What follows belongs to an exercise in optimizing a design on an open flow for small area, a short achievable clock period and few clock cycles per item; a production flow would make more cautious choices.
Where RTL was checked, it was by simulation tests only, not by an equivalence proof against the original.
The series may have gaps, and a smaller design here may also do less where the tests do not look.
The RTL of runs 1 to 4 was laid out without a check of its function.

File: design/flow/run.sh
#!/bin/bash
# synth_recipe.tcl (not shown) runs the flow's synth.tcl, then flattens the netlist and writes it again
# the make line also repeats each setting of config.mk as NAME=value (left out here)
make -C /OpenROAD-flow-scripts/flow DESIGN_CONFIG=/design/flow/config.mk WORK_HOME=/design/flow/orfs CLKGATE_MAP_FILE= SYNTH_SCRIPT=/design/flow/synth_recipe.tcl finish
File: design/flow/config.mk
export PLATFORM = sky130hd
export DESIGN_NAME = EQ
export DESIGN_NICKNAME = EQ
export VERILOG_FILES = /design/flow/design.v
export SDC_FILE = /design/flow/constraint.sdc
export NUM_CORES = 4
export LEC_CHECK = 0
export ABC_AREA = 1
export CAP_MARGIN = 20
export CORE_MARGIN = 2
export CORE_UTILIZATION = 50
export SLEW_MARGIN = 20
File: design/flow/constraint.sdc
create_clock -name core_clock -period 5.5 [get_ports {clk}]
set_input_delay 1.1000 -clock core_clock [delete_from_list [all_inputs] [get_ports {clk}]]
set_output_delay 1.1000 -clock core_clock [all_outputs]
set_load 0.01 [all_outputs]
File: design/flow/design.v
module EQ(
    clk,
    rst_n,
    in_valid,
    in_row,
    in_col,
    out_valid,
    out
);
input clk, rst_n, in_valid;
input [2:0] in_row, in_col;
output logic out_valid;
output logic [2:0] out;
logic       got_a;       
logic       c1;          
logic       c2;          
logic       c3;          
logic [2:0] k;           
logic [7:0] ra, ca;      
logic [7:0] rb, cb;      
logic [7:0] in_r, in_c;
logic [5:0] s1_any;      
logic [17:0] s1_loc;     
logic       h;           
logic [5:0] idx;         
logic       hit;         
logic       found;       
logic [2:0] col0;        
logic [5:0] any_next;
logic [17:0] loc_next;
logic [5:0] idx_next;    
logic [2:0] col1;        
logic [2:0] col;         
EQ_stage1 u_stage1 (.ra(ra), .ca(ca), .rb(rb), .cb(cb), .dir(c2), .hit(hit), .col0(col0), .any(any_next), .loc(loc_next));
EQ_stage2 u_stage2 (.any(s1_any), .loc(s1_loc), .dir(h), .idx(idx_next), .col1(col1));
EQ_rom u_rom (.idx(idx), .k(k), .h(h), .col(col));
assign found = (c1 && hit) || c2;
always_comb begin
    in_r = 8'd0; in_r[in_row] = 1'b1;
    in_c = 8'd0; in_c[in_col] = 1'b1;
end
always_ff @(posedge clk) begin
    if (!got_a && !c1 && !c2) begin ra <= in_r; ca <= in_c; end
    else if (c1) ca <= {ca[0], ca[1], ca[2], ca[3], ca[4], ca[5], ca[6], ca[7]};
    if (!c1 && !c2) begin rb <= in_r; cb <= in_c; end
    else if (c1) cb <= {cb[0], cb[1], cb[2], cb[3], cb[4], cb[5], cb[6], cb[7]};
    s1_any <= any_next;
    s1_loc <= loc_next;
    if (c1 || c2) h <= c2;
    if (c3) idx <= idx_next;
    if (c1 || c2) out <= col0;
    else if (c3) out <= col1;
    else if (out_valid) out <= col;
end
always_ff @(posedge clk or negedge rst_n) begin
    if (!rst_n) begin
        got_a <= 1'b0; c1 <= 1'b0; c2 <= 1'b0; c3 <= 1'b0; out_valid <= 1'b0; k <= 3'd0;
    end else begin
        got_a <= in_valid && !got_a;
        c1 <= in_valid && got_a;
        c2 <= c1 && !hit;
        c3 <= found;
        if (found) begin out_valid <= 1'b1; k <= 3'd0; end
        else if (out_valid) begin k <= k + 3'd1; if (k == 3'd7) out_valid <= 1'b0; end
    end
end
endmodule
module EQ_stage1(ra, ca, rb, cb, dir, hit, col0, any, loc);
  input [7:0] ra;
  wire [7:0] ra;
  input [7:0] ca;
  wire [7:0] ca;
  input [7:0] rb;
  wire [7:0] rb;
  input [7:0] cb;
  wire [7:0] cb;
  input dir;
  wire dir;
  output hit;
  wire hit;
  output [2:0] col0;
  wire [2:0] col0;
  output [5:0] any;
  wire [5:0] any;
  output [17:0] loc;
  wire [17:0] loc;
  wire _0000_;
  wire _0001_;
  wire _0002_;
  wire _0003_;
  wire _0004_;
  wire _0005_;
  wire _0006_;
  wire _0007_;
  wire _0008_;
  wire _0009_;
  wire _0010_;
  wire _0011_;
  wire _0012_;
  wire _0013_;
  wire _0014_;
  wire _0015_;
  wire _0016_;
  wire _0017_;
  wire _0018_;
  wire _0019_;
  wire _0020_;
  wire _0021_;
  wire _0022_;
  wire _0023_;
  wire _0024_;
  wire _0025_;
  wire _0026_;
  wire _0027_;
  wire _0028_;
  wire _0029_;
  wire _0030_;
  wire _0031_;
  wire _0032_;
  wire _0033_;
  wire _0034_;
  wire _0035_;
  wire _0036_;
  wire _0037_;
  wire _0038_;
  wire _0039_;
  wire _0040_;
  wire _0041_;
  wire _0042_;
  wire _0043_;
  wire _0044_;
  wire _0045_;
  wire _0046_;
  wire _0047_;
  wire _0048_;
  wire _0049_;
  wire _0050_;
  wire _0051_;
  wire _0052_;
  wire _0053_;
  wire _0054_;
  wire _0055_;
  wire _0056_;
  wire _0057_;
  wire _0058_;
  wire _0059_;
  wire _0060_;
  wire _0061_;
  wire _0062_;
  wire _0063_;
  wire _0064_;
  wire _0065_;
  wire _0066_;
  wire _0067_;
  wire _0068_;
  wire _0069_;
  wire _0070_;
  wire _0071_;
  wire _0072_;
  wire _0073_;
  wire _0074_;
  wire _0075_;
  wire _0076_;
  wire _0077_;
  wire _0078_;
  wire _0079_;
  wire _0080_;
  wire _0081_;
  wire _0082_;
  wire _0083_;
  wire _0084_;
  wire _0085_;
  wire _0086_;
  wire _0087_;
  wire _0088_;
  wire _0089_;
  wire _0090_;
  wire _0091_;
  wire _0092_;
  wire _0093_;
  wire _0094_;
  wire _0095_;
  wire _0096_;
  wire _0097_;
  wire _0098_;
  wire _0099_;
  wire _0100_;
  wire _0101_;
  wire _0102_;
  wire _0103_;
  wire _0104_;
  wire _0105_;
  wire _0106_;
  wire _0107_;
  wire _0108_;
  wire _0109_;
  wire _0110_;
  wire _0111_;
  wire _0112_;
  wire _0113_;
  wire _0114_;
  wire _0115_;
  wire _0116_;
  wire _0117_;
  wire _0118_;
  wire _0119_;
  wire _0120_;
  wire _0121_;
  wire _0122_;
  wire _0123_;
  wire _0124_;
  wire _0125_;
  wire _0126_;
  wire _0127_;
  wire _0128_;
  wire _0129_;
  wire _0130_;
  wire _0131_;
  wire _0132_;
  wire _0133_;
  wire _0134_;
  wire _0135_;
  wire _0136_;
  wire _0137_;
  wire _0138_;
  wire _0139_;
  wire _0140_;
  wire _0141_;
  wire _0142_;
  wire _0143_;
  wire _0144_;
  wire _0145_;
  wire _0146_;
  wire _0147_;
  wire _0148_;
  wire _0149_;
  wire _0150_;
  wire _0151_;
  wire _0152_;
  wire _0153_;
  wire _0154_;
  wire _0155_;
  wire _0156_;
  wire _0157_;
  wire _0158_;
  wire _0159_;
  wire _0160_;
  wire _0161_;
  wire _0162_;
  wire _0163_;
  wire _0164_;
  wire _0165_;
  wire _0166_;
  wire _0167_;
  wire _0168_;
  wire _0169_;
  wire _0170_;
  wire _0171_;
  wire _0172_;
  wire _0173_;
  wire _0174_;
  wire _0175_;
  wire _0176_;
  wire _0177_;
  wire _0178_;
  wire _0179_;
  wire _0180_;
  wire _0181_;
  wire _0182_;
  wire _0183_;
  wire _0184_;
  wire _0185_;
  wire _0186_;
  wire _0187_;
  wire _0188_;
  wire _0189_;
  wire _0190_;
  wire _0191_;
  wire _0192_;
  wire _0193_;
  wire _0194_;
  wire _0195_;
  wire _0196_;
  wire _0197_;
  wire _0198_;
  wire _0199_;
  wire _0200_;
  wire _0201_;
  wire _0202_;
  wire _0203_;
  wire _0204_;
  wire _0205_;
  wire _0206_;
  wire _0207_;
  wire _0208_;
  wire _0209_;
  wire _0210_;
  wire _0211_;
  wire _0212_;
  wire _0213_;
  wire _0214_;
  wire _0215_;
  wire _0216_;
  wire _0217_;
  wire _0218_;
  wire _0219_;
  wire _0220_;
  wire _0221_;
  wire _0222_;
  wire _0223_;
  wire _0224_;
  wire _0225_;
  wire _0226_;
  wire _0227_;
  wire _0228_;
  wire _0229_;
  wire _0230_;
  wire _0231_;
  wire _0232_;
  wire _0233_;
  wire _0234_;
  wire _0235_;
  wire _0236_;
  wire _0237_;
  wire _0238_;
  wire _0239_;
  wire _0240_;
  wire _0241_;
  wire _0242_;
  wire _0243_;
  wire _0244_;
  wire _0245_;
  wire _0246_;
  wire _0247_;
  wire _0248_;
  wire _0249_;
  wire _0250_;
  wire _0251_;
  wire _0252_;
  wire _0253_;
  wire _0254_;
  wire _0255_;
  wire _0256_;
  wire _0257_;
  wire _0258_;
  wire _0259_;
  wire _0260_;
  wire _0261_;
  wire _0262_;
  wire _0263_;
  wire _0264_;
  wire _0265_;
  wire _0266_;
  wire _0267_;
  wire _0268_;
  wire _0269_;
  wire _0270_;
  wire _0271_;
  wire _0272_;
  wire _0273_;
  wire _0274_;
  wire _0275_;
  wire _0276_;
  wire _0277_;
  wire _0278_;
  wire _0279_;
  wire _0280_;
  wire _0281_;
  wire _0282_;
  wire _0283_;
  wire _0284_;
  wire _0285_;
  wire _0286_;
  wire _0287_;
  wire _0288_;
  wire _0289_;
  wire _0290_;
  wire _0291_;
  wire _0292_;
  wire _0293_;
  wire _0294_;
  wire _0295_;
  wire _0296_;
  wire _0297_;
  wire _0298_;
  wire _0299_;
  wire _0300_;
  wire _0301_;
  wire _0302_;
  wire _0303_;
  wire _0304_;
  wire _0305_;
  wire _0306_;
  wire _0307_;
  wire _0308_;
  wire _0309_;
  wire _0310_;
  wire _0311_;
  wire _0312_;
  wire _0313_;
  wire _0314_;
  wire _0315_;
  wire _0316_;
  wire _0317_;
  wire _0318_;
  wire _0319_;
  wire _0320_;
  wire _0321_;
  wire _0322_;
  wire _0323_;
  wire _0324_;
  wire _0325_;
  wire _0326_;
  wire _0327_;
  wire _0328_;
  wire _0329_;
  wire _0330_;
  wire _0331_;
  wire _0332_;
  wire _0333_;
  wire _0334_;
  wire _0335_;
  wire _0336_;
  wire _0337_;
  wire _0338_;
  wire _0339_;
  wire _0340_;
  wire _0341_;
  wire _0342_;
  wire _0343_;
  wire _0344_;
  wire _0345_;
  wire _0346_;
  wire _0347_;
  wire _0348_;
  wire _0349_;
  wire _0350_;
  wire _0351_;
  wire _0352_;
  wire _0353_;
  wire _0354_;
  wire _0355_;
  wire _0356_;
  wire _0357_;
  wire _0358_;
  wire _0359_;
  wire _0360_;
  wire _0361_;
  wire _0362_;
  wire _0363_;
  wire _0364_;
  wire _0365_;
  wire _0366_;
  wire _0367_;
  wire _0368_;
  wire _0369_;
  wire _0370_;
  wire _0371_;
  wire _0372_;
  wire _0373_;
  wire _0374_;
  wire _0375_;
  wire _0376_;
  wire _0377_;
  wire _0378_;
  wire _0379_;
  wire _0380_;
  wire _0381_;
  wire _0382_;
  wire _0383_;
  wire _0384_;
  wire _0385_;
  wire _0386_;
  wire _0387_;
  wire _0388_;
  wire _0389_;
  wire _0390_;
  wire _0391_;
  wire _0392_;
  wire _0393_;
  wire _0394_;
  wire _0395_;
  wire _0396_;
  wire _0397_;
  wire _0398_;
  wire _0399_;
  wire _0400_;
  wire _0401_;
  wire _0402_;
  wire _0403_;
  wire _0404_;
  wire _0405_;
  wire _0406_;
  wire _0407_;
  wire _0408_;
  wire _0409_;
  wire _0410_;
  wire _0411_;
  wire _0412_;
  wire _0413_;
  wire _0414_;
  wire _0415_;
  wire _0416_;
  wire _0417_;
  wire _0418_;
  wire _0419_;
  wire _0420_;
  wire _0421_;
  wire _0422_;
  wire _0423_;
  wire _0424_;
  wire _0425_;
  wire _0426_;
  wire _0427_;
  wire _0428_;
  wire _0429_;
  wire _0430_;
  wire _0431_;
  wire _0432_;
  wire _0433_;
  wire _0434_;
  wire _0435_;
  wire _0436_;
  wire _0437_;
  wire _0438_;
  wire _0439_;
  wire _0440_;
  wire _0441_;
  wire _0442_;
  wire _0443_;
  wire _0444_;
  wire _0445_;
  wire _0446_;
  wire _0447_;
  wire _0448_;
  wire _0449_;
  wire _0450_;
  wire _0451_;
  wire _0452_;
  wire _0453_;
  wire _0454_;
  wire _0455_;
  wire _0456_;
  wire _0457_;
  wire _0458_;
  wire _0459_;
  wire _0460_;
  wire _0461_;
  wire _0462_;
  wire _0463_;
  wire _0464_;
  wire _0465_;
  wire _0466_;
  wire _0467_;
  wire _0468_;
  wire _0469_;
  wire _0470_;
  wire _0471_;
  wire _0472_;
  wire _0473_;
  wire _0474_;
  wire _0475_;
  wire _0476_;
  wire _0477_;
  wire _0478_;
  wire _0479_;
  wire _0480_;
  wire _0481_;
  wire _0482_;
  wire _0483_;
  wire _0484_;
  wire _0485_;
  wire _0486_;
  wire _0487_;
  wire _0488_;
  wire _0489_;
  wire _0490_;
  wire _0491_;
  wire _0492_;
  wire _0493_;
  wire _0494_;
  wire _0495_;
  wire _0496_;
  wire _0497_;
  wire _0498_;
  wire _0499_;
  wire _0500_;
  wire _0501_;
  wire _0502_;
  wire _0503_;
  wire _0504_;
  wire _0505_;
  wire _0506_;
  wire _0507_;
  wire _0508_;
  wire _0509_;
  wire _0510_;
  wire _0511_;
  wire _0512_;
  wire _0513_;
  wire _0514_;
  wire _0515_;
  wire _0516_;
  wire _0517_;
  wire _0518_;
  wire _0519_;
  wire _0520_;
  wire _0521_;
  wire _0522_;
  wire _0523_;
  wire _0524_;
  wire _0525_;
  wire _0526_;
  wire _0527_;
  wire _0528_;
  wire _0529_;
  wire _0530_;
  wire _0531_;
  wire _0532_;
  wire _0533_;
  wire _0534_;
  wire _0535_;
  wire _0536_;
  wire _0537_;
  wire _0538_;
  wire _0539_;
  wire _0540_;
  wire _0541_;
  wire _0542_;
  wire _0543_;
  wire _0544_;
  wire _0545_;
  wire _0546_;
  wire _0547_;
  wire _0548_;
  wire _0549_;
  wire _0550_;
  wire _0551_;
  wire _0552_;
  wire _0553_;
  wire _0554_;
  wire _0555_;
  wire _0556_;
  wire _0557_;
  wire _0558_;
  wire _0559_;
  wire _0560_;
  wire _0561_;
  wire _0562_;
  wire _0563_;
  wire _0564_;
  wire _0565_;
  wire _0566_;
  wire _0567_;
  wire _0568_;
  wire _0569_;
  wire _0570_;
  wire _0571_;
  wire _0572_;
  wire _0573_;
  wire _0574_;
  wire _0575_;
  wire _0576_;
  wire _0577_;
  wire _0578_;
  wire _0579_;
  wire _0580_;
  wire _0581_;
  wire _0582_;
  wire _0583_;
  wire _0584_;
  wire _0585_;
  wire _0586_;
  wire _0587_;
  wire _0588_;
  wire _0589_;
  wire _0590_;
  wire _0591_;
  wire _0592_;
  wire _0593_;
  wire _0594_;
  wire _0595_;
  wire _0596_;
  wire _0597_;
  wire _0598_;
  wire _0599_;
  wire _0600_;
  wire _0601_;
  wire _0602_;
  wire _0603_;
  wire _0604_;
  wire _0605_;
  wire _0606_;
  wire _0607_;
  wire _0608_;
  wire _0609_;
  wire _0610_;
  wire _0611_;
  wire _0612_;
  wire _0613_;
  wire _0614_;
  wire _0615_;
  wire _0616_;
  wire _0617_;
  wire _0618_;
  wire _0619_;
  wire _0620_;
  wire _0621_;
  wire _0622_;
  wire _0623_;
  wire _0624_;
  wire _0625_;
  wire _0626_;
  wire _0627_;
  wire _0628_;
  wire _0629_;
  wire _0630_;
  wire _0631_;
  wire _0632_;
  wire _0633_;
  wire _0634_;
  wire _0635_;
  wire _0636_;
  wire _0637_;
  wire _0638_;
  wire _0639_;
  wire _0640_;
  wire _0641_;
  wire _0642_;
  wire _0643_;
  wire _0644_;
  wire _0645_;
  wire _0646_;
  wire _0647_;
  wire _0648_;
  wire _0649_;
  wire _0650_;
  wire _0651_;
  wire _0652_;
  wire _0653_;
  wire _0654_;
  wire _0655_;
  wire _0656_;
  wire _0657_;
  wire _0658_;
  wire _0659_;
  wire _0660_;
  wire _0661_;
  wire _0662_;
  wire _0663_;
  wire _0664_;
  wire _0665_;
  wire _0666_;
  wire _0667_;
  wire _0668_;
  wire _0669_;
  wire _0670_;
  wire _0671_;
  wire _0672_;
  wire _0673_;
  wire _0674_;
  wire _0675_;
  wire _0676_;
  wire _0677_;
  wire _0678_;
  wire _0679_;
  wire _0680_;
  wire _0681_;
  wire _0682_;
  wire _0683_;
  wire _0684_;
  wire _0685_;
  wire _0686_;
  wire _0687_;
  wire _0688_;
  wire _0689_;
  wire _0690_;
  wire _0691_;
  wire _0692_;
  wire _0693_;
  wire _0694_;
  wire _0695_;
  wire _0696_;
  wire _0697_;
  wire _0698_;
  wire _0699_;
  wire _0700_;
  wire _0701_;
  wire _0702_;
  wire _0703_;
  wire _0704_;
  wire _0705_;
  wire _0706_;
  wire _0707_;
  wire _0708_;
  wire _0709_;
  wire _0710_;
  wire _0711_;
  wire _0712_;
  wire _0713_;
  wire _0714_;
  wire _0715_;
  wire _0716_;
  wire _0717_;
  wire _0718_;
  wire _0719_;
  wire _0720_;
  wire _0721_;
  wire _0722_;
  wire _0723_;
  wire _0724_;
  wire _0725_;
  wire _0726_;
  wire _0727_;
  wire _0728_;
  wire _0729_;
  wire _0730_;
  wire _0731_;
  wire _0732_;
  wire _0733_;
  wire _0734_;
  wire _0735_;
  wire _0736_;
  wire _0737_;
  wire _0738_;
  wire _0739_;
  wire _0740_;
  wire _0741_;
  wire _0742_;
  wire _0743_;
  wire _0744_;
  wire _0745_;
  wire _0746_;
  wire _0747_;
  wire _0748_;
  wire _0749_;
  wire _0750_;
  wire _0751_;
  wire _0752_;
  wire _0753_;
  wire _0754_;
  wire [31:0] c;
  wire [63:0] da;
  wire [63:0] db;
  wire g0_a6;
  wire g0_r6;
  wire g1_a6;
  wire g1_r6;
  wire g2_a6;
  wire g2_r6;
  wire g3_a6;
  wire g3_r6;
  wire g4_a6;
  wire g4_r6;
  wire g5_a4;
  wire g5_r4;
  wire [31:0] r;
  assign _0506_ = 4'h8 >> { cb[2], rb[3] };
  assign _0516_ = 4'h8 >> { cb[5], rb[4] };
  assign _0527_ = 4'h1 >> { _0516_, _0506_ };
  assign _0538_ = 4'h8 >> { cb[3], rb[0] };
  assign _0549_ = 4'h8 >> { cb[1], rb[1] };
  assign _0560_ = 4'h1 >> { _0549_, _0538_ };
  assign _0571_ = 4'h8 >> { cb[6], rb[2] };
  assign _0582_ = 4'h8 >> { cb[7], rb[5] };
  assign _0592_ = 4'h1 >> { _0582_, _0571_ };
  assign _0601_ = 4'h8 >> { _0592_, _0560_ };
  assign _0611_ = 4'h8 >> { _0601_, _0527_ };
  assign _0622_ = 4'h8 >> { cb[4], rb[6] };
  assign _0631_ = 4'h8 >> { rb[7], cb[0] };
  assign _0641_ = 4'h1 >> { _0631_, _0622_ };
  assign _0650_ = 4'h8 >> { _0641_, _0611_ };
  assign _0661_ = 4'h8 >> { ca[3], ra[0] };
  assign _0670_ = 4'h8 >> { ca[1], ra[1] };
  assign _0680_ = 4'h1 >> { _0670_, _0661_ };
  assign _0690_ = 4'h8 >> { ca[7], ra[5] };
  assign _0699_ = 4'h2 >> { _0690_, _0680_ };
  assign _0710_ = 4'h8 >> { ca[2], ra[3] };
  assign _0719_ = 4'h8 >> { ca[5], ra[4] };
  assign _0729_ = 4'h1 >> { _0719_, _0710_ };
  assign _0737_ = 4'h8 >> { ca[6], ra[2] };
  assign _0740_ = 4'h2 >> { _0737_, _0729_ };
  assign _0741_ = 4'h8 >> { _0740_, _0699_ };
  assign _0742_ = 4'h8 >> { ca[4], ra[6] };
  assign _0743_ = 4'h8 >> { ra[7], ca[0] };
  assign _0744_ = 4'h1 >> { _0743_, _0742_ };
  assign _0745_ = 4'h8 >> { _0744_, _0741_ };
  assign _0746_ = 4'h1 >> { _0745_, _0650_ };
  assign _0747_ = 4'h8 >> { ra[7], ca[2] };
  assign _0748_ = 4'h8 >> { ra[6], ca[5] };
  assign _0749_ = 4'h1 >> { _0748_, _0747_ };
  assign _0750_ = 4'h8 >> { ca[0], ra[4] };
  assign _0751_ = 4'h2 >> { _0750_, _0749_ };
  assign _0752_ = 4'h8 >> { ca[4], ra[3] };
  assign _0753_ = 4'h1 >> { _0752_, _0737_ };
  assign _0754_ = 4'h8 >> { _0753_, _0699_ };
  assign _0000_ = 4'h8 >> { _0754_, _0751_ };
  assign _0001_ = 4'h8 >> { cb[4], rb[3] };
  assign _0002_ = 4'h2 >> { _0001_, _0560_ };
  assign _0003_ = 4'h8 >> { rb[7], cb[2] };
  assign _0004_ = 4'h8 >> { rb[6], cb[5] };
  assign _0005_ = 4'h1 >> { _0004_, _0003_ };
  assign _0006_ = 4'h8 >> { cb[0], rb[4] };
  assign _0007_ = 4'h2 >> { _0006_, _0005_ };
  assign _0008_ = 4'h8 >> { _0007_, _0592_ };
  assign _0009_ = 4'h8 >> { _0008_, _0002_ };
  assign _0010_ = 4'h1 >> { _0009_, _0000_ };
  assign _0011_ = 4'h1 >> { _0010_, _0746_ };
  assign _0012_ = 4'h8 >> { ra[5], ca[2] };
  assign _0013_ = 4'h1 >> { _0012_, _0750_ };
  assign _0014_ = 4'h8 >> { ca[7], ra[2] };
  assign _0015_ = 4'h8 >> { ra[7], ca[6] };
  assign _0016_ = 4'h1 >> { _0015_, _0014_ };
  assign _0017_ = 4'h8 >> { _0016_, _0013_ };
  assign _0018_ = 4'h8 >> { ca[5], ra[3] };
  assign _0019_ = 4'h1 >> { _0018_, _0742_ };
  assign _0020_ = 4'h8 >> { _0019_, _0680_ };
  assign _0021_ = 4'h8 >> { _0020_, _0017_ };
  assign _0022_ = 4'h8 >> { rb[7], cb[6] };
  assign _0023_ = 4'h2 >> { _0022_, _0560_ };
  assign _0024_ = 4'h1 >> { _0006_, _0622_ };
  assign _0025_ = 4'h8 >> { cb[5], rb[3] };
  assign _0026_ = 4'h8 >> { cb[7], rb[2] };
  assign _0027_ = 4'h8 >> { rb[5], cb[2] };
  assign _0028_ = 4'h1 >> { _0027_, _0026_ };
  assign _0029_ = 4'h4 >> { _0028_, _0025_ };
  assign _0030_ = 4'h8 >> { _0029_, _0024_ };
  assign _0031_ = 4'h8 >> { _0030_, _0023_ };
  assign _0032_ = 4'h1 >> { _0031_, _0021_ };
  assign _0033_ = 4'h8 >> { ra[7], ca[5] };
  assign _0034_ = 4'h8 >> { ra[6], ca[2] };
  assign _0035_ = 4'h1 >> { _0034_, _0033_ };
  assign _0036_ = 4'h8 >> { _0035_, _0680_ };
  assign _0037_ = 4'h8 >> { ca[0], ra[5] };
  assign _0038_ = 4'h1 >> { _0037_, _0014_ };
  assign _0039_ = 4'h8 >> { ra[4], ca[6] };
  assign _0040_ = 4'h1 >> { _0039_, _0752_ };
  assign _0041_ = 4'h8 >> { _0040_, _0038_ };
  assign _0042_ = 4'h8 >> { _0041_, _0036_ };
  assign _0043_ = 4'h8 >> { rb[6], cb[2] };
  assign _0044_ = 4'h8 >> { cb[0], rb[5] };
  assign _0045_ = 4'h1 >> { _0044_, _0043_ };
  assign _0046_ = 4'h8 >> { rb[4], cb[6] };
  assign _0047_ = 4'h1 >> { _0046_, _0026_ };
  assign _0048_ = 4'h8 >> { _0047_, _0045_ };
  assign _0049_ = 4'h8 >> { rb[7], cb[5] };
  assign _0050_ = 4'h2 >> { _0049_, _0002_ };
  assign _0051_ = 4'h8 >> { _0050_, _0048_ };
  assign _0052_ = 4'h1 >> { _0051_, _0042_ };
  assign _0053_ = 4'h1 >> { _0052_, _0032_ };
  assign _0054_ = 4'h8 >> { _0053_, _0011_ };
  assign _0055_ = 4'h8 >> { cb[7], rb[3] };
  assign _0056_ = 4'h8 >> { cb[6], rb[1] };
  assign _0057_ = 4'h1 >> { _0056_, _0538_ };
  assign _0058_ = 4'h4 >> { _0057_, _0055_ };
  assign _0059_ = 4'h8 >> { rb[5], cb[1] };
  assign _0060_ = 4'h8 >> { cb[0], rb[2] };
  assign _0061_ = 4'h1 >> { _0060_, _0059_ };
  assign _0062_ = 4'h8 >> { cb[4], rb[4] };
  assign _0063_ = 4'h2 >> { _0062_, _0005_ };
  assign _0064_ = 4'h8 >> { _0063_, _0061_ };
  assign _0065_ = 4'h8 >> { _0064_, _0058_ };
  assign _0066_ = 4'h8 >> { ca[6], ra[1] };
  assign _0067_ = 4'h1 >> { _0066_, _0661_ };
  assign _0068_ = 4'h8 >> { ca[7], ra[3] };
  assign _0069_ = 4'h2 >> { _0068_, _0067_ };
  assign _0070_ = 4'h8 >> { ra[5], ca[1] };
  assign _0071_ = 4'h8 >> { ca[0], ra[2] };
  assign _0072_ = 4'h1 >> { _0071_, _0070_ };
  assign _0073_ = 4'h8 >> { ca[4], ra[4] };
  assign _0074_ = 4'h2 >> { _0073_, _0749_ };
  assign _0075_ = 4'h8 >> { _0074_, _0072_ };
  assign _0076_ = 4'h8 >> { _0075_, _0069_ };
  assign _0077_ = 4'h1 >> { _0076_, _0065_ };
  assign _0078_ = 4'h8 >> { ra[5], ca[6] };
  assign _0079_ = 4'h1 >> { _0078_, _0750_ };
  assign _0080_ = 4'h1 >> { _0014_, _0710_ };
  assign _0081_ = 4'h8 >> { _0080_, _0079_ };
  assign _0082_ = 4'h8 >> { ra[7], ca[1] };
  assign _0083_ = 4'h1 >> { _0082_, _0742_ };
  assign _0084_ = 4'h8 >> { ca[5], ra[1] };
  assign _0085_ = 4'h1 >> { _0084_, _0661_ };
  assign _0086_ = 4'h8 >> { _0085_, _0083_ };
  assign _0087_ = 4'h8 >> { _0086_, _0081_ };
  assign _0088_ = 4'h8 >> { cb[5], rb[1] };
  assign _0089_ = 4'h1 >> { _0026_, _0506_ };
  assign _0090_ = 4'h4 >> { _0089_, _0088_ };
  assign _0091_ = 4'h8 >> { rb[7], cb[1] };
  assign _0092_ = 4'h1 >> { _0091_, _0622_ };
  assign _0093_ = 4'h8 >> { rb[5], cb[6] };
  assign _0094_ = 4'h1 >> { _0093_, _0006_ };
  assign _0095_ = 4'h4 >> { _0094_, _0538_ };
  assign _0096_ = 4'h8 >> { _0095_, _0092_ };
  assign _0097_ = 4'h8 >> { _0096_, _0090_ };
  assign _0098_ = 4'h1 >> { _0097_, _0087_ };
  assign _0099_ = 4'h1 >> { _0098_, _0077_ };
  assign _0100_ = 4'h1 >> { _0088_, _0538_ };
  assign _0101_ = 4'h8 >> { rb[3], cb[1] };
  assign _0102_ = 4'h8 >> { rb[7], cb[4] };
  assign _0103_ = 4'h1 >> { _0102_, _0101_ };
  assign _0104_ = 4'h8 >> { _0103_, _0100_ };
  assign _0105_ = 4'h8 >> { _0104_, _0048_ };
  assign _0106_ = 4'h8 >> { ra[3], ca[1] };
  assign _0107_ = 4'h2 >> { _0106_, _0038_ };
  assign _0108_ = 4'h8 >> { ra[7], ca[4] };
  assign _0109_ = 4'h1 >> { _0108_, _0034_ };
  assign _0110_ = 4'h4 >> { _0085_, _0039_ };
  assign _0111_ = 4'h8 >> { _0110_, _0109_ };
  assign _0112_ = 4'h8 >> { _0111_, _0107_ };
  assign _0113_ = 4'h1 >> { _0112_, _0105_ };
  assign _0114_ = 4'h8 >> { ra[4], ca[1] };
  assign _0115_ = 4'h1 >> { _0114_, _0752_ };
  assign _0116_ = 4'h8 >> { _0115_, _0085_ };
  assign _0117_ = 4'h1 >> { _0034_, _0015_ };
  assign _0118_ = 4'h1 >> { _0071_, _0690_ };
  assign _0119_ = 4'h8 >> { _0118_, _0117_ };
  assign _0120_ = 4'h8 >> { _0119_, _0116_ };
  assign _0121_ = 4'h1 >> { _0043_, _0582_ };
  assign _0122_ = 4'h4 >> { _0121_, _0060_ };
  assign _0123_ = 4'h8 >> { rb[4], cb[1] };
  assign _0124_ = 4'h1 >> { _0022_, _0001_ };
  assign _0125_ = 4'h4 >> { _0124_, _0123_ };
  assign _0126_ = 4'h8 >> { _0125_, _0100_ };
  assign _0127_ = 4'h8 >> { _0126_, _0122_ };
  assign _0128_ = 4'h1 >> { _0127_, _0120_ };
  assign _0129_ = 4'h1 >> { _0128_, _0113_ };
  assign _0130_ = 4'h8 >> { _0129_, _0099_ };
  assign g4_a6 = 4'h7 >> { _0130_, _0054_ };
  assign _0131_ = 4'h8 >> { ca[0], ra[6] };
  assign _0132_ = 4'h8 >> { ca[4], ra[5] };
  assign _0133_ = 4'h8 >> { ca[2], ra[2] };
  assign _0134_ = 4'h1 >> { _0133_, _0132_ };
  assign _0135_ = 4'h4 >> { _0134_, _0131_ };
  assign _0136_ = 4'h1 >> { _0114_, _0033_ };
  assign _0137_ = 4'h8 >> { _0136_, _0069_ };
  assign _0138_ = 4'h8 >> { _0137_, _0135_ };
  assign _0139_ = 4'h8 >> { cb[0], rb[6] };
  assign _0140_ = 4'h8 >> { cb[4], rb[5] };
  assign _0141_ = 4'h8 >> { cb[2], rb[2] };
  assign _0142_ = 4'h1 >> { _0141_, _0140_ };
  assign _0143_ = 4'h4 >> { _0142_, _0139_ };
  assign _0144_ = 4'h1 >> { _0123_, _0049_ };
  assign _0145_ = 4'h8 >> { _0144_, _0058_ };
  assign _0146_ = 4'h8 >> { _0145_, _0143_ };
  assign _0147_ = 4'h1 >> { _0146_, _0138_ };
  assign _0148_ = 4'h4 >> { _0045_, _0516_ };
  assign _0149_ = 4'h8 >> { cb[4], rb[2] };
  assign _0150_ = 4'h2 >> { _0149_, _0057_ };
  assign _0151_ = 4'h8 >> { rb[7], cb[7] };
  assign _0152_ = 4'h1 >> { _0151_, _0101_ };
  assign _0153_ = 4'h8 >> { _0152_, _0150_ };
  assign _0154_ = 4'h8 >> { _0153_, _0148_ };
  assign _0155_ = 4'h1 >> { _0106_, _0034_ };
  assign _0156_ = 4'h8 >> { ca[4], ra[2] };
  assign _0157_ = 4'h8 >> { ra[7], ca[7] };
  assign _0158_ = 4'h1 >> { _0157_, _0156_ };
  assign _0159_ = 4'h8 >> { _0158_, _0155_ };
  assign _0160_ = 4'h1 >> { _0037_, _0719_ };
  assign _0161_ = 4'h8 >> { _0160_, _0067_ };
  assign _0162_ = 4'h8 >> { _0161_, _0159_ };
  assign _0163_ = 4'h1 >> { _0162_, _0154_ };
  assign _0164_ = 4'h1 >> { _0163_, _0147_ };
  assign _0165_ = 4'h8 >> { ra[6], ca[7] };
  assign _0166_ = 4'h1 >> { _0165_, _0082_ };
  assign _0167_ = 4'h8 >> { _0166_, _0067_ };
  assign _0168_ = 4'h1 >> { _0156_, _0710_ };
  assign _0169_ = 4'h8 >> { ra[5], ca[5] };
  assign _0170_ = 4'h1 >> { _0169_, _0750_ };
  assign _0171_ = 4'h8 >> { _0170_, _0168_ };
  assign _0172_ = 4'h8 >> { _0171_, _0167_ };
  assign _0173_ = 4'h8 >> { rb[5], cb[5] };
  assign _0174_ = 4'h1 >> { _0173_, _0006_ };
  assign _0175_ = 4'h8 >> { rb[6], cb[7] };
  assign _0176_ = 4'h1 >> { _0091_, _0506_ };
  assign _0177_ = 4'h4 >> { _0176_, _0175_ };
  assign _0178_ = 4'h8 >> { _0177_, _0174_ };
  assign _0179_ = 4'h8 >> { _0178_, _0150_ };
  assign _0180_ = 4'h1 >> { _0179_, _0172_ };
  assign _0181_ = 4'h8 >> { cb[7], rb[1] };
  assign _0182_ = 4'h1 >> { _0181_, _0538_ };
  assign _0183_ = 4'h8 >> { _0182_, _0061_ };
  assign _0184_ = 4'h8 >> { rb[6], cb[6] };
  assign _0185_ = 4'h1 >> { _0184_, _0102_ };
  assign _0186_ = 4'h8 >> { _0185_, _0527_ };
  assign _0187_ = 4'h8 >> { _0186_, _0183_ };
  assign _0188_ = 4'h8 >> { ca[7], ra[1] };
  assign _0189_ = 4'h1 >> { _0188_, _0661_ };
  assign _0190_ = 4'h8 >> { _0189_, _0072_ };
  assign _0191_ = 4'h8 >> { ra[6], ca[6] };
  assign _0192_ = 4'h1 >> { _0191_, _0108_ };
  assign _0193_ = 4'h8 >> { _0192_, _0729_ };
  assign _0194_ = 4'h8 >> { _0193_, _0190_ };
  assign _0195_ = 4'h1 >> { _0194_, _0187_ };
  assign _0196_ = 4'h1 >> { _0195_, _0180_ };
  assign _0197_ = 4'h8 >> { _0196_, _0164_ };
  assign _0198_ = 4'h8 >> { ra[6], ca[1] };
  assign _0199_ = 4'h1 >> { _0198_, _0033_ };
  assign _0200_ = 4'h8 >> { _0199_, _0079_ };
  assign _0201_ = 4'h8 >> { _0189_, _0168_ };
  assign _0202_ = 4'h8 >> { _0201_, _0200_ };
  assign _0203_ = 4'h8 >> { rb[6], cb[1] };
  assign _0204_ = 4'h1 >> { _0203_, _0049_ };
  assign _0205_ = 4'h8 >> { _0204_, _0094_ };
  assign _0206_ = 4'h1 >> { _0149_, _0506_ };
  assign _0207_ = 4'h8 >> { _0206_, _0182_ };
  assign _0208_ = 4'h8 >> { _0207_, _0205_ };
  assign _0209_ = 4'h1 >> { _0208_, _0202_ };
  assign _0210_ = 4'h1 >> { _0046_, _0001_ };
  assign _0211_ = 4'h8 >> { _0210_, _0005_ };
  assign _0212_ = 4'h8 >> { _0211_, _0183_ };
  assign _0213_ = 4'h8 >> { _0040_, _0749_ };
  assign _0214_ = 4'h8 >> { _0213_, _0190_ };
  assign _0215_ = 4'h1 >> { _0214_, _0212_ };
  assign _0216_ = 4'h1 >> { _0215_, _0209_ };
  assign g5_a4 = 4'h7 >> { _0216_, _0197_ };
  assign _0217_ = 4'h8 >> { ra[0], ca[2] };
  assign _0218_ = 4'h1 >> { _0217_, _0084_ };
  assign _0219_ = 4'h8 >> { ra[2], ca[1] };
  assign _0220_ = 4'h2 >> { _0219_, _0218_ };
  assign _0221_ = 4'h8 >> { ra[3], ca[6] };
  assign _0222_ = 4'h1 >> { _0221_, _0165_ };
  assign _0223_ = 4'h8 >> { _0222_, _0220_ };
  assign _0224_ = 4'h8 >> { ca[3], ra[5] };
  assign _0225_ = 4'h1 >> { _0224_, _0750_ };
  assign _0226_ = 4'h4 >> { _0225_, _0108_ };
  assign _0227_ = 4'h8 >> { _0226_, _0223_ };
  assign _0228_ = 4'h8 >> { cb[2], rb[0] };
  assign _0229_ = 4'h1 >> { _0228_, _0088_ };
  assign _0230_ = 4'h8 >> { rb[2], cb[1] };
  assign _0231_ = 4'h2 >> { _0230_, _0229_ };
  assign _0232_ = 4'h8 >> { rb[3], cb[6] };
  assign _0233_ = 4'h1 >> { _0232_, _0175_ };
  assign _0234_ = 4'h8 >> { _0233_, _0231_ };
  assign _0235_ = 4'h8 >> { rb[5], cb[3] };
  assign _0236_ = 4'h1 >> { _0235_, _0006_ };
  assign _0237_ = 4'h4 >> { _0236_, _0102_ };
  assign _0238_ = 4'h8 >> { _0237_, _0234_ };
  assign _0239_ = 4'h1 >> { _0238_, _0227_ };
  assign _0240_ = 4'h1 >> { _0073_, _0037_ };
  assign _0241_ = 4'h8 >> { ca[3], ra[7] };
  assign _0242_ = 4'h2 >> { _0241_, _0240_ };
  assign _0243_ = 4'h8 >> { _0242_, _0223_ };
  assign _0244_ = 4'h1 >> { _0062_, _0044_ };
  assign _0245_ = 4'h8 >> { rb[7], cb[3] };
  assign _0246_ = 4'h2 >> { _0245_, _0244_ };
  assign _0247_ = 4'h8 >> { _0246_, _0234_ };
  assign _0248_ = 4'h1 >> { _0247_, _0243_ };
  assign _0249_ = 4'h1 >> { _0248_, _0239_ };
  assign _0250_ = 4'h1 >> { _0241_, _0191_ };
  assign _0251_ = 4'h8 >> { ca[7], ra[4] };
  assign _0252_ = 4'h1 >> { _0037_, _0752_ };
  assign _0253_ = 4'h4 >> { _0252_, _0251_ };
  assign _0254_ = 4'h8 >> { _0253_, _0250_ };
  assign _0255_ = 4'h8 >> { _0254_, _0220_ };
  assign _0256_ = 4'h8 >> { cb[7], rb[4] };
  assign _0257_ = 4'h1 >> { _0256_, _0001_ };
  assign _0258_ = 4'h1 >> { _0245_, _0184_ };
  assign _0259_ = 4'h4 >> { _0258_, _0044_ };
  assign _0260_ = 4'h8 >> { _0259_, _0257_ };
  assign _0261_ = 4'h8 >> { _0260_, _0231_ };
  assign _0262_ = 4'h1 >> { _0261_, _0255_ };
  assign _0263_ = 4'h8 >> { ca[4], ra[1] };
  assign _0264_ = 4'h1 >> { _0263_, _0217_ };
  assign _0265_ = 4'h8 >> { ca[3], ra[3] };
  assign _0266_ = 4'h1 >> { _0265_, _0014_ };
  assign _0267_ = 4'h8 >> { _0266_, _0264_ };
  assign _0268_ = 4'h8 >> { _0267_, _0200_ };
  assign _0269_ = 4'h8 >> { cb[4], rb[1] };
  assign _0270_ = 4'h1 >> { _0269_, _0228_ };
  assign _0271_ = 4'h8 >> { rb[3], cb[3] };
  assign _0272_ = 4'h1 >> { _0271_, _0026_ };
  assign _0273_ = 4'h8 >> { _0272_, _0270_ };
  assign _0274_ = 4'h8 >> { _0273_, _0205_ };
  assign _0275_ = 4'h1 >> { _0274_, _0268_ };
  assign _0276_ = 4'h1 >> { _0275_, _0262_ };
  assign _0277_ = 4'h8 >> { _0276_, _0249_ };
  assign _0278_ = 4'h1 >> { _0078_, _0014_ };
  assign _0279_ = 4'h1 >> { _0241_, _0198_ };
  assign _0280_ = 4'h8 >> { _0279_, _0278_ };
  assign _0281_ = 4'h8 >> { ca[0], ra[3] };
  assign _0282_ = 4'h2 >> { _0281_, _0218_ };
  assign _0283_ = 4'h4 >> { _0282_, _0073_ };
  assign _0284_ = 4'h8 >> { _0283_, _0280_ };
  assign _0285_ = 4'h8 >> { cb[0], rb[3] };
  assign _0286_ = 4'h2 >> { _0285_, _0229_ };
  assign _0287_ = 4'h1 >> { _0093_, _0026_ };
  assign _0288_ = 4'h1 >> { _0245_, _0203_ };
  assign _0289_ = 4'h8 >> { _0288_, _0287_ };
  assign _0290_ = 4'h4 >> { _0289_, _0062_ };
  assign _0291_ = 4'h8 >> { _0290_, _0286_ };
  assign _0292_ = 4'h1 >> { _0291_, _0284_ };
  assign _0293_ = 4'h8 >> { ca[3], ra[4] };
  assign _0294_ = 4'h2 >> { _0293_, _0083_ };
  assign _0295_ = 4'h8 >> { _0294_, _0278_ };
  assign _0296_ = 4'h8 >> { _0295_, _0282_ };
  assign _0297_ = 4'h8 >> { _0229_, _0092_ };
  assign _0298_ = 4'h8 >> { rb[4], cb[3] };
  assign _0299_ = 4'h1 >> { _0298_, _0285_ };
  assign _0300_ = 4'h8 >> { _0299_, _0287_ };
  assign _0301_ = 4'h8 >> { _0300_, _0297_ };
  assign _0302_ = 4'h1 >> { _0301_, _0296_ };
  assign _0303_ = 4'h1 >> { _0302_, _0292_ };
  assign _0304_ = 4'h8 >> { ca[3], ra[2] };
  assign _0305_ = 4'h1 >> { _0251_, _0132_ };
  assign _0306_ = 4'h4 >> { _0305_, _0304_ };
  assign _0307_ = 4'h1 >> { _0191_, _0082_ };
  assign _0308_ = 4'h8 >> { _0307_, _0282_ };
  assign _0309_ = 4'h8 >> { _0308_, _0306_ };
  assign _0310_ = 4'h8 >> { rb[2], cb[3] };
  assign _0311_ = 4'h1 >> { _0256_, _0140_ };
  assign _0312_ = 4'h4 >> { _0311_, _0310_ };
  assign _0313_ = 4'h1 >> { _0184_, _0091_ };
  assign _0314_ = 4'h8 >> { _0313_, _0286_ };
  assign _0315_ = 4'h8 >> { _0314_, _0312_ };
  assign _0316_ = 4'h1 >> { _0315_, _0309_ };
  assign _0317_ = 4'h1 >> { _0191_, _0743_ };
  assign _0318_ = 4'h4 >> { _0218_, _0106_ };
  assign _0319_ = 4'h8 >> { _0318_, _0317_ };
  assign _0320_ = 4'h8 >> { _0319_, _0306_ };
  assign _0321_ = 4'h4 >> { _0229_, _0101_ };
  assign _0322_ = 4'h1 >> { _0184_, _0631_ };
  assign _0323_ = 4'h8 >> { _0322_, _0312_ };
  assign _0324_ = 4'h8 >> { _0323_, _0321_ };
  assign _0325_ = 4'h1 >> { _0324_, _0320_ };
  assign _0326_ = 4'h1 >> { _0325_, _0316_ };
  assign _0327_ = 4'h8 >> { _0326_, _0303_ };
  assign g2_a6 = 4'h7 >> { _0327_, _0277_ };
  assign _0328_ = 4'h1 >> { _0131_, _0108_ };
  assign _0329_ = 4'h8 >> { _0328_, _0741_ };
  assign _0330_ = 4'h1 >> { _0139_, _0102_ };
  assign _0331_ = 4'h8 >> { _0330_, _0611_ };
  assign _0332_ = 4'h1 >> { _0331_, _0329_ };
  assign _0333_ = 4'h8 >> { _0117_, _0680_ };
  assign _0334_ = 4'h1 >> { _0156_, _0068_ };
  assign _0335_ = 4'h8 >> { _0334_, _0160_ };
  assign _0336_ = 4'h8 >> { _0335_, _0333_ };
  assign _0337_ = 4'h1 >> { _0149_, _0055_ };
  assign _0338_ = 4'h8 >> { _0337_, _0023_ };
  assign _0339_ = 4'h8 >> { _0338_, _0148_ };
  assign _0340_ = 4'h1 >> { _0339_, _0336_ };
  assign _0341_ = 4'h1 >> { _0340_, _0332_ };
  assign _0342_ = 4'h8 >> { ca[0], ra[1] };
  assign _0343_ = 4'h1 >> { _0342_, _0661_ };
  assign _0344_ = 4'h8 >> { _0343_, _0334_ };
  assign _0345_ = 4'h1 >> { _0012_, _0719_ };
  assign _0346_ = 4'h8 >> { _0345_, _0307_ };
  assign _0347_ = 4'h8 >> { _0346_, _0344_ };
  assign _0348_ = 4'h8 >> { cb[0], rb[1] };
  assign _0349_ = 4'h1 >> { _0348_, _0538_ };
  assign _0350_ = 4'h8 >> { _0349_, _0337_ };
  assign _0351_ = 4'h1 >> { _0027_, _0516_ };
  assign _0352_ = 4'h8 >> { _0351_, _0313_ };
  assign _0353_ = 4'h8 >> { _0352_, _0350_ };
  assign _0354_ = 4'h1 >> { _0353_, _0347_ };
  assign _0355_ = 4'h1 >> { _0114_, _0078_ };
  assign _0356_ = 4'h8 >> { _0355_, _0035_ };
  assign _0357_ = 4'h8 >> { _0356_, _0344_ };
  assign _0358_ = 4'h1 >> { _0093_, _0043_ };
  assign _0359_ = 4'h8 >> { _0358_, _0144_ };
  assign _0360_ = 4'h8 >> { _0359_, _0350_ };
  assign _0361_ = 4'h1 >> { _0360_, _0357_ };
  assign _0362_ = 4'h1 >> { _0361_, _0354_ };
  assign _0363_ = 4'h8 >> { _0362_, _0341_ };
  assign _0364_ = 4'h1 >> { _0217_, _0188_ };
  assign _0365_ = 4'h1 >> { _0304_, _0221_ };
  assign _0366_ = 4'h8 >> { _0365_, _0364_ };
  assign _0367_ = 4'h1 >> { _0198_, _0108_ };
  assign _0368_ = 4'h8 >> { _0367_, _0170_ };
  assign _0369_ = 4'h8 >> { _0368_, _0366_ };
  assign _0370_ = 4'h1 >> { _0228_, _0181_ };
  assign _0371_ = 4'h1 >> { _0310_, _0232_ };
  assign _0372_ = 4'h8 >> { _0371_, _0370_ };
  assign _0373_ = 4'h1 >> { _0203_, _0102_ };
  assign _0374_ = 4'h8 >> { _0373_, _0174_ };
  assign _0375_ = 4'h8 >> { _0374_, _0372_ };
  assign _0376_ = 4'h1 >> { _0375_, _0369_ };
  assign _0377_ = 4'h1 >> { _0217_, _0068_ };
  assign _0378_ = 4'h4 >> { _0377_, _0219_ };
  assign _0379_ = 4'h4 >> { _0378_, _0066_ };
  assign _0380_ = 4'h1 >> { _0224_, _0719_ };
  assign _0381_ = 4'h8 >> { _0380_, _0328_ };
  assign _0382_ = 4'h8 >> { _0381_, _0379_ };
  assign _0383_ = 4'h1 >> { _0230_, _0055_ };
  assign _0384_ = 4'h4 >> { _0383_, _0056_ };
  assign _0385_ = 4'h1 >> { _0235_, _0516_ };
  assign _0386_ = 4'h4 >> { _0330_, _0228_ };
  assign _0387_ = 4'h8 >> { _0386_, _0385_ };
  assign _0388_ = 4'h8 >> { _0387_, _0384_ };
  assign _0389_ = 4'h1 >> { _0388_, _0382_ };
  assign _0390_ = 4'h1 >> { _0389_, _0376_ };
  assign _0391_ = 4'h8 >> { ca[3], ra[6] };
  assign _0392_ = 4'h1 >> { _0391_, _0033_ };
  assign _0393_ = 4'h8 >> { _0392_, _0240_ };
  assign _0394_ = 4'h8 >> { _0393_, _0379_ };
  assign _0395_ = 4'h8 >> { rb[6], cb[3] };
  assign _0396_ = 4'h1 >> { _0395_, _0049_ };
  assign _0397_ = 4'h4 >> { _0396_, _0228_ };
  assign _0398_ = 4'h8 >> { _0384_, _0244_ };
  assign _0399_ = 4'h8 >> { _0398_, _0397_ };
  assign _0400_ = 4'h1 >> { _0399_, _0394_ };
  assign _0401_ = 4'h4 >> { _0185_, _0044_ };
  assign _0402_ = 4'h1 >> { _0298_, _0026_ };
  assign _0403_ = 4'h8 >> { _0402_, _0321_ };
  assign _0404_ = 4'h8 >> { _0403_, _0401_ };
  assign _0405_ = 4'h2 >> { _0293_, _0192_ };
  assign _0406_ = 4'h8 >> { _0405_, _0218_ };
  assign _0407_ = 4'h8 >> { _0406_, _0107_ };
  assign _0408_ = 4'h1 >> { _0407_, _0404_ };
  assign _0409_ = 4'h1 >> { _0408_, _0400_ };
  assign _0410_ = 4'h8 >> { _0409_, _0390_ };
  assign g3_a6 = 4'h7 >> { _0410_, _0363_ };
  assign _0411_ = 4'h8 >> { ra[4], ca[2] };
  assign _0412_ = 4'h8 >> { ra[0], ca[1] };
  assign _0413_ = 4'h8 >> { ca[5], ra[2] };
  assign _0414_ = 4'h1 >> { _0413_, _0412_ };
  assign _0415_ = 4'h4 >> { _0414_, _0411_ };
  assign _0416_ = 4'h8 >> { ca[3], ra[1] };
  assign _0417_ = 4'h1 >> { _0068_, _0037_ };
  assign _0418_ = 4'h4 >> { _0417_, _0416_ };
  assign _0419_ = 4'h8 >> { _0418_, _0192_ };
  assign _0420_ = 4'h8 >> { _0419_, _0415_ };
  assign _0421_ = 4'h8 >> { cb[1], rb[0] };
  assign _0422_ = 4'h8 >> { cb[5], rb[2] };
  assign _0423_ = 4'h8 >> { rb[4], cb[2] };
  assign _0424_ = 4'h1 >> { _0423_, _0422_ };
  assign _0425_ = 4'h4 >> { _0424_, _0421_ };
  assign _0426_ = 4'h8 >> { rb[1], cb[3] };
  assign _0427_ = 4'h1 >> { _0426_, _0055_ };
  assign _0428_ = 4'h8 >> { _0427_, _0401_ };
  assign _0429_ = 4'h8 >> { _0428_, _0425_ };
  assign _0430_ = 4'h1 >> { _0429_, _0420_ };
  assign _0431_ = 4'h1 >> { _0421_, _0269_ };
  assign _0432_ = 4'h8 >> { _0431_, _0592_ };
  assign _0433_ = 4'h1 >> { _0245_, _0004_ };
  assign _0434_ = 4'h1 >> { _0423_, _0285_ };
  assign _0435_ = 4'h8 >> { _0434_, _0433_ };
  assign _0436_ = 4'h8 >> { _0435_, _0432_ };
  assign _0437_ = 4'h1 >> { _0263_, _0690_ };
  assign _0438_ = 4'h4 >> { _0437_, _0412_ };
  assign _0439_ = 4'h1 >> { _0281_, _0737_ };
  assign _0440_ = 4'h1 >> { _0241_, _0748_ };
  assign _0441_ = 4'h4 >> { _0440_, _0411_ };
  assign _0442_ = 4'h8 >> { _0441_, _0439_ };
  assign _0443_ = 4'h8 >> { _0442_, _0438_ };
  assign _0444_ = 4'h1 >> { _0443_, _0436_ };
  assign _0445_ = 4'h1 >> { _0444_, _0430_ };
  assign _0446_ = 4'h1 >> { _0102_, _0088_ };
  assign _0447_ = 4'h1 >> { _0298_, _0232_ };
  assign _0448_ = 4'h4 >> { _0447_, _0421_ };
  assign _0449_ = 4'h8 >> { _0448_, _0446_ };
  assign _0450_ = 4'h8 >> { _0449_, _0122_ };
  assign _0451_ = 4'h1 >> { _0293_, _0221_ };
  assign _0452_ = 4'h8 >> { _0451_, _0109_ };
  assign _0453_ = 4'h1 >> { _0412_, _0084_ };
  assign _0454_ = 4'h8 >> { _0453_, _0118_ };
  assign _0455_ = 4'h8 >> { _0454_, _0452_ };
  assign _0456_ = 4'h1 >> { _0455_, _0450_ };
  assign _0457_ = 4'h1 >> { _0265_, _0737_ };
  assign _0458_ = 4'h8 >> { _0457_, _0751_ };
  assign _0459_ = 4'h8 >> { _0458_, _0438_ };
  assign _0460_ = 4'h2 >> { _0271_, _0007_ };
  assign _0461_ = 4'h8 >> { _0460_, _0432_ };
  assign _0462_ = 4'h1 >> { _0461_, _0459_ };
  assign _0463_ = 4'h1 >> { _0462_, _0456_ };
  assign _0464_ = 4'h8 >> { _0463_, _0445_ };
  assign _0465_ = 4'h4 >> { _0334_, _0224_ };
  assign _0466_ = 4'h8 >> { ra[0], ca[0] };
  assign _0467_ = 4'h1 >> { _0466_, _0066_ };
  assign _0468_ = 4'h2 >> { _0114_, _0749_ };
  assign _0469_ = 4'h8 >> { _0468_, _0467_ };
  assign _0470_ = 4'h8 >> { _0469_, _0465_ };
  assign _0471_ = 4'h2 >> { _0056_, _0005_ };
  assign _0472_ = 4'h8 >> { _0471_, _0337_ };
  assign _0473_ = 4'h8 >> { cb[0], rb[0] };
  assign _0474_ = 4'h1 >> { _0473_, _0235_ };
  assign _0475_ = 4'h4 >> { _0474_, _0123_ };
  assign _0476_ = 4'h8 >> { _0475_, _0472_ };
  assign _0477_ = 4'h1 >> { _0476_, _0470_ };
  assign _0478_ = 4'h1 >> { _0003_, _0622_ };
  assign _0479_ = 4'h1 >> { _0310_, _0059_ };
  assign _0480_ = 4'h8 >> { _0479_, _0478_ };
  assign _0481_ = 4'h1 >> { _0473_, _0025_ };
  assign _0482_ = 4'h1 >> { _0256_, _0056_ };
  assign _0483_ = 4'h8 >> { _0482_, _0481_ };
  assign _0484_ = 4'h8 >> { _0483_, _0480_ };
  assign _0485_ = 4'h1 >> { _0304_, _0747_ };
  assign _0486_ = 4'h8 >> { _0485_, _0019_ };
  assign _0487_ = 4'h1 >> { _0251_, _0070_ };
  assign _0488_ = 4'h8 >> { _0487_, _0467_ };
  assign _0489_ = 4'h8 >> { _0488_, _0486_ };
  assign _0490_ = 4'h1 >> { _0489_, _0484_ };
  assign _0491_ = 4'h1 >> { _0490_, _0477_ };
  assign _0492_ = 4'h4 >> { _0373_, _0046_ };
  assign _0493_ = 4'h8 >> { _0492_, _0474_ };
  assign _0494_ = 4'h8 >> { _0493_, _0090_ };
  assign _0495_ = 4'h1 >> { _0084_, _0039_ };
  assign _0496_ = 4'h1 >> { _0466_, _0224_ };
  assign _0497_ = 4'h8 >> { _0496_, _0495_ };
  assign _0498_ = 4'h8 >> { _0367_, _0080_ };
  assign _0499_ = 4'h8 >> { _0498_, _0497_ };
  assign _0500_ = 4'h1 >> { _0499_, _0494_ };
  assign _0501_ = 4'h1 >> { _0423_, _0269_ };
  assign _0502_ = 4'h8 >> { _0501_, _0481_ };
  assign _0503_ = 4'h8 >> { _0502_, _0289_ };
  assign _0504_ = 4'h1 >> { _0263_, _0018_ };
  assign _0505_ = 4'h1 >> { _0466_, _0411_ };
  assign _0507_ = 4'h8 >> { _0505_, _0504_ };
  assign _0508_ = 4'h8 >> { _0507_, _0280_ };
  assign _0509_ = 4'h1 >> { _0508_, _0503_ };
  assign _0510_ = 4'h1 >> { _0509_, _0500_ };
  assign _0511_ = 4'h8 >> { _0510_, _0491_ };
  assign g0_a6 = 4'h7 >> { _0511_, _0464_ };
  assign _0512_ = 4'h1 >> { _0059_, _0571_ };
  assign _0513_ = 4'h2 >> { _0348_, _0257_ };
  assign _0514_ = 4'h8 >> { _0513_, _0512_ };
  assign _0515_ = 4'h8 >> { _0514_, _0397_ };
  assign _0517_ = 4'h1 >> { _0342_, _0217_ };
  assign _0518_ = 4'h8 >> { _0517_, _0753_ };
  assign _0519_ = 4'h8 >> { _0487_, _0392_ };
  assign _0520_ = 4'h8 >> { _0519_, _0518_ };
  assign _0521_ = 4'h1 >> { _0520_, _0515_ };
  assign _0522_ = 4'h8 >> { _0383_, _0270_ };
  assign _0523_ = 4'h8 >> { _0396_, _0094_ };
  assign _0524_ = 4'h8 >> { _0523_, _0522_ };
  assign _0525_ = 4'h4 >> { _0378_, _0263_ };
  assign _0526_ = 4'h8 >> { _0392_, _0079_ };
  assign _0528_ = 4'h8 >> { _0526_, _0525_ };
  assign _0529_ = 4'h1 >> { _0528_, _0524_ };
  assign _0530_ = 4'h1 >> { _0529_, _0521_ };
  assign _0531_ = 4'h8 >> { _0385_, _0322_ };
  assign _0532_ = 4'h8 >> { _0531_, _0522_ };
  assign _0533_ = 4'h8 >> { _0380_, _0317_ };
  assign _0534_ = 4'h8 >> { _0533_, _0525_ };
  assign _0535_ = 4'h1 >> { _0534_, _0532_ };
  assign _0536_ = 4'h1 >> { _0070_, _0033_ };
  assign _0537_ = 4'h1 >> { _0293_, _0165_ };
  assign _0539_ = 4'h8 >> { _0537_, _0536_ };
  assign _0540_ = 4'h8 >> { _0439_, _0264_ };
  assign _0541_ = 4'h8 >> { _0540_, _0539_ };
  assign _0542_ = 4'h1 >> { _0175_, _0049_ };
  assign _0543_ = 4'h8 >> { _0542_, _0270_ };
  assign _0544_ = 4'h8 >> { _0512_, _0299_ };
  assign _0545_ = 4'h8 >> { _0544_, _0543_ };
  assign _0546_ = 4'h1 >> { _0545_, _0541_ };
  assign _0547_ = 4'h1 >> { _0546_, _0535_ };
  assign _0548_ = 4'h8 >> { _0547_, _0530_ };
  assign _0550_ = 4'h1 >> { _0188_, _0132_ };
  assign _0551_ = 4'h4 >> { _0550_, _0281_ };
  assign _0552_ = 4'h8 >> { _0551_, _0250_ };
  assign _0553_ = 4'h8 >> { _0552_, _0415_ };
  assign _0554_ = 4'h1 >> { _0181_, _0140_ };
  assign _0555_ = 4'h4 >> { _0554_, _0285_ };
  assign _0556_ = 4'h8 >> { _0555_, _0258_ };
  assign _0557_ = 4'h8 >> { _0556_, _0425_ };
  assign _0558_ = 4'h1 >> { _0557_, _0553_ };
  assign _0559_ = 4'h2 >> { _0421_, _0236_ };
  assign _0561_ = 4'h8 >> { _0559_, _0472_ };
  assign _0562_ = 4'h1 >> { _0412_, _0066_ };
  assign _0563_ = 4'h8 >> { _0562_, _0751_ };
  assign _0564_ = 4'h8 >> { _0563_, _0465_ };
  assign _0565_ = 4'h1 >> { _0564_, _0561_ };
  assign _0566_ = 4'h1 >> { _0565_, _0558_ };
  assign _0567_ = 4'h8 >> { _0192_, _0080_ };
  assign _0568_ = 4'h8 >> { _0453_, _0225_ };
  assign _0569_ = 4'h8 >> { _0568_, _0567_ };
  assign _0570_ = 4'h8 >> { _0185_, _0090_ };
  assign _0572_ = 4'h8 >> { _0570_, _0559_ };
  assign _0573_ = 4'h1 >> { _0572_, _0569_ };
  assign _0574_ = 4'h1 >> { _0245_, _0025_ };
  assign _0575_ = 4'h4 >> { _0574_, _0421_ };
  assign _0576_ = 4'h8 >> { _0575_, _0482_ };
  assign _0577_ = 4'h8 >> { _0576_, _0143_ };
  assign _0578_ = 4'h1 >> { _0241_, _0018_ };
  assign _0579_ = 4'h4 >> { _0578_, _0251_ };
  assign _0580_ = 4'h8 >> { _0579_, _0562_ };
  assign _0581_ = 4'h8 >> { _0580_, _0135_ };
  assign _0583_ = 4'h1 >> { _0581_, _0577_ };
  assign _0584_ = 4'h1 >> { _0583_, _0573_ };
  assign _0585_ = 4'h8 >> { _0584_, _0566_ };
  assign g1_a6 = 4'h7 >> { _0585_, _0548_ };
  assign _0586_ = 4'h4 >> { _0511_, dir };
  assign _0587_ = 4'h8 >> { _0548_, _0410_ };
  assign _0588_ = 4'h4 >> { _0587_, g2_a6 };
  assign _0589_ = 4'h8 >> { _0585_, _0464_ };
  assign _0590_ = 4'h4 >> { _0589_, _0588_ };
  assign _0591_ = 4'h2 >> { _0590_, _0586_ };
  assign _0593_ = 4'h1 >> { g5_a4, g4_a6 };
  assign _0594_ = 4'h8 >> { _0363_, dir };
  assign _0595_ = 4'h8 >> { _0594_, _0593_ };
  assign _0596_ = 4'h2 >> { _0589_, _0588_ };
  assign _0597_ = 4'h2 >> { _0596_, _0595_ };
  assign col0[0] = 4'he >> { _0597_, _0591_ };
  assign _0598_ = 4'h4 >> { _0585_, dir };
  assign _0599_ = 4'h2 >> { _0548_, dir };
  assign g1_r6 = 4'he >> { _0599_, _0598_ };
  assign _0600_ = 4'h2 >> { _0566_, _0530_ };
  assign _0602_ = 4'h2 >> { _0600_, _0547_ };
  assign _0603_ = 4'h2 >> { _0602_, dir };
  assign _0604_ = 4'h4 >> { _0566_, _0530_ };
  assign _0605_ = 4'h1 >> { _0573_, dir };
  assign _0606_ = 4'h4 >> { _0605_, _0583_ };
  assign _0607_ = 4'h4 >> { _0606_, _0604_ };
  assign loc[4] = 4'he >> { _0607_, _0603_ };
  assign _0608_ = 4'h4 >> { _0535_, _0529_ };
  assign _0609_ = 4'h1 >> { _0608_, _0521_ };
  assign _0610_ = 4'h1 >> { _0609_, _0558_ };
  assign _0612_ = 4'h1 >> { _0610_, _0565_ };
  assign _0613_ = 4'h1 >> { _0612_, _0583_ };
  assign _0614_ = 4'h2 >> { _0613_, _0605_ };
  assign _0615_ = 4'h4 >> { _0583_, _0565_ };
  assign _0616_ = 4'h1 >> { _0615_, _0558_ };
  assign _0617_ = 4'h1 >> { _0616_, _0521_ };
  assign _0618_ = 4'h1 >> { _0617_, _0529_ };
  assign _0619_ = 4'h1 >> { _0618_, _0535_ };
  assign _0620_ = 4'h1 >> { _0619_, _0546_ };
  assign _0621_ = 4'h2 >> { _0620_, dir };
  assign loc[3] = 4'he >> { _0621_, _0614_ };
  assign _0623_ = 4'h2 >> { _0464_, dir };
  assign g0_r6 = 4'he >> { _0623_, _0586_ };
  assign _0624_ = 4'h2 >> { _0491_, _0445_ };
  assign _0625_ = 4'h2 >> { _0624_, _0463_ };
  assign _0626_ = 4'h2 >> { _0625_, dir };
  assign _0627_ = 4'h4 >> { _0491_, _0445_ };
  assign _0628_ = 4'h1 >> { _0509_, dir };
  assign _0629_ = 4'h4 >> { _0628_, _0500_ };
  assign _0630_ = 4'h4 >> { _0629_, _0627_ };
  assign loc[1] = 4'he >> { _0630_, _0626_ };
  assign _0632_ = 4'h4 >> { _0462_, _0444_ };
  assign _0633_ = 4'h1 >> { _0632_, _0430_ };
  assign _0634_ = 4'h1 >> { _0633_, _0477_ };
  assign _0635_ = 4'h1 >> { _0634_, _0490_ };
  assign _0636_ = 4'h1 >> { _0635_, _0500_ };
  assign _0637_ = 4'h2 >> { _0636_, _0628_ };
  assign _0638_ = 4'h4 >> { _0500_, _0490_ };
  assign _0639_ = 4'h1 >> { _0638_, _0477_ };
  assign _0640_ = 4'h1 >> { _0639_, _0430_ };
  assign _0642_ = 4'h1 >> { _0640_, _0444_ };
  assign _0643_ = 4'h1 >> { _0642_, _0462_ };
  assign _0644_ = 4'h1 >> { _0643_, _0456_ };
  assign _0645_ = 4'h2 >> { _0644_, dir };
  assign loc[0] = 4'he >> { _0645_, _0637_ };
  assign _0646_ = 4'h2 >> { _0327_, dir };
  assign _0647_ = 4'h4 >> { _0277_, dir };
  assign g2_r6 = 4'he >> { _0647_, _0646_ };
  assign _0648_ = 4'h2 >> { _0325_, _0302_ };
  assign _0649_ = 4'h1 >> { _0648_, _0316_ };
  assign _0651_ = 4'h1 >> { _0649_, _0248_ };
  assign _0652_ = 4'h1 >> { _0651_, _0239_ };
  assign _0653_ = 4'h1 >> { _0652_, _0262_ };
  assign _0654_ = 4'h1 >> { _0653_, _0275_ };
  assign _0655_ = 4'h1 >> { _0654_, dir };
  assign _0656_ = 4'h4 >> { _0262_, _0239_ };
  assign _0657_ = 4'h1 >> { _0656_, _0248_ };
  assign _0658_ = 4'h1 >> { _0657_, _0316_ };
  assign _0659_ = 4'h1 >> { _0658_, _0325_ };
  assign _0660_ = 4'h1 >> { _0659_, _0302_ };
  assign _0662_ = 4'h2 >> { _0292_, dir };
  assign _0663_ = 4'h4 >> { _0662_, _0660_ };
  assign loc[6] = 4'h1 >> { _0663_, _0655_ };
  assign _0664_ = 4'h4 >> { _0326_, _0249_ };
  assign _0665_ = 4'h2 >> { _0664_, _0303_ };
  assign _0666_ = 4'h2 >> { _0665_, dir };
  assign _0667_ = 4'h2 >> { _0326_, _0249_ };
  assign _0668_ = 4'h4 >> { _0276_, dir };
  assign _0669_ = 4'h4 >> { _0668_, _0667_ };
  assign loc[7] = 4'he >> { _0669_, _0666_ };
  assign _0671_ = 4'h1 >> { _0410_, dir };
  assign g3_r6 = 4'h1 >> { _0671_, _0594_ };
  assign _0672_ = 4'h1 >> { _0408_, dir };
  assign _0673_ = 4'h2 >> { _0354_, _0340_ };
  assign _0674_ = 4'h1 >> { _0673_, _0361_ };
  assign _0675_ = 4'h1 >> { _0674_, _0376_ };
  assign _0676_ = 4'h1 >> { _0675_, _0389_ };
  assign _0677_ = 4'h1 >> { _0676_, _0400_ };
  assign _0678_ = 4'h2 >> { _0677_, _0672_ };
  assign _0679_ = 4'h4 >> { _0400_, _0389_ };
  assign _0681_ = 4'h1 >> { _0679_, _0376_ };
  assign _0682_ = 4'h1 >> { _0681_, _0361_ };
  assign _0683_ = 4'h1 >> { _0682_, _0354_ };
  assign _0684_ = 4'h1 >> { _0683_, _0340_ };
  assign _0685_ = 4'h1 >> { _0684_, _0332_ };
  assign _0686_ = 4'h2 >> { _0685_, dir };
  assign loc[9] = 4'he >> { _0686_, _0678_ };
  assign _0687_ = 4'h2 >> { _0390_, _0362_ };
  assign _0688_ = 4'h2 >> { _0687_, _0341_ };
  assign _0689_ = 4'h2 >> { _0688_, dir };
  assign _0691_ = 4'h4 >> { _0390_, _0362_ };
  assign _0692_ = 4'h4 >> { _0672_, _0400_ };
  assign _0693_ = 4'h4 >> { _0692_, _0691_ };
  assign loc[10] = 4'he >> { _0693_, _0689_ };
  assign _0694_ = 4'h2 >> { _0130_, dir };
  assign _0695_ = 4'h4 >> { _0054_, dir };
  assign g4_r6 = 4'he >> { _0695_, _0694_ };
  assign _0696_ = 4'h2 >> { _0113_, _0098_ };
  assign _0697_ = 4'h1 >> { _0696_, _0128_ };
  assign _0698_ = 4'h1 >> { _0697_, _0032_ };
  assign _0700_ = 4'h1 >> { _0698_, _0052_ };
  assign _0701_ = 4'h1 >> { _0700_, _0010_ };
  assign _0702_ = 4'h1 >> { _0701_, _0746_ };
  assign _0703_ = 4'h1 >> { _0702_, dir };
  assign _0704_ = 4'h2 >> { _0052_, _0010_ };
  assign _0705_ = 4'h1 >> { _0704_, _0032_ };
  assign _0706_ = 4'h1 >> { _0705_, _0128_ };
  assign _0707_ = 4'h1 >> { _0706_, _0113_ };
  assign _0708_ = 4'h1 >> { _0707_, _0098_ };
  assign _0709_ = 4'h2 >> { _0077_, dir };
  assign _0711_ = 4'h4 >> { _0709_, _0708_ };
  assign loc[12] = 4'h1 >> { _0711_, _0703_ };
  assign _0712_ = 4'h4 >> { _0129_, _0053_ };
  assign _0713_ = 4'h2 >> { _0712_, _0099_ };
  assign _0714_ = 4'h2 >> { _0713_, dir };
  assign _0715_ = 4'h2 >> { _0129_, _0053_ };
  assign _0716_ = 4'h4 >> { _0011_, dir };
  assign _0717_ = 4'h4 >> { _0716_, _0715_ };
  assign loc[13] = 4'he >> { _0717_, _0714_ };
  assign _0718_ = 4'h1 >> { _0197_, dir };
  assign _0720_ = 4'h8 >> { _0216_, dir };
  assign g5_r4 = 4'h1 >> { _0720_, _0718_ };
  assign _0721_ = 4'h8 >> { _0209_, dir };
  assign _0722_ = 4'h2 >> { _0721_, _0215_ };
  assign _0723_ = 4'h4 >> { _0722_, _0718_ };
  assign _0724_ = 4'h2 >> { _0180_, _0163_ };
  assign _0725_ = 4'h4 >> { _0720_, _0195_ };
  assign _0726_ = 4'h4 >> { _0725_, _0724_ };
  assign _0727_ = 4'h4 >> { _0180_, _0163_ };
  assign _0728_ = 4'h1 >> { _0727_, _0147_ };
  assign _0730_ = 4'h1 >> { _0728_, dir };
  assign _0731_ = 4'h1 >> { _0730_, _0726_ };
  assign loc[15] = 4'h4 >> { _0731_, _0723_ };
  assign _0732_ = 4'h4 >> { _0164_, dir };
  assign _0733_ = 4'h1 >> { _0732_, _0720_ };
  assign loc[16] = 4'h1 >> { _0733_, _0196_ };
  assign _0734_ = 4'h1 >> { g3_a6, g2_a6 };
  assign _0735_ = 4'h1 >> { g1_a6, g0_a6 };
  assign _0736_ = 4'h8 >> { _0735_, _0734_ };
  assign hit = 4'h7 >> { _0736_, _0593_ };
  assign _0738_ = 4'h8 >> { _0595_, _0588_ };
  assign _0739_ = 4'h8 >> { _0589_, _0586_ };
  assign col0[1] = 4'he >> { _0739_, _0738_ };
  assign c = 32'd8;
  assign r = 32'd8;
  assign { db[10], db[7:4] } = 5'hxx;
  assign { da[10], da[7:4] } = 5'hxx;
  assign { loc[17], loc[14], loc[11], loc[8], loc[5], loc[2] } = { g5_r4, g4_r6, g3_r6, g2_r6, g1_r6, g0_r6 };
  assign any = { g5_a4, g4_a6, g3_a6, g2_a6, g1_a6, g0_a6 };
  assign col0[2] = dir;
endmodule
module EQ_stage2(any, loc, dir, idx, col1);
  input [5:0] any;
  wire [5:0] any;
  input [17:0] loc;
  wire [17:0] loc;
  input dir;
  wire dir;
  output [5:0] idx;
  wire [5:0] idx;
  output [2:0] col1;
  wire [2:0] col1;
  wire _000_;
  wire _001_;
  wire _002_;
  wire _003_;
  wire _004_;
  wire _005_;
  wire _006_;
  wire _007_;
  wire _008_;
  wire _009_;
  wire _010_;
  wire _011_;
  wire _012_;
  wire _013_;
  wire _014_;
  wire _015_;
  wire _016_;
  wire _017_;
  wire _018_;
  wire _019_;
  wire _020_;
  wire _021_;
  wire _022_;
  wire _023_;
  wire _024_;
  wire _025_;
  wire _026_;
  wire _027_;
  wire _028_;
  wire _029_;
  wire _030_;
  wire _031_;
  wire _032_;
  wire _033_;
  wire _034_;
  wire _035_;
  wire _036_;
  wire _037_;
  wire _038_;
  wire _039_;
  wire _040_;
  wire _041_;
  wire _042_;
  wire _043_;
  wire _044_;
  wire _045_;
  wire _046_;
  wire _047_;
  wire _048_;
  wire _049_;
  wire _050_;
  wire _051_;
  wire _052_;
  wire _053_;
  wire _054_;
  wire _055_;
  wire _056_;
  wire _057_;
  wire _058_;
  wire _059_;
  wire _060_;
  wire _061_;
  wire _062_;
  wire _063_;
  wire _064_;
  wire _065_;
  wire _066_;
  wire _067_;
  wire _068_;
  wire _069_;
  wire _070_;
  wire _071_;
  wire _072_;
  wire _073_;
  wire _074_;
  wire _075_;
  wire _076_;
  wire _077_;
  wire _078_;
  wire _079_;
  wire _080_;
  wire _081_;
  wire _082_;
  wire _083_;
  wire _084_;
  wire _085_;
  wire _086_;
  wire _087_;
  wire _088_;
  wire _089_;
  wire _090_;
  wire _091_;
  wire _092_;
  wire _093_;
  wire _094_;
  wire [2:0] gs;
  wire s_r4;
  assign _036_ = 4'h8 >> { any[2], dir };
  assign _037_ = 4'h2 >> { _036_, any[1] };
  assign _038_ = 4'h1 >> { _037_, any[3] };
  assign _039_ = 4'h4 >> any[2:1];
  assign _040_ = 4'h1 >> { _039_, any[0] };
  assign _041_ = 4'h1 >> { _040_, dir };
  assign _042_ = 4'h1 >> { _041_, _038_ };
  assign _043_ = 4'h1 >> any[1:0];
  assign _044_ = 4'h1 >> any[3:2];
  assign _045_ = 4'h8 >> { _044_, _043_ };
  assign _046_ = 4'h1 >> { _045_, dir };
  assign _047_ = 4'h2 >> { any[5], dir };
  assign _048_ = 4'h4 >> { _047_, any[4] };
  assign s_r4 = 4'h1 >> { _048_, _046_ };
  assign _049_ = 4'h2 >> { s_r4, _042_ };
  assign _050_ = 4'h4 >> { any[4], dir };
  assign _051_ = 4'h1 >> { _050_, _047_ };
  assign _052_ = 4'h4 >> { _051_, _046_ };
  assign idx[3] = 4'he >> { _052_, _049_ };
  assign _053_ = 4'h1 >> { _043_, dir };
  assign _054_ = 4'h1 >> { _053_, _044_ };
  assign idx[4] = 4'h4 >> { _054_, s_r4 };
  assign _055_ = 4'h4 >> { _054_, idx[3] };
  assign _056_ = 4'h4 >> { _055_, loc[8] };
  assign _057_ = 4'h2 >> { _054_, _042_ };
  assign _058_ = 4'h4 >> { _057_, loc[5] };
  assign _059_ = 4'h1 >> { _058_, s_r4 };
  assign _060_ = 4'h1 >> { _054_, _042_ };
  assign _061_ = 4'h4 >> { _060_, loc[2] };
  assign _062_ = 4'h8 >> { _054_, _042_ };
  assign _063_ = 4'h4 >> { _062_, loc[11] };
  assign _064_ = 4'h1 >> { _063_, _061_ };
  assign _065_ = 4'h8 >> { _064_, _059_ };
  assign _066_ = 4'h4 >> { _065_, _056_ };
  assign _067_ = 4'h2 >> { _051_, s_r4 };
  assign _068_ = 4'h8 >> { _067_, loc[14] };
  assign _069_ = 4'h8 >> { _052_, loc[17] };
  assign _070_ = 4'h1 >> { _069_, _068_ };
  assign idx[2] = 4'hb >> { _070_, _066_ };
  assign _071_ = 4'h4 >> { _054_, _042_ };
  assign _072_ = 4'h4 >> { _071_, loc[7] };
  assign _073_ = 4'h4 >> { _060_, loc[1] };
  assign _074_ = 4'h1 >> { _073_, s_r4 };
  assign _075_ = 4'h4 >> { _074_, _072_ };
  assign _076_ = 4'h2 >> { _054_, loc[4] };
  assign _077_ = 4'h8 >> { _054_, loc[10] };
  assign _078_ = 4'h2 >> { _077_, _042_ };
  assign _079_ = 4'h4 >> { _078_, _076_ };
  assign _080_ = 4'h2 >> { _079_, _075_ };
  assign _081_ = 4'h8 >> { _067_, loc[13] };
  assign _082_ = 4'h8 >> { _052_, loc[16] };
  assign _083_ = 4'h1 >> { _082_, _081_ };
  assign idx[1] = 4'hb >> { _083_, _080_ };
  assign _084_ = 4'h8 >> { _062_, loc[9] };
  assign _085_ = 4'h1 >> { _084_, s_r4 };
  assign _086_ = 4'h8 >> { _060_, loc[0] };
  assign _087_ = 4'h8 >> { _071_, loc[6] };
  assign _088_ = 4'h8 >> { _057_, loc[3] };
  assign _089_ = 4'h1 >> { _088_, _087_ };
  assign _090_ = 4'h4 >> { _089_, _086_ };
  assign _091_ = 4'h8 >> { _090_, _085_ };
  assign _092_ = 4'h4 >> { _067_, loc[12] };
  assign _093_ = 4'h4 >> { _052_, loc[15] };
  assign _094_ = 4'h1 >> { _093_, _092_ };
  assign idx[0] = 4'h4 >> { _094_, _091_ };
  assign _000_ = 4'h4 >> { _065_, _055_ };
  assign _001_ = 4'h4 >> { _000_, _077_ };
  assign _002_ = 4'h1 >> { _091_, _075_ };
  assign _003_ = 4'h8 >> { _075_, _055_ };
  assign _004_ = 4'h1 >> { _003_, idx[2] };
  assign _005_ = 4'h4 >> { _004_, _002_ };
  assign _006_ = 4'h1 >> { _005_, _001_ };
  assign _007_ = 4'h1 >> { idx[0], idx[1] };
  assign _008_ = 4'h4 >> { _066_, _042_ };
  assign _009_ = 4'h2 >> { _008_, _007_ };
  assign _010_ = 4'h2 >> { _007_, _066_ };
  assign _011_ = 4'h1 >> { _010_, _009_ };
  assign _012_ = 4'h4 >> { _011_, _006_ };
  assign _013_ = 4'h8 >> { idx[0], idx[1] };
  assign _014_ = 4'h8 >> { _013_, _068_ };
  assign _015_ = 4'h1 >> { _014_, _052_ };
  assign _016_ = 4'h4 >> { _015_, _012_ };
  assign _017_ = 4'h2 >> { _016_, dir };
  assign _018_ = 4'h4 >> { _016_, dir };
  assign col1[1] = 4'h1 >> { _018_, _017_ };
  assign _019_ = 4'h2 >> { _066_, _042_ };
  assign _020_ = 4'h1 >> { _019_, _008_ };
  assign _021_ = 4'h1 >> { _013_, _007_ };
  assign _022_ = 4'h1 >> { _021_, _020_ };
  assign _023_ = 4'h1 >> { _022_, _006_ };
  assign _024_ = 4'h4 >> { _052_, loc[17] };
  assign _025_ = 4'h4 >> { _024_, _013_ };
  assign _026_ = 4'h1 >> { _025_, _014_ };
  assign _027_ = 4'h4 >> { _026_, _023_ };
  assign _028_ = 4'h2 >> { _027_, dir };
  assign _029_ = 4'h4 >> { _027_, dir };
  assign col1[0] = 4'he >> { _029_, _028_ };
  assign _030_ = 4'h1 >> { _007_, _054_ };
  assign _031_ = 4'h2 >> { _030_, _000_ };
  assign _032_ = 4'h4 >> { _067_, loc[14] };
  assign _033_ = 4'h1 >> { _032_, _031_ };
  assign _034_ = 4'h2 >> { _033_, dir };
  assign _035_ = 4'h4 >> { _033_, dir };
  assign col1[2] = 4'he >> { _035_, _034_ };
  assign gs = { s_r4, idx[4:3] };
  assign idx[5] = s_r4;
endmodule
module EQ_rom(idx, k, h, col);
  input [5:0] idx;
  wire [5:0] idx;
  input [2:0] k;
  wire [2:0] k;
  input h;
  wire h;
  output [2:0] col;
  wire [2:0] col;
  wire _000_;
  wire _001_;
  wire _002_;
  wire _003_;
  wire _004_;
  wire _005_;
  wire _006_;
  wire _007_;
  wire _008_;
  wire _009_;
  wire _010_;
  wire _011_;
  wire _012_;
  wire _013_;
  wire _014_;
  wire _015_;
  wire _016_;
  wire _017_;
  wire _018_;
  wire _019_;
  wire _020_;
  wire _021_;
  wire _022_;
  wire _023_;
  wire _024_;
  wire _025_;
  wire _026_;
  wire _027_;
  wire _028_;
  wire _029_;
  wire _030_;
  wire _031_;
  wire _032_;
  wire _033_;
  wire _034_;
  wire _035_;
  wire _036_;
  wire _037_;
  wire _038_;
  wire _039_;
  wire _040_;
  wire _041_;
  wire _042_;
  wire _043_;
  wire _044_;
  wire _045_;
  wire _046_;
  wire _047_;
  wire _048_;
  wire _049_;
  wire _050_;
  wire _051_;
  wire _052_;
  wire _053_;
  wire _054_;
  wire _055_;
  wire _056_;
  wire _057_;
  wire _058_;
  wire _059_;
  wire _060_;
  wire _061_;
  wire _062_;
  wire _063_;
  wire _064_;
  wire _065_;
  wire _066_;
  wire _067_;
  wire _068_;
  wire _069_;
  wire _070_;
  wire _071_;
  wire _072_;
  wire _073_;
  wire _074_;
  wire _075_;
  wire _076_;
  wire _077_;
  wire _078_;
  wire _079_;
  wire _080_;
  wire _081_;
  wire _082_;
  wire _083_;
  wire _084_;
  wire _085_;
  wire _086_;
  wire _087_;
  wire _088_;
  wire _089_;
  wire _090_;
  wire _091_;
  wire _092_;
  wire _093_;
  wire _094_;
  wire _095_;
  wire _096_;
  wire _097_;
  wire _098_;
  wire _099_;
  wire _100_;
  wire _101_;
  wire _102_;
  wire _103_;
  wire _104_;
  wire _105_;
  wire _106_;
  wire _107_;
  wire _108_;
  wire _109_;
  wire _110_;
  wire _111_;
  wire _112_;
  wire _113_;
  wire _114_;
  wire _115_;
  wire _116_;
  wire _117_;
  wire _118_;
  wire _119_;
  wire _120_;
  wire _121_;
  wire _122_;
  wire _123_;
  wire _124_;
  wire _125_;
  wire _126_;
  wire _127_;
  wire _128_;
  wire _129_;
  wire _130_;
  wire _131_;
  wire _132_;
  wire _133_;
  wire _134_;
  wire _135_;
  wire _136_;
  wire _137_;
  wire _138_;
  wire _139_;
  wire _140_;
  wire _141_;
  wire _142_;
  wire _143_;
  wire _144_;
  wire _145_;
  wire _146_;
  wire _147_;
  wire _148_;
  wire _149_;
  wire _150_;
  wire _151_;
  wire _152_;
  wire _153_;
  wire _154_;
  wire _155_;
  wire _156_;
  wire _157_;
  wire _158_;
  wire _159_;
  wire _160_;
  wire _161_;
  wire _162_;
  wire _163_;
  wire _164_;
  wire _165_;
  wire _166_;
  wire _167_;
  wire _168_;
  wire _169_;
  wire _170_;
  wire _171_;
  wire _172_;
  wire _173_;
  wire _174_;
  wire _175_;
  wire _176_;
  wire _177_;
  wire _178_;
  wire _179_;
  wire _180_;
  wire _181_;
  wire _182_;
  wire _183_;
  wire _184_;
  wire _185_;
  wire _186_;
  wire _187_;
  wire _188_;
  wire _189_;
  wire _190_;
  wire _191_;
  wire _192_;
  wire _193_;
  wire _194_;
  wire _195_;
  wire _196_;
  wire _197_;
  wire _198_;
  wire _199_;
  wire _200_;
  wire _201_;
  wire _202_;
  wire _203_;
  wire _204_;
  wire _205_;
  wire _206_;
  wire _207_;
  wire _208_;
  wire _209_;
  wire _210_;
  wire _211_;
  wire _212_;
  wire _213_;
  wire _214_;
  wire _215_;
  wire _216_;
  wire _217_;
  wire _218_;
  wire _219_;
  wire _220_;
  wire _221_;
  wire _222_;
  wire _223_;
  wire _224_;
  wire _225_;
  wire _226_;
  wire _227_;
  wire _228_;
  wire _229_;
  wire _230_;
  wire _231_;
  wire _232_;
  wire _233_;
  wire _234_;
  wire _235_;
  wire _236_;
  wire _237_;
  wire _238_;
  wire _239_;
  wire _240_;
  wire _241_;
  wire _242_;
  wire _243_;
  wire _244_;
  wire _245_;
  wire _246_;
  wire _247_;
  wire _248_;
  wire _249_;
  wire _250_;
  wire _251_;
  wire _252_;
  wire _253_;
  wire _254_;
  wire _255_;
  wire _256_;
  wire _257_;
  wire _258_;
  wire _259_;
  wire _260_;
  wire _261_;
  wire _262_;
  wire _263_;
  wire _264_;
  wire _265_;
  wire _266_;
  wire _267_;
  wire _268_;
  wire _269_;
  wire _270_;
  wire _271_;
  wire _272_;
  wire _273_;
  wire _274_;
  wire _275_;
  assign _040_ = 4'h8 >> { k[0], k[1] };
  assign _050_ = 4'h1 >> { k[0], k[1] };
  assign _061_ = 4'h2 >> { _050_, k[2] };
  assign _072_ = 4'h1 >> { _061_, _040_ };
  assign _083_ = 4'h1 >> { _072_, idx[0] };
  assign _094_ = 4'h1 >> { _083_, idx[1] };
  assign _105_ = 4'h2 >> { k[0], k[2] };
  assign _116_ = 4'h2 >> { k[0], k[1] };
  assign _127_ = 4'h8 >> { k[1], k[2] };
  assign _137_ = 4'h1 >> { _127_, _116_ };
  assign _148_ = 4'h4 >> { _137_, _105_ };
  assign _159_ = 4'h1 >> { _148_, idx[0] };
  assign _170_ = 4'h2 >> { _159_, idx[1] };
  assign _181_ = 4'h1 >> { _170_, _094_ };
  assign _192_ = 4'h4 >> { k[1], k[2] };
  assign _203_ = 4'h2 >> { k[1], k[2] };
  assign _206_ = 4'h1 >> { _203_, _192_ };
  assign _207_ = 4'h1 >> { _206_, _050_ };
  assign _208_ = 4'h8 >> { _207_, idx[0] };
  assign _209_ = 4'h1 >> { _208_, idx[2] };
  assign _210_ = 4'h4 >> { _209_, _181_ };
  assign _211_ = 4'h2 >> { _148_, idx[0] };
  assign _212_ = 4'h1 >> { k[2], idx[0] };
  assign _213_ = 4'h1 >> { _212_, idx[1] };
  assign _214_ = 4'h4 >> { _213_, _211_ };
  assign _215_ = 4'h8 >> { _137_, idx[0] };
  assign _216_ = 4'h2 >> { _215_, idx[1] };
  assign _217_ = 4'h4 >> { _216_, _083_ };
  assign _218_ = 4'h1 >> { _217_, _214_ };
  assign _219_ = 4'h2 >> { _218_, idx[2] };
  assign _220_ = 4'h1 >> { _219_, idx[3] };
  assign _221_ = 4'h4 >> { _220_, _210_ };
  assign _222_ = 4'h1 >> { k[1], idx[0] };
  assign _223_ = 4'h1 >> { _040_, k[2] };
  assign _224_ = 4'h4 >> { _223_, idx[0] };
  assign _225_ = 4'h1 >> { _224_, _222_ };
  assign _226_ = 4'h2 >> { _072_, idx[0] };
  assign _227_ = 4'h2 >> { _226_, _225_ };
  assign _228_ = 4'h2 >> { _227_, _094_ };
  assign _229_ = 4'h4 >> { _116_, k[2] };
  assign _230_ = 4'h1 >> { _229_, _203_ };
  assign _231_ = 4'h2 >> { _230_, idx[1] };
  assign _232_ = 4'h4 >> { _231_, _050_ };
  assign _233_ = 4'h1 >> { _232_, _228_ };
  assign _234_ = 4'h1 >> { _223_, _061_ };
  assign _235_ = 4'h1 >> { _234_, idx[2] };
  assign _236_ = 4'h4 >> { _235_, _233_ };
  assign _237_ = 4'h8 >> { _206_, idx[0] };
  assign _238_ = 4'h2 >> { _237_, idx[2] };
  assign _239_ = 4'h8 >> { _238_, _227_ };
  assign _240_ = 4'h2 >> { _239_, idx[3] };
  assign _241_ = 4'h4 >> { _240_, _236_ };
  assign _242_ = 4'h1 >> { _241_, _221_ };
  assign _243_ = 4'h2 >> { _242_, idx[5] };
  assign _244_ = 4'h1 >> { _234_, idx[0] };
  assign _245_ = 4'h2 >> { k[1], idx[0] };
  assign _246_ = 4'h1 >> { _245_, _244_ };
  assign _247_ = 4'h8 >> { _246_, k[2] };
  assign _248_ = 4'h2 >> { _247_, _233_ };
  assign _249_ = 4'h1 >> { _248_, idx[2] };
  assign _250_ = 4'h4 >> { _148_, idx[1] };
  assign _251_ = 4'h1 >> { _116_, _061_ };
  assign _252_ = 4'h1 >> { _251_, idx[0] };
  assign _253_ = 4'h2 >> { _252_, idx[1] };
  assign _254_ = 4'h4 >> { _253_, _208_ };
  assign _255_ = 4'h1 >> { _254_, _250_ };
  assign _256_ = 4'h2 >> { _255_, idx[2] };
  assign _257_ = 4'h1 >> { _256_, idx[3] };
  assign _258_ = 4'h4 >> { _257_, _249_ };
  assign _259_ = 4'h8 >> { _234_, idx[0] };
  assign _260_ = 4'h1 >> { _259_, _224_ };
  assign _261_ = 4'h8 >> { _260_, _231_ };
  assign _262_ = 4'h1 >> { _261_, _230_ };
  assign _263_ = 4'h8 >> { k[2], idx[0] };
  assign _264_ = 4'h1 >> { _263_, _224_ };
  assign _265_ = 4'h8 >> { _264_, idx[1] };
  assign _266_ = 4'h4 >> { _265_, _234_ };
  assign _267_ = 4'h2 >> { _266_, idx[2] };
  assign _268_ = 4'h4 >> { _267_, _262_ };
  assign _269_ = 4'h8 >> { _230_, idx[0] };
  assign _270_ = 4'h1 >> { _269_, idx[1] };
  assign _271_ = 4'h4 >> { _270_, _159_ };
  assign _272_ = 4'h4 >> { _271_, _105_ };
  assign _273_ = 4'h4 >> { _244_, _192_ };
  assign _274_ = 4'h2 >> { _040_, idx[1] };
  assign _275_ = 4'h4 >> { _274_, _263_ };
  assign _000_ = 4'h4 >> { _275_, _273_ };
  assign _001_ = 4'h1 >> { _000_, idx[2] };
  assign _002_ = 4'h4 >> { _001_, _272_ };
  assign _003_ = 4'h1 >> { _002_, _268_ };
  assign _004_ = 4'h2 >> { _003_, idx[3] };
  assign _005_ = 4'h2 >> { _004_, idx[4] };
  assign _006_ = 4'h4 >> { _005_, _258_ };
  assign _007_ = 4'h1 >> { _230_, idx[0] };
  assign _008_ = 4'h8 >> { _148_, idx[0] };
  assign _009_ = 4'h1 >> { _008_, _007_ };
  assign _010_ = 4'h2 >> { _009_, idx[1] };
  assign _011_ = 4'h2 >> { _271_, idx[2] };
  assign _012_ = 4'h4 >> { _011_, _010_ };
  assign _013_ = 4'h4 >> { _270_, idx[2] };
  assign _014_ = 4'h8 >> { _013_, _225_ };
  assign _015_ = 4'h1 >> { _226_, idx[2] };
  assign _016_ = 4'h8 >> { _015_, _170_ };
  assign _017_ = 4'h2 >> { _016_, idx[3] };
  assign _018_ = 4'h4 >> { _017_, _014_ };
  assign _019_ = 4'h4 >> { _018_, _012_ };
  assign _020_ = 4'h2 >> { _007_, idx[1] };
  assign _021_ = 4'h1 >> { _007_, _263_ };
  assign _022_ = 4'h1 >> { _021_, _020_ };
  assign _023_ = 4'h4 >> { _022_, _050_ };
  assign _024_ = 4'h1 >> { _023_, _010_ };
  assign _025_ = 4'h1 >> { _024_, idx[2] };
  assign _026_ = 4'h1 >> { _207_, idx[0] };
  assign _027_ = 4'h1 >> { _026_, _208_ };
  assign _028_ = 4'h8 >> { _027_, _260_ };
  assign _029_ = 4'h2 >> { _028_, idx[1] };
  assign _030_ = 4'h4 >> { _027_, idx[1] };
  assign _031_ = 4'h8 >> { _250_, k[1] };
  assign _032_ = 4'h2 >> { _031_, idx[2] };
  assign _033_ = 4'h4 >> { _032_, _030_ };
  assign _034_ = 4'h4 >> { _033_, _029_ };
  assign _035_ = 4'h1 >> { _034_, idx[3] };
  assign _036_ = 4'h4 >> { _035_, _025_ };
  assign _037_ = 4'h1 >> { _036_, _019_ };
  assign _038_ = 4'h1 >> { _037_, idx[4] };
  assign _039_ = 4'h1 >> { _038_, idx[5] };
  assign _041_ = 4'h4 >> { _039_, _006_ };
  assign _042_ = 4'h1 >> { _041_, _243_ };
  assign _043_ = 4'h1 >> { _042_, h };
  assign _044_ = 4'h8 >> { _042_, h };
  assign col[1] = 4'h1 >> { _044_, _043_ };
  assign _045_ = 4'h8 >> { idx[2], k[2] };
  assign _046_ = 4'h4 >> { _045_, _239_ };
  assign _047_ = 4'h2 >> { _234_, idx[0] };
  assign _048_ = 4'h1 >> { _047_, _212_ };
  assign _049_ = 4'h2 >> { _048_, idx[1] };
  assign _051_ = 4'h1 >> { idx[1], k[1] };
  assign _052_ = 4'h1 >> { _051_, idx[2] };
  assign _053_ = 4'h4 >> { _052_, _049_ };
  assign _054_ = 4'h2 >> { _053_, idx[3] };
  assign _055_ = 4'h4 >> { _054_, _046_ };
  assign _056_ = 4'h1 >> { _203_, idx[1] };
  assign _057_ = 4'h4 >> { _056_, _234_ };
  assign _058_ = 4'h2 >> { _057_, idx[2] };
  assign _059_ = 4'h1 >> { _058_, _045_ };
  assign _060_ = 4'h1 >> { _059_, _231_ };
  assign _062_ = 4'h2 >> { _223_, idx[1] };
  assign _063_ = 4'h1 >> { _062_, _056_ };
  assign _064_ = 4'h1 >> { _063_, idx[2] };
  assign _065_ = 4'h2 >> { _064_, idx[0] };
  assign _066_ = 4'h4 >> { _065_, _060_ };
  assign _067_ = 4'h8 >> { idx[1], k[2] };
  assign _068_ = 4'h2 >> { _067_, k[1] };
  assign _069_ = 4'h8 >> { _203_, idx[1] };
  assign _070_ = 4'h1 >> { _069_, _068_ };
  assign _071_ = 4'h1 >> { _070_, _271_ };
  assign _073_ = 4'h1 >> { _246_, idx[1] };
  assign _074_ = 4'h1 >> { _073_, idx[0] };
  assign _075_ = 4'h4 >> { _074_, _071_ };
  assign _076_ = 4'h1 >> { _075_, idx[3] };
  assign _077_ = 4'h4 >> { _076_, _066_ };
  assign _078_ = 4'h1 >> { _077_, _055_ };
  assign _079_ = 4'h2 >> { _078_, idx[5] };
  assign _080_ = 4'h1 >> { _048_, idx[1] };
  assign _081_ = 4'h8 >> { k[1], idx[0] };
  assign _082_ = 4'h1 >> { _000_, _253_ };
  assign _084_ = 4'h1 >> { _082_, _081_ };
  assign _085_ = 4'h1 >> { _084_, _080_ };
  assign _086_ = 4'h1 >> { _085_, idx[2] };
  assign _087_ = 4'h2 >> { _261_, idx[2] };
  assign _088_ = 4'h4 >> { _087_, _070_ };
  assign _089_ = 4'h2 >> { _088_, idx[3] };
  assign _090_ = 4'h4 >> { _089_, _086_ };
  assign _091_ = 4'h1 >> { _234_, _192_ };
  assign _092_ = 4'h2 >> { _091_, idx[0] };
  assign _093_ = 4'h8 >> { _015_, k[1] };
  assign _095_ = 4'h1 >> { _093_, _092_ };
  assign _096_ = 4'h2 >> { _095_, idx[1] };
  assign _097_ = 4'h8 >> { _022_, idx[2] };
  assign _098_ = 4'h4 >> { _013_, _244_ };
  assign _099_ = 4'h1 >> { _098_, _097_ };
  assign _100_ = 4'h4 >> { _099_, _096_ };
  assign _101_ = 4'h1 >> { _100_, idx[3] };
  assign _102_ = 4'h2 >> { _101_, idx[4] };
  assign _103_ = 4'h4 >> { _102_, _090_ };
  assign _104_ = 4'h1 >> { _081_, idx[1] };
  assign _106_ = 4'h4 >> { _026_, k[1] };
  assign _107_ = 4'h2 >> { _106_, _104_ };
  assign _108_ = 4'h4 >> { _020_, _237_ };
  assign _109_ = 4'h1 >> { _108_, idx[2] };
  assign _110_ = 4'h4 >> { _109_, _107_ };
  assign _111_ = 4'h1 >> { _260_, idx[1] };
  assign _112_ = 4'h2 >> { _111_, _267_ };
  assign _113_ = 4'h2 >> { _112_, idx[3] };
  assign _114_ = 4'h4 >> { _113_, _110_ };
  assign _115_ = 4'h2 >> { _265_, _246_ };
  assign _117_ = 4'h4 >> { _265_, _246_ };
  assign _118_ = 4'h1 >> { _117_, idx[2] };
  assign _119_ = 4'h4 >> { _118_, _115_ };
  assign _120_ = 4'h4 >> { _020_, _259_ };
  assign _121_ = 4'h4 >> { _264_, idx[1] };
  assign _122_ = 4'h2 >> { _121_, idx[2] };
  assign _123_ = 4'h4 >> { _122_, _120_ };
  assign _124_ = 4'h1 >> { _123_, idx[3] };
  assign _125_ = 4'h4 >> { _124_, _119_ };
  assign _126_ = 4'h1 >> { _125_, idx[4] };
  assign _128_ = 4'h4 >> { _126_, _114_ };
  assign _129_ = 4'h1 >> { _128_, idx[5] };
  assign _130_ = 4'h4 >> { _129_, _103_ };
  assign _131_ = 4'h1 >> { _130_, _079_ };
  assign _132_ = 4'h1 >> { _131_, h };
  assign _133_ = 4'h8 >> { _131_, h };
  assign col[0] = 4'h1 >> { _133_, _132_ };
  assign _134_ = 4'h4 >> { _071_, _049_ };
  assign _135_ = 4'h1 >> { _134_, idx[2] };
  assign _136_ = 4'h2 >> { _222_, idx[1] };
  assign _138_ = 4'h4 >> { _136_, _208_ };
  assign _139_ = 4'h2 >> { _138_, _011_ };
  assign _140_ = 4'h1 >> { _139_, idx[3] };
  assign _141_ = 4'h4 >> { _140_, _135_ };
  assign _142_ = 4'h4 >> { _136_, _226_ };
  assign _143_ = 4'h1 >> { _142_, idx[2] };
  assign _144_ = 4'h4 >> { _143_, _271_ };
  assign _145_ = 4'h8 >> { _027_, idx[2] };
  assign _146_ = 4'h2 >> { _145_, idx[3] };
  assign _147_ = 4'h4 >> { _146_, _144_ };
  assign _149_ = 4'h2 >> { _147_, idx[5] };
  assign _150_ = 4'h4 >> { _149_, _141_ };
  assign _151_ = 4'h4 >> { _104_, _273_ };
  assign _152_ = 4'h1 >> { _151_, idx[2] };
  assign _153_ = 4'h4 >> { _152_, _094_ };
  assign _154_ = 4'h1 >> { _153_, _014_ };
  assign _155_ = 4'h2 >> { _026_, idx[1] };
  assign _156_ = 4'h1 >> { _259_, _127_ };
  assign _157_ = 4'h8 >> { _156_, _155_ };
  assign _158_ = 4'h1 >> { _157_, _154_ };
  assign _160_ = 4'h1 >> { _222_, _211_ };
  assign _161_ = 4'h2 >> { _160_, idx[1] };
  assign _162_ = 4'h2 >> { _073_, idx[2] };
  assign _163_ = 4'h4 >> { _162_, _161_ };
  assign _164_ = 4'h1 >> { _163_, idx[3] };
  assign _165_ = 4'h4 >> { _164_, _158_ };
  assign _166_ = 4'h1 >> { _246_, _127_ };
  assign _167_ = 4'h2 >> { _166_, idx[1] };
  assign _168_ = 4'h1 >> { _273_, idx[1] };
  assign _169_ = 4'h4 >> { _168_, _092_ };
  assign _171_ = 4'h1 >> { _169_, _167_ };
  assign _172_ = 4'h1 >> { _171_, idx[2] };
  assign _173_ = 4'h1 >> { _008_, _222_ };
  assign _174_ = 4'h1 >> { _173_, _212_ };
  assign _175_ = 4'h1 >> { _174_, idx[1] };
  assign _176_ = 4'h4 >> { _155_, _092_ };
  assign _177_ = 4'h2 >> { _176_, idx[2] };
  assign _178_ = 4'h4 >> { _177_, _175_ };
  assign _179_ = 4'h2 >> { _178_, idx[3] };
  assign _180_ = 4'h4 >> { _179_, _172_ };
  assign _182_ = 4'h1 >> { _180_, idx[4] };
  assign _183_ = 4'h4 >> { _182_, _165_ };
  assign _184_ = 4'h1 >> { _030_, idx[2] };
  assign _185_ = 4'h4 >> { _184_, _254_ };
  assign _186_ = 4'h8 >> { _251_, idx[0] };
  assign _187_ = 4'h2 >> { _186_, _136_ };
  assign _188_ = 4'h2 >> { _187_, _058_ };
  assign _189_ = 4'h1 >> { _188_, idx[3] };
  assign _190_ = 4'h4 >> { _189_, _185_ };
  assign _191_ = 4'h4 >> { _030_, _223_ };
  assign _193_ = 4'h2 >> { _191_, _087_ };
  assign _194_ = 4'h2 >> { _173_, idx[1] };
  assign _195_ = 4'h2 >> { _194_, _152_ };
  assign _196_ = 4'h2 >> { _195_, idx[3] };
  assign _197_ = 4'h4 >> { _196_, _193_ };
  assign _198_ = 4'h1 >> { _197_, _190_ };
  assign _199_ = 4'h2 >> { _198_, idx[4] };
  assign _200_ = 4'h1 >> { _199_, idx[5] };
  assign _201_ = 4'h4 >> { _200_, _183_ };
  assign _202_ = 4'h1 >> { _201_, _150_ };
  assign _204_ = 4'h4 >> { _202_, h };
  assign _205_ = 4'h2 >> { _202_, h };
  assign col[2] = 4'h1 >> { _205_, _204_ };
endmodule
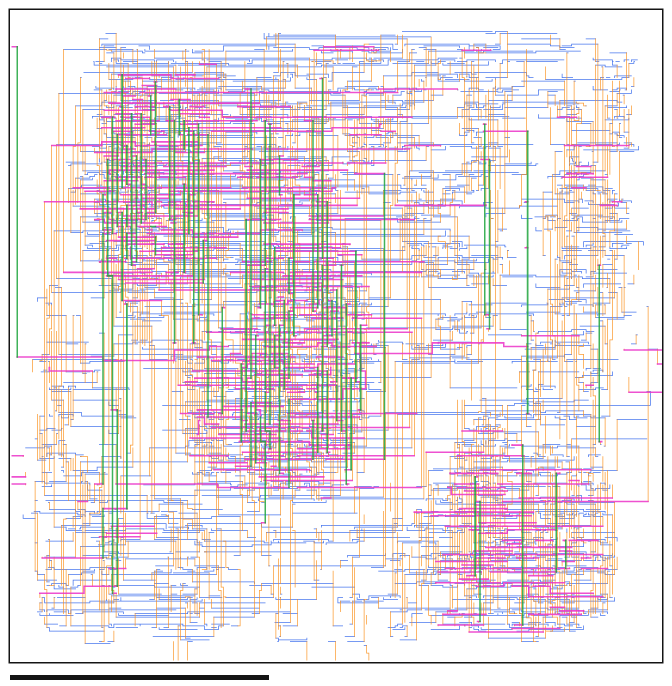
Run 1: routed metal, one colour a layer
Scale bar: 50 µm.
met1 -> blue  # wire length 10500 µm
met4 -> green  # wire length 1890 µm
met3 -> magenta  # wire length 3170 µm
met2 -> orange  # wire length 11600 µm
final WL: 27110 µm
Vias: 8331
DR WL/cell: 20.55 µm
Total GRT Usage: 34.80%

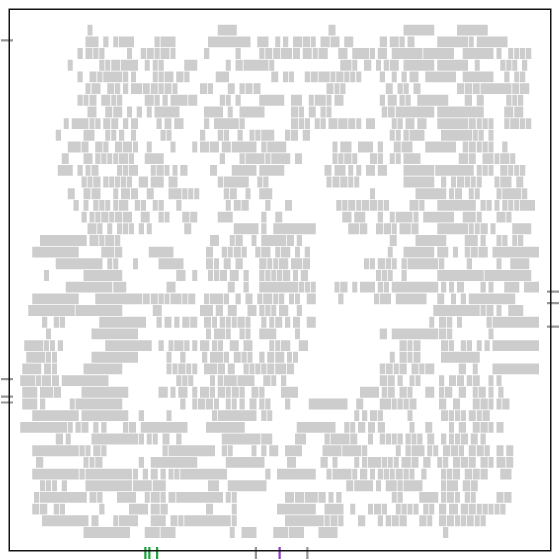
Run 1: pin placement
Pins as bars across the die edge, other pins in grey.
in_col -> green  # pins 3, direction input, edge south
rst_n -> purple  # pins 1, direction input, edge south
I/O Buffers: 12
Chip Width: 125.7 µm
die height: 125.7 µm

==> flow_metrics.py, run 1 <==
metrics = {
    "final_layout": {
        "fin_nets": 1160,
        "antenna_cells": 0,
        "drive_gt1_share_pct": 10.22,
        "area_growth_pct": 5.117,
    },
    "synth": {
        "synthTopCellsByArea": "nand2_1 19%, edfxtp_1 17%, nand3_1 7.8%",
        "synthesis.nets": 1178,
        "syn-cell-area_um2": 7410,
        "syn-mean-instance-area_um2": 6.449,
        "seq_area_frac_synth_pct": 26.21,
        "yosysMostFrequentCell": "nand2_1",
        "synth_top_area_share_pct": 18.90,
        "synth_cell_types": 61,
        "ys_seq_elements": 74,
    },
    "detailed_routing": {
        "drtPass1Iterations": 9,
        "drt_iter0_markers": 1553,
        "antenna_left": 0,
    },
    "hold_path": {
        "hp-class": "reg2reg",
        "holdPathStages": 1,
    },
    "timing": {
        "fin_crit_ns": 2.975,
        "rsz0062_at_grt": "false",
        "min_period_over_period_pct": 54.09,
        "worst_slack_ns": 2.525,
        "hold_viol": 0,
        "tightest_slew_ns": 0.7641,
        "fmax_mhz": 336.1,
        "setup_tns_ns": 0,
    },
    "cts": {
        "cts.clk_slew.worst_paths_ns": 0.06,
        "hold_buffers": 0,
        "cts_max_path_buffers": 2,
        "postCtsSetupBuffers": 0,
        "cts-root-buf": "clkbuf_16",
        "h-tree-depth": 3,
        "clkLatencyLatePin_ns": 0.34,
        "clkSinkCount": 74,
        "cts_tree": "done",
        "cts-resized-gates": 0,
    },
    "status": {
        "status": "no timing/DRC/antenna violations",
    },
    "critical_path": {
        "critPathRequiredTime_ns": 5.59,
        "start_kind": "register",
        "ff2ff_setup_slack_ns": 2.52,
        "reg2reg_depth": 19,
        "path_max_fanout": 10,
        "r2r-start": "h",
        "critPathCaptureType": "register",
        "arrival_ns": 3.07,
    },
    "grt": {
        "grt_pass1_vias": 7687,
        "grt_pass1_wl_um": 42790,
        "antenna_found_initial": 0,
        "overflow": 0,
    },
    "placement": {
        "place_congestion": 1.112,
        "post-place-ws_ns": 2.385,
    },
    "die": {
        "pin_count": 13,
        "num_rows": 44,
        "start_util_pct": 51.18,
        "dieArea_um2": 15810,
    },
    "run": {
        "maxCapViolCount": 0,
    },
}
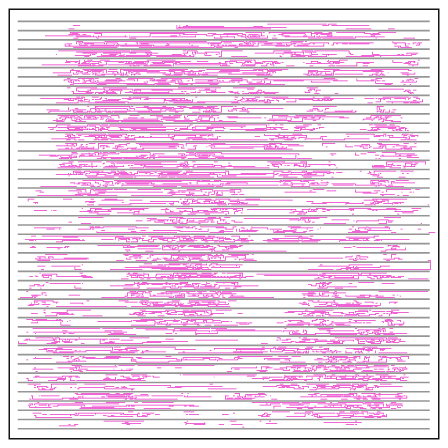
Run 1: met1 routing
Supply wires on this layer in grey.
nets with wire on the layer = 1099
longest straight run = 37.3 µm
main direction = horizontal
wire length on this layer = 10500 µm
met1 Use GR: 45.40%

==> run 1: worst min-delay path by stage <==
stage                        to  slack, ns   from
after floorplan           got_a       0.42  got_a
after global placement    got_a       0.44  got_a
after detailed placement  got_a       0.47  got_a
after CTS                 got_a       0.47  got_a
after global routing      got_a       0.48  got_a
final                     got_a       0.47  got_a
==> run 1: flip-flops by register name (all words and copies together) (netlist names), 3 cells and up <==
register,cells
rb,8
k,3
s1_loc,18
ra,8
idx,6
cb,8
ca,8
out,3
s1_any,6
==> run 1: area by class of cell <==
type	count	area [µm²]	share of cell area [%]
Clock buffer	9	225.2	2.892
Clock inverter	6	58.81	0.7550
Inverter	139	521.8	6.699
Multi-Input combinational cell	892	4668	59.94
Sequential cell	74	1942	24.93
Tap cell	184	230.2	2.956
Timing Repair Buffer	15	142.6	1.831
==> run 1: per-stage QoR <==
| stage | area (µm²) | hold slack (ns) | instances | utilization, % |
|---|---|---|---|---|
| 4_1_cts | 7789 | 0.4749 | 1319 | 53.79 |
| 5_1_grt | 7789 | 0.4833 | 1319 | 53.79 |
| 6_report | 7789 | 0.4692 | 1319 | 53.79 |
| 3_3_place_gp | 7505 | 0.4447 | 1304 | 51.83 |
| 3_5_place_dp | 7505 | 0.4683 | 1304 | 51.83 |
| 2_1_floorplan | 7410 | 0.4212 | 1149 | - |
==> run 1: logic make-up (layout without fill, tap and decap cells) <==
family / Yosys count / after routing / synth area share [%]
AOI/OAI and AO/OA: 187 / 187 / 17.95
muxes: 1 / 1 / 0.1351
and+or+nand+nor: 681 / 681 / 41.19
xor gates and xnor gates: 3 / 3 / 0.3547
buffers and inverters: 183 / 169 / 10.79
adders and majority gates: 20 / 20 / 3.377
DFF: 74 / 74 / 26.21
==> run 1: cell usage in the layout (no fill, tap or decap), types with 3 or more instances in the layout <==
| cell | count |
|---|---|
| a21boi_0 | 8 |
| a21oi_1 | 25 |
| a21oi_2 | 5 |
| a31oi_1 | 9 |
| and3_1 | 4 |
| buf_4 | 3 |
| clkbuf_16 | 9 |
| clkdlybuf4s50_1 | 12 |
| clkinv_1 | 5 |
| dfrtp_1 | 8 |
| dfxtp_1 | 24 |
| edfxtp_1 | 42 |
| ha_1 | 20 |
| inv_1 | 125 |
| inv_2 | 10 |
| nand2_1 | 373 |
| nand2_2 | 27 |
| nand2_4 | 7 |
| nand3_1 | 115 |
| nand3_2 | 3 |
| nand4_1 | 31 |
| nor2_1 | 80 |
| nor2_2 | 12 |
| nor2_4 | 3 |
| nor3_1 | 15 |
| o2111ai_1 | 4 |
| o211ai_1 | 5 |
| o21ai_0 | 69 |
| o21ai_1 | 15 |
| o21ai_2 | 4 |
| o22ai_1 | 5 |
| o31ai_1 | 4 |
| o31ai_2 | 6 |
| o32ai_2 | 8 |
| o41ai_2 | 5 |
| or2_2 | 3 |
==> run 1: layer usage <==
layer,GRT usage (%),up-vias,wire length (µm)
li1,-,3808,-
met1,45.40,3651,10460
met2,53.55,699,11580
met3,8.199,173,3174
met4,18.88,0,1892
met5,0,-,0
==> run 1: critical path, cell delays in order (launching register included) <==
cell      delay, ns
edfxtp_1       0.55
inv_1          0.20
nand2_1        0.16
nand2_2        0.13
inv_1          0.13
nand3_1        0.08
nand3_1        0.11
nor2_1         0.07
nor2_1         0.20
inv_1          0.07
ha_1           0.28
or2_2          0.26
nand2_1        0.07
nand2_1        0.05
nand2_1        0.08
nand2_1        0.06
nand2_1        0.06
nand2_1        0.06
nand2_1        0.05
nand2_1        0.05
==> inputs of run 2 (changes only) <==
--- a/design/flow/config.mk
+++ b/design/flow/config.mk
@@ -9,4 +9,5 @@
 export CAP_MARGIN = 20
 export CORE_MARGIN = 2
 export CORE_UTILIZATION = 50
+export SETUP_SLACK_MARGIN = 2.7
 export SLEW_MARGIN = 20
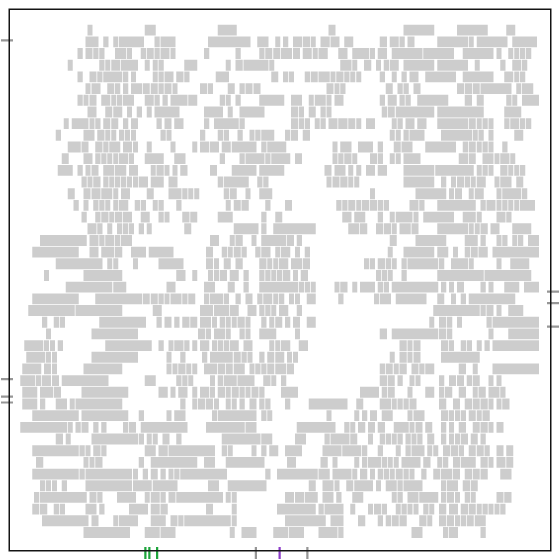
Run 2: pin placement
Pins as bars across the die edge, other pins in grey.
in_col -> green  # pins 3, direction input, edge south
rst_n -> purple  # pins 1, direction input, edge south
all pins by edge = 6 south, 4 west, 3 east

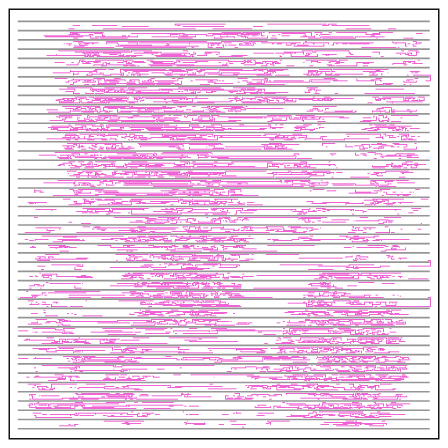
Run 2: met1 routing
Supply wires on this layer in grey.
wire length on this layer = 10800 µm
main direction = horizontal
longest straight run = 31.3 µm
nets with wire on the layer = 1129
share of all routed wire = 39%
final WL: 27840 µm
Vias: 8466

==> run 2 against run 1 <==
- clock-buffer cell count unchanged
==> flow_metrics.py, run 2 <==
metrics = {
    "placement": {
        "post-place-ws_ns": 2.385,
        "placed_cell_area_um2": 7505,
        "port_buffers": 12,
    },
    "critical_path": {
        "start_kind": "register",
        "crit_family": "simple AND/OR/NAND/NOR gates",
        "path_max_fanout": 6,
        "arrival_ns": 2.90,
        "crit_path_frequent_cell": "nand2_1",
        "worstPathBufferInverterCount": 1,
        "ff2ff_setup_slack_ns": 2.70,
        "max_stage_delay_ns": 0.55,
        "critical_path_depth": 11,
        "cp_slowest_cell": "o31ai_1",
        "reg2reg_depth": 11,
        "r2r-start": "ca[6]",
        "critPathCaptureType": "register",
        "critPathRequiredTime_ns": 5.60,
        "path_cells": "buf_4, nand2_1, o21ai_0, o31ai_1, nand2_1, nor2_4, nand2_1, o21ai_0, nand2_1, nand2_1, nand2_1",
    },
    "status": {
        "status": "no timing/DRC/antenna violations",
    },
    "detailed_routing": {
        "wl_met1_um": 10810,
        "antenna_left": 0,
        "route.met2.wl_um": 11900,
        "highest_layer": "met4",
        "drtPass1Iterations": 10,
    },
    "synth": {
        "syn-mean-instance-area_um2": 6.449,
        "seq_area_frac_synth_pct": 26.21,
        "synthTopCellsByArea": "nand2_1 19%, edfxtp_1 17%, nand3_1 7.8%",
        "synth_top_area_share_pct": 18.90,
        "syn-cell-area_um2": 7410,
        "ys_seq_elements": 74,
        "synth_cell_types": 61,
        "synthesis.nets": 1178,
    },
    "final_layout": {
        "top_register": "s1_loc",
        "area_growth_pct": 10.08,
        "drive_gt1_share_pct": 14.81,
        "largest_register_ffs": 18,
        "fin_nets": 1193,
        "final_cell_area_um2": 8157,
        "layout_common_cells": "368 x nand2_1, 123 x inv_1, 112 x nand3_1",
        "final_common_cell": "nand2_1",
    },
    "die": {
        "dieArea_um2": 15810,
        "start_util_pct": 51.18,
        "die_w_um": 125.7,
        "die_h_um": 125.7,
        "pin_count": 13,
        "num_rows": 44,
    },
    "grt": {
        "grt_pass1_wl_um": 42930,
        "overflow": 0,
        "antenna_found_initial": 0,
    },
    "hold_path": {
        "holdPathStages": 1,
        "hp-class": "reg2reg",
    },
    "cts": {
        "clkLatencyLatePin_ns": 0.34,
        "cts-root-buf": "clkbuf_16",
        "cts.clk_slew.worst_paths_ns": 0.06,
        "clkSinkCount": 74,
        "cts_max_path_buffers": 2,
    },
    "timing": {
        "final_max_slew_viol_count": 0,
        "min_period_over_period_pct": 50.92,
        "hold_viol": 0,
        "fin_crit_ns": 2.800,
        "tightest_slew_ns": 0.6200,
        "rsz0062_at_grt": "true",
        "fmax_mhz": 357.1,
        "worst_slack_ns": 2.700,
    },
    "run": {
        "maxCapViolCount": 0,
    },
}
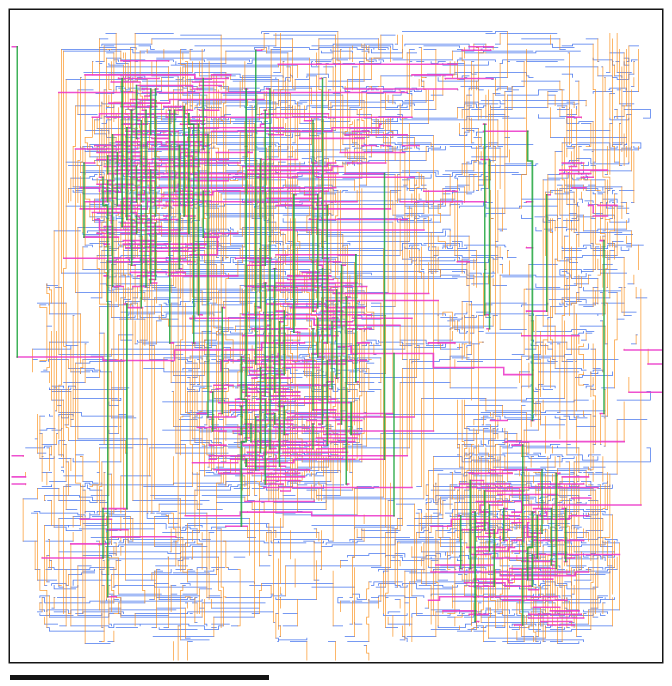
Run 2: routed metal, one colour a layer
Scale bar: 50 µm.
met3 -> magenta  # wire length 3090 µm
met4 -> green  # wire length 2040 µm
met2 -> orange  # wire length 11900 µm
met1 -> blue  # wire length 10800 µm
DR WL/cell: 20.59 µm
Total GRT Usage: 34.92%

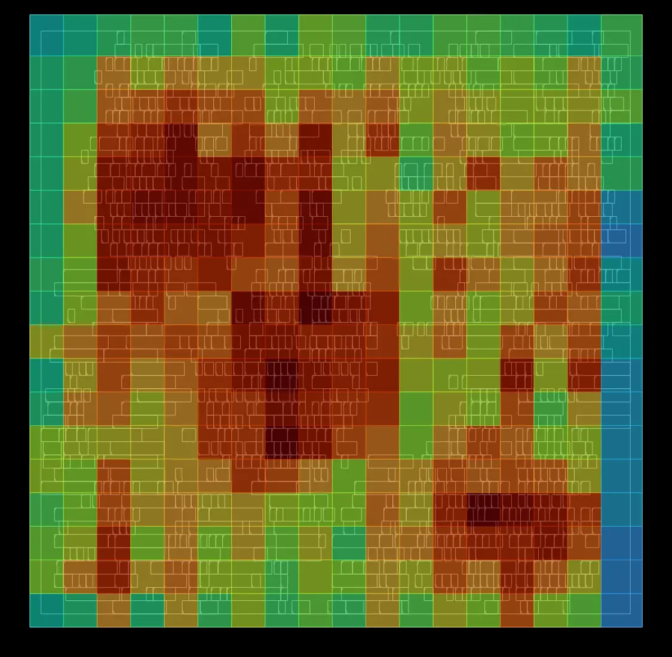
Run 2: routing congestion map
Layout Utilization: 56.33%
GR peak layer: met2
met3 Track Usage GR: 8.241%
met1 Use GR: 45.46%
grt met2 use: 53.74%

==> run 2: repair_timing <==
item / CTS / global route
resized for setup: 1 / 31
setup buffers: 2 / 30
pin swaps: 0 / 1
gates cloned: 0 / 1
endpoints found under the setup margin: 2 / 32
==> run 2: metrics by stage <==
stage                     instances  hold WS, ns  util (%)
after global placement         1304       0.4447     51.83
final                          1352       0.4680     56.33
after detailed placement       1304       0.4683     51.83
after global routing           1352       0.4833     56.33
after floorplan                1149       0.4212         -
after CTS                      1321       0.4749     53.92
==> run 2: area by class of cell <==
type                    instances  area (µm²)
flip-flops and latches         74        1944
repair buffers                 47       399.1
fillers                      1417        6322
clock buffers                   9       225.2
well taps                     184       230.2
inverters                     139       529.3
repair inverters                1       5.005
multi-input cells             892        4765
clock inverters                 6       58.81
==> run 2: routing by layer <==
layer / vias up / GRT usage [%]
li1: 3873 / -
met1: 3719 / 45.46
met2: 678 / 53.74
met3: 196 / 8.241
met4: 0 / 19.13
met5: - / 0
==> run 2: worst min path at each step <==
stage | endpoint | slack [ns] | start
floorplan | got_a | 0.42 | got_a
global placement | got_a | 0.44 | got_a
detailed placement | got_a | 0.47 | got_a
CTS | got_a | 0.47 | got_a
global route | got_a | 0.48 | got_a
finish | got_a | 0.47 | got_a
==> run 2: logic make-up after synthesis <==
family	count (synthesis)	share of synthesized area [%]
XOR/XNOR	3	0.3547
buffers and inverters	183	10.79
adder cells (fa/ha/maj)	20	3.377
flip-flops	74	26.21
AND/OR/NAND/NOR	681	41.19
multiplexers	1	0.1351
AO/OA/AOI/OAI	187	17.95
==> run 2: worst register-to-register path: cells and delay by family, from the launching register on <==
family                 cells  cell delay [ns]
buffers and inverters      1             0.23
AND/OR/NAND/NOR            7             0.94
AO/OA/AOI/OAI              3             0.89
flip-flops                 1             0.50
==> inputs of run 3 (changes only) <==
--- a/design/flow/design.v
+++ b/design/flow/design.v
@@ -15,12 +15,15 @@
 logic       c1;          
 logic       c2;          
 logic       c3;          
+logic       ld_a;        
+logic       ld_b;        
 logic [2:0] k;           
 logic [7:0] ra, ca;      
 logic [7:0] rb, cb;      
 logic [7:0] in_r, in_c;
 logic [5:0] s1_any;      
 logic [17:0] s1_loc;     
+logic       h2;          
 logic       h;           
 logic [5:0] idx;         
 logic       hit;         
@@ -32,7 +35,7 @@
 logic [2:0] col1;        
 logic [2:0] col;         
 EQ_stage1 u_stage1 (.ra(ra), .ca(ca), .rb(rb), .cb(cb), .dir(c2), .hit(hit), .col0(col0), .any(any_next), .loc(loc_next));
-EQ_stage2 u_stage2 (.any(s1_any), .loc(s1_loc), .dir(h), .idx(idx_next), .col1(col1));
+EQ_stage2 u_stage2 (.any(s1_any), .loc(s1_loc), .dir(h2), .idx(idx_next), .col1(col1));
 EQ_rom u_rom (.idx(idx), .k(k), .h(h), .col(col));
 assign found = (c1 && hit) || c2;
 always_comb begin
@@ -40,14 +43,14 @@
     in_c = 8'd0; in_c[in_col] = 1'b1;
 end
 always_ff @(posedge clk) begin
-    if (!got_a && !c1 && !c2) begin ra <= in_r; ca <= in_c; end
+    if (ld_a) begin ra <= in_r; ca <= in_c; end
     else if (c1) ca <= {ca[0], ca[1], ca[2], ca[3], ca[4], ca[5], ca[6], ca[7]};
-    if (!c1 && !c2) begin rb <= in_r; cb <= in_c; end
+    if (ld_b) begin rb <= in_r; cb <= in_c; end
     else if (c1) cb <= {cb[0], cb[1], cb[2], cb[3], cb[4], cb[5], cb[6], cb[7]};
     s1_any <= any_next;
     s1_loc <= loc_next;
-    if (c1 || c2) h <= c2;
-    if (c3) idx <= idx_next;
+    h2 <= c2;
+    if (c3) begin idx <= idx_next; h <= h2; end
     if (c1 || c2) out <= col0;
     else if (c3) out <= col1;
     else if (out_valid) out <= col;
@@ -55,10 +58,13 @@
 always_ff @(posedge clk or negedge rst_n) begin
     if (!rst_n) begin
         got_a <= 1'b0; c1 <= 1'b0; c2 <= 1'b0; c3 <= 1'b0; out_valid <= 1'b0; k <= 3'd0;
+        ld_a <= 1'b1; ld_b <= 1'b1;
     end else begin
         got_a <= in_valid && !got_a;
         c1 <= in_valid && got_a;
         c2 <= c1 && !hit;
+        ld_a <= !in_valid && !(c1 && !hit);
+        ld_b <= !(in_valid && got_a) && !(c1 && !hit);
         c3 <= found;
         if (found) begin out_valid <= 1'b1; k <= 3'd0; end
         else if (out_valid) begin k <= k + 3'd1; if (k == 3'd7) out_valid <= 1'b0; end
@@ -1751,112 +1757,148 @@
   wire _092_;
   wire _093_;
   wire _094_;
+  wire _095_;
+  wire _096_;
+  wire _097_;
+  wire _098_;
+  wire _099_;
+  wire _100_;
+  wire _101_;
+  wire _102_;
+  wire _103_;
+  wire _104_;
+  wire _105_;
+  wire _106_;
+  wire _107_;
+  wire _108_;
+  wire _109_;
   wire [2:0] gs;
   wire s_r4;
-  assign _036_ = 4'h8 >> { any[2], dir };
-  assign _037_ = 4'h2 >> { _036_, any[1] };
-  assign _038_ = 4'h1 >> { _037_, any[3] };
-  assign _039_ = 4'h4 >> any[2:1];
-  assign _040_ = 4'h1 >> { _039_, any[0] };
-  assign _041_ = 4'h1 >> { _040_, dir };
-  assign _042_ = 4'h1 >> { _041_, _038_ };
-  assign _043_ = 4'h1 >> any[1:0];
-  assign _044_ = 4'h1 >> any[3:2];
-  assign _045_ = 4'h8 >> { _044_, _043_ };
-  assign _046_ = 4'h1 >> { _045_, dir };
-  assign _047_ = 4'h2 >> { any[5], dir };
-  assign _048_ = 4'h4 >> { _047_, any[4] };
-  assign s_r4 = 4'h1 >> { _048_, _046_ };
-  assign _049_ = 4'h2 >> { s_r4, _042_ };
-  assign _050_ = 4'h4 >> { any[4], dir };
-  assign _051_ = 4'h1 >> { _050_, _047_ };
-  assign _052_ = 4'h4 >> { _051_, _046_ };
-  assign idx[3] = 4'he >> { _052_, _049_ };
-  assign _053_ = 4'h1 >> { _043_, dir };
-  assign _054_ = 4'h1 >> { _053_, _044_ };
-  assign idx[4] = 4'h4 >> { _054_, s_r4 };
-  assign _055_ = 4'h4 >> { _054_, idx[3] };
-  assign _056_ = 4'h4 >> { _055_, loc[8] };
-  assign _057_ = 4'h2 >> { _054_, _042_ };
-  assign _058_ = 4'h4 >> { _057_, loc[5] };
-  assign _059_ = 4'h1 >> { _058_, s_r4 };
-  assign _060_ = 4'h1 >> { _054_, _042_ };
-  assign _061_ = 4'h4 >> { _060_, loc[2] };
-  assign _062_ = 4'h8 >> { _054_, _042_ };
-  assign _063_ = 4'h4 >> { _062_, loc[11] };
-  assign _064_ = 4'h1 >> { _063_, _061_ };
-  assign _065_ = 4'h8 >> { _064_, _059_ };
-  assign _066_ = 4'h4 >> { _065_, _056_ };
-  assign _067_ = 4'h2 >> { _051_, s_r4 };
-  assign _068_ = 4'h8 >> { _067_, loc[14] };
-  assign _069_ = 4'h8 >> { _052_, loc[17] };
-  assign _070_ = 4'h1 >> { _069_, _068_ };
-  assign idx[2] = 4'hb >> { _070_, _066_ };
-  assign _071_ = 4'h4 >> { _054_, _042_ };
-  assign _072_ = 4'h4 >> { _071_, loc[7] };
-  assign _073_ = 4'h4 >> { _060_, loc[1] };
+  wire [2:0] t2;
+  wire [2:0] t4;
+  wire [2:0] t5;
+  assign _051_ = 4'h1 >> any[1:0];
+  assign _052_ = 4'h1 >> { _051_, dir };
+  assign _053_ = 4'h1 >> any[3:2];
+  assign _054_ = 4'h8 >> { _053_, dir };
+  assign _055_ = 4'h1 >> { _054_, _052_ };
+  assign _056_ = 4'h8 >> { any[5], dir };
+  assign _057_ = 4'h8 >> { any[4], dir };
+  assign _058_ = 4'h1 >> { _057_, _056_ };
+  assign _059_ = 4'h4 >> { _058_, _055_ };
+  assign _060_ = 4'h4 >> { _058_, _053_ };
+  assign s_r4 = 4'h1 >> { _060_, _059_ };
+  assign _061_ = 4'h1 >> { any[4], dir };
+  assign _062_ = 4'h1 >> { _061_, _056_ };
+  assign _063_ = 4'h8 >> { _062_, s_r4 };
+  assign _064_ = 4'h2 >> any[2:1];
+  assign _065_ = 4'h1 >> { _064_, any[3] };
+  assign _066_ = 4'h2 >> { _065_, dir };
+  assign _067_ = 4'h4 >> any[2:1];
+  assign _068_ = 4'h1 >> { dir, any[0] };
+  assign _069_ = 4'h4 >> { _068_, _067_ };
+  assign _070_ = 4'h1 >> { _069_, _066_ };
+  assign _071_ = 4'h8 >> { _070_, _058_ };
+  assign idx[3] = 4'h1 >> { _071_, _063_ };
+  assign idx[4] = 4'h4 >> { _060_, _052_ };
+  assign _072_ = 4'h4 >> { idx[4], _070_ };
+  assign _073_ = 4'h4 >> { _072_, loc[11] };
   assign _074_ = 4'h1 >> { _073_, s_r4 };
-  assign _075_ = 4'h4 >> { _074_, _072_ };
-  assign _076_ = 4'h2 >> { _054_, loc[4] };
-  assign _077_ = 4'h8 >> { _054_, loc[10] };
-  assign _078_ = 4'h2 >> { _077_, _042_ };
-  assign _079_ = 4'h4 >> { _078_, _076_ };
-  assign _080_ = 4'h2 >> { _079_, _075_ };
-  assign _081_ = 4'h8 >> { _067_, loc[13] };
-  assign _082_ = 4'h8 >> { _052_, loc[16] };
-  assign _083_ = 4'h1 >> { _082_, _081_ };
-  assign idx[1] = 4'hb >> { _083_, _080_ };
-  assign _084_ = 4'h8 >> { _062_, loc[9] };
-  assign _085_ = 4'h1 >> { _084_, s_r4 };
-  assign _086_ = 4'h8 >> { _060_, loc[0] };
-  assign _087_ = 4'h8 >> { _071_, loc[6] };
-  assign _088_ = 4'h8 >> { _057_, loc[3] };
-  assign _089_ = 4'h1 >> { _088_, _087_ };
-  assign _090_ = 4'h4 >> { _089_, _086_ };
-  assign _091_ = 4'h8 >> { _090_, _085_ };
-  assign _092_ = 4'h4 >> { _067_, loc[12] };
-  assign _093_ = 4'h4 >> { _052_, loc[15] };
+  assign _075_ = 4'h8 >> { _055_, loc[8] };
+  assign _076_ = 4'h2 >> { _075_, _070_ };
+  assign _077_ = 4'h1 >> { _055_, loc[5] };
+  assign _078_ = 4'h1 >> { _077_, _076_ };
+  assign _079_ = 4'h8 >> { _070_, _059_ };
+  assign _080_ = 4'h8 >> { _079_, loc[2] };
+  assign _081_ = 4'h1 >> { _080_, _078_ };
+  assign _082_ = 4'h2 >> { _081_, _074_ };
+  assign _083_ = 4'h2 >> { _062_, s_r4 };
+  assign _084_ = 4'h8 >> { _083_, loc[17] };
+  assign _085_ = 4'h8 >> { _063_, loc[14] };
+  assign _086_ = 4'h1 >> { _085_, _084_ };
+  assign idx[2] = 4'hb >> { _086_, _082_ };
+  assign _087_ = 4'h2 >> { _070_, _059_ };
+  assign _088_ = 4'h8 >> { _087_, loc[4] };
+  assign _089_ = 4'h8 >> { idx[4], _070_ };
+  assign _090_ = 4'h8 >> { _089_, loc[7] };
+  assign _091_ = 4'h1 >> { _090_, _088_ };
+  assign _092_ = 4'h8 >> { _079_, loc[1] };
+  assign _093_ = 4'h8 >> { _072_, loc[10] };
   assign _094_ = 4'h1 >> { _093_, _092_ };
-  assign idx[0] = 4'h4 >> { _094_, _091_ };
-  assign _000_ = 4'h4 >> { _065_, _055_ };
-  assign _001_ = 4'h4 >> { _000_, _077_ };
-  assign _002_ = 4'h1 >> { _091_, _075_ };
-  assign _003_ = 4'h8 >> { _075_, _055_ };
-  assign _004_ = 4'h1 >> { _003_, idx[2] };
-  assign _005_ = 4'h4 >> { _004_, _002_ };
-  assign _006_ = 4'h1 >> { _005_, _001_ };
-  assign _007_ = 4'h1 >> { idx[0], idx[1] };
-  assign _008_ = 4'h4 >> { _066_, _042_ };
-  assign _009_ = 4'h2 >> { _008_, _007_ };
-  assign _010_ = 4'h2 >> { _007_, _066_ };
-  assign _011_ = 4'h1 >> { _010_, _009_ };
-  assign _012_ = 4'h4 >> { _011_, _006_ };
-  assign _013_ = 4'h8 >> { idx[0], idx[1] };
-  assign _014_ = 4'h8 >> { _013_, _068_ };
-  assign _015_ = 4'h1 >> { _014_, _052_ };
-  assign _016_ = 4'h4 >> { _015_, _012_ };
-  assign _017_ = 4'h2 >> { _016_, dir };
-  assign _018_ = 4'h4 >> { _016_, dir };
-  assign col1[1] = 4'h1 >> { _018_, _017_ };
-  assign _019_ = 4'h2 >> { _066_, _042_ };
-  assign _020_ = 4'h1 >> { _019_, _008_ };
-  assign _021_ = 4'h1 >> { _013_, _007_ };
-  assign _022_ = 4'h1 >> { _021_, _020_ };
-  assign _023_ = 4'h1 >> { _022_, _006_ };
-  assign _024_ = 4'h4 >> { _052_, loc[17] };
-  assign _025_ = 4'h4 >> { _024_, _013_ };
-  assign _026_ = 4'h1 >> { _025_, _014_ };
-  assign _027_ = 4'h4 >> { _026_, _023_ };
-  assign _028_ = 4'h2 >> { _027_, dir };
-  assign _029_ = 4'h4 >> { _027_, dir };
-  assign col1[0] = 4'he >> { _029_, _028_ };
-  assign _030_ = 4'h1 >> { _007_, _054_ };
-  assign _031_ = 4'h2 >> { _030_, _000_ };
-  assign _032_ = 4'h4 >> { _067_, loc[14] };
-  assign _033_ = 4'h1 >> { _032_, _031_ };
-  assign _034_ = 4'h2 >> { _033_, dir };
-  assign _035_ = 4'h4 >> { _033_, dir };
-  assign col1[2] = 4'he >> { _035_, _034_ };
+  assign _095_ = 4'h8 >> { _094_, _091_ };
+  assign _096_ = 4'h8 >> { _063_, loc[13] };
+  assign _097_ = 4'h8 >> { _083_, loc[16] };
+  assign _098_ = 4'h1 >> { _097_, _096_ };
+  assign idx[1] = 4'h7 >> { _098_, _095_ };
+  assign _099_ = 4'h8 >> { _087_, loc[3] };
+  assign _100_ = 4'h8 >> { _072_, loc[9] };
+  assign _101_ = 4'h1 >> { _100_, _099_ };
+  assign _102_ = 4'h8 >> { _079_, loc[0] };
+  assign _103_ = 4'h8 >> { _089_, loc[6] };
+  assign _104_ = 4'h1 >> { _103_, _102_ };
+  assign _105_ = 4'h8 >> { _104_, _101_ };
+  assign _106_ = 4'h8 >> { _083_, loc[15] };
+  assign _107_ = 4'h8 >> { _063_, loc[12] };
+  assign _108_ = 4'h1 >> { _107_, _106_ };
+  assign idx[0] = 4'h7 >> { _108_, _105_ };
+  assign _109_ = 4'h4 >> { _092_, loc[2] };
+  assign _000_ = 4'h8 >> { loc[13], loc[14] };
+  assign _001_ = 4'h8 >> { _000_, loc[12] };
+  assign _002_ = 4'h2 >> { _001_, _063_ };
+  assign _003_ = 4'h1 >> { _002_, _074_ };
+  assign _004_ = 4'h1 >> { loc[3], loc[4] };
+  assign _005_ = 4'h4 >> { _059_, loc[5] };
+  assign _006_ = 4'h4 >> { _005_, _004_ };
+  assign _007_ = 4'h1 >> { _006_, _003_ };
+  assign _008_ = 4'h1 >> { loc[9], loc[11] };
+  assign _009_ = 4'h4 >> { _008_, loc[10] };
+  assign _010_ = 4'h8 >> { _009_, idx[4] };
+  assign _011_ = 4'h1 >> { _010_, _071_ };
+  assign _012_ = 4'h4 >> { _011_, _007_ };
+  assign _013_ = 4'h1 >> { _012_, _109_ };
+  assign _014_ = 4'h4 >> { _080_, loc[1] };
+  assign _015_ = 4'h4 >> { _014_, loc[0] };
+  assign _016_ = 4'h2 >> { _015_, dir };
+  assign _017_ = 4'h4 >> { _015_, dir };
+  assign _018_ = 4'h1 >> { _017_, _016_ };
+  assign _019_ = 4'h8 >> { _018_, _013_ };
+  assign _020_ = 4'h1 >> { _018_, _013_ };
+  assign col1[1] = 4'h1 >> { _020_, _019_ };
+  assign _021_ = 4'h4 >> { loc[15], loc[17] };
+  assign _022_ = 4'h2 >> { _021_, loc[16] };
+  assign _023_ = 4'h1 >> { _097_, _084_ };
+  assign _024_ = 4'h1 >> { _023_, _022_ };
+  assign _025_ = 4'h8 >> { loc[3], loc[4] };
+  assign _026_ = 4'h1 >> { _025_, _004_ };
+  assign _027_ = 4'h2 >> { _026_, _005_ };
+  assign _028_ = 4'h1 >> { _027_, _002_ };
+  assign _029_ = 4'h2 >> { _008_, _093_ };
+  assign _030_ = 4'h4 >> { _055_, loc[7] };
+  assign _031_ = 4'h8 >> { _030_, _076_ };
+  assign _032_ = 4'h1 >> { _031_, _011_ };
+  assign _033_ = 4'h1 >> { _032_, _029_ };
+  assign _034_ = 4'h8 >> { _033_, _028_ };
+  assign _035_ = 4'h4 >> { _034_, _024_ };
+  assign _036_ = 4'h4 >> { _079_, loc[0] };
+  assign _037_ = 4'h1 >> { _036_, _109_ };
+  assign _038_ = 4'h4 >> { _037_, _014_ };
+  assign _039_ = 4'h4 >> { _038_, _035_ };
+  assign _040_ = 4'h1 >> { _039_, _103_ };
+  assign _041_ = 4'h4 >> { _040_, _018_ };
+  assign _042_ = 4'h2 >> { _040_, _018_ };
+  assign col1[0] = 4'he >> { _042_, _041_ };
+  assign _043_ = 4'h4 >> { _063_, loc[14] };
+  assign _044_ = 4'h1 >> { _043_, _074_ };
+  assign _045_ = 4'h8 >> { _004_, loc[5] };
+  assign _046_ = 4'h2 >> { _045_, _059_ };
+  assign _047_ = 4'h1 >> { _046_, _071_ };
+  assign _048_ = 4'h4 >> { _047_, _044_ };
+  assign _049_ = 4'h4 >> { _048_, _018_ };
+  assign _050_ = 4'h2 >> { _048_, _018_ };
+  assign col1[2] = 4'he >> { _050_, _049_ };
+  assign t5[2:1] = 2'h3;
+  assign t4[2] = loc[14];
+  assign t2[2:1] = 2'h2;
   assign gs = { s_r4, idx[4:3] };
   assign idx[5] = s_r4;
 endmodule
--- a/design/flow/config.mk
+++ b/design/flow/config.mk
@@ -9,5 +9,4 @@
 export CAP_MARGIN = 20
 export CORE_MARGIN = 2
 export CORE_UTILIZATION = 50
-export SETUP_SLACK_MARGIN = 2.7
 export SLEW_MARGIN = 20
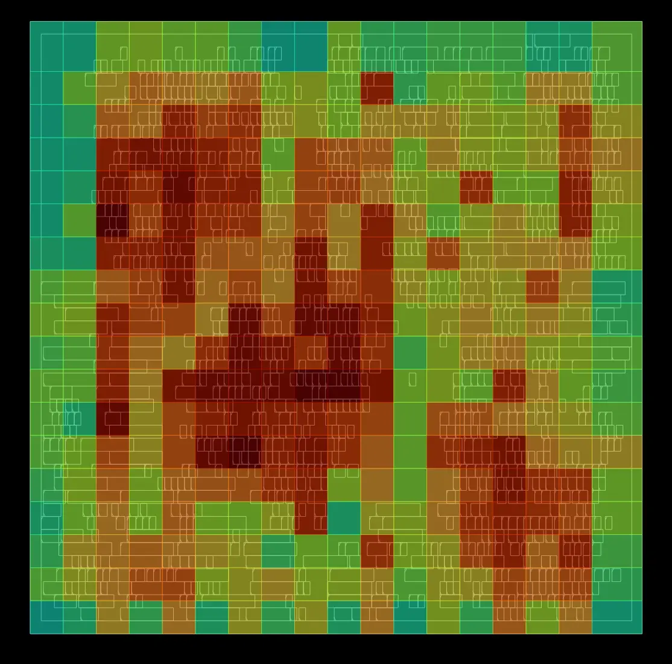
Run 3: routing congestion map
grt met2 use: 54.58%
Total GRT Usage: 33.59%
met3 Track Usage GR: 4.758%
DR WL/cell: 18.65 µm

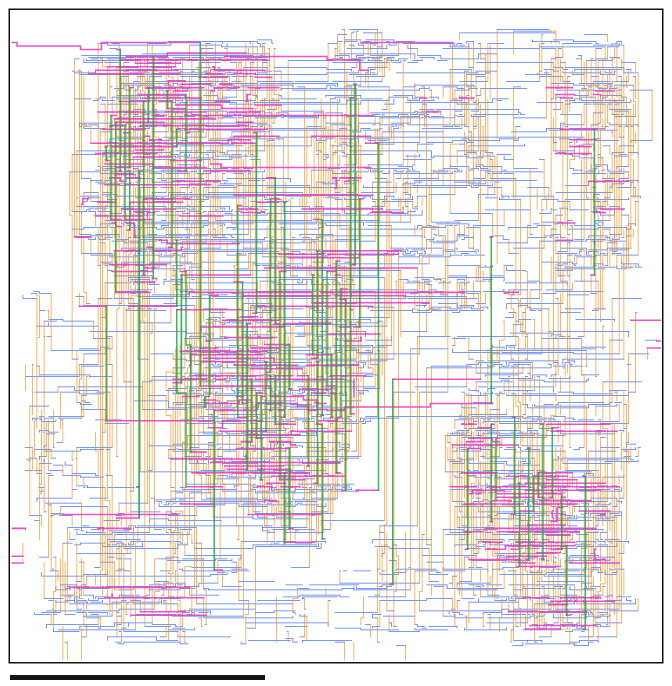
Run 3: routed metal, one colour a layer
Scale bar: 50 µm.
met1 -> blue  # wire length 10500 µm
met3 -> magenta  # wire length 2420 µm
met2 -> orange  # wire length 12000 µm
met4 -> green  # wire length 1740 µm
Vias: 8497
final WL: 26630 µm

==> run 3 against run 2 <==
- still clean on timing, DRC and antenna
- highest routed layer unchanged
- first-iteration DRC count fell by 15%
- global-route usage decreased by 1.3 points
- clock skew rose by 0.0034 ns
==> flow_metrics.py, run 3 <==
metrics = {
    "status": {
        "status": "no timing/DRC/antenna violations",
    },
    "synth": {
        "synth_cell_types": 50,
        "yosysMostFrequentCell": "nand2_1",
        "seq_area_frac_synth_pct": 26.31,
        "synth_compound_area_share_pct": 11.86,
        "synthesis.nets": 1285,
        "syn-cell-area_um2": 7657,
        "synth_top_area_share_pct": 20.93,
        "synth_top_family_by_area": "simple AND/OR/NAND/NOR gates",
        "synth-edff-count": 42,
        "syn-mean-instance-area_um2": 6.087,
        "synthSimpleGateAreaFrac_pct": 47.92,
        "synthXorXnorAreaFrac_pct": 0.3431,
        "synth_mux_area_share_pct": 0,
        "ys_seq_elements": 77,
        "synthTopCellsByArea": "nand2_1 21%, edfxtp_1 16%, nand3_1 8.0%",
    },
    "detailed_routing": {
        "antenna_left": 0,
        "drtPass1Iterations": 7,
        "drt_iter0_markers": 1410,
    },
    "die": {
        "pin_count": 13,
        "num_rows": 45,
        "start_util_pct": 50.75,
        "dieArea_um2": 16320,
    },
    "cts": {
        "postCtsSetupBuffers": 0,
        "hold_buffers": 0,
        "clkLatencyLatePin_ns": 0.35,
        "cts_tree": "done",
        "cts-root-buf": "clkbuf_16",
        "cts.clk_slew.worst_paths_ns": 0.06,
        "h-tree-depth": 3,
        "cts-resized-gates": 0,
        "clkSinkCount": 77,
    },
    "final_layout": {
        "top_register": "s1_loc",
        "antenna_cells": 0,
        "layout_common_cells": "427 x nand2_1, 127 x inv_1, 123 x nand3_1",
        "area_growth_pct": 5.474,
        "largest_register_ffs": 18,
        "drive_gt1_share_pct": 10.65,
        "fin_nets": 1262,
        "final_common_cell": "nand2_1",
    },
    "timing": {
        "setup_tns_ns": 0,
        "rsz0062_at_grt": "false",
        "tightest_slew_ns": 0.6746,
        "final_max_slew_viol_count": 0,
        "fin_crit_ns": 2.958,
        "min_period_over_period_pct": 53.78,
        "hold_viol": 0,
    },
    "hold_path": {
        "hp-class": "reg2reg",
    },
    "grt": {
        "antenna_found_initial": 0,
        "grt_pass1_vias": 7857,
        "grt_max_degree": 24,
        "grt_pass1_wl_um": 42270,
    },
    "critical_path": {
        "critPathCaptureType": "register",
        "reg2reg_depth": 19,
        "critPathRequiredTime_ns": 5.59,
        "start_kind": "register",
        "path_max_fanout": 12,
        "ff2ff_setup_slack_ns": 2.54,
        "arrival_ns": 3.05,
        "critPathKind": "reg2reg",
    },
    "run": {
        "maxCapViolCount": 0,
    },
    "placement": {
        "place_congestion": 1.048,
        "port_buffers": 12,
    },
}
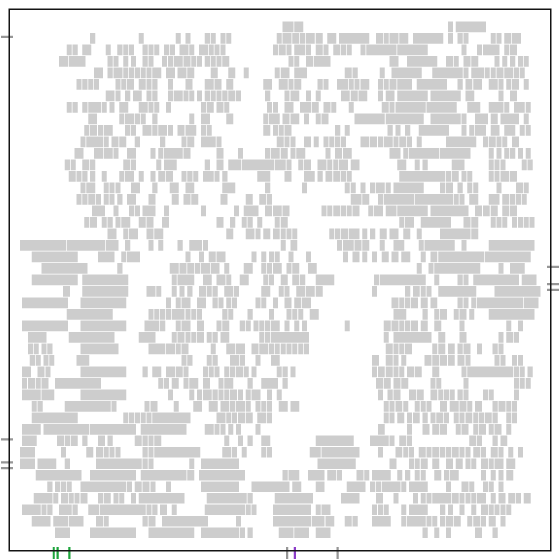
Run 3: pin placement
Pins as bars across the die edge, other pins in grey.
rst_n -> purple  # pins 1, direction input, edge south
in_col -> green  # pins 3, direction input, edge south
die height: 127.8 µm
Chip Width: 127.8 µm

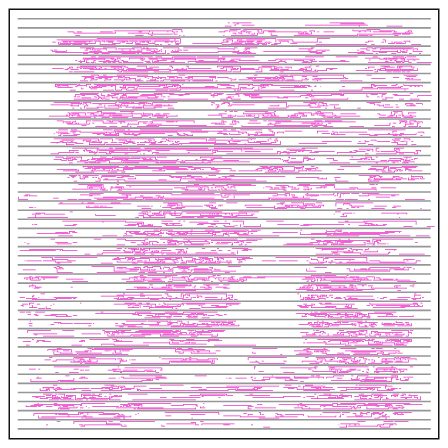
Run 3: met1 routing
Supply wires on this layer in grey.
nets with wire on the layer = 1195
main direction = horizontal
met1 Use GR: 43.12%

-- run 3: cell count changes after synthesis, sizes merged, moves of 5 or more --
cell / delta
o41ai: -6
a31oi: -5
o32ai: -10
nor2: +41
a21oi: +7
nand4: +19
nand3: +7
nand2: +74
-- run 3: stage by stage --
| step | util (%) | worst slack [ns] | cell area [µm²] | hold WS (ns) | std cells |
|---|---|---|---|---|---|
| floorplan | - | 3.055 | 7657 | 0.4001 | 1258 |
| global placement | 51.33 | 2.548 | 7745 | 0.4089 | 1412 |
| detailed placement | 51.33 | 2.504 | 7745 | 0.4115 | 1412 |
| CTS | 53.52 | 2.545 | 8077 | 0.4188 | 1428 |
| global route | 53.52 | 2.235 | 8077 | 0.4445 | 1428 |
| finish | 53.52 | 2.542 | 8077 | 0.4162 | 1428 |
-- run 3: cell families after synthesis --
| kind of cell | count (synthesis) |
|---|---|
| XOR/XNOR | 3 |
| adder cells (fa/ha/maj) | 18 |
| AO/OA/AOI/OAI | 152 |
| AND/OR/NAND/NOR | 818 |
| flip-flops | 77 |
| buffers and inverters | 190 |
-- run 3: final cells by class --
| class | count | area (µm²) |
|---|---|---|
| Multi-Input combinational cell | 991 | 4830 |
| Clock inverter | 4 | 52.55 |
| Tap cell | 188 | 235.2 |
| Clock buffer | 12 | 279.0 |
| Inverter | 143 | 538.0 |
| Fill cell | 1534 | 7013 |
| Timing Repair Buffer | 13 | 127.6 |
| Sequential cell | 77 | 2014 |
-- run 3: per-layer routing --
layer	GRT usage, %	part of all wire (%)	vias to the layer above	wire length [µm]
met5	0	0	-	0
met4	18.62	6.5	0	1743
met3	4.758	9.1	153	2424
met2	54.58	45	602	11980
met1	43.12	39	3685	10480
li1	-	-	4057	-
-- run 3: how the worst min path moves through the flow --
stage | start | end | slack (ns) | cells after the start
floorplan | got_a | got_a | 0.40 | 1
global placement | got_a | got_a | 0.41 | 1
detailed placement | got_a | got_a | 0.41 | 1
CTS | got_a | got_a | 0.42 | 1
global route | got_a | got_a | 0.44 | 1
finish | got_a | got_a | 0.42 | 1
-- run 3: critical path: stages (launching register included) --
cell     delay [ns]
dfrtp_1        0.59
inv_1          0.26
ha_1           0.41
nor2_1         0.15
inv_1          0.06
ha_1           0.19
inv_1          0.08
nor2_1         0.04
nor2_1         0.12
nor2_1         0.05
a21oi_1        0.17
nand2_1        0.07
nand2_1        0.06
nor2_1         0.04
nor2_1         0.08
nand2_1        0.08
nand3_1        0.07
nand2_1        0.05
nor2_1         0.10
nor2_1         0.04
==> inputs of run 4 (changes only) <==
--- a/design/flow/design.v
+++ b/design/flow/design.v
@@ -18,6 +18,7 @@
 logic       ld_a;        
 logic       ld_b;        
 logic [2:0] k;           
+logic [6:1] kh;          
 logic [7:0] ra, ca;      
 logic [7:0] rb, cb;      
 logic [7:0] in_r, in_c;
@@ -36,7 +37,7 @@
 logic [2:0] col;         
 EQ_stage1 u_stage1 (.ra(ra), .ca(ca), .rb(rb), .cb(cb), .dir(c2), .hit(hit), .col0(col0), .any(any_next), .loc(loc_next));
 EQ_stage2 u_stage2 (.any(s1_any), .loc(s1_loc), .dir(h2), .idx(idx_next), .col1(col1));
-EQ_rom u_rom (.idx(idx), .k(k), .h(h), .col(col));
+EQ_rom u_rom (.idx(idx), .kh(kh), .h(h), .col(col));
 assign found = (c1 && hit) || c2;
 always_comb begin
     in_r = 8'd0; in_r[in_row] = 1'b1;
@@ -58,7 +59,7 @@
 always_ff @(posedge clk or negedge rst_n) begin
     if (!rst_n) begin
         got_a <= 1'b0; c1 <= 1'b0; c2 <= 1'b0; c3 <= 1'b0; out_valid <= 1'b0; k <= 3'd0;
-        ld_a <= 1'b1; ld_b <= 1'b1;
+        ld_a <= 1'b1; ld_b <= 1'b1; kh <= 6'd0;
     end else begin
         got_a <= in_valid && !got_a;
         c1 <= in_valid && got_a;
@@ -68,6 +69,7 @@
         c3 <= found;
         if (found) begin out_valid <= 1'b1; k <= 3'd0; end
         else if (out_valid) begin k <= k + 3'd1; if (k == 3'd7) out_valid <= 1'b0; end
+        kh <= {kh[5:1], c3};
     end
 end
 endmodule
@@ -1902,11 +1904,11 @@
   assign gs = { s_r4, idx[4:3] };
   assign idx[5] = s_r4;
 endmodule
-module EQ_rom(idx, k, h, col);
+module EQ_rom(idx, kh, h, col);
   input [5:0] idx;
   wire [5:0] idx;
-  input [2:0] k;
-  wire [2:0] k;
+  input [6:1] kh;
+  wire [6:1] kh;
   input h;
   wire h;
   output [2:0] col;
@@ -2185,285 +2187,281 @@
   wire _271_;
   wire _272_;
   wire _273_;
-  wire _274_;
-  wire _275_;
-  assign _040_ = 4'h8 >> { k[0], k[1] };
-  assign _050_ = 4'h1 >> { k[0], k[1] };
-  assign _061_ = 4'h2 >> { _050_, k[2] };
-  assign _072_ = 4'h1 >> { _061_, _040_ };
-  assign _083_ = 4'h1 >> { _072_, idx[0] };
-  assign _094_ = 4'h1 >> { _083_, idx[1] };
-  assign _105_ = 4'h2 >> { k[0], k[2] };
-  assign _116_ = 4'h2 >> { k[0], k[1] };
-  assign _127_ = 4'h8 >> { k[1], k[2] };
-  assign _137_ = 4'h1 >> { _127_, _116_ };
-  assign _148_ = 4'h4 >> { _137_, _105_ };
-  assign _159_ = 4'h1 >> { _148_, idx[0] };
-  assign _170_ = 4'h2 >> { _159_, idx[1] };
-  assign _181_ = 4'h1 >> { _170_, _094_ };
-  assign _192_ = 4'h4 >> { k[1], k[2] };
-  assign _203_ = 4'h2 >> { k[1], k[2] };
-  assign _206_ = 4'h1 >> { _203_, _192_ };
-  assign _207_ = 4'h1 >> { _206_, _050_ };
-  assign _208_ = 4'h8 >> { _207_, idx[0] };
-  assign _209_ = 4'h1 >> { _208_, idx[2] };
-  assign _210_ = 4'h4 >> { _209_, _181_ };
-  assign _211_ = 4'h2 >> { _148_, idx[0] };
-  assign _212_ = 4'h1 >> { k[2], idx[0] };
-  assign _213_ = 4'h1 >> { _212_, idx[1] };
-  assign _214_ = 4'h4 >> { _213_, _211_ };
-  assign _215_ = 4'h8 >> { _137_, idx[0] };
-  assign _216_ = 4'h2 >> { _215_, idx[1] };
-  assign _217_ = 4'h4 >> { _216_, _083_ };
-  assign _218_ = 4'h1 >> { _217_, _214_ };
-  assign _219_ = 4'h2 >> { _218_, idx[2] };
-  assign _220_ = 4'h1 >> { _219_, idx[3] };
-  assign _221_ = 4'h4 >> { _220_, _210_ };
-  assign _222_ = 4'h1 >> { k[1], idx[0] };
-  assign _223_ = 4'h1 >> { _040_, k[2] };
-  assign _224_ = 4'h4 >> { _223_, idx[0] };
-  assign _225_ = 4'h1 >> { _224_, _222_ };
-  assign _226_ = 4'h2 >> { _072_, idx[0] };
-  assign _227_ = 4'h2 >> { _226_, _225_ };
-  assign _228_ = 4'h2 >> { _227_, _094_ };
-  assign _229_ = 4'h4 >> { _116_, k[2] };
-  assign _230_ = 4'h1 >> { _229_, _203_ };
-  assign _231_ = 4'h2 >> { _230_, idx[1] };
-  assign _232_ = 4'h4 >> { _231_, _050_ };
-  assign _233_ = 4'h1 >> { _232_, _228_ };
-  assign _234_ = 4'h1 >> { _223_, _061_ };
-  assign _235_ = 4'h1 >> { _234_, idx[2] };
-  assign _236_ = 4'h4 >> { _235_, _233_ };
-  assign _237_ = 4'h8 >> { _206_, idx[0] };
-  assign _238_ = 4'h2 >> { _237_, idx[2] };
-  assign _239_ = 4'h8 >> { _238_, _227_ };
-  assign _240_ = 4'h2 >> { _239_, idx[3] };
-  assign _241_ = 4'h4 >> { _240_, _236_ };
-  assign _242_ = 4'h1 >> { _241_, _221_ };
-  assign _243_ = 4'h2 >> { _242_, idx[5] };
-  assign _244_ = 4'h1 >> { _234_, idx[0] };
-  assign _245_ = 4'h2 >> { k[1], idx[0] };
-  assign _246_ = 4'h1 >> { _245_, _244_ };
-  assign _247_ = 4'h8 >> { _246_, k[2] };
-  assign _248_ = 4'h2 >> { _247_, _233_ };
-  assign _249_ = 4'h1 >> { _248_, idx[2] };
-  assign _250_ = 4'h4 >> { _148_, idx[1] };
-  assign _251_ = 4'h1 >> { _116_, _061_ };
-  assign _252_ = 4'h1 >> { _251_, idx[0] };
-  assign _253_ = 4'h2 >> { _252_, idx[1] };
-  assign _254_ = 4'h4 >> { _253_, _208_ };
-  assign _255_ = 4'h1 >> { _254_, _250_ };
-  assign _256_ = 4'h2 >> { _255_, idx[2] };
-  assign _257_ = 4'h1 >> { _256_, idx[3] };
-  assign _258_ = 4'h4 >> { _257_, _249_ };
-  assign _259_ = 4'h8 >> { _234_, idx[0] };
-  assign _260_ = 4'h1 >> { _259_, _224_ };
-  assign _261_ = 4'h8 >> { _260_, _231_ };
-  assign _262_ = 4'h1 >> { _261_, _230_ };
-  assign _263_ = 4'h8 >> { k[2], idx[0] };
-  assign _264_ = 4'h1 >> { _263_, _224_ };
-  assign _265_ = 4'h8 >> { _264_, idx[1] };
-  assign _266_ = 4'h4 >> { _265_, _234_ };
-  assign _267_ = 4'h2 >> { _266_, idx[2] };
-  assign _268_ = 4'h4 >> { _267_, _262_ };
-  assign _269_ = 4'h8 >> { _230_, idx[0] };
-  assign _270_ = 4'h1 >> { _269_, idx[1] };
-  assign _271_ = 4'h4 >> { _270_, _159_ };
-  assign _272_ = 4'h4 >> { _271_, _105_ };
-  assign _273_ = 4'h4 >> { _244_, _192_ };
-  assign _274_ = 4'h2 >> { _040_, idx[1] };
-  assign _275_ = 4'h4 >> { _274_, _263_ };
-  assign _000_ = 4'h4 >> { _275_, _273_ };
-  assign _001_ = 4'h1 >> { _000_, idx[2] };
-  assign _002_ = 4'h4 >> { _001_, _272_ };
-  assign _003_ = 4'h1 >> { _002_, _268_ };
-  assign _004_ = 4'h2 >> { _003_, idx[3] };
-  assign _005_ = 4'h2 >> { _004_, idx[4] };
-  assign _006_ = 4'h4 >> { _005_, _258_ };
-  assign _007_ = 4'h1 >> { _230_, idx[0] };
-  assign _008_ = 4'h8 >> { _148_, idx[0] };
-  assign _009_ = 4'h1 >> { _008_, _007_ };
-  assign _010_ = 4'h2 >> { _009_, idx[1] };
-  assign _011_ = 4'h2 >> { _271_, idx[2] };
-  assign _012_ = 4'h4 >> { _011_, _010_ };
-  assign _013_ = 4'h4 >> { _270_, idx[2] };
-  assign _014_ = 4'h8 >> { _013_, _225_ };
-  assign _015_ = 4'h1 >> { _226_, idx[2] };
-  assign _016_ = 4'h8 >> { _015_, _170_ };
-  assign _017_ = 4'h2 >> { _016_, idx[3] };
-  assign _018_ = 4'h4 >> { _017_, _014_ };
-  assign _019_ = 4'h4 >> { _018_, _012_ };
-  assign _020_ = 4'h2 >> { _007_, idx[1] };
-  assign _021_ = 4'h1 >> { _007_, _263_ };
-  assign _022_ = 4'h1 >> { _021_, _020_ };
-  assign _023_ = 4'h4 >> { _022_, _050_ };
-  assign _024_ = 4'h1 >> { _023_, _010_ };
-  assign _025_ = 4'h1 >> { _024_, idx[2] };
-  assign _026_ = 4'h1 >> { _207_, idx[0] };
-  assign _027_ = 4'h1 >> { _026_, _208_ };
-  assign _028_ = 4'h8 >> { _027_, _260_ };
-  assign _029_ = 4'h2 >> { _028_, idx[1] };
-  assign _030_ = 4'h4 >> { _027_, idx[1] };
-  assign _031_ = 4'h8 >> { _250_, k[1] };
-  assign _032_ = 4'h2 >> { _031_, idx[2] };
-  assign _033_ = 4'h4 >> { _032_, _030_ };
-  assign _034_ = 4'h4 >> { _033_, _029_ };
-  assign _035_ = 4'h1 >> { _034_, idx[3] };
-  assign _036_ = 4'h4 >> { _035_, _025_ };
-  assign _037_ = 4'h1 >> { _036_, _019_ };
-  assign _038_ = 4'h1 >> { _037_, idx[4] };
-  assign _039_ = 4'h1 >> { _038_, idx[5] };
-  assign _041_ = 4'h4 >> { _039_, _006_ };
-  assign _042_ = 4'h1 >> { _041_, _243_ };
-  assign _043_ = 4'h1 >> { _042_, h };
-  assign _044_ = 4'h8 >> { _042_, h };
-  assign col[1] = 4'h1 >> { _044_, _043_ };
-  assign _045_ = 4'h8 >> { idx[2], k[2] };
-  assign _046_ = 4'h4 >> { _045_, _239_ };
-  assign _047_ = 4'h2 >> { _234_, idx[0] };
-  assign _048_ = 4'h1 >> { _047_, _212_ };
-  assign _049_ = 4'h2 >> { _048_, idx[1] };
-  assign _051_ = 4'h1 >> { idx[1], k[1] };
-  assign _052_ = 4'h1 >> { _051_, idx[2] };
-  assign _053_ = 4'h4 >> { _052_, _049_ };
-  assign _054_ = 4'h2 >> { _053_, idx[3] };
-  assign _055_ = 4'h4 >> { _054_, _046_ };
-  assign _056_ = 4'h1 >> { _203_, idx[1] };
-  assign _057_ = 4'h4 >> { _056_, _234_ };
-  assign _058_ = 4'h2 >> { _057_, idx[2] };
-  assign _059_ = 4'h1 >> { _058_, _045_ };
-  assign _060_ = 4'h1 >> { _059_, _231_ };
-  assign _062_ = 4'h2 >> { _223_, idx[1] };
-  assign _063_ = 4'h1 >> { _062_, _056_ };
-  assign _064_ = 4'h1 >> { _063_, idx[2] };
-  assign _065_ = 4'h2 >> { _064_, idx[0] };
-  assign _066_ = 4'h4 >> { _065_, _060_ };
-  assign _067_ = 4'h8 >> { idx[1], k[2] };
-  assign _068_ = 4'h2 >> { _067_, k[1] };
-  assign _069_ = 4'h8 >> { _203_, idx[1] };
-  assign _070_ = 4'h1 >> { _069_, _068_ };
-  assign _071_ = 4'h1 >> { _070_, _271_ };
-  assign _073_ = 4'h1 >> { _246_, idx[1] };
-  assign _074_ = 4'h1 >> { _073_, idx[0] };
-  assign _075_ = 4'h4 >> { _074_, _071_ };
-  assign _076_ = 4'h1 >> { _075_, idx[3] };
-  assign _077_ = 4'h4 >> { _076_, _066_ };
-  assign _078_ = 4'h1 >> { _077_, _055_ };
-  assign _079_ = 4'h2 >> { _078_, idx[5] };
-  assign _080_ = 4'h1 >> { _048_, idx[1] };
-  assign _081_ = 4'h8 >> { k[1], idx[0] };
-  assign _082_ = 4'h1 >> { _000_, _253_ };
-  assign _084_ = 4'h1 >> { _082_, _081_ };
-  assign _085_ = 4'h1 >> { _084_, _080_ };
-  assign _086_ = 4'h1 >> { _085_, idx[2] };
-  assign _087_ = 4'h2 >> { _261_, idx[2] };
-  assign _088_ = 4'h4 >> { _087_, _070_ };
-  assign _089_ = 4'h2 >> { _088_, idx[3] };
-  assign _090_ = 4'h4 >> { _089_, _086_ };
-  assign _091_ = 4'h1 >> { _234_, _192_ };
-  assign _092_ = 4'h2 >> { _091_, idx[0] };
-  assign _093_ = 4'h8 >> { _015_, k[1] };
-  assign _095_ = 4'h1 >> { _093_, _092_ };
-  assign _096_ = 4'h2 >> { _095_, idx[1] };
-  assign _097_ = 4'h8 >> { _022_, idx[2] };
-  assign _098_ = 4'h4 >> { _013_, _244_ };
-  assign _099_ = 4'h1 >> { _098_, _097_ };
-  assign _100_ = 4'h4 >> { _099_, _096_ };
-  assign _101_ = 4'h1 >> { _100_, idx[3] };
-  assign _102_ = 4'h2 >> { _101_, idx[4] };
-  assign _103_ = 4'h4 >> { _102_, _090_ };
-  assign _104_ = 4'h1 >> { _081_, idx[1] };
-  assign _106_ = 4'h4 >> { _026_, k[1] };
-  assign _107_ = 4'h2 >> { _106_, _104_ };
-  assign _108_ = 4'h4 >> { _020_, _237_ };
-  assign _109_ = 4'h1 >> { _108_, idx[2] };
-  assign _110_ = 4'h4 >> { _109_, _107_ };
-  assign _111_ = 4'h1 >> { _260_, idx[1] };
-  assign _112_ = 4'h2 >> { _111_, _267_ };
-  assign _113_ = 4'h2 >> { _112_, idx[3] };
-  assign _114_ = 4'h4 >> { _113_, _110_ };
-  assign _115_ = 4'h2 >> { _265_, _246_ };
-  assign _117_ = 4'h4 >> { _265_, _246_ };
-  assign _118_ = 4'h1 >> { _117_, idx[2] };
-  assign _119_ = 4'h4 >> { _118_, _115_ };
-  assign _120_ = 4'h4 >> { _020_, _259_ };
-  assign _121_ = 4'h4 >> { _264_, idx[1] };
-  assign _122_ = 4'h2 >> { _121_, idx[2] };
-  assign _123_ = 4'h4 >> { _122_, _120_ };
-  assign _124_ = 4'h1 >> { _123_, idx[3] };
-  assign _125_ = 4'h4 >> { _124_, _119_ };
-  assign _126_ = 4'h1 >> { _125_, idx[4] };
-  assign _128_ = 4'h4 >> { _126_, _114_ };
-  assign _129_ = 4'h1 >> { _128_, idx[5] };
-  assign _130_ = 4'h4 >> { _129_, _103_ };
-  assign _131_ = 4'h1 >> { _130_, _079_ };
-  assign _132_ = 4'h1 >> { _131_, h };
-  assign _133_ = 4'h8 >> { _131_, h };
-  assign col[0] = 4'h1 >> { _133_, _132_ };
-  assign _134_ = 4'h4 >> { _071_, _049_ };
-  assign _135_ = 4'h1 >> { _134_, idx[2] };
-  assign _136_ = 4'h2 >> { _222_, idx[1] };
-  assign _138_ = 4'h4 >> { _136_, _208_ };
-  assign _139_ = 4'h2 >> { _138_, _011_ };
-  assign _140_ = 4'h1 >> { _139_, idx[3] };
-  assign _141_ = 4'h4 >> { _140_, _135_ };
-  assign _142_ = 4'h4 >> { _136_, _226_ };
-  assign _143_ = 4'h1 >> { _142_, idx[2] };
-  assign _144_ = 4'h4 >> { _143_, _271_ };
-  assign _145_ = 4'h8 >> { _027_, idx[2] };
-  assign _146_ = 4'h2 >> { _145_, idx[3] };
-  assign _147_ = 4'h4 >> { _146_, _144_ };
-  assign _149_ = 4'h2 >> { _147_, idx[5] };
-  assign _150_ = 4'h4 >> { _149_, _141_ };
-  assign _151_ = 4'h4 >> { _104_, _273_ };
-  assign _152_ = 4'h1 >> { _151_, idx[2] };
-  assign _153_ = 4'h4 >> { _152_, _094_ };
-  assign _154_ = 4'h1 >> { _153_, _014_ };
-  assign _155_ = 4'h2 >> { _026_, idx[1] };
-  assign _156_ = 4'h1 >> { _259_, _127_ };
-  assign _157_ = 4'h8 >> { _156_, _155_ };
-  assign _158_ = 4'h1 >> { _157_, _154_ };
-  assign _160_ = 4'h1 >> { _222_, _211_ };
-  assign _161_ = 4'h2 >> { _160_, idx[1] };
-  assign _162_ = 4'h2 >> { _073_, idx[2] };
-  assign _163_ = 4'h4 >> { _162_, _161_ };
-  assign _164_ = 4'h1 >> { _163_, idx[3] };
-  assign _165_ = 4'h4 >> { _164_, _158_ };
-  assign _166_ = 4'h1 >> { _246_, _127_ };
-  assign _167_ = 4'h2 >> { _166_, idx[1] };
-  assign _168_ = 4'h1 >> { _273_, idx[1] };
-  assign _169_ = 4'h4 >> { _168_, _092_ };
-  assign _171_ = 4'h1 >> { _169_, _167_ };
-  assign _172_ = 4'h1 >> { _171_, idx[2] };
-  assign _173_ = 4'h1 >> { _008_, _222_ };
-  assign _174_ = 4'h1 >> { _173_, _212_ };
-  assign _175_ = 4'h1 >> { _174_, idx[1] };
-  assign _176_ = 4'h4 >> { _155_, _092_ };
-  assign _177_ = 4'h2 >> { _176_, idx[2] };
-  assign _178_ = 4'h4 >> { _177_, _175_ };
-  assign _179_ = 4'h2 >> { _178_, idx[3] };
-  assign _180_ = 4'h4 >> { _179_, _172_ };
-  assign _182_ = 4'h1 >> { _180_, idx[4] };
-  assign _183_ = 4'h4 >> { _182_, _165_ };
-  assign _184_ = 4'h1 >> { _030_, idx[2] };
-  assign _185_ = 4'h4 >> { _184_, _254_ };
-  assign _186_ = 4'h8 >> { _251_, idx[0] };
-  assign _187_ = 4'h2 >> { _186_, _136_ };
-  assign _188_ = 4'h2 >> { _187_, _058_ };
-  assign _189_ = 4'h1 >> { _188_, idx[3] };
-  assign _190_ = 4'h4 >> { _189_, _185_ };
-  assign _191_ = 4'h4 >> { _030_, _223_ };
-  assign _193_ = 4'h2 >> { _191_, _087_ };
-  assign _194_ = 4'h2 >> { _173_, idx[1] };
-  assign _195_ = 4'h2 >> { _194_, _152_ };
-  assign _196_ = 4'h2 >> { _195_, idx[3] };
-  assign _197_ = 4'h4 >> { _196_, _193_ };
-  assign _198_ = 4'h1 >> { _197_, _190_ };
-  assign _199_ = 4'h2 >> { _198_, idx[4] };
-  assign _200_ = 4'h1 >> { _199_, idx[5] };
-  assign _201_ = 4'h4 >> { _200_, _183_ };
-  assign _202_ = 4'h1 >> { _201_, _150_ };
-  assign _204_ = 4'h4 >> { _202_, h };
-  assign _205_ = 4'h2 >> { _202_, h };
-  assign col[2] = 4'h1 >> { _205_, _204_ };
+  assign _069_ = 4'h8 >> idx[3:2];
+  assign _080_ = 4'h4 >> { _069_, idx[0] };
+  assign _091_ = 4'h8 >> { idx[0], idx[1] };
+  assign _102_ = 4'h1 >> { idx[0], idx[1] };
+  assign _113_ = 4'h1 >> { _102_, _091_ };
+  assign _124_ = 4'h8 >> { _113_, idx[3] };
+  assign _135_ = 4'h1 >> { _102_, idx[2] };
+  assign _145_ = 4'h4 >> { _135_, idx[3] };
+  assign _156_ = 4'h1 >> { _145_, _124_ };
+  assign _167_ = 4'h4 >> { _156_, _080_ };
+  assign _178_ = 4'h2 >> { _167_, idx[4] };
+  assign _189_ = 4'h2 >> { idx[2], idx[0] };
+  assign _200_ = 4'h2 >> { _113_, idx[2] };
+  assign _204_ = 4'h1 >> { _200_, idx[3] };
+  assign _205_ = 4'h4 >> { _204_, _189_ };
+  assign _206_ = 4'h2 >> { _113_, _069_ };
+  assign _207_ = 4'h1 >> idx[2:1];
+  assign _208_ = 4'h1 >> { _207_, idx[4] };
+  assign _209_ = 4'h4 >> { _208_, _206_ };
+  assign _210_ = 4'h4 >> { _209_, _205_ };
+  assign _211_ = 4'h1 >> { _210_, idx[5] };
+  assign _212_ = 4'h4 >> { _211_, _178_ };
+  assign _213_ = 4'h8 >> { _135_, idx[3] };
+  assign _214_ = 4'h1 >> { _213_, _069_ };
+  assign _215_ = 4'h2 >> { _200_, idx[5] };
+  assign _216_ = 4'h8 >> { _215_, _214_ };
+  assign _217_ = 4'h1 >> { _216_, _212_ };
+  assign _218_ = 4'h2 >> { _217_, kh[1] };
+  assign _219_ = 4'h4 >> { _102_, idx[3] };
+  assign _220_ = 4'h8 >> { _219_, idx[2] };
+  assign _221_ = 4'h1 >> { _220_, idx[3] };
+  assign _222_ = 4'h1 >> { idx[2], idx[0] };
+  assign _223_ = 4'h1 >> { _222_, idx[3] };
+  assign _224_ = 4'h8 >> { _223_, _113_ };
+  assign _225_ = 4'h2 >> { _224_, _221_ };
+  assign _226_ = 4'h2 >> { _225_, _214_ };
+  assign _227_ = 4'h2 >> { _226_, idx[4] };
+  assign _228_ = 4'h8 >> { idx[2], idx[0] };
+  assign _229_ = 4'h1 >> { _228_, _222_ };
+  assign _230_ = 4'h1 >> { _229_, idx[3] };
+  assign _231_ = 4'h4 >> { _230_, _091_ };
+  assign _232_ = 4'h1 >> { _200_, _189_ };
+  assign _233_ = 4'h2 >> { _232_, idx[3] };
+  assign _234_ = 4'h1 >> { _233_, _231_ };
+  assign _235_ = 4'h4 >> idx[2:1];
+  assign _236_ = 4'h2 >> idx[2:1];
+  assign _237_ = 4'h1 >> { _236_, _235_ };
+  assign _238_ = 4'h8 >> { _237_, idx[0] };
+  assign _239_ = 4'h1 >> { _219_, idx[4] };
+  assign _240_ = 4'h4 >> { _239_, _238_ };
+  assign _241_ = 4'h8 >> { _240_, _234_ };
+  assign _242_ = 4'h1 >> { _241_, _227_ };
+  assign _243_ = 4'h1 >> { _242_, idx[5] };
+  assign _244_ = 4'h4 >> { _231_, _207_ };
+  assign _245_ = 4'h2 >> { _080_, idx[5] };
+  assign _246_ = 4'h4 >> { _245_, _244_ };
+  assign _247_ = 4'h2 >> { _246_, kh[3] };
+  assign _248_ = 4'h4 >> { _247_, _243_ };
+  assign _249_ = 4'h4 >> idx[3:2];
+  assign _250_ = 4'h4 >> { idx[0], idx[1] };
+  assign _251_ = 4'h2 >> { _250_, _249_ };
+  assign _252_ = 4'h8 >> { _228_, idx[3] };
+  assign _253_ = 4'h2 >> { _252_, idx[5] };
+  assign _254_ = 4'h4 >> { _253_, _251_ };
+  assign _255_ = 4'h4 >> { _254_, _205_ };
+  assign _256_ = 4'h1 >> { _213_, idx[4] };
+  assign _257_ = 4'h2 >> { _238_, _221_ };
+  assign _258_ = 4'h2 >> { _257_, _256_ };
+  assign _259_ = 4'h8 >> { _080_, idx[1] };
+  assign _260_ = 4'h1 >> { _235_, idx[3] };
+  assign _261_ = 4'h8 >> { _260_, idx[0] };
+  assign _262_ = 4'h2 >> { _261_, idx[4] };
+  assign _263_ = 4'h4 >> { _262_, _259_ };
+  assign _264_ = 4'h1 >> { _263_, idx[5] };
+  assign _265_ = 4'h4 >> { _264_, _258_ };
+  assign _266_ = 4'h1 >> { _265_, _255_ };
+  assign _267_ = 4'h2 >> { _266_, kh[6] };
+  assign _268_ = 4'h4 >> { _260_, _135_ };
+  assign _269_ = 4'h1 >> { _252_, _251_ };
+  assign _270_ = 4'h2 >> { _269_, idx[1] };
+  assign _271_ = 4'h2 >> { _270_, idx[4] };
+  assign _272_ = 4'h4 >> { _271_, _268_ };
+  assign _273_ = 4'h1 >> { _124_, idx[4] };
+  assign _000_ = 4'h1 >> { _273_, _256_ };
+  assign _001_ = 4'h1 >> { _000_, _204_ };
+  assign _002_ = 4'h1 >> { _001_, idx[5] };
+  assign _003_ = 4'h4 >> { _002_, _272_ };
+  assign _004_ = 4'h2 >> { _213_, idx[5] };
+  assign _005_ = 4'h1 >> { _237_, idx[3] };
+  assign _006_ = 4'h4 >> { _005_, _189_ };
+  assign _007_ = 4'h2 >> { _006_, _004_ };
+  assign _008_ = 4'h2 >> { _007_, kh[5] };
+  assign _009_ = 4'h4 >> { _008_, _003_ };
+  assign _010_ = 4'h1 >> { _009_, _267_ };
+  assign _011_ = 4'h4 >> { _010_, _248_ };
+  assign _012_ = 4'h4 >> { _011_, _218_ };
+  assign _013_ = 4'h2 >> { idx[0], idx[1] };
+  assign _014_ = 4'h2 >> { _013_, _249_ };
+  assign _015_ = 4'h1 >> { _014_, _259_ };
+  assign _016_ = 4'h4 >> { _235_, idx[3] };
+  assign _017_ = 4'h2 >> { _135_, idx[4] };
+  assign _018_ = 4'h4 >> { _017_, _016_ };
+  assign _019_ = 4'h2 >> { _069_, idx[4] };
+  assign _020_ = 4'h1 >> { _229_, idx[1] };
+  assign _021_ = 4'h8 >> { _020_, idx[3] };
+  assign _022_ = 4'h2 >> { _021_, idx[4] };
+  assign _023_ = 4'h1 >> { _022_, _019_ };
+  assign _024_ = 4'h1 >> { _023_, _223_ };
+  assign _025_ = 4'h1 >> { _024_, _018_ };
+  assign _026_ = 4'h2 >> { _025_, _015_ };
+  assign _027_ = 4'h4 >> { _005_, idx[0] };
+  assign _028_ = 4'h1 >> { _027_, idx[4] };
+  assign _029_ = 4'h4 >> { _028_, _233_ };
+  assign _030_ = 4'h1 >> { _029_, idx[5] };
+  assign _031_ = 4'h4 >> { _030_, _026_ };
+  assign _032_ = 4'h4 >> { _013_, idx[2] };
+  assign _033_ = 4'h1 >> { _228_, idx[3] };
+  assign _034_ = 4'h4 >> { _033_, _032_ };
+  assign _035_ = 4'h2 >> { _034_, _253_ };
+  assign _036_ = 4'h2 >> { _035_, kh[4] };
+  assign _037_ = 4'h4 >> { _036_, _031_ };
+  assign _038_ = 4'h1 >> { _234_, idx[4] };
+  assign _039_ = 4'h1 >> { _226_, idx[2] };
+  assign _040_ = 4'h2 >> { _039_, _019_ };
+  assign _041_ = 4'h1 >> { _040_, _038_ };
+  assign _042_ = 4'h1 >> { _041_, idx[5] };
+  assign _043_ = 4'h2 >> { _268_, _254_ };
+  assign _044_ = 4'h2 >> { _043_, kh[2] };
+  assign _045_ = 4'h4 >> { _044_, _042_ };
+  assign _046_ = 4'h1 >> { _045_, _037_ };
+  assign _047_ = 4'h8 >> { _046_, _012_ };
+  assign _048_ = 4'h2 >> { _047_, h };
+  assign _049_ = 4'h4 >> { _047_, h };
+  assign col[1] = 4'h1 >> { _049_, _048_ };
+  assign _050_ = 4'h8 >> { _207_, idx[3] };
+  assign _051_ = 4'h1 >> { _050_, _252_ };
+  assign _052_ = 4'h4 >> { _051_, _013_ };
+  assign _053_ = 4'h2 >> { _052_, _245_ };
+  assign _054_ = 4'h1 >> { _235_, idx[0] };
+  assign _055_ = 4'h8 >> { _054_, idx[3] };
+  assign _056_ = 4'h1 >> { _055_, idx[4] };
+  assign _057_ = 4'h1 >> { _020_, idx[3] };
+  assign _058_ = 4'h2 >> { _057_, _056_ };
+  assign _059_ = 4'h1 >> { _269_, _113_ };
+  assign _060_ = 4'h1 >> { _059_, _055_ };
+  assign _061_ = 4'h2 >> { _244_, idx[4] };
+  assign _062_ = 4'h8 >> { _061_, _060_ };
+  assign _063_ = 4'h1 >> { _062_, _058_ };
+  assign _064_ = 4'h1 >> { _063_, idx[5] };
+  assign _065_ = 4'h1 >> { _064_, _053_ };
+  assign _066_ = 4'h2 >> { _065_, kh[6] };
+  assign _067_ = 4'h1 >> { _207_, idx[3] };
+  assign _068_ = 4'h4 >> { _067_, _027_ };
+  assign _070_ = 4'h1 >> { _000_, _206_ };
+  assign _071_ = 4'h4 >> { _070_, _068_ };
+  assign _072_ = 4'h1 >> { _019_, idx[5] };
+  assign _073_ = 4'h4 >> { _072_, _071_ };
+  assign _074_ = 4'h4 >> { _067_, _200_ };
+  assign _075_ = 4'h2 >> { _074_, idx[5] };
+  assign _076_ = 4'h2 >> { _075_, kh[1] };
+  assign _077_ = 4'h4 >> { _076_, _073_ };
+  assign _078_ = 4'h1 >> { _057_, _091_ };
+  assign _079_ = 4'h2 >> { _078_, idx[4] };
+  assign _081_ = 4'h1 >> { _238_, idx[3] };
+  assign _082_ = 4'h4 >> { _081_, _250_ };
+  assign _083_ = 4'h2 >> { _082_, _273_ };
+  assign _084_ = 4'h1 >> { _083_, _079_ };
+  assign _085_ = 4'h1 >> { _084_, idx[5] };
+  assign _086_ = 4'h1 >> { _236_, _228_ };
+  assign _087_ = 4'h1 >> { _086_, idx[3] };
+  assign _088_ = 4'h2 >> { _087_, idx[5] };
+  assign _089_ = 4'h1 >> { _088_, _053_ };
+  assign _090_ = 4'h1 >> { _089_, _050_ };
+  assign _092_ = 4'h2 >> { _090_, kh[2] };
+  assign _093_ = 4'h4 >> { _092_, _085_ };
+  assign _094_ = 4'h2 >> { _251_, _239_ };
+  assign _095_ = 4'h4 >> { _094_, _021_ };
+  assign _096_ = 4'h4 >> { _095_, _226_ };
+  assign _097_ = 4'h8 >> { _249_, idx[0] };
+  assign _098_ = 4'h2 >> { _097_, idx[4] };
+  assign _099_ = 4'h4 >> { _098_, _225_ };
+  assign _100_ = 4'h1 >> { _099_, idx[5] };
+  assign _101_ = 4'h4 >> { _100_, _096_ };
+  assign _103_ = 4'h2 >> { _014_, idx[5] };
+  assign _104_ = 4'h4 >> { _103_, _219_ };
+  assign _105_ = 4'h2 >> { _104_, kh[3] };
+  assign _106_ = 4'h4 >> { _105_, _101_ };
+  assign _107_ = 4'h1 >> { _106_, _093_ };
+  assign _108_ = 4'h4 >> { _107_, _077_ };
+  assign _109_ = 4'h8 >> { _075_, _051_ };
+  assign _110_ = 4'h1 >> { _206_, _145_ };
+  assign _111_ = 4'h8 >> { _110_, _056_ };
+  assign _112_ = 4'h4 >> { _111_, _068_ };
+  assign _114_ = 4'h2 >> { _032_, _271_ };
+  assign _115_ = 4'h1 >> { _114_, idx[5] };
+  assign _116_ = 4'h4 >> { _115_, _112_ };
+  assign _117_ = 4'h1 >> { _116_, _109_ };
+  assign _118_ = 4'h2 >> { _117_, kh[4] };
+  assign _119_ = 4'h8 >> { _230_, idx[1] };
+  assign _120_ = 4'h4 >> { _015_, _220_ };
+  assign _121_ = 4'h4 >> { _120_, _119_ };
+  assign _122_ = 4'h1 >> { _121_, idx[4] };
+  assign _123_ = 4'h1 >> { _122_, _099_ };
+  assign _125_ = 4'h1 >> { _123_, idx[5] };
+  assign _126_ = 4'h1 >> { _081_, _014_ };
+  assign _127_ = 4'h2 >> { _126_, idx[5] };
+  assign _128_ = 4'h2 >> { _127_, kh[5] };
+  assign _129_ = 4'h4 >> { _128_, _125_ };
+  assign _130_ = 4'h1 >> { _129_, _118_ };
+  assign _131_ = 4'h8 >> { _130_, _108_ };
+  assign _132_ = 4'h4 >> { _131_, _066_ };
+  assign _133_ = 4'h2 >> { _132_, h };
+  assign _134_ = 4'h4 >> { _132_, h };
+  assign col[0] = 4'h1 >> { _134_, _133_ };
+  assign _136_ = 4'h1 >> { _121_, _113_ };
+  assign _137_ = 4'h1 >> { _136_, _080_ };
+  assign _138_ = 4'h4 >> { _137_, _135_ };
+  assign _139_ = 4'h2 >> { _138_, _004_ };
+  assign _140_ = 4'h8 >> { _017_, _167_ };
+  assign _141_ = 4'h1 >> { _059_, _224_ };
+  assign _142_ = 4'h1 >> { _141_, idx[4] };
+  assign _143_ = 4'h1 >> { _142_, idx[5] };
+  assign _144_ = 4'h4 >> { _143_, _140_ };
+  assign _146_ = 4'h1 >> { _144_, _139_ };
+  assign _147_ = 4'h2 >> { _146_, kh[2] };
+  assign _148_ = 4'h4 >> { _111_, _220_ };
+  assign _149_ = 4'h8 >> { _022_, _156_ };
+  assign _150_ = 4'h1 >> { _149_, _148_ };
+  assign _151_ = 4'h1 >> { _150_, idx[5] };
+  assign _152_ = 4'h8 >> { _229_, idx[3] };
+  assign _153_ = 4'h2 >> { _152_, _088_ };
+  assign _154_ = 4'h1 >> { _153_, _151_ };
+  assign _155_ = 4'h2 >> { _154_, kh[4] };
+  assign _157_ = 4'h1 >> { _152_, _054_ };
+  assign _158_ = 4'h1 >> { _157_, _124_ };
+  assign _159_ = 4'h2 >> { _158_, idx[4] };
+  assign _160_ = 4'h8 >> { _269_, _239_ };
+  assign _161_ = 4'h4 >> { _160_, _068_ };
+  assign _162_ = 4'h1 >> { _161_, idx[5] };
+  assign _163_ = 4'h4 >> { _162_, _159_ };
+  assign _164_ = 4'h2 >> { _230_, idx[5] };
+  assign _165_ = 4'h4 >> { _164_, _152_ };
+  assign _166_ = 4'h2 >> { _165_, kh[3] };
+  assign _168_ = 4'h4 >> { _166_, _163_ };
+  assign _169_ = 4'h1 >> { _168_, _155_ };
+  assign _170_ = 4'h2 >> { _137_, idx[5] };
+  assign _171_ = 4'h2 >> { _236_, _124_ };
+  assign _172_ = 4'h1 >> { _119_, idx[4] };
+  assign _173_ = 4'h4 >> { _172_, _171_ };
+  assign _174_ = 4'h1 >> { _018_, idx[5] };
+  assign _175_ = 4'h4 >> { _174_, _173_ };
+  assign _176_ = 4'h2 >> { _175_, kh[1] };
+  assign _177_ = 4'h4 >> { _176_, _170_ };
+  assign _179_ = 4'h1 >> { _005_, _224_ };
+  assign _180_ = 4'h8 >> { _179_, _022_ };
+  assign _181_ = 4'h2 >> { _074_, _028_ };
+  assign _182_ = 4'h8 >> { _181_, _060_ };
+  assign _183_ = 4'h1 >> { _182_, _180_ };
+  assign _184_ = 4'h1 >> { _183_, idx[5] };
+  assign _185_ = 4'h4 >> { _051_, _006_ };
+  assign _186_ = 4'h2 >> { _185_, idx[5] };
+  assign _187_ = 4'h2 >> { _186_, kh[5] };
+  assign _188_ = 4'h4 >> { _187_, _184_ };
+  assign _190_ = 4'h2 >> { _259_, _258_ };
+  assign _191_ = 4'h1 >> { _024_, idx[5] };
+  assign _192_ = 4'h4 >> { _191_, _190_ };
+  assign _193_ = 4'h1 >> { _005_, _252_ };
+  assign _194_ = 4'h8 >> { _193_, _103_ };
+  assign _195_ = 4'h2 >> { _194_, kh[6] };
+  assign _196_ = 4'h4 >> { _195_, _192_ };
+  assign _197_ = 4'h1 >> { _196_, _188_ };
+  assign _198_ = 4'h4 >> { _197_, _177_ };
+  assign _199_ = 4'h8 >> { _198_, _169_ };
+  assign _201_ = 4'h4 >> { _199_, _147_ };
+  assign _202_ = 4'h2 >> { _201_, h };
+  assign _203_ = 4'h4 >> { _201_, h };
+  assign col[2] = 4'h1 >> { _203_, _202_ };
 endmodule
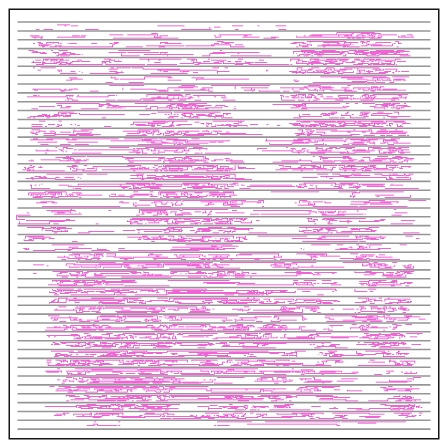
Run 4: met1 routing
Supply wires on this layer in grey.
wire length on this layer = 11100 µm
main direction = horizontal
share of all routed wire = 40%
Vias: 8737
met1 Use GR: 40.75%
final WL: 27890 µm

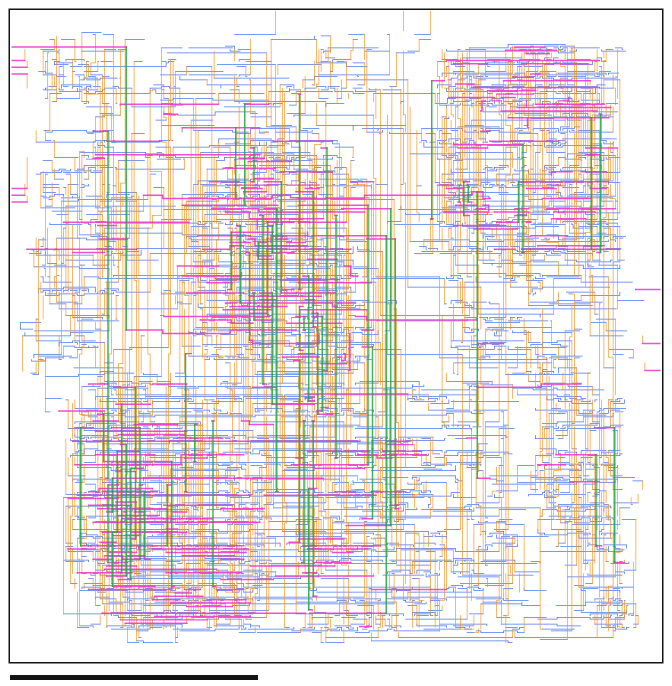
Run 4: routed metal, one colour a layer
Scale bar: 50 µm.
met2 -> orange  # wire length 12500 µm
met4 -> green  # wire length 1600 µm
met3 -> magenta  # wire length 2640 µm
met1 -> blue  # wire length 11100 µm
Total GRT Usage: 32.16%
DR WL/cell: 18.36 µm

==> run 4 against run 3 <==
- still clean
- sequential share of layout area up 0.62 points
- clock-buffer cell count is 3 lower
==> flow_metrics.py, run 4 <==
metrics = {
    "synth": {
        "synthTopCellsByArea": "nand2_1 23%, edfxtp_1 16%, nor2_1 6.7%",
        "ys_seq_elements": 83,
        "synthSimpleGateAreaFrac_pct": 49.77,
        "yosysMostFrequentCell": "nand2_1",
        "synth_cell_types": 47,
        "async_reset_ff_share_pct": 19.28,
        "ys.flop_type": "edfxtp_1",
        "synth_mux_area_share_pct": 0,
        "yosys-top-cells-count": "506 x nand2_1, 145 x nor2_1, 112 x inv_1",
        "synth_compound_area_share_pct": 9.859,
        "syn_inst": 1318,
        "synth_top_area_cell": "nand2_1",
        "synthXorXnorAreaFrac_pct": 0.3230,
        "syn-cell-area_um2": 8135,
        "synth_top_area_share_pct": 23.35,
        "syn-mean-instance-area_um2": 6.172,
        "synth-adder-area-share_pct": 3.076,
        "synth-edff-count": 42,
        "seq_area_frac_synth_pct": 26.61,
        "synthesis.nets": 1347,
        "synth_top_family_by_area": "simple AND/OR/NAND/NOR gates",
        "yosys_warnings": 1,
    },
    "final_layout": {
        "final_common_cell": "nand2_1",
        "regArea_um2": 2165,
        "fin_nets": 1327,
        "drive_gt1_share_pct": 10.90,
        "layoutNonFillerInstCount": 1519,
        "top_register": "s1_loc",
        "fill_cells": 1668,
        "layout_common_cells": "506 x nand2_1, 145 x nor2_1, 112 x inv_1",
        "antenna_cells": 0,
        "largest_register_ffs": 18,
        "area_growth_pct": 4.091,
        "multi_input_area_um2": 5127,
    },
    "die": {
        "dieArea_um2": 17310,
        "num_rows": 46,
        "start_util_pct": 51.21,
        "pin_count": 13,
        "die_w_um": 131.6,
    },
    "detailed_routing": {
        "via_per_inst": 5.752,
        "drtPass1Iterations": 8,
        "antenna_left": 0,
        "drc": 0,
        "drt_iter0_markers": 1113,
    },
    "cts": {
        "clkSinkCount": 83,
        "h-tree-depth": 3,
        "cts_tree": "done",
        "hold_buffers": 0,
        "cts_max_path_buffers": 2,
        "cts-resized-gates": 0,
        "postCtsSetupBuffers": 0,
        "cts-root-buf": "clkbuf_16",
        "clkLatencyLatePin_ns": 0.35,
        "cts.clk_slew.worst_paths_ns": 0.06,
        "cts-buffers-inserted": 9,
    },
    "critical_path": {
        "start_kind": "register",
        "ff2ff_setup_slack_ns": 2.64,
        "reg2reg_to": "out[2]",
        "r2r-start": "idx[0]",
        "arrival_ns": 2.94,
        "critPathKind": "reg2reg",
        "critPathCaptureType": "register",
        "critPathRequiredTime_ns": 5.59,
        "reg2reg_depth": 16,
        "path_max_fanout": 11,
    },
    "hold_path": {
        "holdPathStages": 1,
        "hold_start": "got_a",
        "hp-class": "reg2reg",
        "hold_end": "got_a",
    },
    "placement": {
        "port_buffers": 12,
        "hpwl_um": 22220,
        "place_congestion": 1.041,
        "place_inst": 1503,
    },
    "timing": {
        "final_max_slew_viol_count": 0,
        "min_period_over_period_pct": 51.97,
        "fin_crit_ns": 2.859,
        "fmax_mhz": 349.8,
        "hold_viol": 0,
        "whs_ns": 0.4203,
        "rsz0062_at_grt": "false",
        "slew-limit-headroom_pct": 51.68,
        "tightest_slew_ns": 0.7248,
        "setup_violations": 0,
        "fin_skew_ns": 0.004507,
        "setup_tns_ns": 0,
    },
    "run": {
        "maxCapViolCount": 0,
    },
    "grt": {
        "grt_max_degree": 23,
        "antenna_found_initial": 0,
        "overflow": 0,
        "grt_pass1_vias": 8190,
        "grt_pass1_wl_um": 43840,
    },
    "status": {
        "status": "no timing/DRC/antenna violations",
    },
}
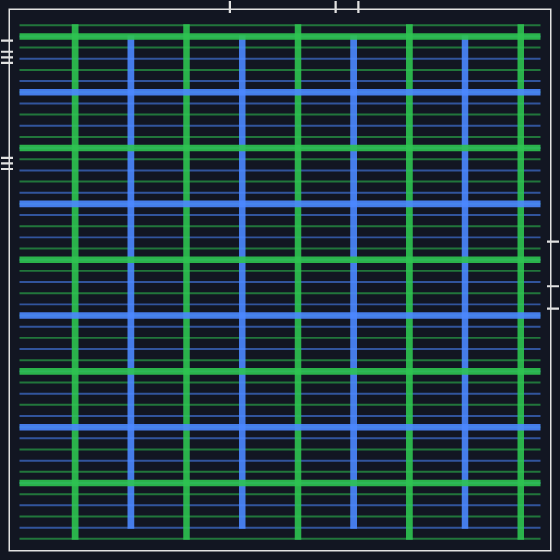
Run 4: floorplan with the power grid
Pins as bars on the die edge.
VSS -> green
VDD -> blue
signal pins = 13
met1 rails = 47
die height: 131.6 µm
core box area: 15890 µm²

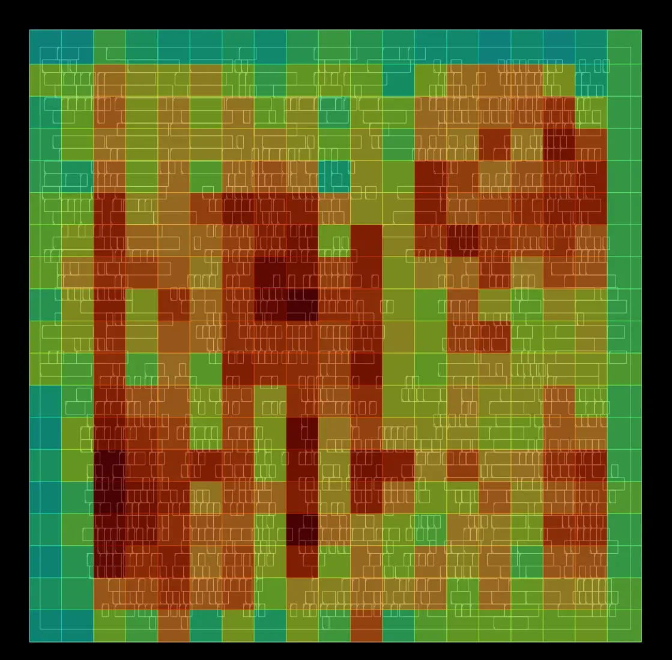
Run 4: routing congestion map
met3 Track Usage GR: 6.636%
Layout Utilization: 53.31%
grt met2 use: 52.24%

-- run 4: changes by cell type in the layout (fill, tap and decap cells not counted), sizes merged, moves of 9 or more --
cell,change
nand2,+94
nor2,+33
nand3,-20
nand4,-20
o21ai,-17
inv,-13
nand3b,+9
-- run 4: logic make-up (layout without fill, tap and decap cells) --
logic type / Yosys count / after routing
and+or+nand+nor: 905 / 905
adders and majority gates: 20 / 20
DFF: 83 / 83
xor gates and xnor gates: 3 / 3
AOI/OAI and AO/OA: 135 / 135
buffers and inverters: 172 / 157
-- run 4: critical path, stage by stage (launching register included) --
cell	delay, ns
edfxtp_1	0.63
inv_1	0.23
ha_1	0.39
inv_1	0.13
nand2_1	0.13
nand2_1	0.15
nand3_1	0.08
o21ai_0	0.22
nand2_1	0.07
nand2_1	0.06
nand2_1	0.06
nor2_1	0.14
nand2_1	0.07
nand2_1	0.06
nand3_1	0.06
nand2_1	0.06
nand2_1	0.05
-- run 4: stage by stage --
step / worst slack, ns / area [µm²] / utilization (%)
finish: 2.641 / 8468 / 53.31
floorplan: 3.284 / 8135 / -
CTS: 2.704 / 8468 / 53.31
global placement: 2.551 / 8168 / 51.42
detailed placement: 2.491 / 8168 / 51.42
global route: 2.345 / 8468 / 53.31
-- run 4: per-layer routing --
layer / global-route usage, % / routed length [µm]
met4: 15.58 / 1599
met5: 0 / 0
met2: 52.24 / 12530
met3: 6.636 / 2643
met1: 40.75 / 11120
-- run 4: how the worst max path moves through the flow --
stage / startpoint / end / slack, ns / cells after the start
2_1_floorplan: idx[0] / out[2] / 3.28 / 16
3_3_place_gp: in_col[0] / cb[7] / 2.55 / 7
3_5_place_dp: in_col[0] / cb[7] / 2.49 / 7
4_1_cts: idx[0] / out[2] / 2.70 / 16
5_1_grt: idx[0] / out[2] / 2.35 / 16
6_report: idx[0] / out[2] / 2.64 / 16
-- run 4: layout make-up --
class	count	area share (%)
clock inverters	7	0.8865
flip-flops and latches	83	25.56
repair buffers	12	1.418
multi-input cells	1063	60.55
inverters	129	5.733
well taps	216	3.191
clock buffers	9	2.660
## Run 5: large edit since run 4, in outline
design/flow/design.v: 2467 -> 2468 lines; modules unchanged: 0
  EQ: edited, 75 -> 49 lines
  EQ_match: new, 1706 lines
  EQ_rom: edited, 561 -> 713 lines
  removed: EQ_stage1, EQ_stage2
==> module EQ as of run 5 <==
module EQ(
    clk,
    rst_n,
    in_valid,
    in_row,
    in_col,
    out_valid,
    out
);
input clk, rst_n, in_valid;
input [2:0] in_row, in_col;
output logic out_valid;
output logic [2:0] out;
logic       got_a;       
logic       calc;        
logic       ph;          
logic [2:0] k;           
logic [2:0] ra, ca;      
logic [2:0] rb, cb;      
logic [5:0] idx;         
logic       h;
logic       hit;         
logic [5:0] idx_next;
logic [2:0] col0;        
logic [2:0] col;         
EQ_match u_match (.ra(ra), .ca(ca), .rb(rb), .cb(cb), .ph(ph), .hit(hit), .idx(idx_next), .col0(col0));
EQ_rom u_rom (.idx(idx), .k(k), .h(h), .col(col));
always_ff @(posedge clk) begin
    if (in_valid && !got_a) begin ra <= in_row; ca <= in_col; end
    else if (calc && !hit) ca <= ~ca;
    if (in_valid && got_a) begin rb <= in_row; cb <= in_col; end
    else if (calc && !hit) cb <= ~cb;
    if (calc) begin idx <= idx_next; h <= ph; end
    if (calc) out <= col0;
    else if (out_valid) out <= col;
end
always_ff @(posedge clk or negedge rst_n) begin
    if (!rst_n) begin
        got_a <= 1'b0; calc <= 1'b0; ph <= 1'b0; out_valid <= 1'b0; k <= 3'd0;
    end else begin
        got_a <= in_valid && !got_a;
        if (in_valid && got_a) begin calc <= 1'b1; ph <= 1'b0; end
        else if (calc && (hit || ph)) begin calc <= 1'b0; ph <= 1'b0; end
        else if (calc) ph <= 1'b1;
        if (calc && (hit || ph)) begin out_valid <= 1'b1; k <= 3'd0; end
        else if (out_valid) begin k <= k + 3'd1; if (k == 3'd7) out_valid <= 1'b0; end
    end
end
endmodule
--- a/design/flow/config.mk
+++ b/design/flow/config.mk
@@ -9,4 +9,4 @@
 export CAP_MARGIN = 20
 export CORE_MARGIN = 2
-export CORE_UTILIZATION = 50
+export CORE_UTILIZATION = 25
 export SLEW_MARGIN = 20
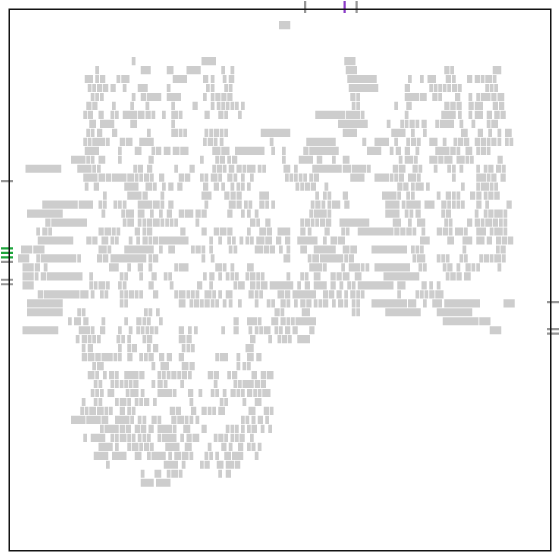
Run 5: pin placement
Pins as bars across the die edge, other pins in grey.
in_col -> green  # pins 3, direction input, edge west
rst_n -> purple  # pins 1, direction input, edge north
all pins by edge = 7 west, 3 north, 3 east
Chip Width: 163.7 µm
die height: 163.7 µm

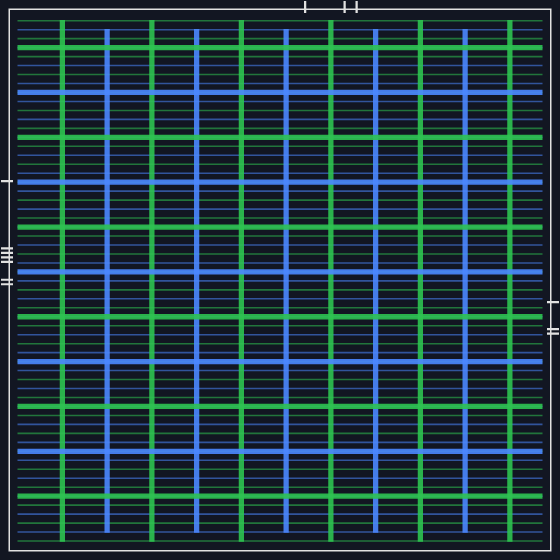
Run 5: floorplan with the power grid
Pins as bars on the die edge.
VSS -> green
VDD -> blue
met4 straps = 11
met1 rails = 59
rows = 58
signal pins = 13
met5 straps = 11
core box area: 25110 µm²

==> run 5 against run 4 <==
- still clean
- final area fell by 19%
- via count fell by 10%
- hold slack improved by 0.12 ns
- synthesized cell count fell by 15%
- utilization fell by 26 points
- clock skew rose by 0.0023 ns
- largest cell class unchanged
==> flow_metrics.py, run 5 <==
metrics = {
    "status": {
        "status": "no timing/DRC/antenna violations",
    },
    "cts": {
        "postCtsSetupBuffers": 0,
        "cts.clk_slew.worst_paths_ns": 0.06,
        "h-tree-depth": 2,
        "cts_tree": "done",
        "cts-buffers-inserted": 5,
        "cts_max_path_buffers": 2,
        "clkSinkCount": 29,
        "cts-resized-gates": 0,
        "hold_buffers": 0,
        "cts-root-buf": "clkbuf_16",
        "clkLatencyLatePin_ns": 0.29,
    },
    "final_layout": {
        "fin_nets": 1163,
        "antenna_cells": 0,
        "final_common_cell": "nand2_1",
        "area_growth_pct": 8.003,
        "drive_gt1_share_pct": 8.213,
        "regArea_um2": 835.8,
        "largest_register_ffs": 6,
        "fill_cells": 2915,
        "top_register": "idx",
        "final_cell_area_um2": 6889,
        "layout_common_cells": "356 x nand2_1, 151 x nand3_1, 114 x inv_1",
        "multi_input_area_um2": 4831,
    },
    "placement": {
        "post-place-ws_ns": 1.540,
        "place_congestion": 1.057,
        "placed_cell_area_um2": 6746,
        "port_buffers": 12,
        "hpwl_um": 20960,
    },
    "critical_path": {
        "critPathCaptureType": "register",
        "path_max_fanout": 14,
        "arrival_ns": 4.04,
        "critPathKind": "reg2reg",
        "start_kind": "register",
        "critPathRequiredTime_ns": 5.43,
    },
    "synth": {
        "syn-mean-instance-area_um2": 5.700,
        "synth_cell_types": 53,
        "ys.flop_type": "edfxtp_1",
        "synthesis.nets": 1175,
        "syn-cell-area_um2": 6379,
        "synth_top_area_share_pct": 20.95,
        "yosysMostFrequentCell": "nand2_1",
        "yosys_warnings": 1,
        "synthTopCellsByArea": "nand2_1 21%, nand3_1 12%, edfxtp_1 10%",
        "yosys-top-cells-count": "356 x nand2_1, 151 x nand3_1, 114 x inv_1",
        "async_reset_ff_share_pct": 24.14,
        "seq_area_frac_synth_pct": 13.10,
        "ys_seq_elements": 29,
        "synth-edff-count": 22,
        "syn_inst": 1119,
        "synth_top_area_cell": "nand2_1",
    },
    "timing": {
        "tightest_slew_ns": 0.9152,
        "fin_crit_ns": 4.113,
        "setup_tns_ns": 0,
        "min_period_over_period_pct": 74.79,
        "whs_ns": 0.5432,
        "hold_viol": 0,
        "slew-limit-headroom_pct": 38.98,
        "worst_slack_ns": 1.387,
        "setup_violations": 0,
        "final_max_slew_viol_count": 0,
        "fin_skew_ns": 0.006813,
        "fmax_mhz": 243.1,
        "rsz0062_at_grt": "false",
    },
    "die": {
        "num_rows": 58,
        "dieArea_um2": 26810,
        "pin_count": 13,
        "start_util_pct": 25.40,
    },
    "grt": {
        "overflow": 0,
        "grt_pass1_vias": 7150,
        "grt_max_degree": 25,
        "grt_pass1_wl_um": 40790,
        "antenna_found_initial": 0,
    },
    "run": {
        "maxCapViolCount": 0,
    },
    "detailed_routing": {
        "wl_um": 26160,
        "via_per_inst": 5.471,
        "drc": 0,
        "antenna_left": 0,
        "drt_iter0_markers": 1155,
        "drtPass1Iterations": 7,
    },
    "hold_path": {
        "hp-class": "reg2reg",
    },
}
Testbench counts for the RTL of run 5, summed over its fixed seeds: cycles 4,707, puzzles 384.
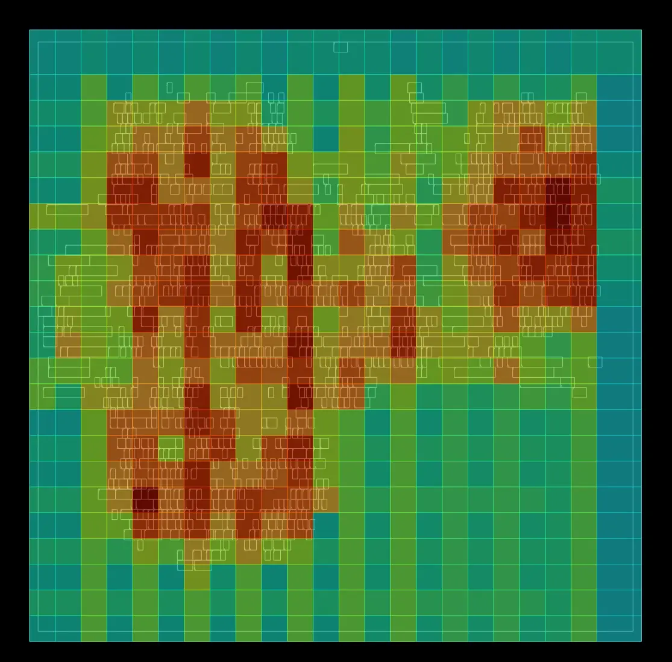
Run 5: routing congestion map
DR WL/cell: 18.19 µm
grt met2 use: 32.35%
Total GRT Usage: 19.40%
met3 Track Usage GR: 2.576%

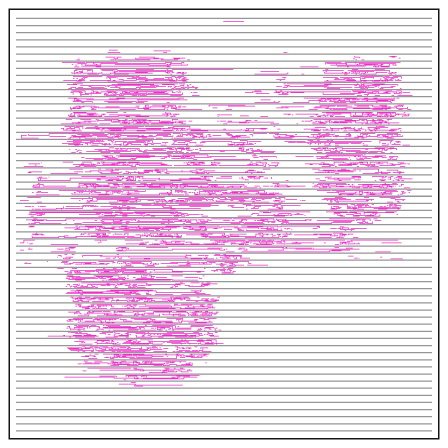
Run 5: met1 routing
Supply wires on this layer in grey.
share of all routed wire = 42%
nets with wire on the layer = 1070
main direction = horizontal
longest straight run = 54.7 µm
wire length on this layer = 11000 µm
Vias: 7867
met1 Use GR: 25.34%

[run 5: changes by cell type after synthesis, moves of 16 or more]
cell,change
nand2_2,-33
nand3_1,+48
nand2_1,-150
edfxtp_1,-20
dfxtp_1,-25
nor2_1,-57
buf_6,-18
ha_1,+27
o211ai_1,+16
[run 5: path summary, 6_finish.rpt]
check	startpoint	end	slack [ns]	cells past startpoint
worst min-delay path	out_valid	k[1]	0.54	1
max in group asynchronous	rst_n	calc	4.16	1
worst max-delay path	rb[1]	ca[0]	1.39	15
worst min register to register	out_valid	k[1]	0.54	1
min in group asynchronous	rst_n	k[0]	1.09	1
worst max register to register	rb[1]	ca[0]	1.39	15
[run 5: worst max-delay path, stage by stage, from the launching register on]
cell	delay, ns
edfxtp_1	0.73
inv_1	0.20
ha_1	0.63
inv_2	0.17
ha_1	0.35
inv_1	0.08
nand2_1	0.09
nand2_1	0.05
o21ai_1	0.16
nand2_1	0.11
nor2_2	0.18
nand2_2	0.12
nor2_8	0.17
nand4_1	0.13
or2_1	0.25
o21ai_1	0.31
[run 5: logic make-up (layout without fill, tap and decap cells)]
kind of cell,after synthesis,after routing,synth area share [%]
DFF,29,29,13.10
AOI/OAI and AO/OA,164,164,15.83
xor gates and xnor gates,2,2,0.2747
adders and majority gates,47,47,9.219
buffers and inverters,171,160,11.16
and+or+nand+nor,706,706,50.41
[run 5: final cells by class]
| cell class | instances | share of cell area, % |
|---|---|---|
| flip-flops and latches | 29 | 12.13 |
| well taps | 330 | 5.993 |
| inverters | 136 | 7.501 |
| multi-input cells | 919 | 70.12 |
| clock inverters | 3 | 0.2543 |
| clock buffers | 5 | 1.816 |
| repair buffers | 16 | 2.179 |
[run 5: stage by stage]
| step | utilization, % | cells |
|---|---|---|
| after CTS | 27.44 | 1438 |
| after floorplan | - | 1119 |
| after detailed placement | 26.87 | 1430 |
| final | 27.44 | 1438 |
| after global placement | 26.87 | 1430 |
| after global routing | 27.44 | 1438 |
[run 5: routing by layer]
| metal | global-route usage (%) | up-vias | routed length [µm] |
|---|---|---|---|
| met5 | 0 | - | 0 |
| met4 | 7.576 | 0 | 1202 |
| met3 | 2.576 | 79 | 1988 |
| met2 | 32.35 | 437 | 11960 |
| met1 | 25.34 | 3637 | 11010 |
| li1 | - | 3714 | - |
==> inputs of run 6 (changes only) <==
--- a/design/flow/config.mk
+++ b/design/flow/config.mk
@@ -8,5 +8,5 @@
 export ABC_AREA = 1
 export CAP_MARGIN = 20
 export CORE_MARGIN = 2
-export CORE_UTILIZATION = 25
+export CORE_UTILIZATION = 40
 export SLEW_MARGIN = 20
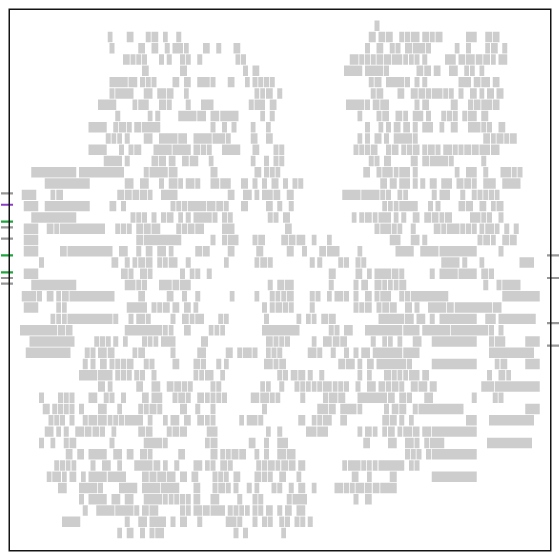
Run 6: pin placement
Pins as bars across the die edge, other pins in grey.
rst_n -> purple  # pins 1, direction input, edge west
in_col -> green  # pins 3, direction input, edge west
die height: 130.3 µm
Chip Width: 130.3 µm

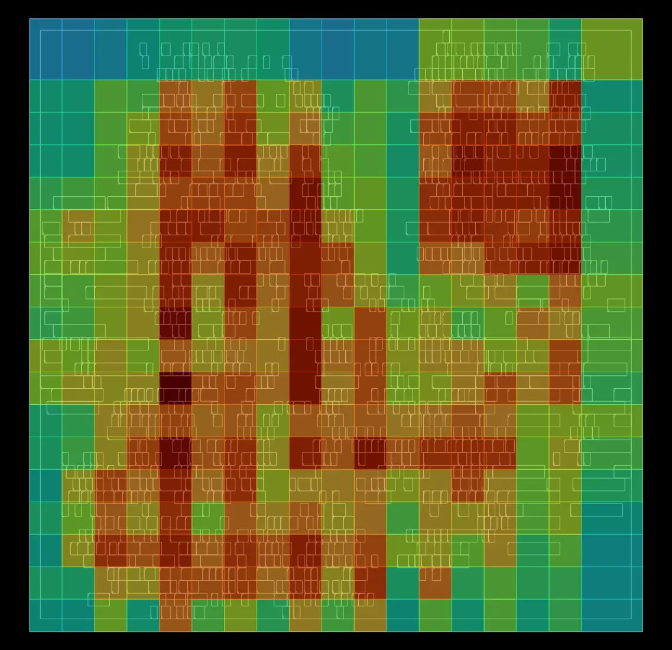
Run 6: routing congestion map
met3 Track Usage GR: 4.264%
Layout Utilization: 42.82%
met1 Use GR: 39.30%

==> run 6 against run 5 <==
- critical path type unchanged
- setup slack better by 0.22 ns
- sequential share of layout area increased by 0.29 points
- via count up 0.67%
- largest cell class unchanged
- highest routed layer unchanged
- global-route usage rose by 11 points
- critical path depth is 1 higher
- critical endpoint is now ca[2]
- still clean
- die area fell by 37%
==> flow_metrics.py, run 6 <==
metrics = {
    "critical_path": {
        "start_kind": "register",
        "critPathCaptureType": "register",
        "max_stage_delay_ns": 0.85,
        "arrival_ns": 3.85,
        "path_max_fanout": 17,
        "worstPathBufferInverterCount": 2,
        "critPathKind": "reg2reg",
        "reg2reg_depth": 16,
        "crit_path_frequent_cell": "nand2_1",
        "crit_family": "simple AND/OR/NAND/NOR gates",
    },
    "grt": {
        "grt_max_degree": 25,
        "antenna_found_initial": 0,
        "grt_pass1_vias": 7110,
        "grt_pass1_wl_um": 39480,
    },
    "synth": {
        "synth_top_area_cell": "nand2_1",
        "ys.flop_type": "edfxtp_1",
        "yosysMostFrequentCell": "nand2_1",
        "ys_seq_elements": 29,
        "synth_cell_types": 53,
        "syn-mean-instance-area_um2": 5.700,
        "synthesis.nets": 1175,
        "yosys-top-cells-count": "356 x nand2_1, 151 x nand3_1, 114 x inv_1",
        "yosys_warnings": 1,
        "async_reset_ff_share_pct": 24.14,
        "syn_inst": 1119,
        "synthTopCellsByArea": "nand2_1 21%, nand3_1 12%, edfxtp_1 10%",
        "syn-cell-area_um2": 6379,
        "synth_top_area_share_pct": 20.95,
        "synth-edff-count": 22,
    },
    "placement": {
        "hpwl_um": 20480,
        "port_buffers": 12,
        "placed_cell_area_um2": 6581,
        "place_congestion": 0.9991,
    },
    "cts": {
        "cts-root-buf": "clkbuf_16",
        "hold_buffers": 0,
        "h-tree-depth": 2,
        "cts-buffers-inserted": 5,
        "postCtsSetupBuffers": 0,
        "cts_max_path_buffers": 2,
        "clkSinkCount": 29,
        "cts_tree": "done",
        "clkLatencyLatePin_ns": 0.28,
        "cts.clk_slew.worst_paths_ns": 0.05,
        "cts-resized-gates": 0,
    },
    "timing": {
        "fin_crit_ns": 3.897,
        "min_period_over_period_pct": 70.86,
        "rsz0062_at_grt": "false",
        "hold_viol": 0,
        "fin_skew_ns": 0.005568,
        "setup_tns_ns": 0,
        "setup_violations": 0,
        "slew-limit-headroom_pct": 41.32,
    },
    "detailed_routing": {
        "drc": 0,
        "via_per_inst": 5.995,
        "antenna_left": 0,
        "drtPass1Iterations": 7,
        "drt_iter0_markers": 1203,
    },
    "hold_path": {
        "hp-class": "reg2reg",
        "holdPathStages": 1,
    },
    "run": {
        "maxCapViolCount": 0,
    },
    "final_layout": {
        "layout_common_cells": "356 x nand2_1, 151 x nand3_1, 114 x inv_1",
        "top_register": "idx",
        "drive_gt1_share_pct": 7.783,
        "area_growth_pct": 5.473,
        "final_common_cell": "nand2_1",
        "fin_nets": 1160,
        "antenna_cells": 0,
        "final_cell_area_um2": 6728,
    },
    "die": {
        "dieArea_um2": 16970,
        "start_util_pct": 40.60,
        "num_rows": 46,
        "pin_count": 13,
    },
    "status": {
        "status": "no timing/DRC/antenna violations",
    },
}
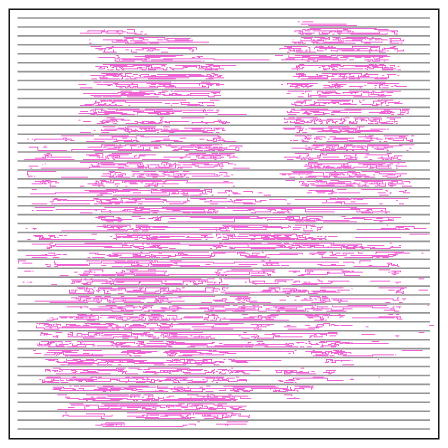
Run 6: met1 routing
Supply wires on this layer in grey.
wire length on this layer = 10400 µm
main direction = horizontal
nets with wire on the layer = 1044
share of all routed wire = 41%
longest straight run = 52.0 µm
Vias: 7920
final WL: 25400 µm

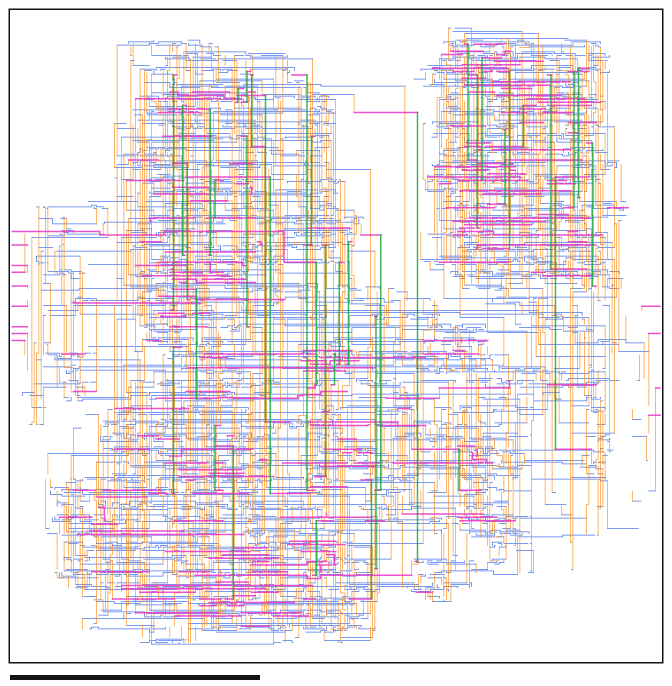
Run 6: routed metal, one colour a layer
Scale bar: 50 µm.
met2 -> orange  # wire length 11600 µm
met1 -> blue  # wire length 10400 µm
met4 -> green  # wire length 1200 µm
met3 -> magenta  # wire length 2130 µm
Total GRT Usage: 30.07%
DR WL/cell: 19.23 µm

run 6: cell counts after synthesis:
No cell type changed its count.
run 6: logic make-up (layout without fill, tap and decap cells):
family	after synthesis	after routing	synth area share, %
AND/OR/NAND/NOR	706	706	50.41
AO/OA/AOI/OAI	164	164	15.83
flip-flops	29	29	13.10
buffers and inverters	171	157	11.16
XOR/XNOR	2	2	0.2747
adder cells (fa/ha/maj)	47	47	9.219
run 6: metal layers:
metal	GRT usage [%]	up-vias	wire length (µm)
met5	0	-	0
met4	12.65	0	1196
met3	4.264	84	2132
met2	49.68	498	11630
met1	39.30	3616	10440
li1	-	3722	-
run 6: worst register-to-register path: stages (launching register included):
cell      delay (ns)
edfxtp_1        0.85
inv_2           0.26
ha_1            0.51
inv_2           0.18
nand2_1         0.08
nand3_1         0.18
nor2_1          0.08
nor2_1          0.10
nand2_1         0.05
nand2_1         0.08
nand2_1         0.08
nor2_2          0.22
nand2_2         0.12
nor2_8          0.15
nand4_1         0.11
or2_1           0.30
o21ai_1         0.20
run 6: worst paths after layout:
path / start / endpoint / slack [ns]
setup / recovery: ca[0] / ca[2] / 1.60
hold / removal: out_valid / k[1] / 0.55
setup reg to reg: ca[0] / ca[2] / 1.60
hold reg to reg: out_valid / k[1] / 0.55
max in group asynchronous: rst_n / k[1] / 3.95
min in group asynchronous: rst_n / got_a / 1.18
run 6: layout make-up:
class / instances / area (µm²)
repair buffers: 13 / 127.6
clock buffers: 8 / 146.4
well taps: 216 / 270.3
flip-flops and latches: 29 / 835.8
fillers: 1709 / 8985
multi-input cells: 919 / 4831
inverters: 136 / 516.7
run 6: through the flow:
stage	hold WS (ns)	cells	utilization [%]
2_1_floorplan	0.4413	1119	-
3_3_place_gp	0.5439	1313	41.89
3_5_place_dp	0.5487	1313	41.89
4_1_cts	0.5562	1321	42.82
5_1_grt	0.6044	1321	42.82
6_report	0.5496	1321	42.82
--- run 7: outline of the changes from run 6 ---
design/flow/design.v: 2468 -> 2475 lines; modules unchanged: 1
  EQ: edited, 49 -> 54 lines
  EQ_match: edited, 1706 -> 1708 lines
==> module EQ as of run 7 <==
module EQ(
    clk,
    rst_n,
    in_valid,
    in_row,
    in_col,
    out_valid,
    out
);
input clk, rst_n, in_valid;
input [2:0] in_row, in_col;
output logic out_valid;
output logic [2:0] out;
logic       got_a;       
logic       calc;        
logic       ph;          
logic [2:0] k;           
logic [7:0] ra, ca;      
logic [7:0] rb, cb;      
logic [7:0] in_r, in_c;  
logic [5:0] idx;         
logic       h;
logic       hit;         
logic [5:0] idx_next;
logic [2:0] col0;        
logic [2:0] col;         
EQ_match u_match (.ra(ra), .ca(ca), .rb(rb), .cb(cb), .ph(ph), .hit(hit), .idx(idx_next), .col0(col0));
EQ_rom u_rom (.idx(idx), .k(k), .h(h), .col(col));
always_comb begin
    in_r = 8'd0; in_r[in_row] = 1'b1;
    in_c = 8'd0; in_c[in_col] = 1'b1;
end
always_ff @(posedge clk) begin
    if (!got_a && !calc) begin ra <= in_r; ca <= in_c; end
    else if (calc && !ph) ca <= {ca[0], ca[1], ca[2], ca[3], ca[4], ca[5], ca[6], ca[7]};
    if (!calc) begin rb <= in_r; cb <= in_c; end
    else if (!ph) cb <= {cb[0], cb[1], cb[2], cb[3], cb[4], cb[5], cb[6], cb[7]};
    if (calc) begin idx <= idx_next; h <= ph; end
    if (calc) out <= col0;
    else if (out_valid) out <= col;
end
always_ff @(posedge clk or negedge rst_n) begin
    if (!rst_n) begin
        got_a <= 1'b0; calc <= 1'b0; ph <= 1'b0; out_valid <= 1'b0; k <= 3'd0;
    end else begin
        got_a <= in_valid && !got_a;
        if (in_valid && got_a) begin calc <= 1'b1; ph <= 1'b0; end
        else if (calc && (hit || ph)) begin calc <= 1'b0; ph <= 1'b0; end
        else if (calc) ph <= 1'b1;
        if (calc && (hit || ph)) begin out_valid <= 1'b1; k <= 3'd0; end
        else if (out_valid) begin k <= k + 3'd1; if (k == 3'd7) out_valid <= 1'b0; end
    end
end
endmodule
--- a/design/flow/config.mk
+++ b/design/flow/config.mk
@@ -9,4 +9,5 @@
 export CAP_MARGIN = 20
 export CORE_MARGIN = 2
-export CORE_UTILIZATION = 40
+export CORE_UTILIZATION = 50
+export SETUP_SLACK_MARGIN = 2.0
 export SLEW_MARGIN = 20
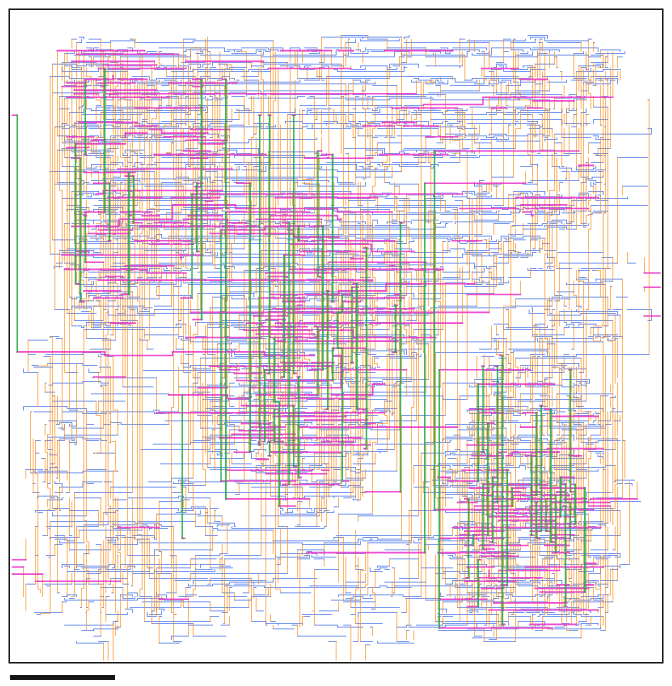
Run 7: routed metal, one colour a layer
Scale bar: 20 µm.
met2 -> orange  # wire length 11500 µm
met3 -> magenta  # wire length 2800 µm
met1 -> blue  # wire length 10700 µm
met4 -> green  # wire length 1680 µm
DR WL/cell: 18.68 µm
final WL: 26650 µm

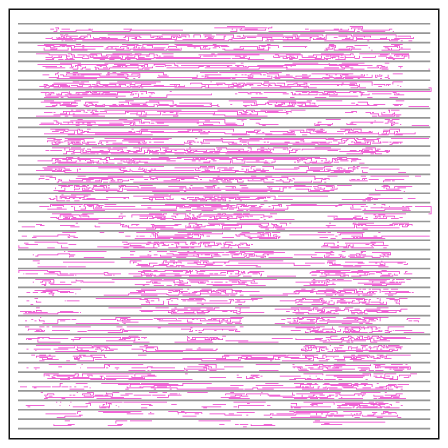
Run 7: met1 routing
Supply wires on this layer in grey.
share of all routed wire = 40%
main direction = horizontal
wire length on this layer = 10700 µm
met1 Use GR: 48.12%
Vias: 8409

==> run 7 against run 6 <==
- utilization up 9.8 points
- fmax grew 28%
- still clean
- highest routed layer unchanged
- synthesized cell count rose by 14%
- critical path depth unchanged
- critical path type unchanged
- clock-buffer cell count is 3 lower
- largest cell class unchanged
- final cell count is 8.0% higher
- global-route usage increased by 6.7 points
- wire length grew 4.9%
==> flow_metrics.py, run 7 <==
metrics = {
    "placement": {
        "place_inst": 1419,
        "hpwl_um": 21300,
        "placed_cell_area_um2": 7173,
        "port_buffers": 12,
        "place_congestion": 1.061,
    },
    "final_layout": {
        "final_common_cell": "nand2_1",
        "regArea_um2": 1436,
        "layout_common_cells": "519 x nand2_1, 171 x nor2_1, 103 x inv_1",
        "drive_gt1_share_pct": 8.500,
        "post-route-util_pct": 52.58,
        "multi_input_area_um2": 4956,
        "final_cell_area_um2": 7327,
        "layoutNonFillerInstCount": 1427,
        "fill_cells": 1487,
        "area_growth_pct": 2.360,
        "antenna_cells": 0,
        "fin_nets": 1276,
    },
    "cts": {
        "clkSinkCount": 49,
        "cts-resized-gates": 0,
        "cts-root-buf": "clkbuf_16",
        "clkLatencyLatePin_ns": 0.31,
        "postCtsSetupBuffers": 0,
        "cts.clk_slew.worst_paths_ns": 0.08,
        "h-tree-depth": 2,
        "cts-buffers-inserted": 5,
        "cts_max_path_buffers": 2,
        "hold_buffers": 0,
        "cts_tree": "done",
    },
    "timing": {
        "tightest_slew_ns": 1.030,
        "hold_viol": 0,
        "fmax_mhz": 327.8,
        "fin_crit_ns": 3.050,
        "final_max_slew_viol_count": 0,
        "whs_ns": 0.4817,
        "setup_violations": 0,
        "min_period_over_period_pct": 55.46,
        "setup_tns_ns": 0,
        "fin_skew_ns": 0.009816,
        "slew-limit-headroom_pct": 31.34,
        "rsz0062_at_grt": "false",
    },
    "die": {
        "start_util_pct": 51.37,
        "dieArea_um2": 15290,
        "pin_count": 13,
        "num_rows": 43,
        "core-area_um2": 13930,
    },
    "synth": {
        "async_reset_ff_share_pct": 14.29,
        "yosysMostFrequentCell": "nand2_1",
        "syn-cell-area_um2": 7158,
        "ys_seq_elements": 49,
        "synth_top_area_cell": "nand2_1",
        "seq_area_frac_synth_pct": 20.07,
        "yosys-top-cells-count": "519 x nand2_1, 171 x nor2_1, 103 x inv_1",
        "synth_cell_types": 44,
        "ys.flop_type": "edfxtp_1",
        "synthTopCellsByArea": "nand2_1 27%, edfxtp_1 18%, nor2_1 9.0%",
        "synth_top_area_share_pct": 27.22,
        "syn_inst": 1272,
        "synthesis.nets": 1302,
        "syn-mean-instance-area_um2": 5.627,
        "synth-edff-count": 42,
        "yosys_warnings": 1,
    },
    "critical_path": {
        "critPathCaptureType": "register",
        "cp_slowest_cell": "edfxtp_1",
        "start_kind": "register",
        "reg2reg_depth": 16,
        "path_cells": "nand2_4, nand2_1, nor2_1, nand2_1, nand2_1, nand2_1, nor2_2, nand3_1, nand2_1, inv_1, nand2_1, nand2_1, nand3_1, nand2_1, inv_1, nand3_1",
        "path_max_fanout": 9,
        "max_stage_delay_ns": 0.59,
        "crit_path_frequent_cell": "nand2_1",
        "arrival_ns": 3.02,
        "critPathRequiredTime_ns": 5.47,
        "critPathKind": "reg2reg",
    },
    "detailed_routing": {
        "via_per_inst": 5.893,
        "drt_iter0_markers": 1387,
        "antenna_left": 0,
        "drc": 0,
        "drtPass1Iterations": 8,
    },
    "grt": {
        "overflow": 0,
        "antenna_found_initial": 0,
        "grt_usage_pct": 36.80,
        "grt_max_degree": 33,
        "grt_pass1_wl_um": 42410,
        "grt_pass1_vias": 7705,
    },
    "hold_path": {
        "holdPathStages": 1,
        "hp-class": "reg2reg",
    },
    "status": {
        "status": "no timing/DRC/antenna violations",
    },
    "run": {
        "maxCapViolCount": 0,
    },
}
Testbench counts for the RTL of run 7, summed over its fixed seeds: cycles 4,707, puzzles 384.
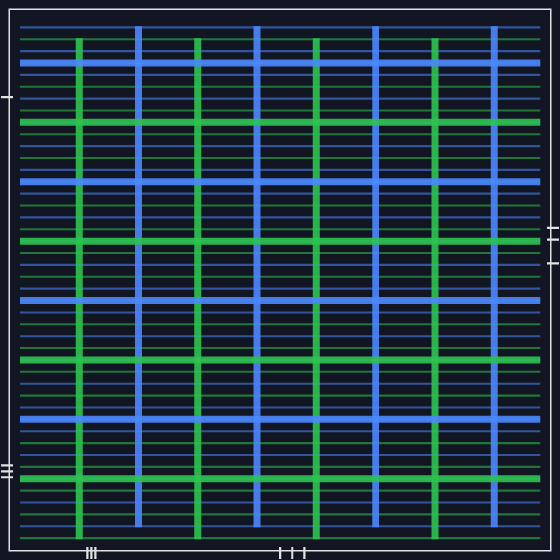
Run 7: floorplan with the power grid
Pins as bars on the die edge.
VDD -> blue
VSS -> green
rows = 43
met4 straps = 8
met5 straps = 8
signal pins = 13
Chip Width: 123.7 µm
die height: 123.7 µm

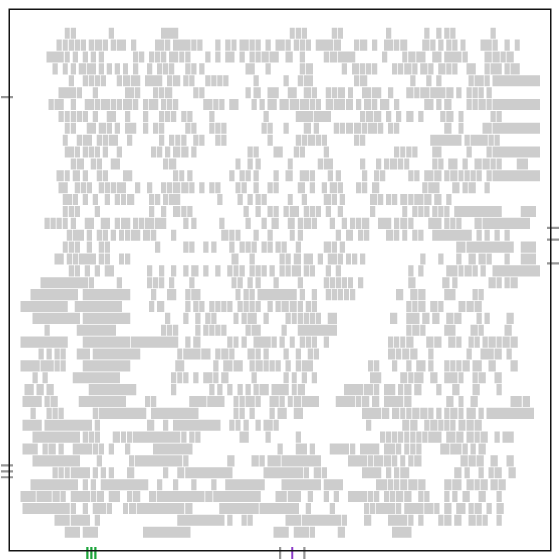
Run 7: pin placement
Pins as bars across the die edge, other pins in grey.
rst_n -> purple  # pins 1, direction input, edge south
in_col -> green  # pins 3, direction input, edge south
all pins by edge = 6 south, 4 west, 3 east

run 7: routing by layer:
layer	track usage [%]	routed length [µm]	share of wire, %	vias to the layer above
li1	-	-	-	4014
met5	0	0	0	-
met4	19.53	1675	6.3	0
met3	8.791	2803	11	144
met1	48.12	10720	40	3677
met2	56.15	11450	43	574
run 7: cell type report:
cell class / count / area share, %
multi-input combinational: 1064 / 67.64
sequential: 49 / 19.60
inverter: 112 / 5.738
tap: 180 / 3.074
timing repair buffer: 14 / 1.844
clock buffer: 5 / 1.708
clock inverter: 3 / 0.3928
run 7: cells by family (layout without fill, tap and decap cells):
kind of cell | after synthesis | in the layout | share of synthesized area (%)
simple gates | 897 | 897 | 54.22
buf+inv | 159 | 134 | 10.70
compound gates | 144 | 144 | 11.10
flops | 49 | 49 | 20.07
fa+ha+maj | 21 | 21 | 3.671
xor+xnor | 2 | 2 | 0.2448
run 7: worst paths after layout:
path	end	slack, ns	start
min	got_a	0.48	got_a
min in group asynchronous	k[1]	1.04	rst_n
min reg2reg	got_a	0.48	got_a
max in group asynchronous	calc	4.23	rst_n
max	idx[0]	2.45	cb[3]
max reg2reg	idx[0]	2.45	cb[3]
run 7: critical path: cells and delay by family (launching register included):
| kind | cells | cell delay, ns |
|---|---|---|
| buffers and inverters | 2 | 0.10 |
| and+or+nand+nor | 14 | 1.99 |
| DFF | 1 | 0.59 |
run 7: metrics by stage:
step                      worst slack [ns]
after floorplan                      3.133
after global placement               2.545
after detailed placement             2.479
after CTS                            2.485
after global routing                 2.056
final                                2.450
==> inputs of run 8 (changes only) <==
--- a/design/flow/config.mk
+++ b/design/flow/config.mk
@@ -9,5 +9,5 @@
 export CAP_MARGIN = 20
 export CORE_MARGIN = 2
 export CORE_UTILIZATION = 50
-export SETUP_SLACK_MARGIN = 2.0
+export SETUP_SLACK_MARGIN = 3.0
 export SLEW_MARGIN = 20
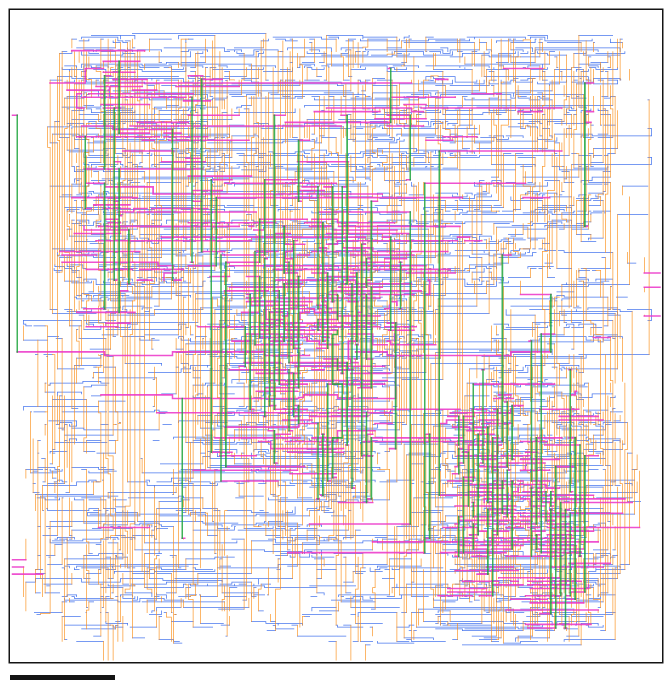
Run 8: routed metal, one colour a layer
Scale bar: 20 µm.
met4 -> green  # wire length 2120 µm
met1 -> blue  # wire length 11300 µm
met3 -> magenta  # wire length 3190 µm
met2 -> orange  # wire length 13100 µm
Vias: 9221
DR WL/cell: 19.26 µm
Total GRT Usage: 38.71%
final WL: 29680 µm

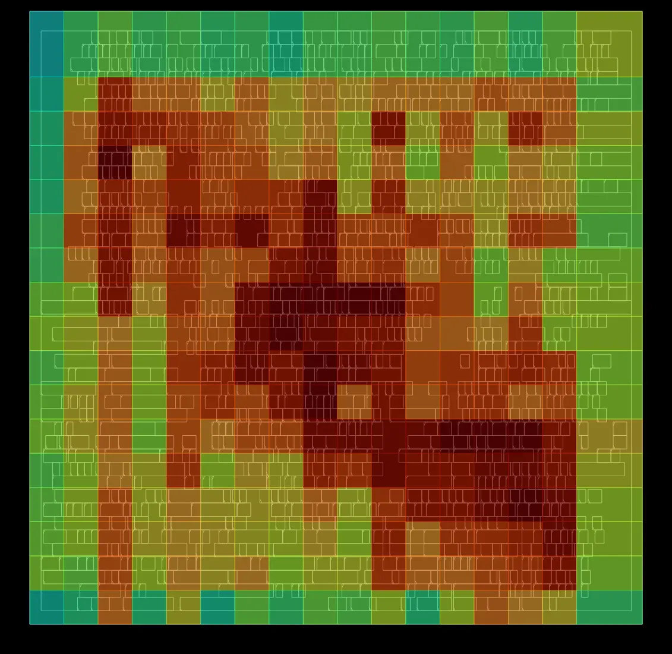
Run 8: routing congestion map
met1 Use GR: 49.47%
Layout Utilization: 66.31%

==> run 8 against run 7 <==
- fmax is 10% higher
- first-iteration DRC count is 8.1% higher
- wire length is 11% higher
- setup slack better by 0.28 ns
- non-clock buffer count is 113 higher
- critical path type unchanged
- highest routed layer unchanged
==> flow_metrics.py, run 8 <==
metrics = {
    "timing": {
        "setup_tns_ns": 0,
        "tightest_slew_ns": 0.7211,
        "fin_skew_ns": 0.01087,
        "worst_slack_ns": 2.728,
        "min_period_over_period_pct": 50.41,
        "rsz0062_at_grt": "true",
        "fmax_mhz": 360.7,
        "slew-limit-headroom_pct": 51.60,
        "fin_crit_ns": 2.772,
        "whs_ns": 0.5221,
        "final_max_slew_viol_count": 0,
        "hold_viol": 0,
        "setup_violations": 0,
    },
    "placement": {
        "place_congestion": 1.061,
        "post-place-ws_ns": 2.479,
        "hpwl_um": 21300,
        "port_buffers": 12,
    },
    "final_layout": {
        "drive_gt1_share_pct": 31.96,
        "multi_input_area_um2": 5892,
        "fin_nets": 1390,
        "antenna_cells": 0,
        "final_common_cell": "nand2_1",
        "layout_common_cells": "408 x nand2_1, 130 x nand2_2, 128 x nor2_1",
        "regArea_um2": 1441,
        "fill_cells": 1226,
        "area_growth_pct": 29.09,
    },
    "grt": {
        "antenna_found_initial": 0,
        "overflow": 0,
        "grt_pass1_vias": 8365,
        "grt_pass1_wl_um": 44940,
        "grt_max_degree": 33,
    },
    "cts": {
        "h-tree-depth": 2,
        "clkLatencyLatePin_ns": 0.31,
        "clkSinkCount": 49,
        "cts.clk_slew.worst_paths_ns": 0.08,
        "cts_tree": "done",
        "hold_buffers": 0,
        "cts_max_path_buffers": 2,
        "cts-buffers-inserted": 5,
        "cts-root-buf": "clkbuf_16",
    },
    "die": {
        "num_rows": 43,
        "dieArea_um2": 15290,
        "die_h_um": 123.7,
        "die_w_um": 123.7,
        "start_util_pct": 51.37,
        "pin_count": 13,
        "core-area_um2": 13930,
    },
    "critical_path": {
        "cp_slowest_cell": "edfxtp_1",
        "arrival_ns": 2.81,
        "critPathKind": "reg2reg",
        "max_stage_delay_ns": 0.55,
        "start_kind": "register",
        "path_cells": "buf_6, nand2_4, nand2_1, nor2_1, nand2_1, nand2_1, nand2_2, nor2_4, nand2_2, nor2_4, nand3_2, nand2_2, nand2_4, nand2_4, nor2_1, nand2_1, nand3_4",
        "crit_path_frequent_cell": "nand2_1",
        "critPathCaptureType": "register",
        "crit_family": "simple AND/OR/NAND/NOR gates",
        "critPathRequiredTime_ns": 5.54,
        "path_max_fanout": 6,
        "worstPathBufferInverterCount": 1,
    },
    "detailed_routing": {
        "via_per_inst": 5.984,
        "route.met2.wl_um": 13080,
        "drc": 0,
        "met3_length_um": 3190,
        "drt_iter0_markers": 1499,
        "antenna_left": 0,
        "wl_met1_um": 11290,
        "drtPass1Iterations": 8,
        "highest_layer": "met4",
    },
    "synth": {
        "synth_top_area_cell": "nand2_1",
        "ys.flop_type": "edfxtp_1",
        "synth_cell_types": 44,
        "async_reset_ff_share_pct": 14.29,
        "yosys-top-cells-count": "519 x nand2_1, 171 x nor2_1, 103 x inv_1",
        "syn-cell-area_um2": 7158,
        "seq_area_frac_synth_pct": 20.07,
        "synthTopCellsByArea": "nand2_1 27%, edfxtp_1 18%, nor2_1 9.0%",
        "ys_seq_elements": 49,
        "yosys_warnings": 1,
        "synthesis.nets": 1302,
        "syn_inst": 1272,
        "yosysMostFrequentCell": "nand2_1",
        "synth-edff-count": 42,
        "synth_top_area_share_pct": 27.22,
        "syn-mean-instance-area_um2": 5.627,
    },
    "status": {
        "status": "no timing/DRC/antenna violations",
    },
    "run": {
        "maxCapViolCount": 0,
    },
    "hold_path": {
        "hp-class": "reg2reg",
    },
}
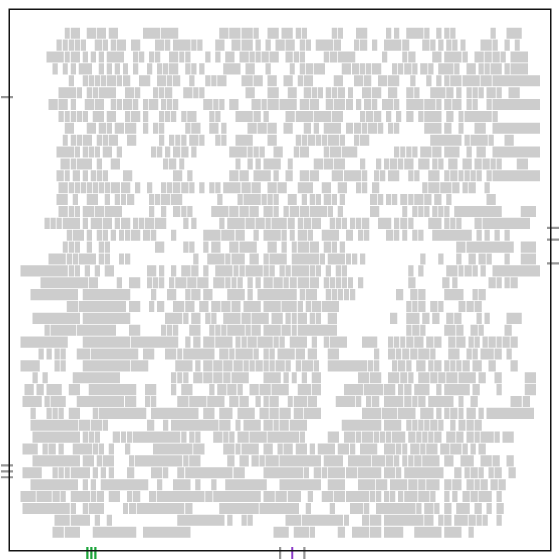
Run 8: pin placement
Pins as bars across the die edge, other pins in grey.
in_col -> green  # pins 3, direction input, edge south
rst_n -> purple  # pins 1, direction input, edge south

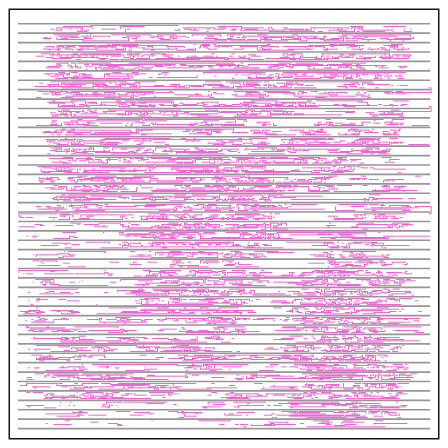
Run 8: met1 routing
Supply wires on this layer in grey.
main direction = horizontal
share of all routed wire = 38%

==> run 8: metal layers <==
layer,up-vias,global-route usage [%]
li1,4255,-
met1,4029,49.47
met2,705,60.68
met3,232,9.386
met4,0,19.89
met5,-,0
==> run 8: final cells by class <==
class	instances	share of cell area [%]
clock inverters	3	0.3114
flip-flops and latches	49	15.60
repair buffers	127	11.71
clock buffers	5	1.354
repair inverters	1	0.05416
well taps	180	2.437
multi-input cells	1064	63.76
inverters	112	4.766
==> run 8: logic make-up after synthesis <==
logic type                 count (synthesis)  synth area share, %
AOI/OAI and AO/OA                        144                11.10
xor gates and xnor gates                   2               0.2448
buffers and inverters                    159                10.70
DFF                                       49                20.07
adders and majority gates                 21                3.671
and+or+nand+nor                          897                54.22
==> run 8: timing repair <==
action,4_1_cts,5_1_grt
hold endpoints to repair,0,0
pin swaps,48,81
endpoints found under the setup margin,33,37
setup buffers,84,29
gates cloned,0,1
resized for setup,111,204
==> run 8: path summary, 6_finish.rpt <==
path | depth (start not counted) | slack, ns | from | end
setup / recovery | 17 | 2.73 | cb[7] | idx[0]
hold / removal | 1 | 0.52 | got_a | got_a
setup reg to reg | 17 | 2.73 | cb[7] | idx[0]
hold reg to reg | 1 | 0.52 | got_a | got_a
max in group asynchronous | 1 | 4.23 | rst_n | calc
min in group asynchronous | 1 | 1.03 | rst_n | out_valid
==> run 8: worst register-to-register path, cell delays in order (launching register included) <==
cell	delay [ns]
edfxtp_1	0.55
buf_6	0.21
nand2_4	0.09
nand2_1	0.05
nor2_1	0.28
nand2_1	0.13
nand2_1	0.11
nand2_2	0.10
nor2_4	0.14
nand2_2	0.08
nor2_4	0.10
nand3_2	0.10
nand2_2	0.10
nand2_4	0.13
nand2_4	0.08
nor2_1	0.04
nand2_1	0.10
nand3_4	0.12
==> run 8: per-stage QoR <==
| stage | instances | cell area, µm² |
|---|---|---|
| finish | 1541 | 9240 |
| floorplan | 1272 | 7158 |
| detailed placement | 1419 | 7173 |
| global route | 1541 | 9240 |
| global placement | 1419 | 7173 |
| CTS | 1511 | 8305 |
==> inputs of run 9 (changes only) <==
--- a/design/flow/config.mk
+++ b/design/flow/config.mk
@@ -9,5 +9,4 @@
 export CAP_MARGIN = 20
 export CORE_MARGIN = 2
 export CORE_UTILIZATION = 50
-export SETUP_SLACK_MARGIN = 3.0
 export SLEW_MARGIN = 20
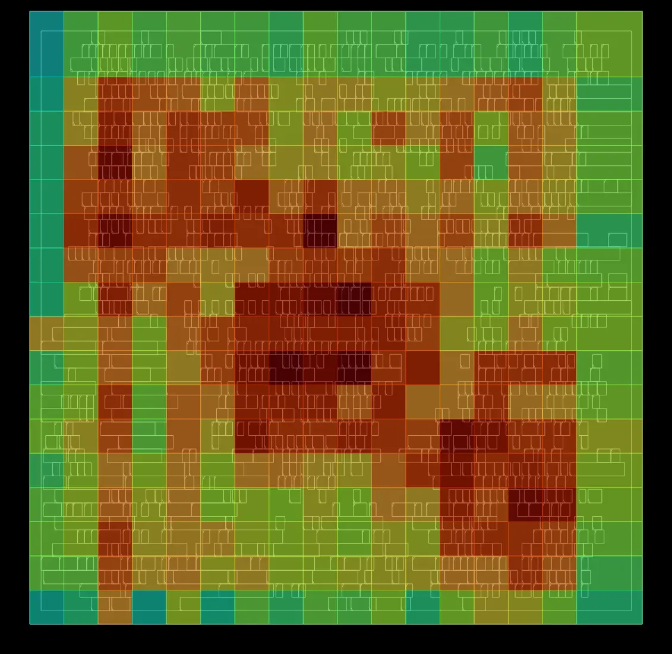
Run 9: routing congestion map
Total GRT Usage: 36.80%
grt met2 use: 56.15%
met3 Track Usage GR: 8.791%
met1 Use GR: 48.12%
DR WL/cell: 18.68 µm

==> run 9 against run 8 <==
- clock skew is 0.0011 ns lower
- sequential share of layout area is 4.0 points higher
- setup slack got worse by 0.28 ns
- synthesized area stayed put
- critical path type unchanged
- synthesized cell count unchanged
- sequential cell count is the same
- clock-buffer cell count stayed put
- wire length shrank 10%
- first-iteration DRC count is 7.5% lower
==> flow_metrics.py, run 9 <==
metrics = {
    "run": {
        "maxCapViolCount": 0,
    },
    "timing": {
        "setup_tns_ns": 0,
        "final_max_slew_viol_count": 0,
        "whs_ns": 0.4817,
        "rsz0062_at_grt": "false",
        "tightest_slew_ns": 1.030,
        "setup_violations": 0,
        "fin_skew_ns": 0.009816,
        "fmax_mhz": 327.8,
        "fin_crit_ns": 3.050,
        "slew-limit-headroom_pct": 31.34,
        "hold_viol": 0,
        "min_period_over_period_pct": 55.46,
    },
    "grt": {
        "grt_pass1_vias": 7705,
        "overflow": 0,
        "grt_max_degree": 33,
        "grt_pass1_wl_um": 42410,
        "antenna_found_initial": 0,
    },
    "die": {
        "pin_count": 13,
        "num_rows": 43,
        "core-area_um2": 13930,
        "die_h_um": 123.7,
        "dieArea_um2": 15290,
        "die_w_um": 123.7,
        "start_util_pct": 51.37,
    },
    "critical_path": {
        "critPathCaptureType": "register",
        "reg2reg_depth": 16,
        "critPathRequiredTime_ns": 5.47,
        "r2r-start": "cb[3]",
        "critPathKind": "reg2reg",
        "start_kind": "register",
        "crit_start": "cb[3]",
        "arrival_ns": 3.02,
        "path_max_fanout": 9,
    },
    "detailed_routing": {
        "via_per_inst": 5.893,
        "wl_um": 26650,
        "routed-via-count": 8409,
        "drtPass1Iterations": 8,
        "drc": 0,
        "antenna_left": 0,
        "drt_iter0_markers": 1387,
    },
    "placement": {
        "place_inst": 1419,
        "port_buffers": 12,
        "place_congestion": 1.061,
        "hpwl_um": 21300,
    },
    "final_layout": {
        "final_common_cell": "nand2_1",
        "antenna_cells": 0,
        "regArea_um2": 1436,
        "drive_gt1_share_pct": 8.500,
        "layout_common_cells": "519 x nand2_1, 171 x nor2_1, 103 x inv_1",
        "post-route-util_pct": 52.58,
        "area_growth_pct": 2.360,
        "layoutNonFillerInstCount": 1427,
        "fill_cells": 1487,
        "fin_nets": 1276,
        "multi_input_area_um2": 4956,
    },
    "synth": {
        "yosysMostFrequentCell": "nand2_1",
        "syn-cell-area_um2": 7158,
        "ys_seq_elements": 49,
        "synth_top_area_share_pct": 27.22,
        "synth_top_area_cell": "nand2_1",
        "synth_cell_types": 44,
        "synth-edff-count": 42,
        "yosys-top-cells-count": "519 x nand2_1, 171 x nor2_1, 103 x inv_1",
        "synthTopCellsByArea": "nand2_1 27%, edfxtp_1 18%, nor2_1 9.0%",
        "syn_inst": 1272,
        "ys.flop_type": "edfxtp_1",
        "yosys_warnings": 1,
        "syn-mean-instance-area_um2": 5.627,
        "seq_area_frac_synth_pct": 20.07,
        "synthesis.nets": 1302,
        "async_reset_ff_share_pct": 14.29,
    },
    "hold_path": {
        "hp-class": "reg2reg",
        "hold_start": "got_a",
        "holdPathStages": 1,
    },
    "cts": {
        "cts_tree": "done",
        "hold_buffers": 0,
        "h-tree-depth": 2,
        "postCtsSetupBuffers": 0,
        "cts_max_path_buffers": 2,
        "cts-root-buf": "clkbuf_16",
        "clkSinkCount": 49,
        "cts.clk_slew.worst_paths_ns": 0.08,
        "clkLatencyLatePin_ns": 0.31,
        "cts-resized-gates": 0,
        "cts-buffers-inserted": 5,
    },
    "status": {
        "status": "no timing/DRC/antenna violations",
    },
}
run 9: cell count changes in the layout (fill, tap and decap cells not counted), sizes merged:
cell / change
clkinvlp: -4
clkinv: -1
buf: -113
inv: +4
run 9: per-layer routing:
layer / GRT usage, % / wire length (µm)
met3: 8.791 / 2803
met4: 19.53 / 1675
met1: 48.12 / 10720
met2: 56.15 / 11450
met5: 0 / 0
run 9: critical path, cell delays in order, from the launching register on:
cell      delay (ns)
edfxtp_1        0.59
nand2_4         0.21
nand2_1         0.06
nor2_1          0.34
nand2_1         0.09
nand2_1         0.21
nand2_1         0.13
nor2_2          0.18
nand3_1         0.11
nand2_1         0.21
inv_1           0.06
nand2_1         0.07
nand2_1         0.04
nand3_1         0.07
nand2_1         0.05
inv_1           0.04
nand3_1         0.22
run 9: final timing paths:
path / endpoint / slack [ns]
max in group asynchronous: calc / 4.23
hold reg to reg: got_a / 0.48
setup / recovery: idx[0] / 2.45
hold / removal: got_a / 0.48
setup reg to reg: idx[0] / 2.45
min in group asynchronous: k[1] / 1.04
run 9: cell type report:
cell class / instances / area share, %
Sequential cell: 49 / 19.60
Tap cell: 180 / 3.074
Multi-Input combinational cell: 1064 / 67.64
Inverter: 112 / 5.738
Timing Repair Buffer: 14 / 1.844
Clock buffer: 5 / 1.708
Clock inverter: 3 / 0.3928
run 9: logic make-up (layout without fill, tap and decap cells):
family                   Yosys count  in the layout  synth area share, %
AO/OA/AOI/OAI                    144            144                11.10
buffers and inverters            159            134                10.70
AND/OR/NAND/NOR                  897            897                54.22
XOR/XNOR                           2              2               0.2448
flip-flops                        49             49                20.07
adder cells (fa/ha/maj)           21             21                3.671
run 9: per-stage QoR:
stage               worst slack [ns]  instance area (µm²)
floorplan                      3.133                 7158
global placement               2.545                 7173
detailed placement             2.479                 7173
CTS                            2.485                 7327
global route                   2.056                 7327
finish                         2.450                 7327
==> inputs of run 10 (changes only) <==
--- a/design/flow/config.mk
+++ b/design/flow/config.mk
@@ -9,4 +9,6 @@
 export CAP_MARGIN = 20
 export CORE_MARGIN = 2
 export CORE_UTILIZATION = 50
+export PLACE_DENSITY = 0.9
+export SETUP_SLACK_MARGIN = 2.7
 export SLEW_MARGIN = 20
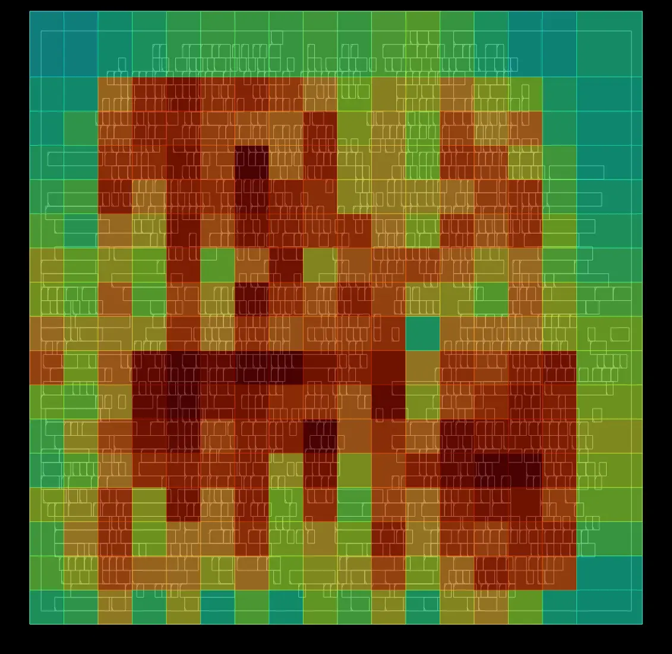
Run 10: routing congestion map
DR WL/cell: 18.49 µm
Total GRT Usage: 35.80%
met3 Track Usage GR: 8.883%
met1 Use GR: 44.64%

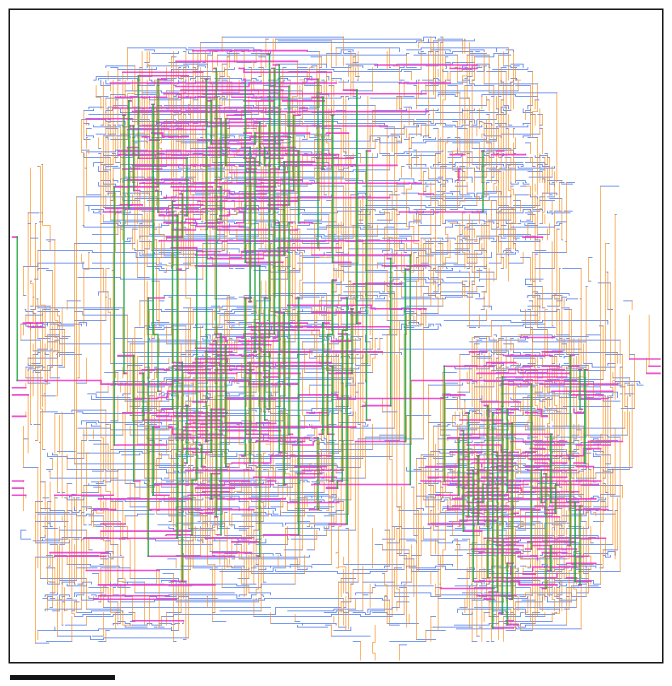
Run 10: routed metal, one colour a layer
Scale bar: 20 µm.
met2 -> orange  # wire length 11600 µm
met4 -> green  # wire length 2390 µm
met3 -> magenta  # wire length 3100 µm
met1 -> blue  # wire length 10200 µm
Vias: 8836
final WL: 27270 µm

==> run 10 against run 9 <==
- critical path depth rose by 1
- global-route usage is 1.0 points lower
- via count up 5.1%
- final cell count rose by 3.4%
- die area unchanged
- clock-buffer cell count did not move
- wire length up 2.3%
==> flow_metrics.py, run 10 <==
metrics = {
    "status": {
        "status": "no timing/DRC/antenna violations",
    },
    "placement": {
        "place_congestion": 1.135,
        "post-place-ws_ns": 2.531,
        "port_buffers": 12,
        "place_inst": 1421,
    },
    "die": {
        "die_w_um": 123.7,
        "dieArea_um2": 15290,
        "die_h_um": 123.7,
        "pin_count": 13,
    },
    "final_layout": {
        "antenna_cells": 0,
        "layoutNonFillerInstCount": 1475,
        "post-route-util_pct": 55.94,
        "area_growth_pct": 8.897,
        "fin_nets": 1324,
        "layout_common_cells": "499 x nand2_1, 161 x nor2_1, 101 x inv_1",
        "drive_gt1_share_pct": 14.83,
        "final_common_cell": "nand2_1",
    },
    "detailed_routing": {
        "drtPass1Iterations": 9,
        "antenna_left": 0,
        "drt_iter0_markers": 1680,
        "met3_length_um": 3095,
        "drc": 0,
        "highest_layer": "met4",
        "wl_met1_um": 10200,
    },
    "synth": {
        "syn-cell-area_um2": 7158,
        "synth_cell_types": 44,
        "ys_seq_elements": 49,
        "ys.flop_type": "edfxtp_1",
        "syn-mean-instance-area_um2": 5.627,
        "async_reset_ff_share_pct": 14.29,
        "syn_inst": 1272,
        "yosys-top-cells-count": "519 x nand2_1, 171 x nor2_1, 103 x inv_1",
        "seq_area_frac_synth_pct": 20.07,
    },
    "grt": {
        "antenna_found_initial": 0,
        "overflow": 0,
        "grt_max_degree": 34,
        "grt_pass1_vias": 7856,
        "grt_pass1_wl_um": 41610,
    },
    "critical_path": {
        "critPathRequiredTime_ns": 5.54,
        "path_cells": "buf_4, nand2_2, nand2_1, nor2_1, nand2_1, nand2_2, nand2_2, nor2_4, nand2_2, nor2_4, nand3_2, nand2_2, nand2_4, nand2_1, nor2_1, nand2_1, nand3_1",
        "start_kind": "register",
        "max_stage_delay_ns": 0.55,
        "path_max_fanout": 8,
        "crit_path_frequent_cell": "nand2_2",
        "arrival_ns": 2.75,
        "cp_slowest_cell": "edfxtp_1",
        "critPathCaptureType": "register",
        "critPathKind": "reg2reg",
    },
    "hold_path": {
        "hp-class": "reg2reg",
    },
    "timing": {
        "min_period_over_period_pct": 49.18,
        "worst_slack_ns": 2.795,
        "setup_violations": 0,
        "final_max_slew_viol_count": 0,
        "tightest_slew_ns": 1.082,
        "fin_skew_ns": 0.01012,
        "fmax_mhz": 369.7,
        "slew-limit-headroom_pct": 27.58,
        "hold_viol": 0,
        "rsz0062_at_grt": "true",
    },
    "cts": {
        "cts-buffers-inserted": 5,
        "cts.clk_slew.worst_paths_ns": 0.07,
        "clkSinkCount": 49,
        "cts-root-buf": "clkbuf_16",
        "clkLatencyLatePin_ns": 0.30,
        "cts_max_path_buffers": 2,
        "cts_tree": "done",
    },
}
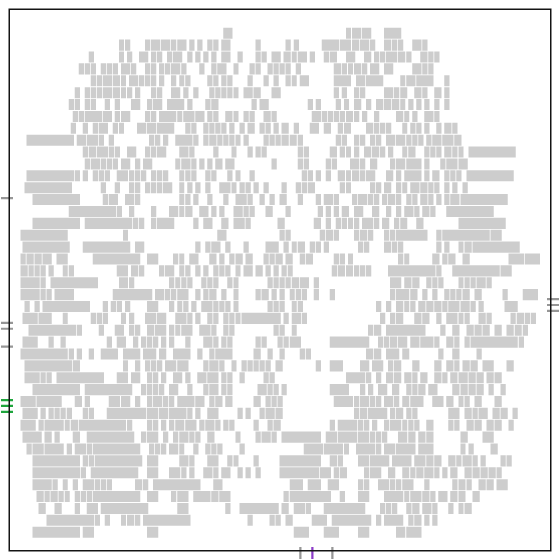
Run 10: pin placement
Pins as bars across the die edge, other pins in grey.
in_col -> green  # pins 3, direction input, edge west
rst_n -> purple  # pins 1, direction input, edge south

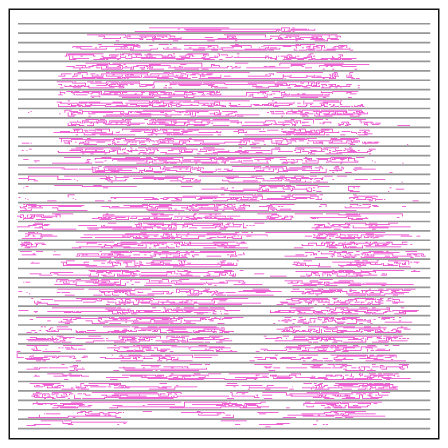
Run 10: met1 routing
Supply wires on this layer in grey.
wire length on this layer = 10200 µm
nets with wire on the layer = 1241

==> run 10: cells by family (layout without fill, tap and decap cells) <==
| family | after synthesis | in the layout | share of synthesized area (%) |
|---|---|---|---|
| xor+xnor | 2 | 2 | 0.2448 |
| buf+inv | 159 | 182 | 10.70 |
| fa+ha+maj | 21 | 21 | 3.671 |
| simple gates | 897 | 897 | 54.22 |
| flops | 49 | 49 | 20.07 |
| compound gates | 144 | 144 | 11.10 |
==> run 10: path summary, 6_finish.rpt <==
path	from	to	slack, ns	cells past startpoint
hold / removal	got_a	got_a	0.45	1
min in group asynchronous	rst_n	out_valid	1.04	1
setup / recovery	cb[4]	idx[0]	2.80	17
hold reg to reg	got_a	got_a	0.45	1
max in group asynchronous	rst_n	k[1]	4.21	1
setup reg to reg	cb[4]	idx[0]	2.80	17
==> run 10: area by class of cell <==
class,count,area (µm²)
clock inverters,3,21.27
repair inverters,1,5.005
multi-input cells,1064,5062
fillers,1434,6140
repair buffers,61,488.0
inverters,112,427.9
flip-flops and latches,49,1440
well taps,180,225.2
clock buffers,5,125.1
==> run 10: routing by layer <==
layer	track usage, %	vias up
li1	-	4095
met1	44.64	3848
met2	55.98	685
met3	8.883	208
met4	21.16	0
met5	0	-
==> run 10: critical path: cells and delay by family (launching register included) <==
| kind | cells | cell delay, ns |
|---|---|---|
| AND/OR/NAND/NOR | 16 | 1.70 |
| flip-flops | 1 | 0.55 |
| buffers and inverters | 1 | 0.21 |
==> run 10: timing repair <==
action	CTS	global route
gates resized for setup	3	40
endpoints found under the hold margin	0	0
buffers inserted	0	45
setup endpoints to repair	2	21
gates cloned	0	1
pin swaps	0	2

-- re-timing with driven ports --
Ports are ideal in the flow. The routed layouts listed here were re-timed in OpenROAD.
Step 1, drivers: a clkbuf_16 drives clk and a buf_2 each remaining input, both assumed.
Step 2 times the ports against the registers' clock, not the clock port: input delays grow and output delays shrink by t, the midpoint of the rising clock arrivals with the driver on.
Three values: ideal, step 1, step 2; two values: the first two.
| run | shift t [ns] | setup slack, ns | worst hold slack (ns) | worst register clock-pin slew, ns | worst slew at a driven data input, ns |
|---|---|---|---|---|---|
| run 1 | 0.376 | 2.525 / 2.525 / 2.342 | 0.469 / 0.469 / 0.469 | 0.06 / 0.06 | 0.03 |
| run 2 | 0.381 | 2.700 / 2.700 / 2.568 | 0.468 / 0.468 / 0.468 | 0.06 / 0.06 | 0.03 |
| run 3 | 0.390 | 2.542 / 2.542 / 2.484 | 0.416 / 0.416 / 0.416 | 0.07 / 0.07 | 0.03 |
| run 4 | 0.392 | 2.641 / 2.641 / 2.511 | 0.420 / 0.420 / 0.420 | 0.06 / 0.06 | 0.03 |
| run 5 | 0.322 | 1.387 / 1.387 / 1.387 | 0.543 / 0.543 / 0.543 | 0.06 / 0.06 | 0.03 |
| run 6 | 0.320 | 1.603 / 1.603 / 1.603 | 0.550 / 0.550 / 0.550 | 0.05 / 0.05 | 0.03 |
| run 7 | 0.339 | 2.450 / 2.450 / 2.450 | 0.482 / 0.482 / 0.482 | 0.08 / 0.08 | 0.03 |
| run 8 | 0.346 | 2.728 / 2.728 / 2.728 | 0.522 / 0.522 / 0.522 | 0.08 / 0.08 | 0.03 |
| run 9 | 0.339 | 2.450 / 2.450 / 2.450 | 0.482 / 0.482 / 0.482 | 0.08 / 0.08 | 0.03 |
| run 10 | 0.334 | 2.795 / 2.795 / 2.559 | 0.453 / 0.453 / 0.453 | 0.07 / 0.07 | 0.03 |
After both steps every run listed still meets setup and hold. For run 10, which loses most, drivers alone change the setup slack by 0.000 ns; drivers and shift together by -0.236 ns.
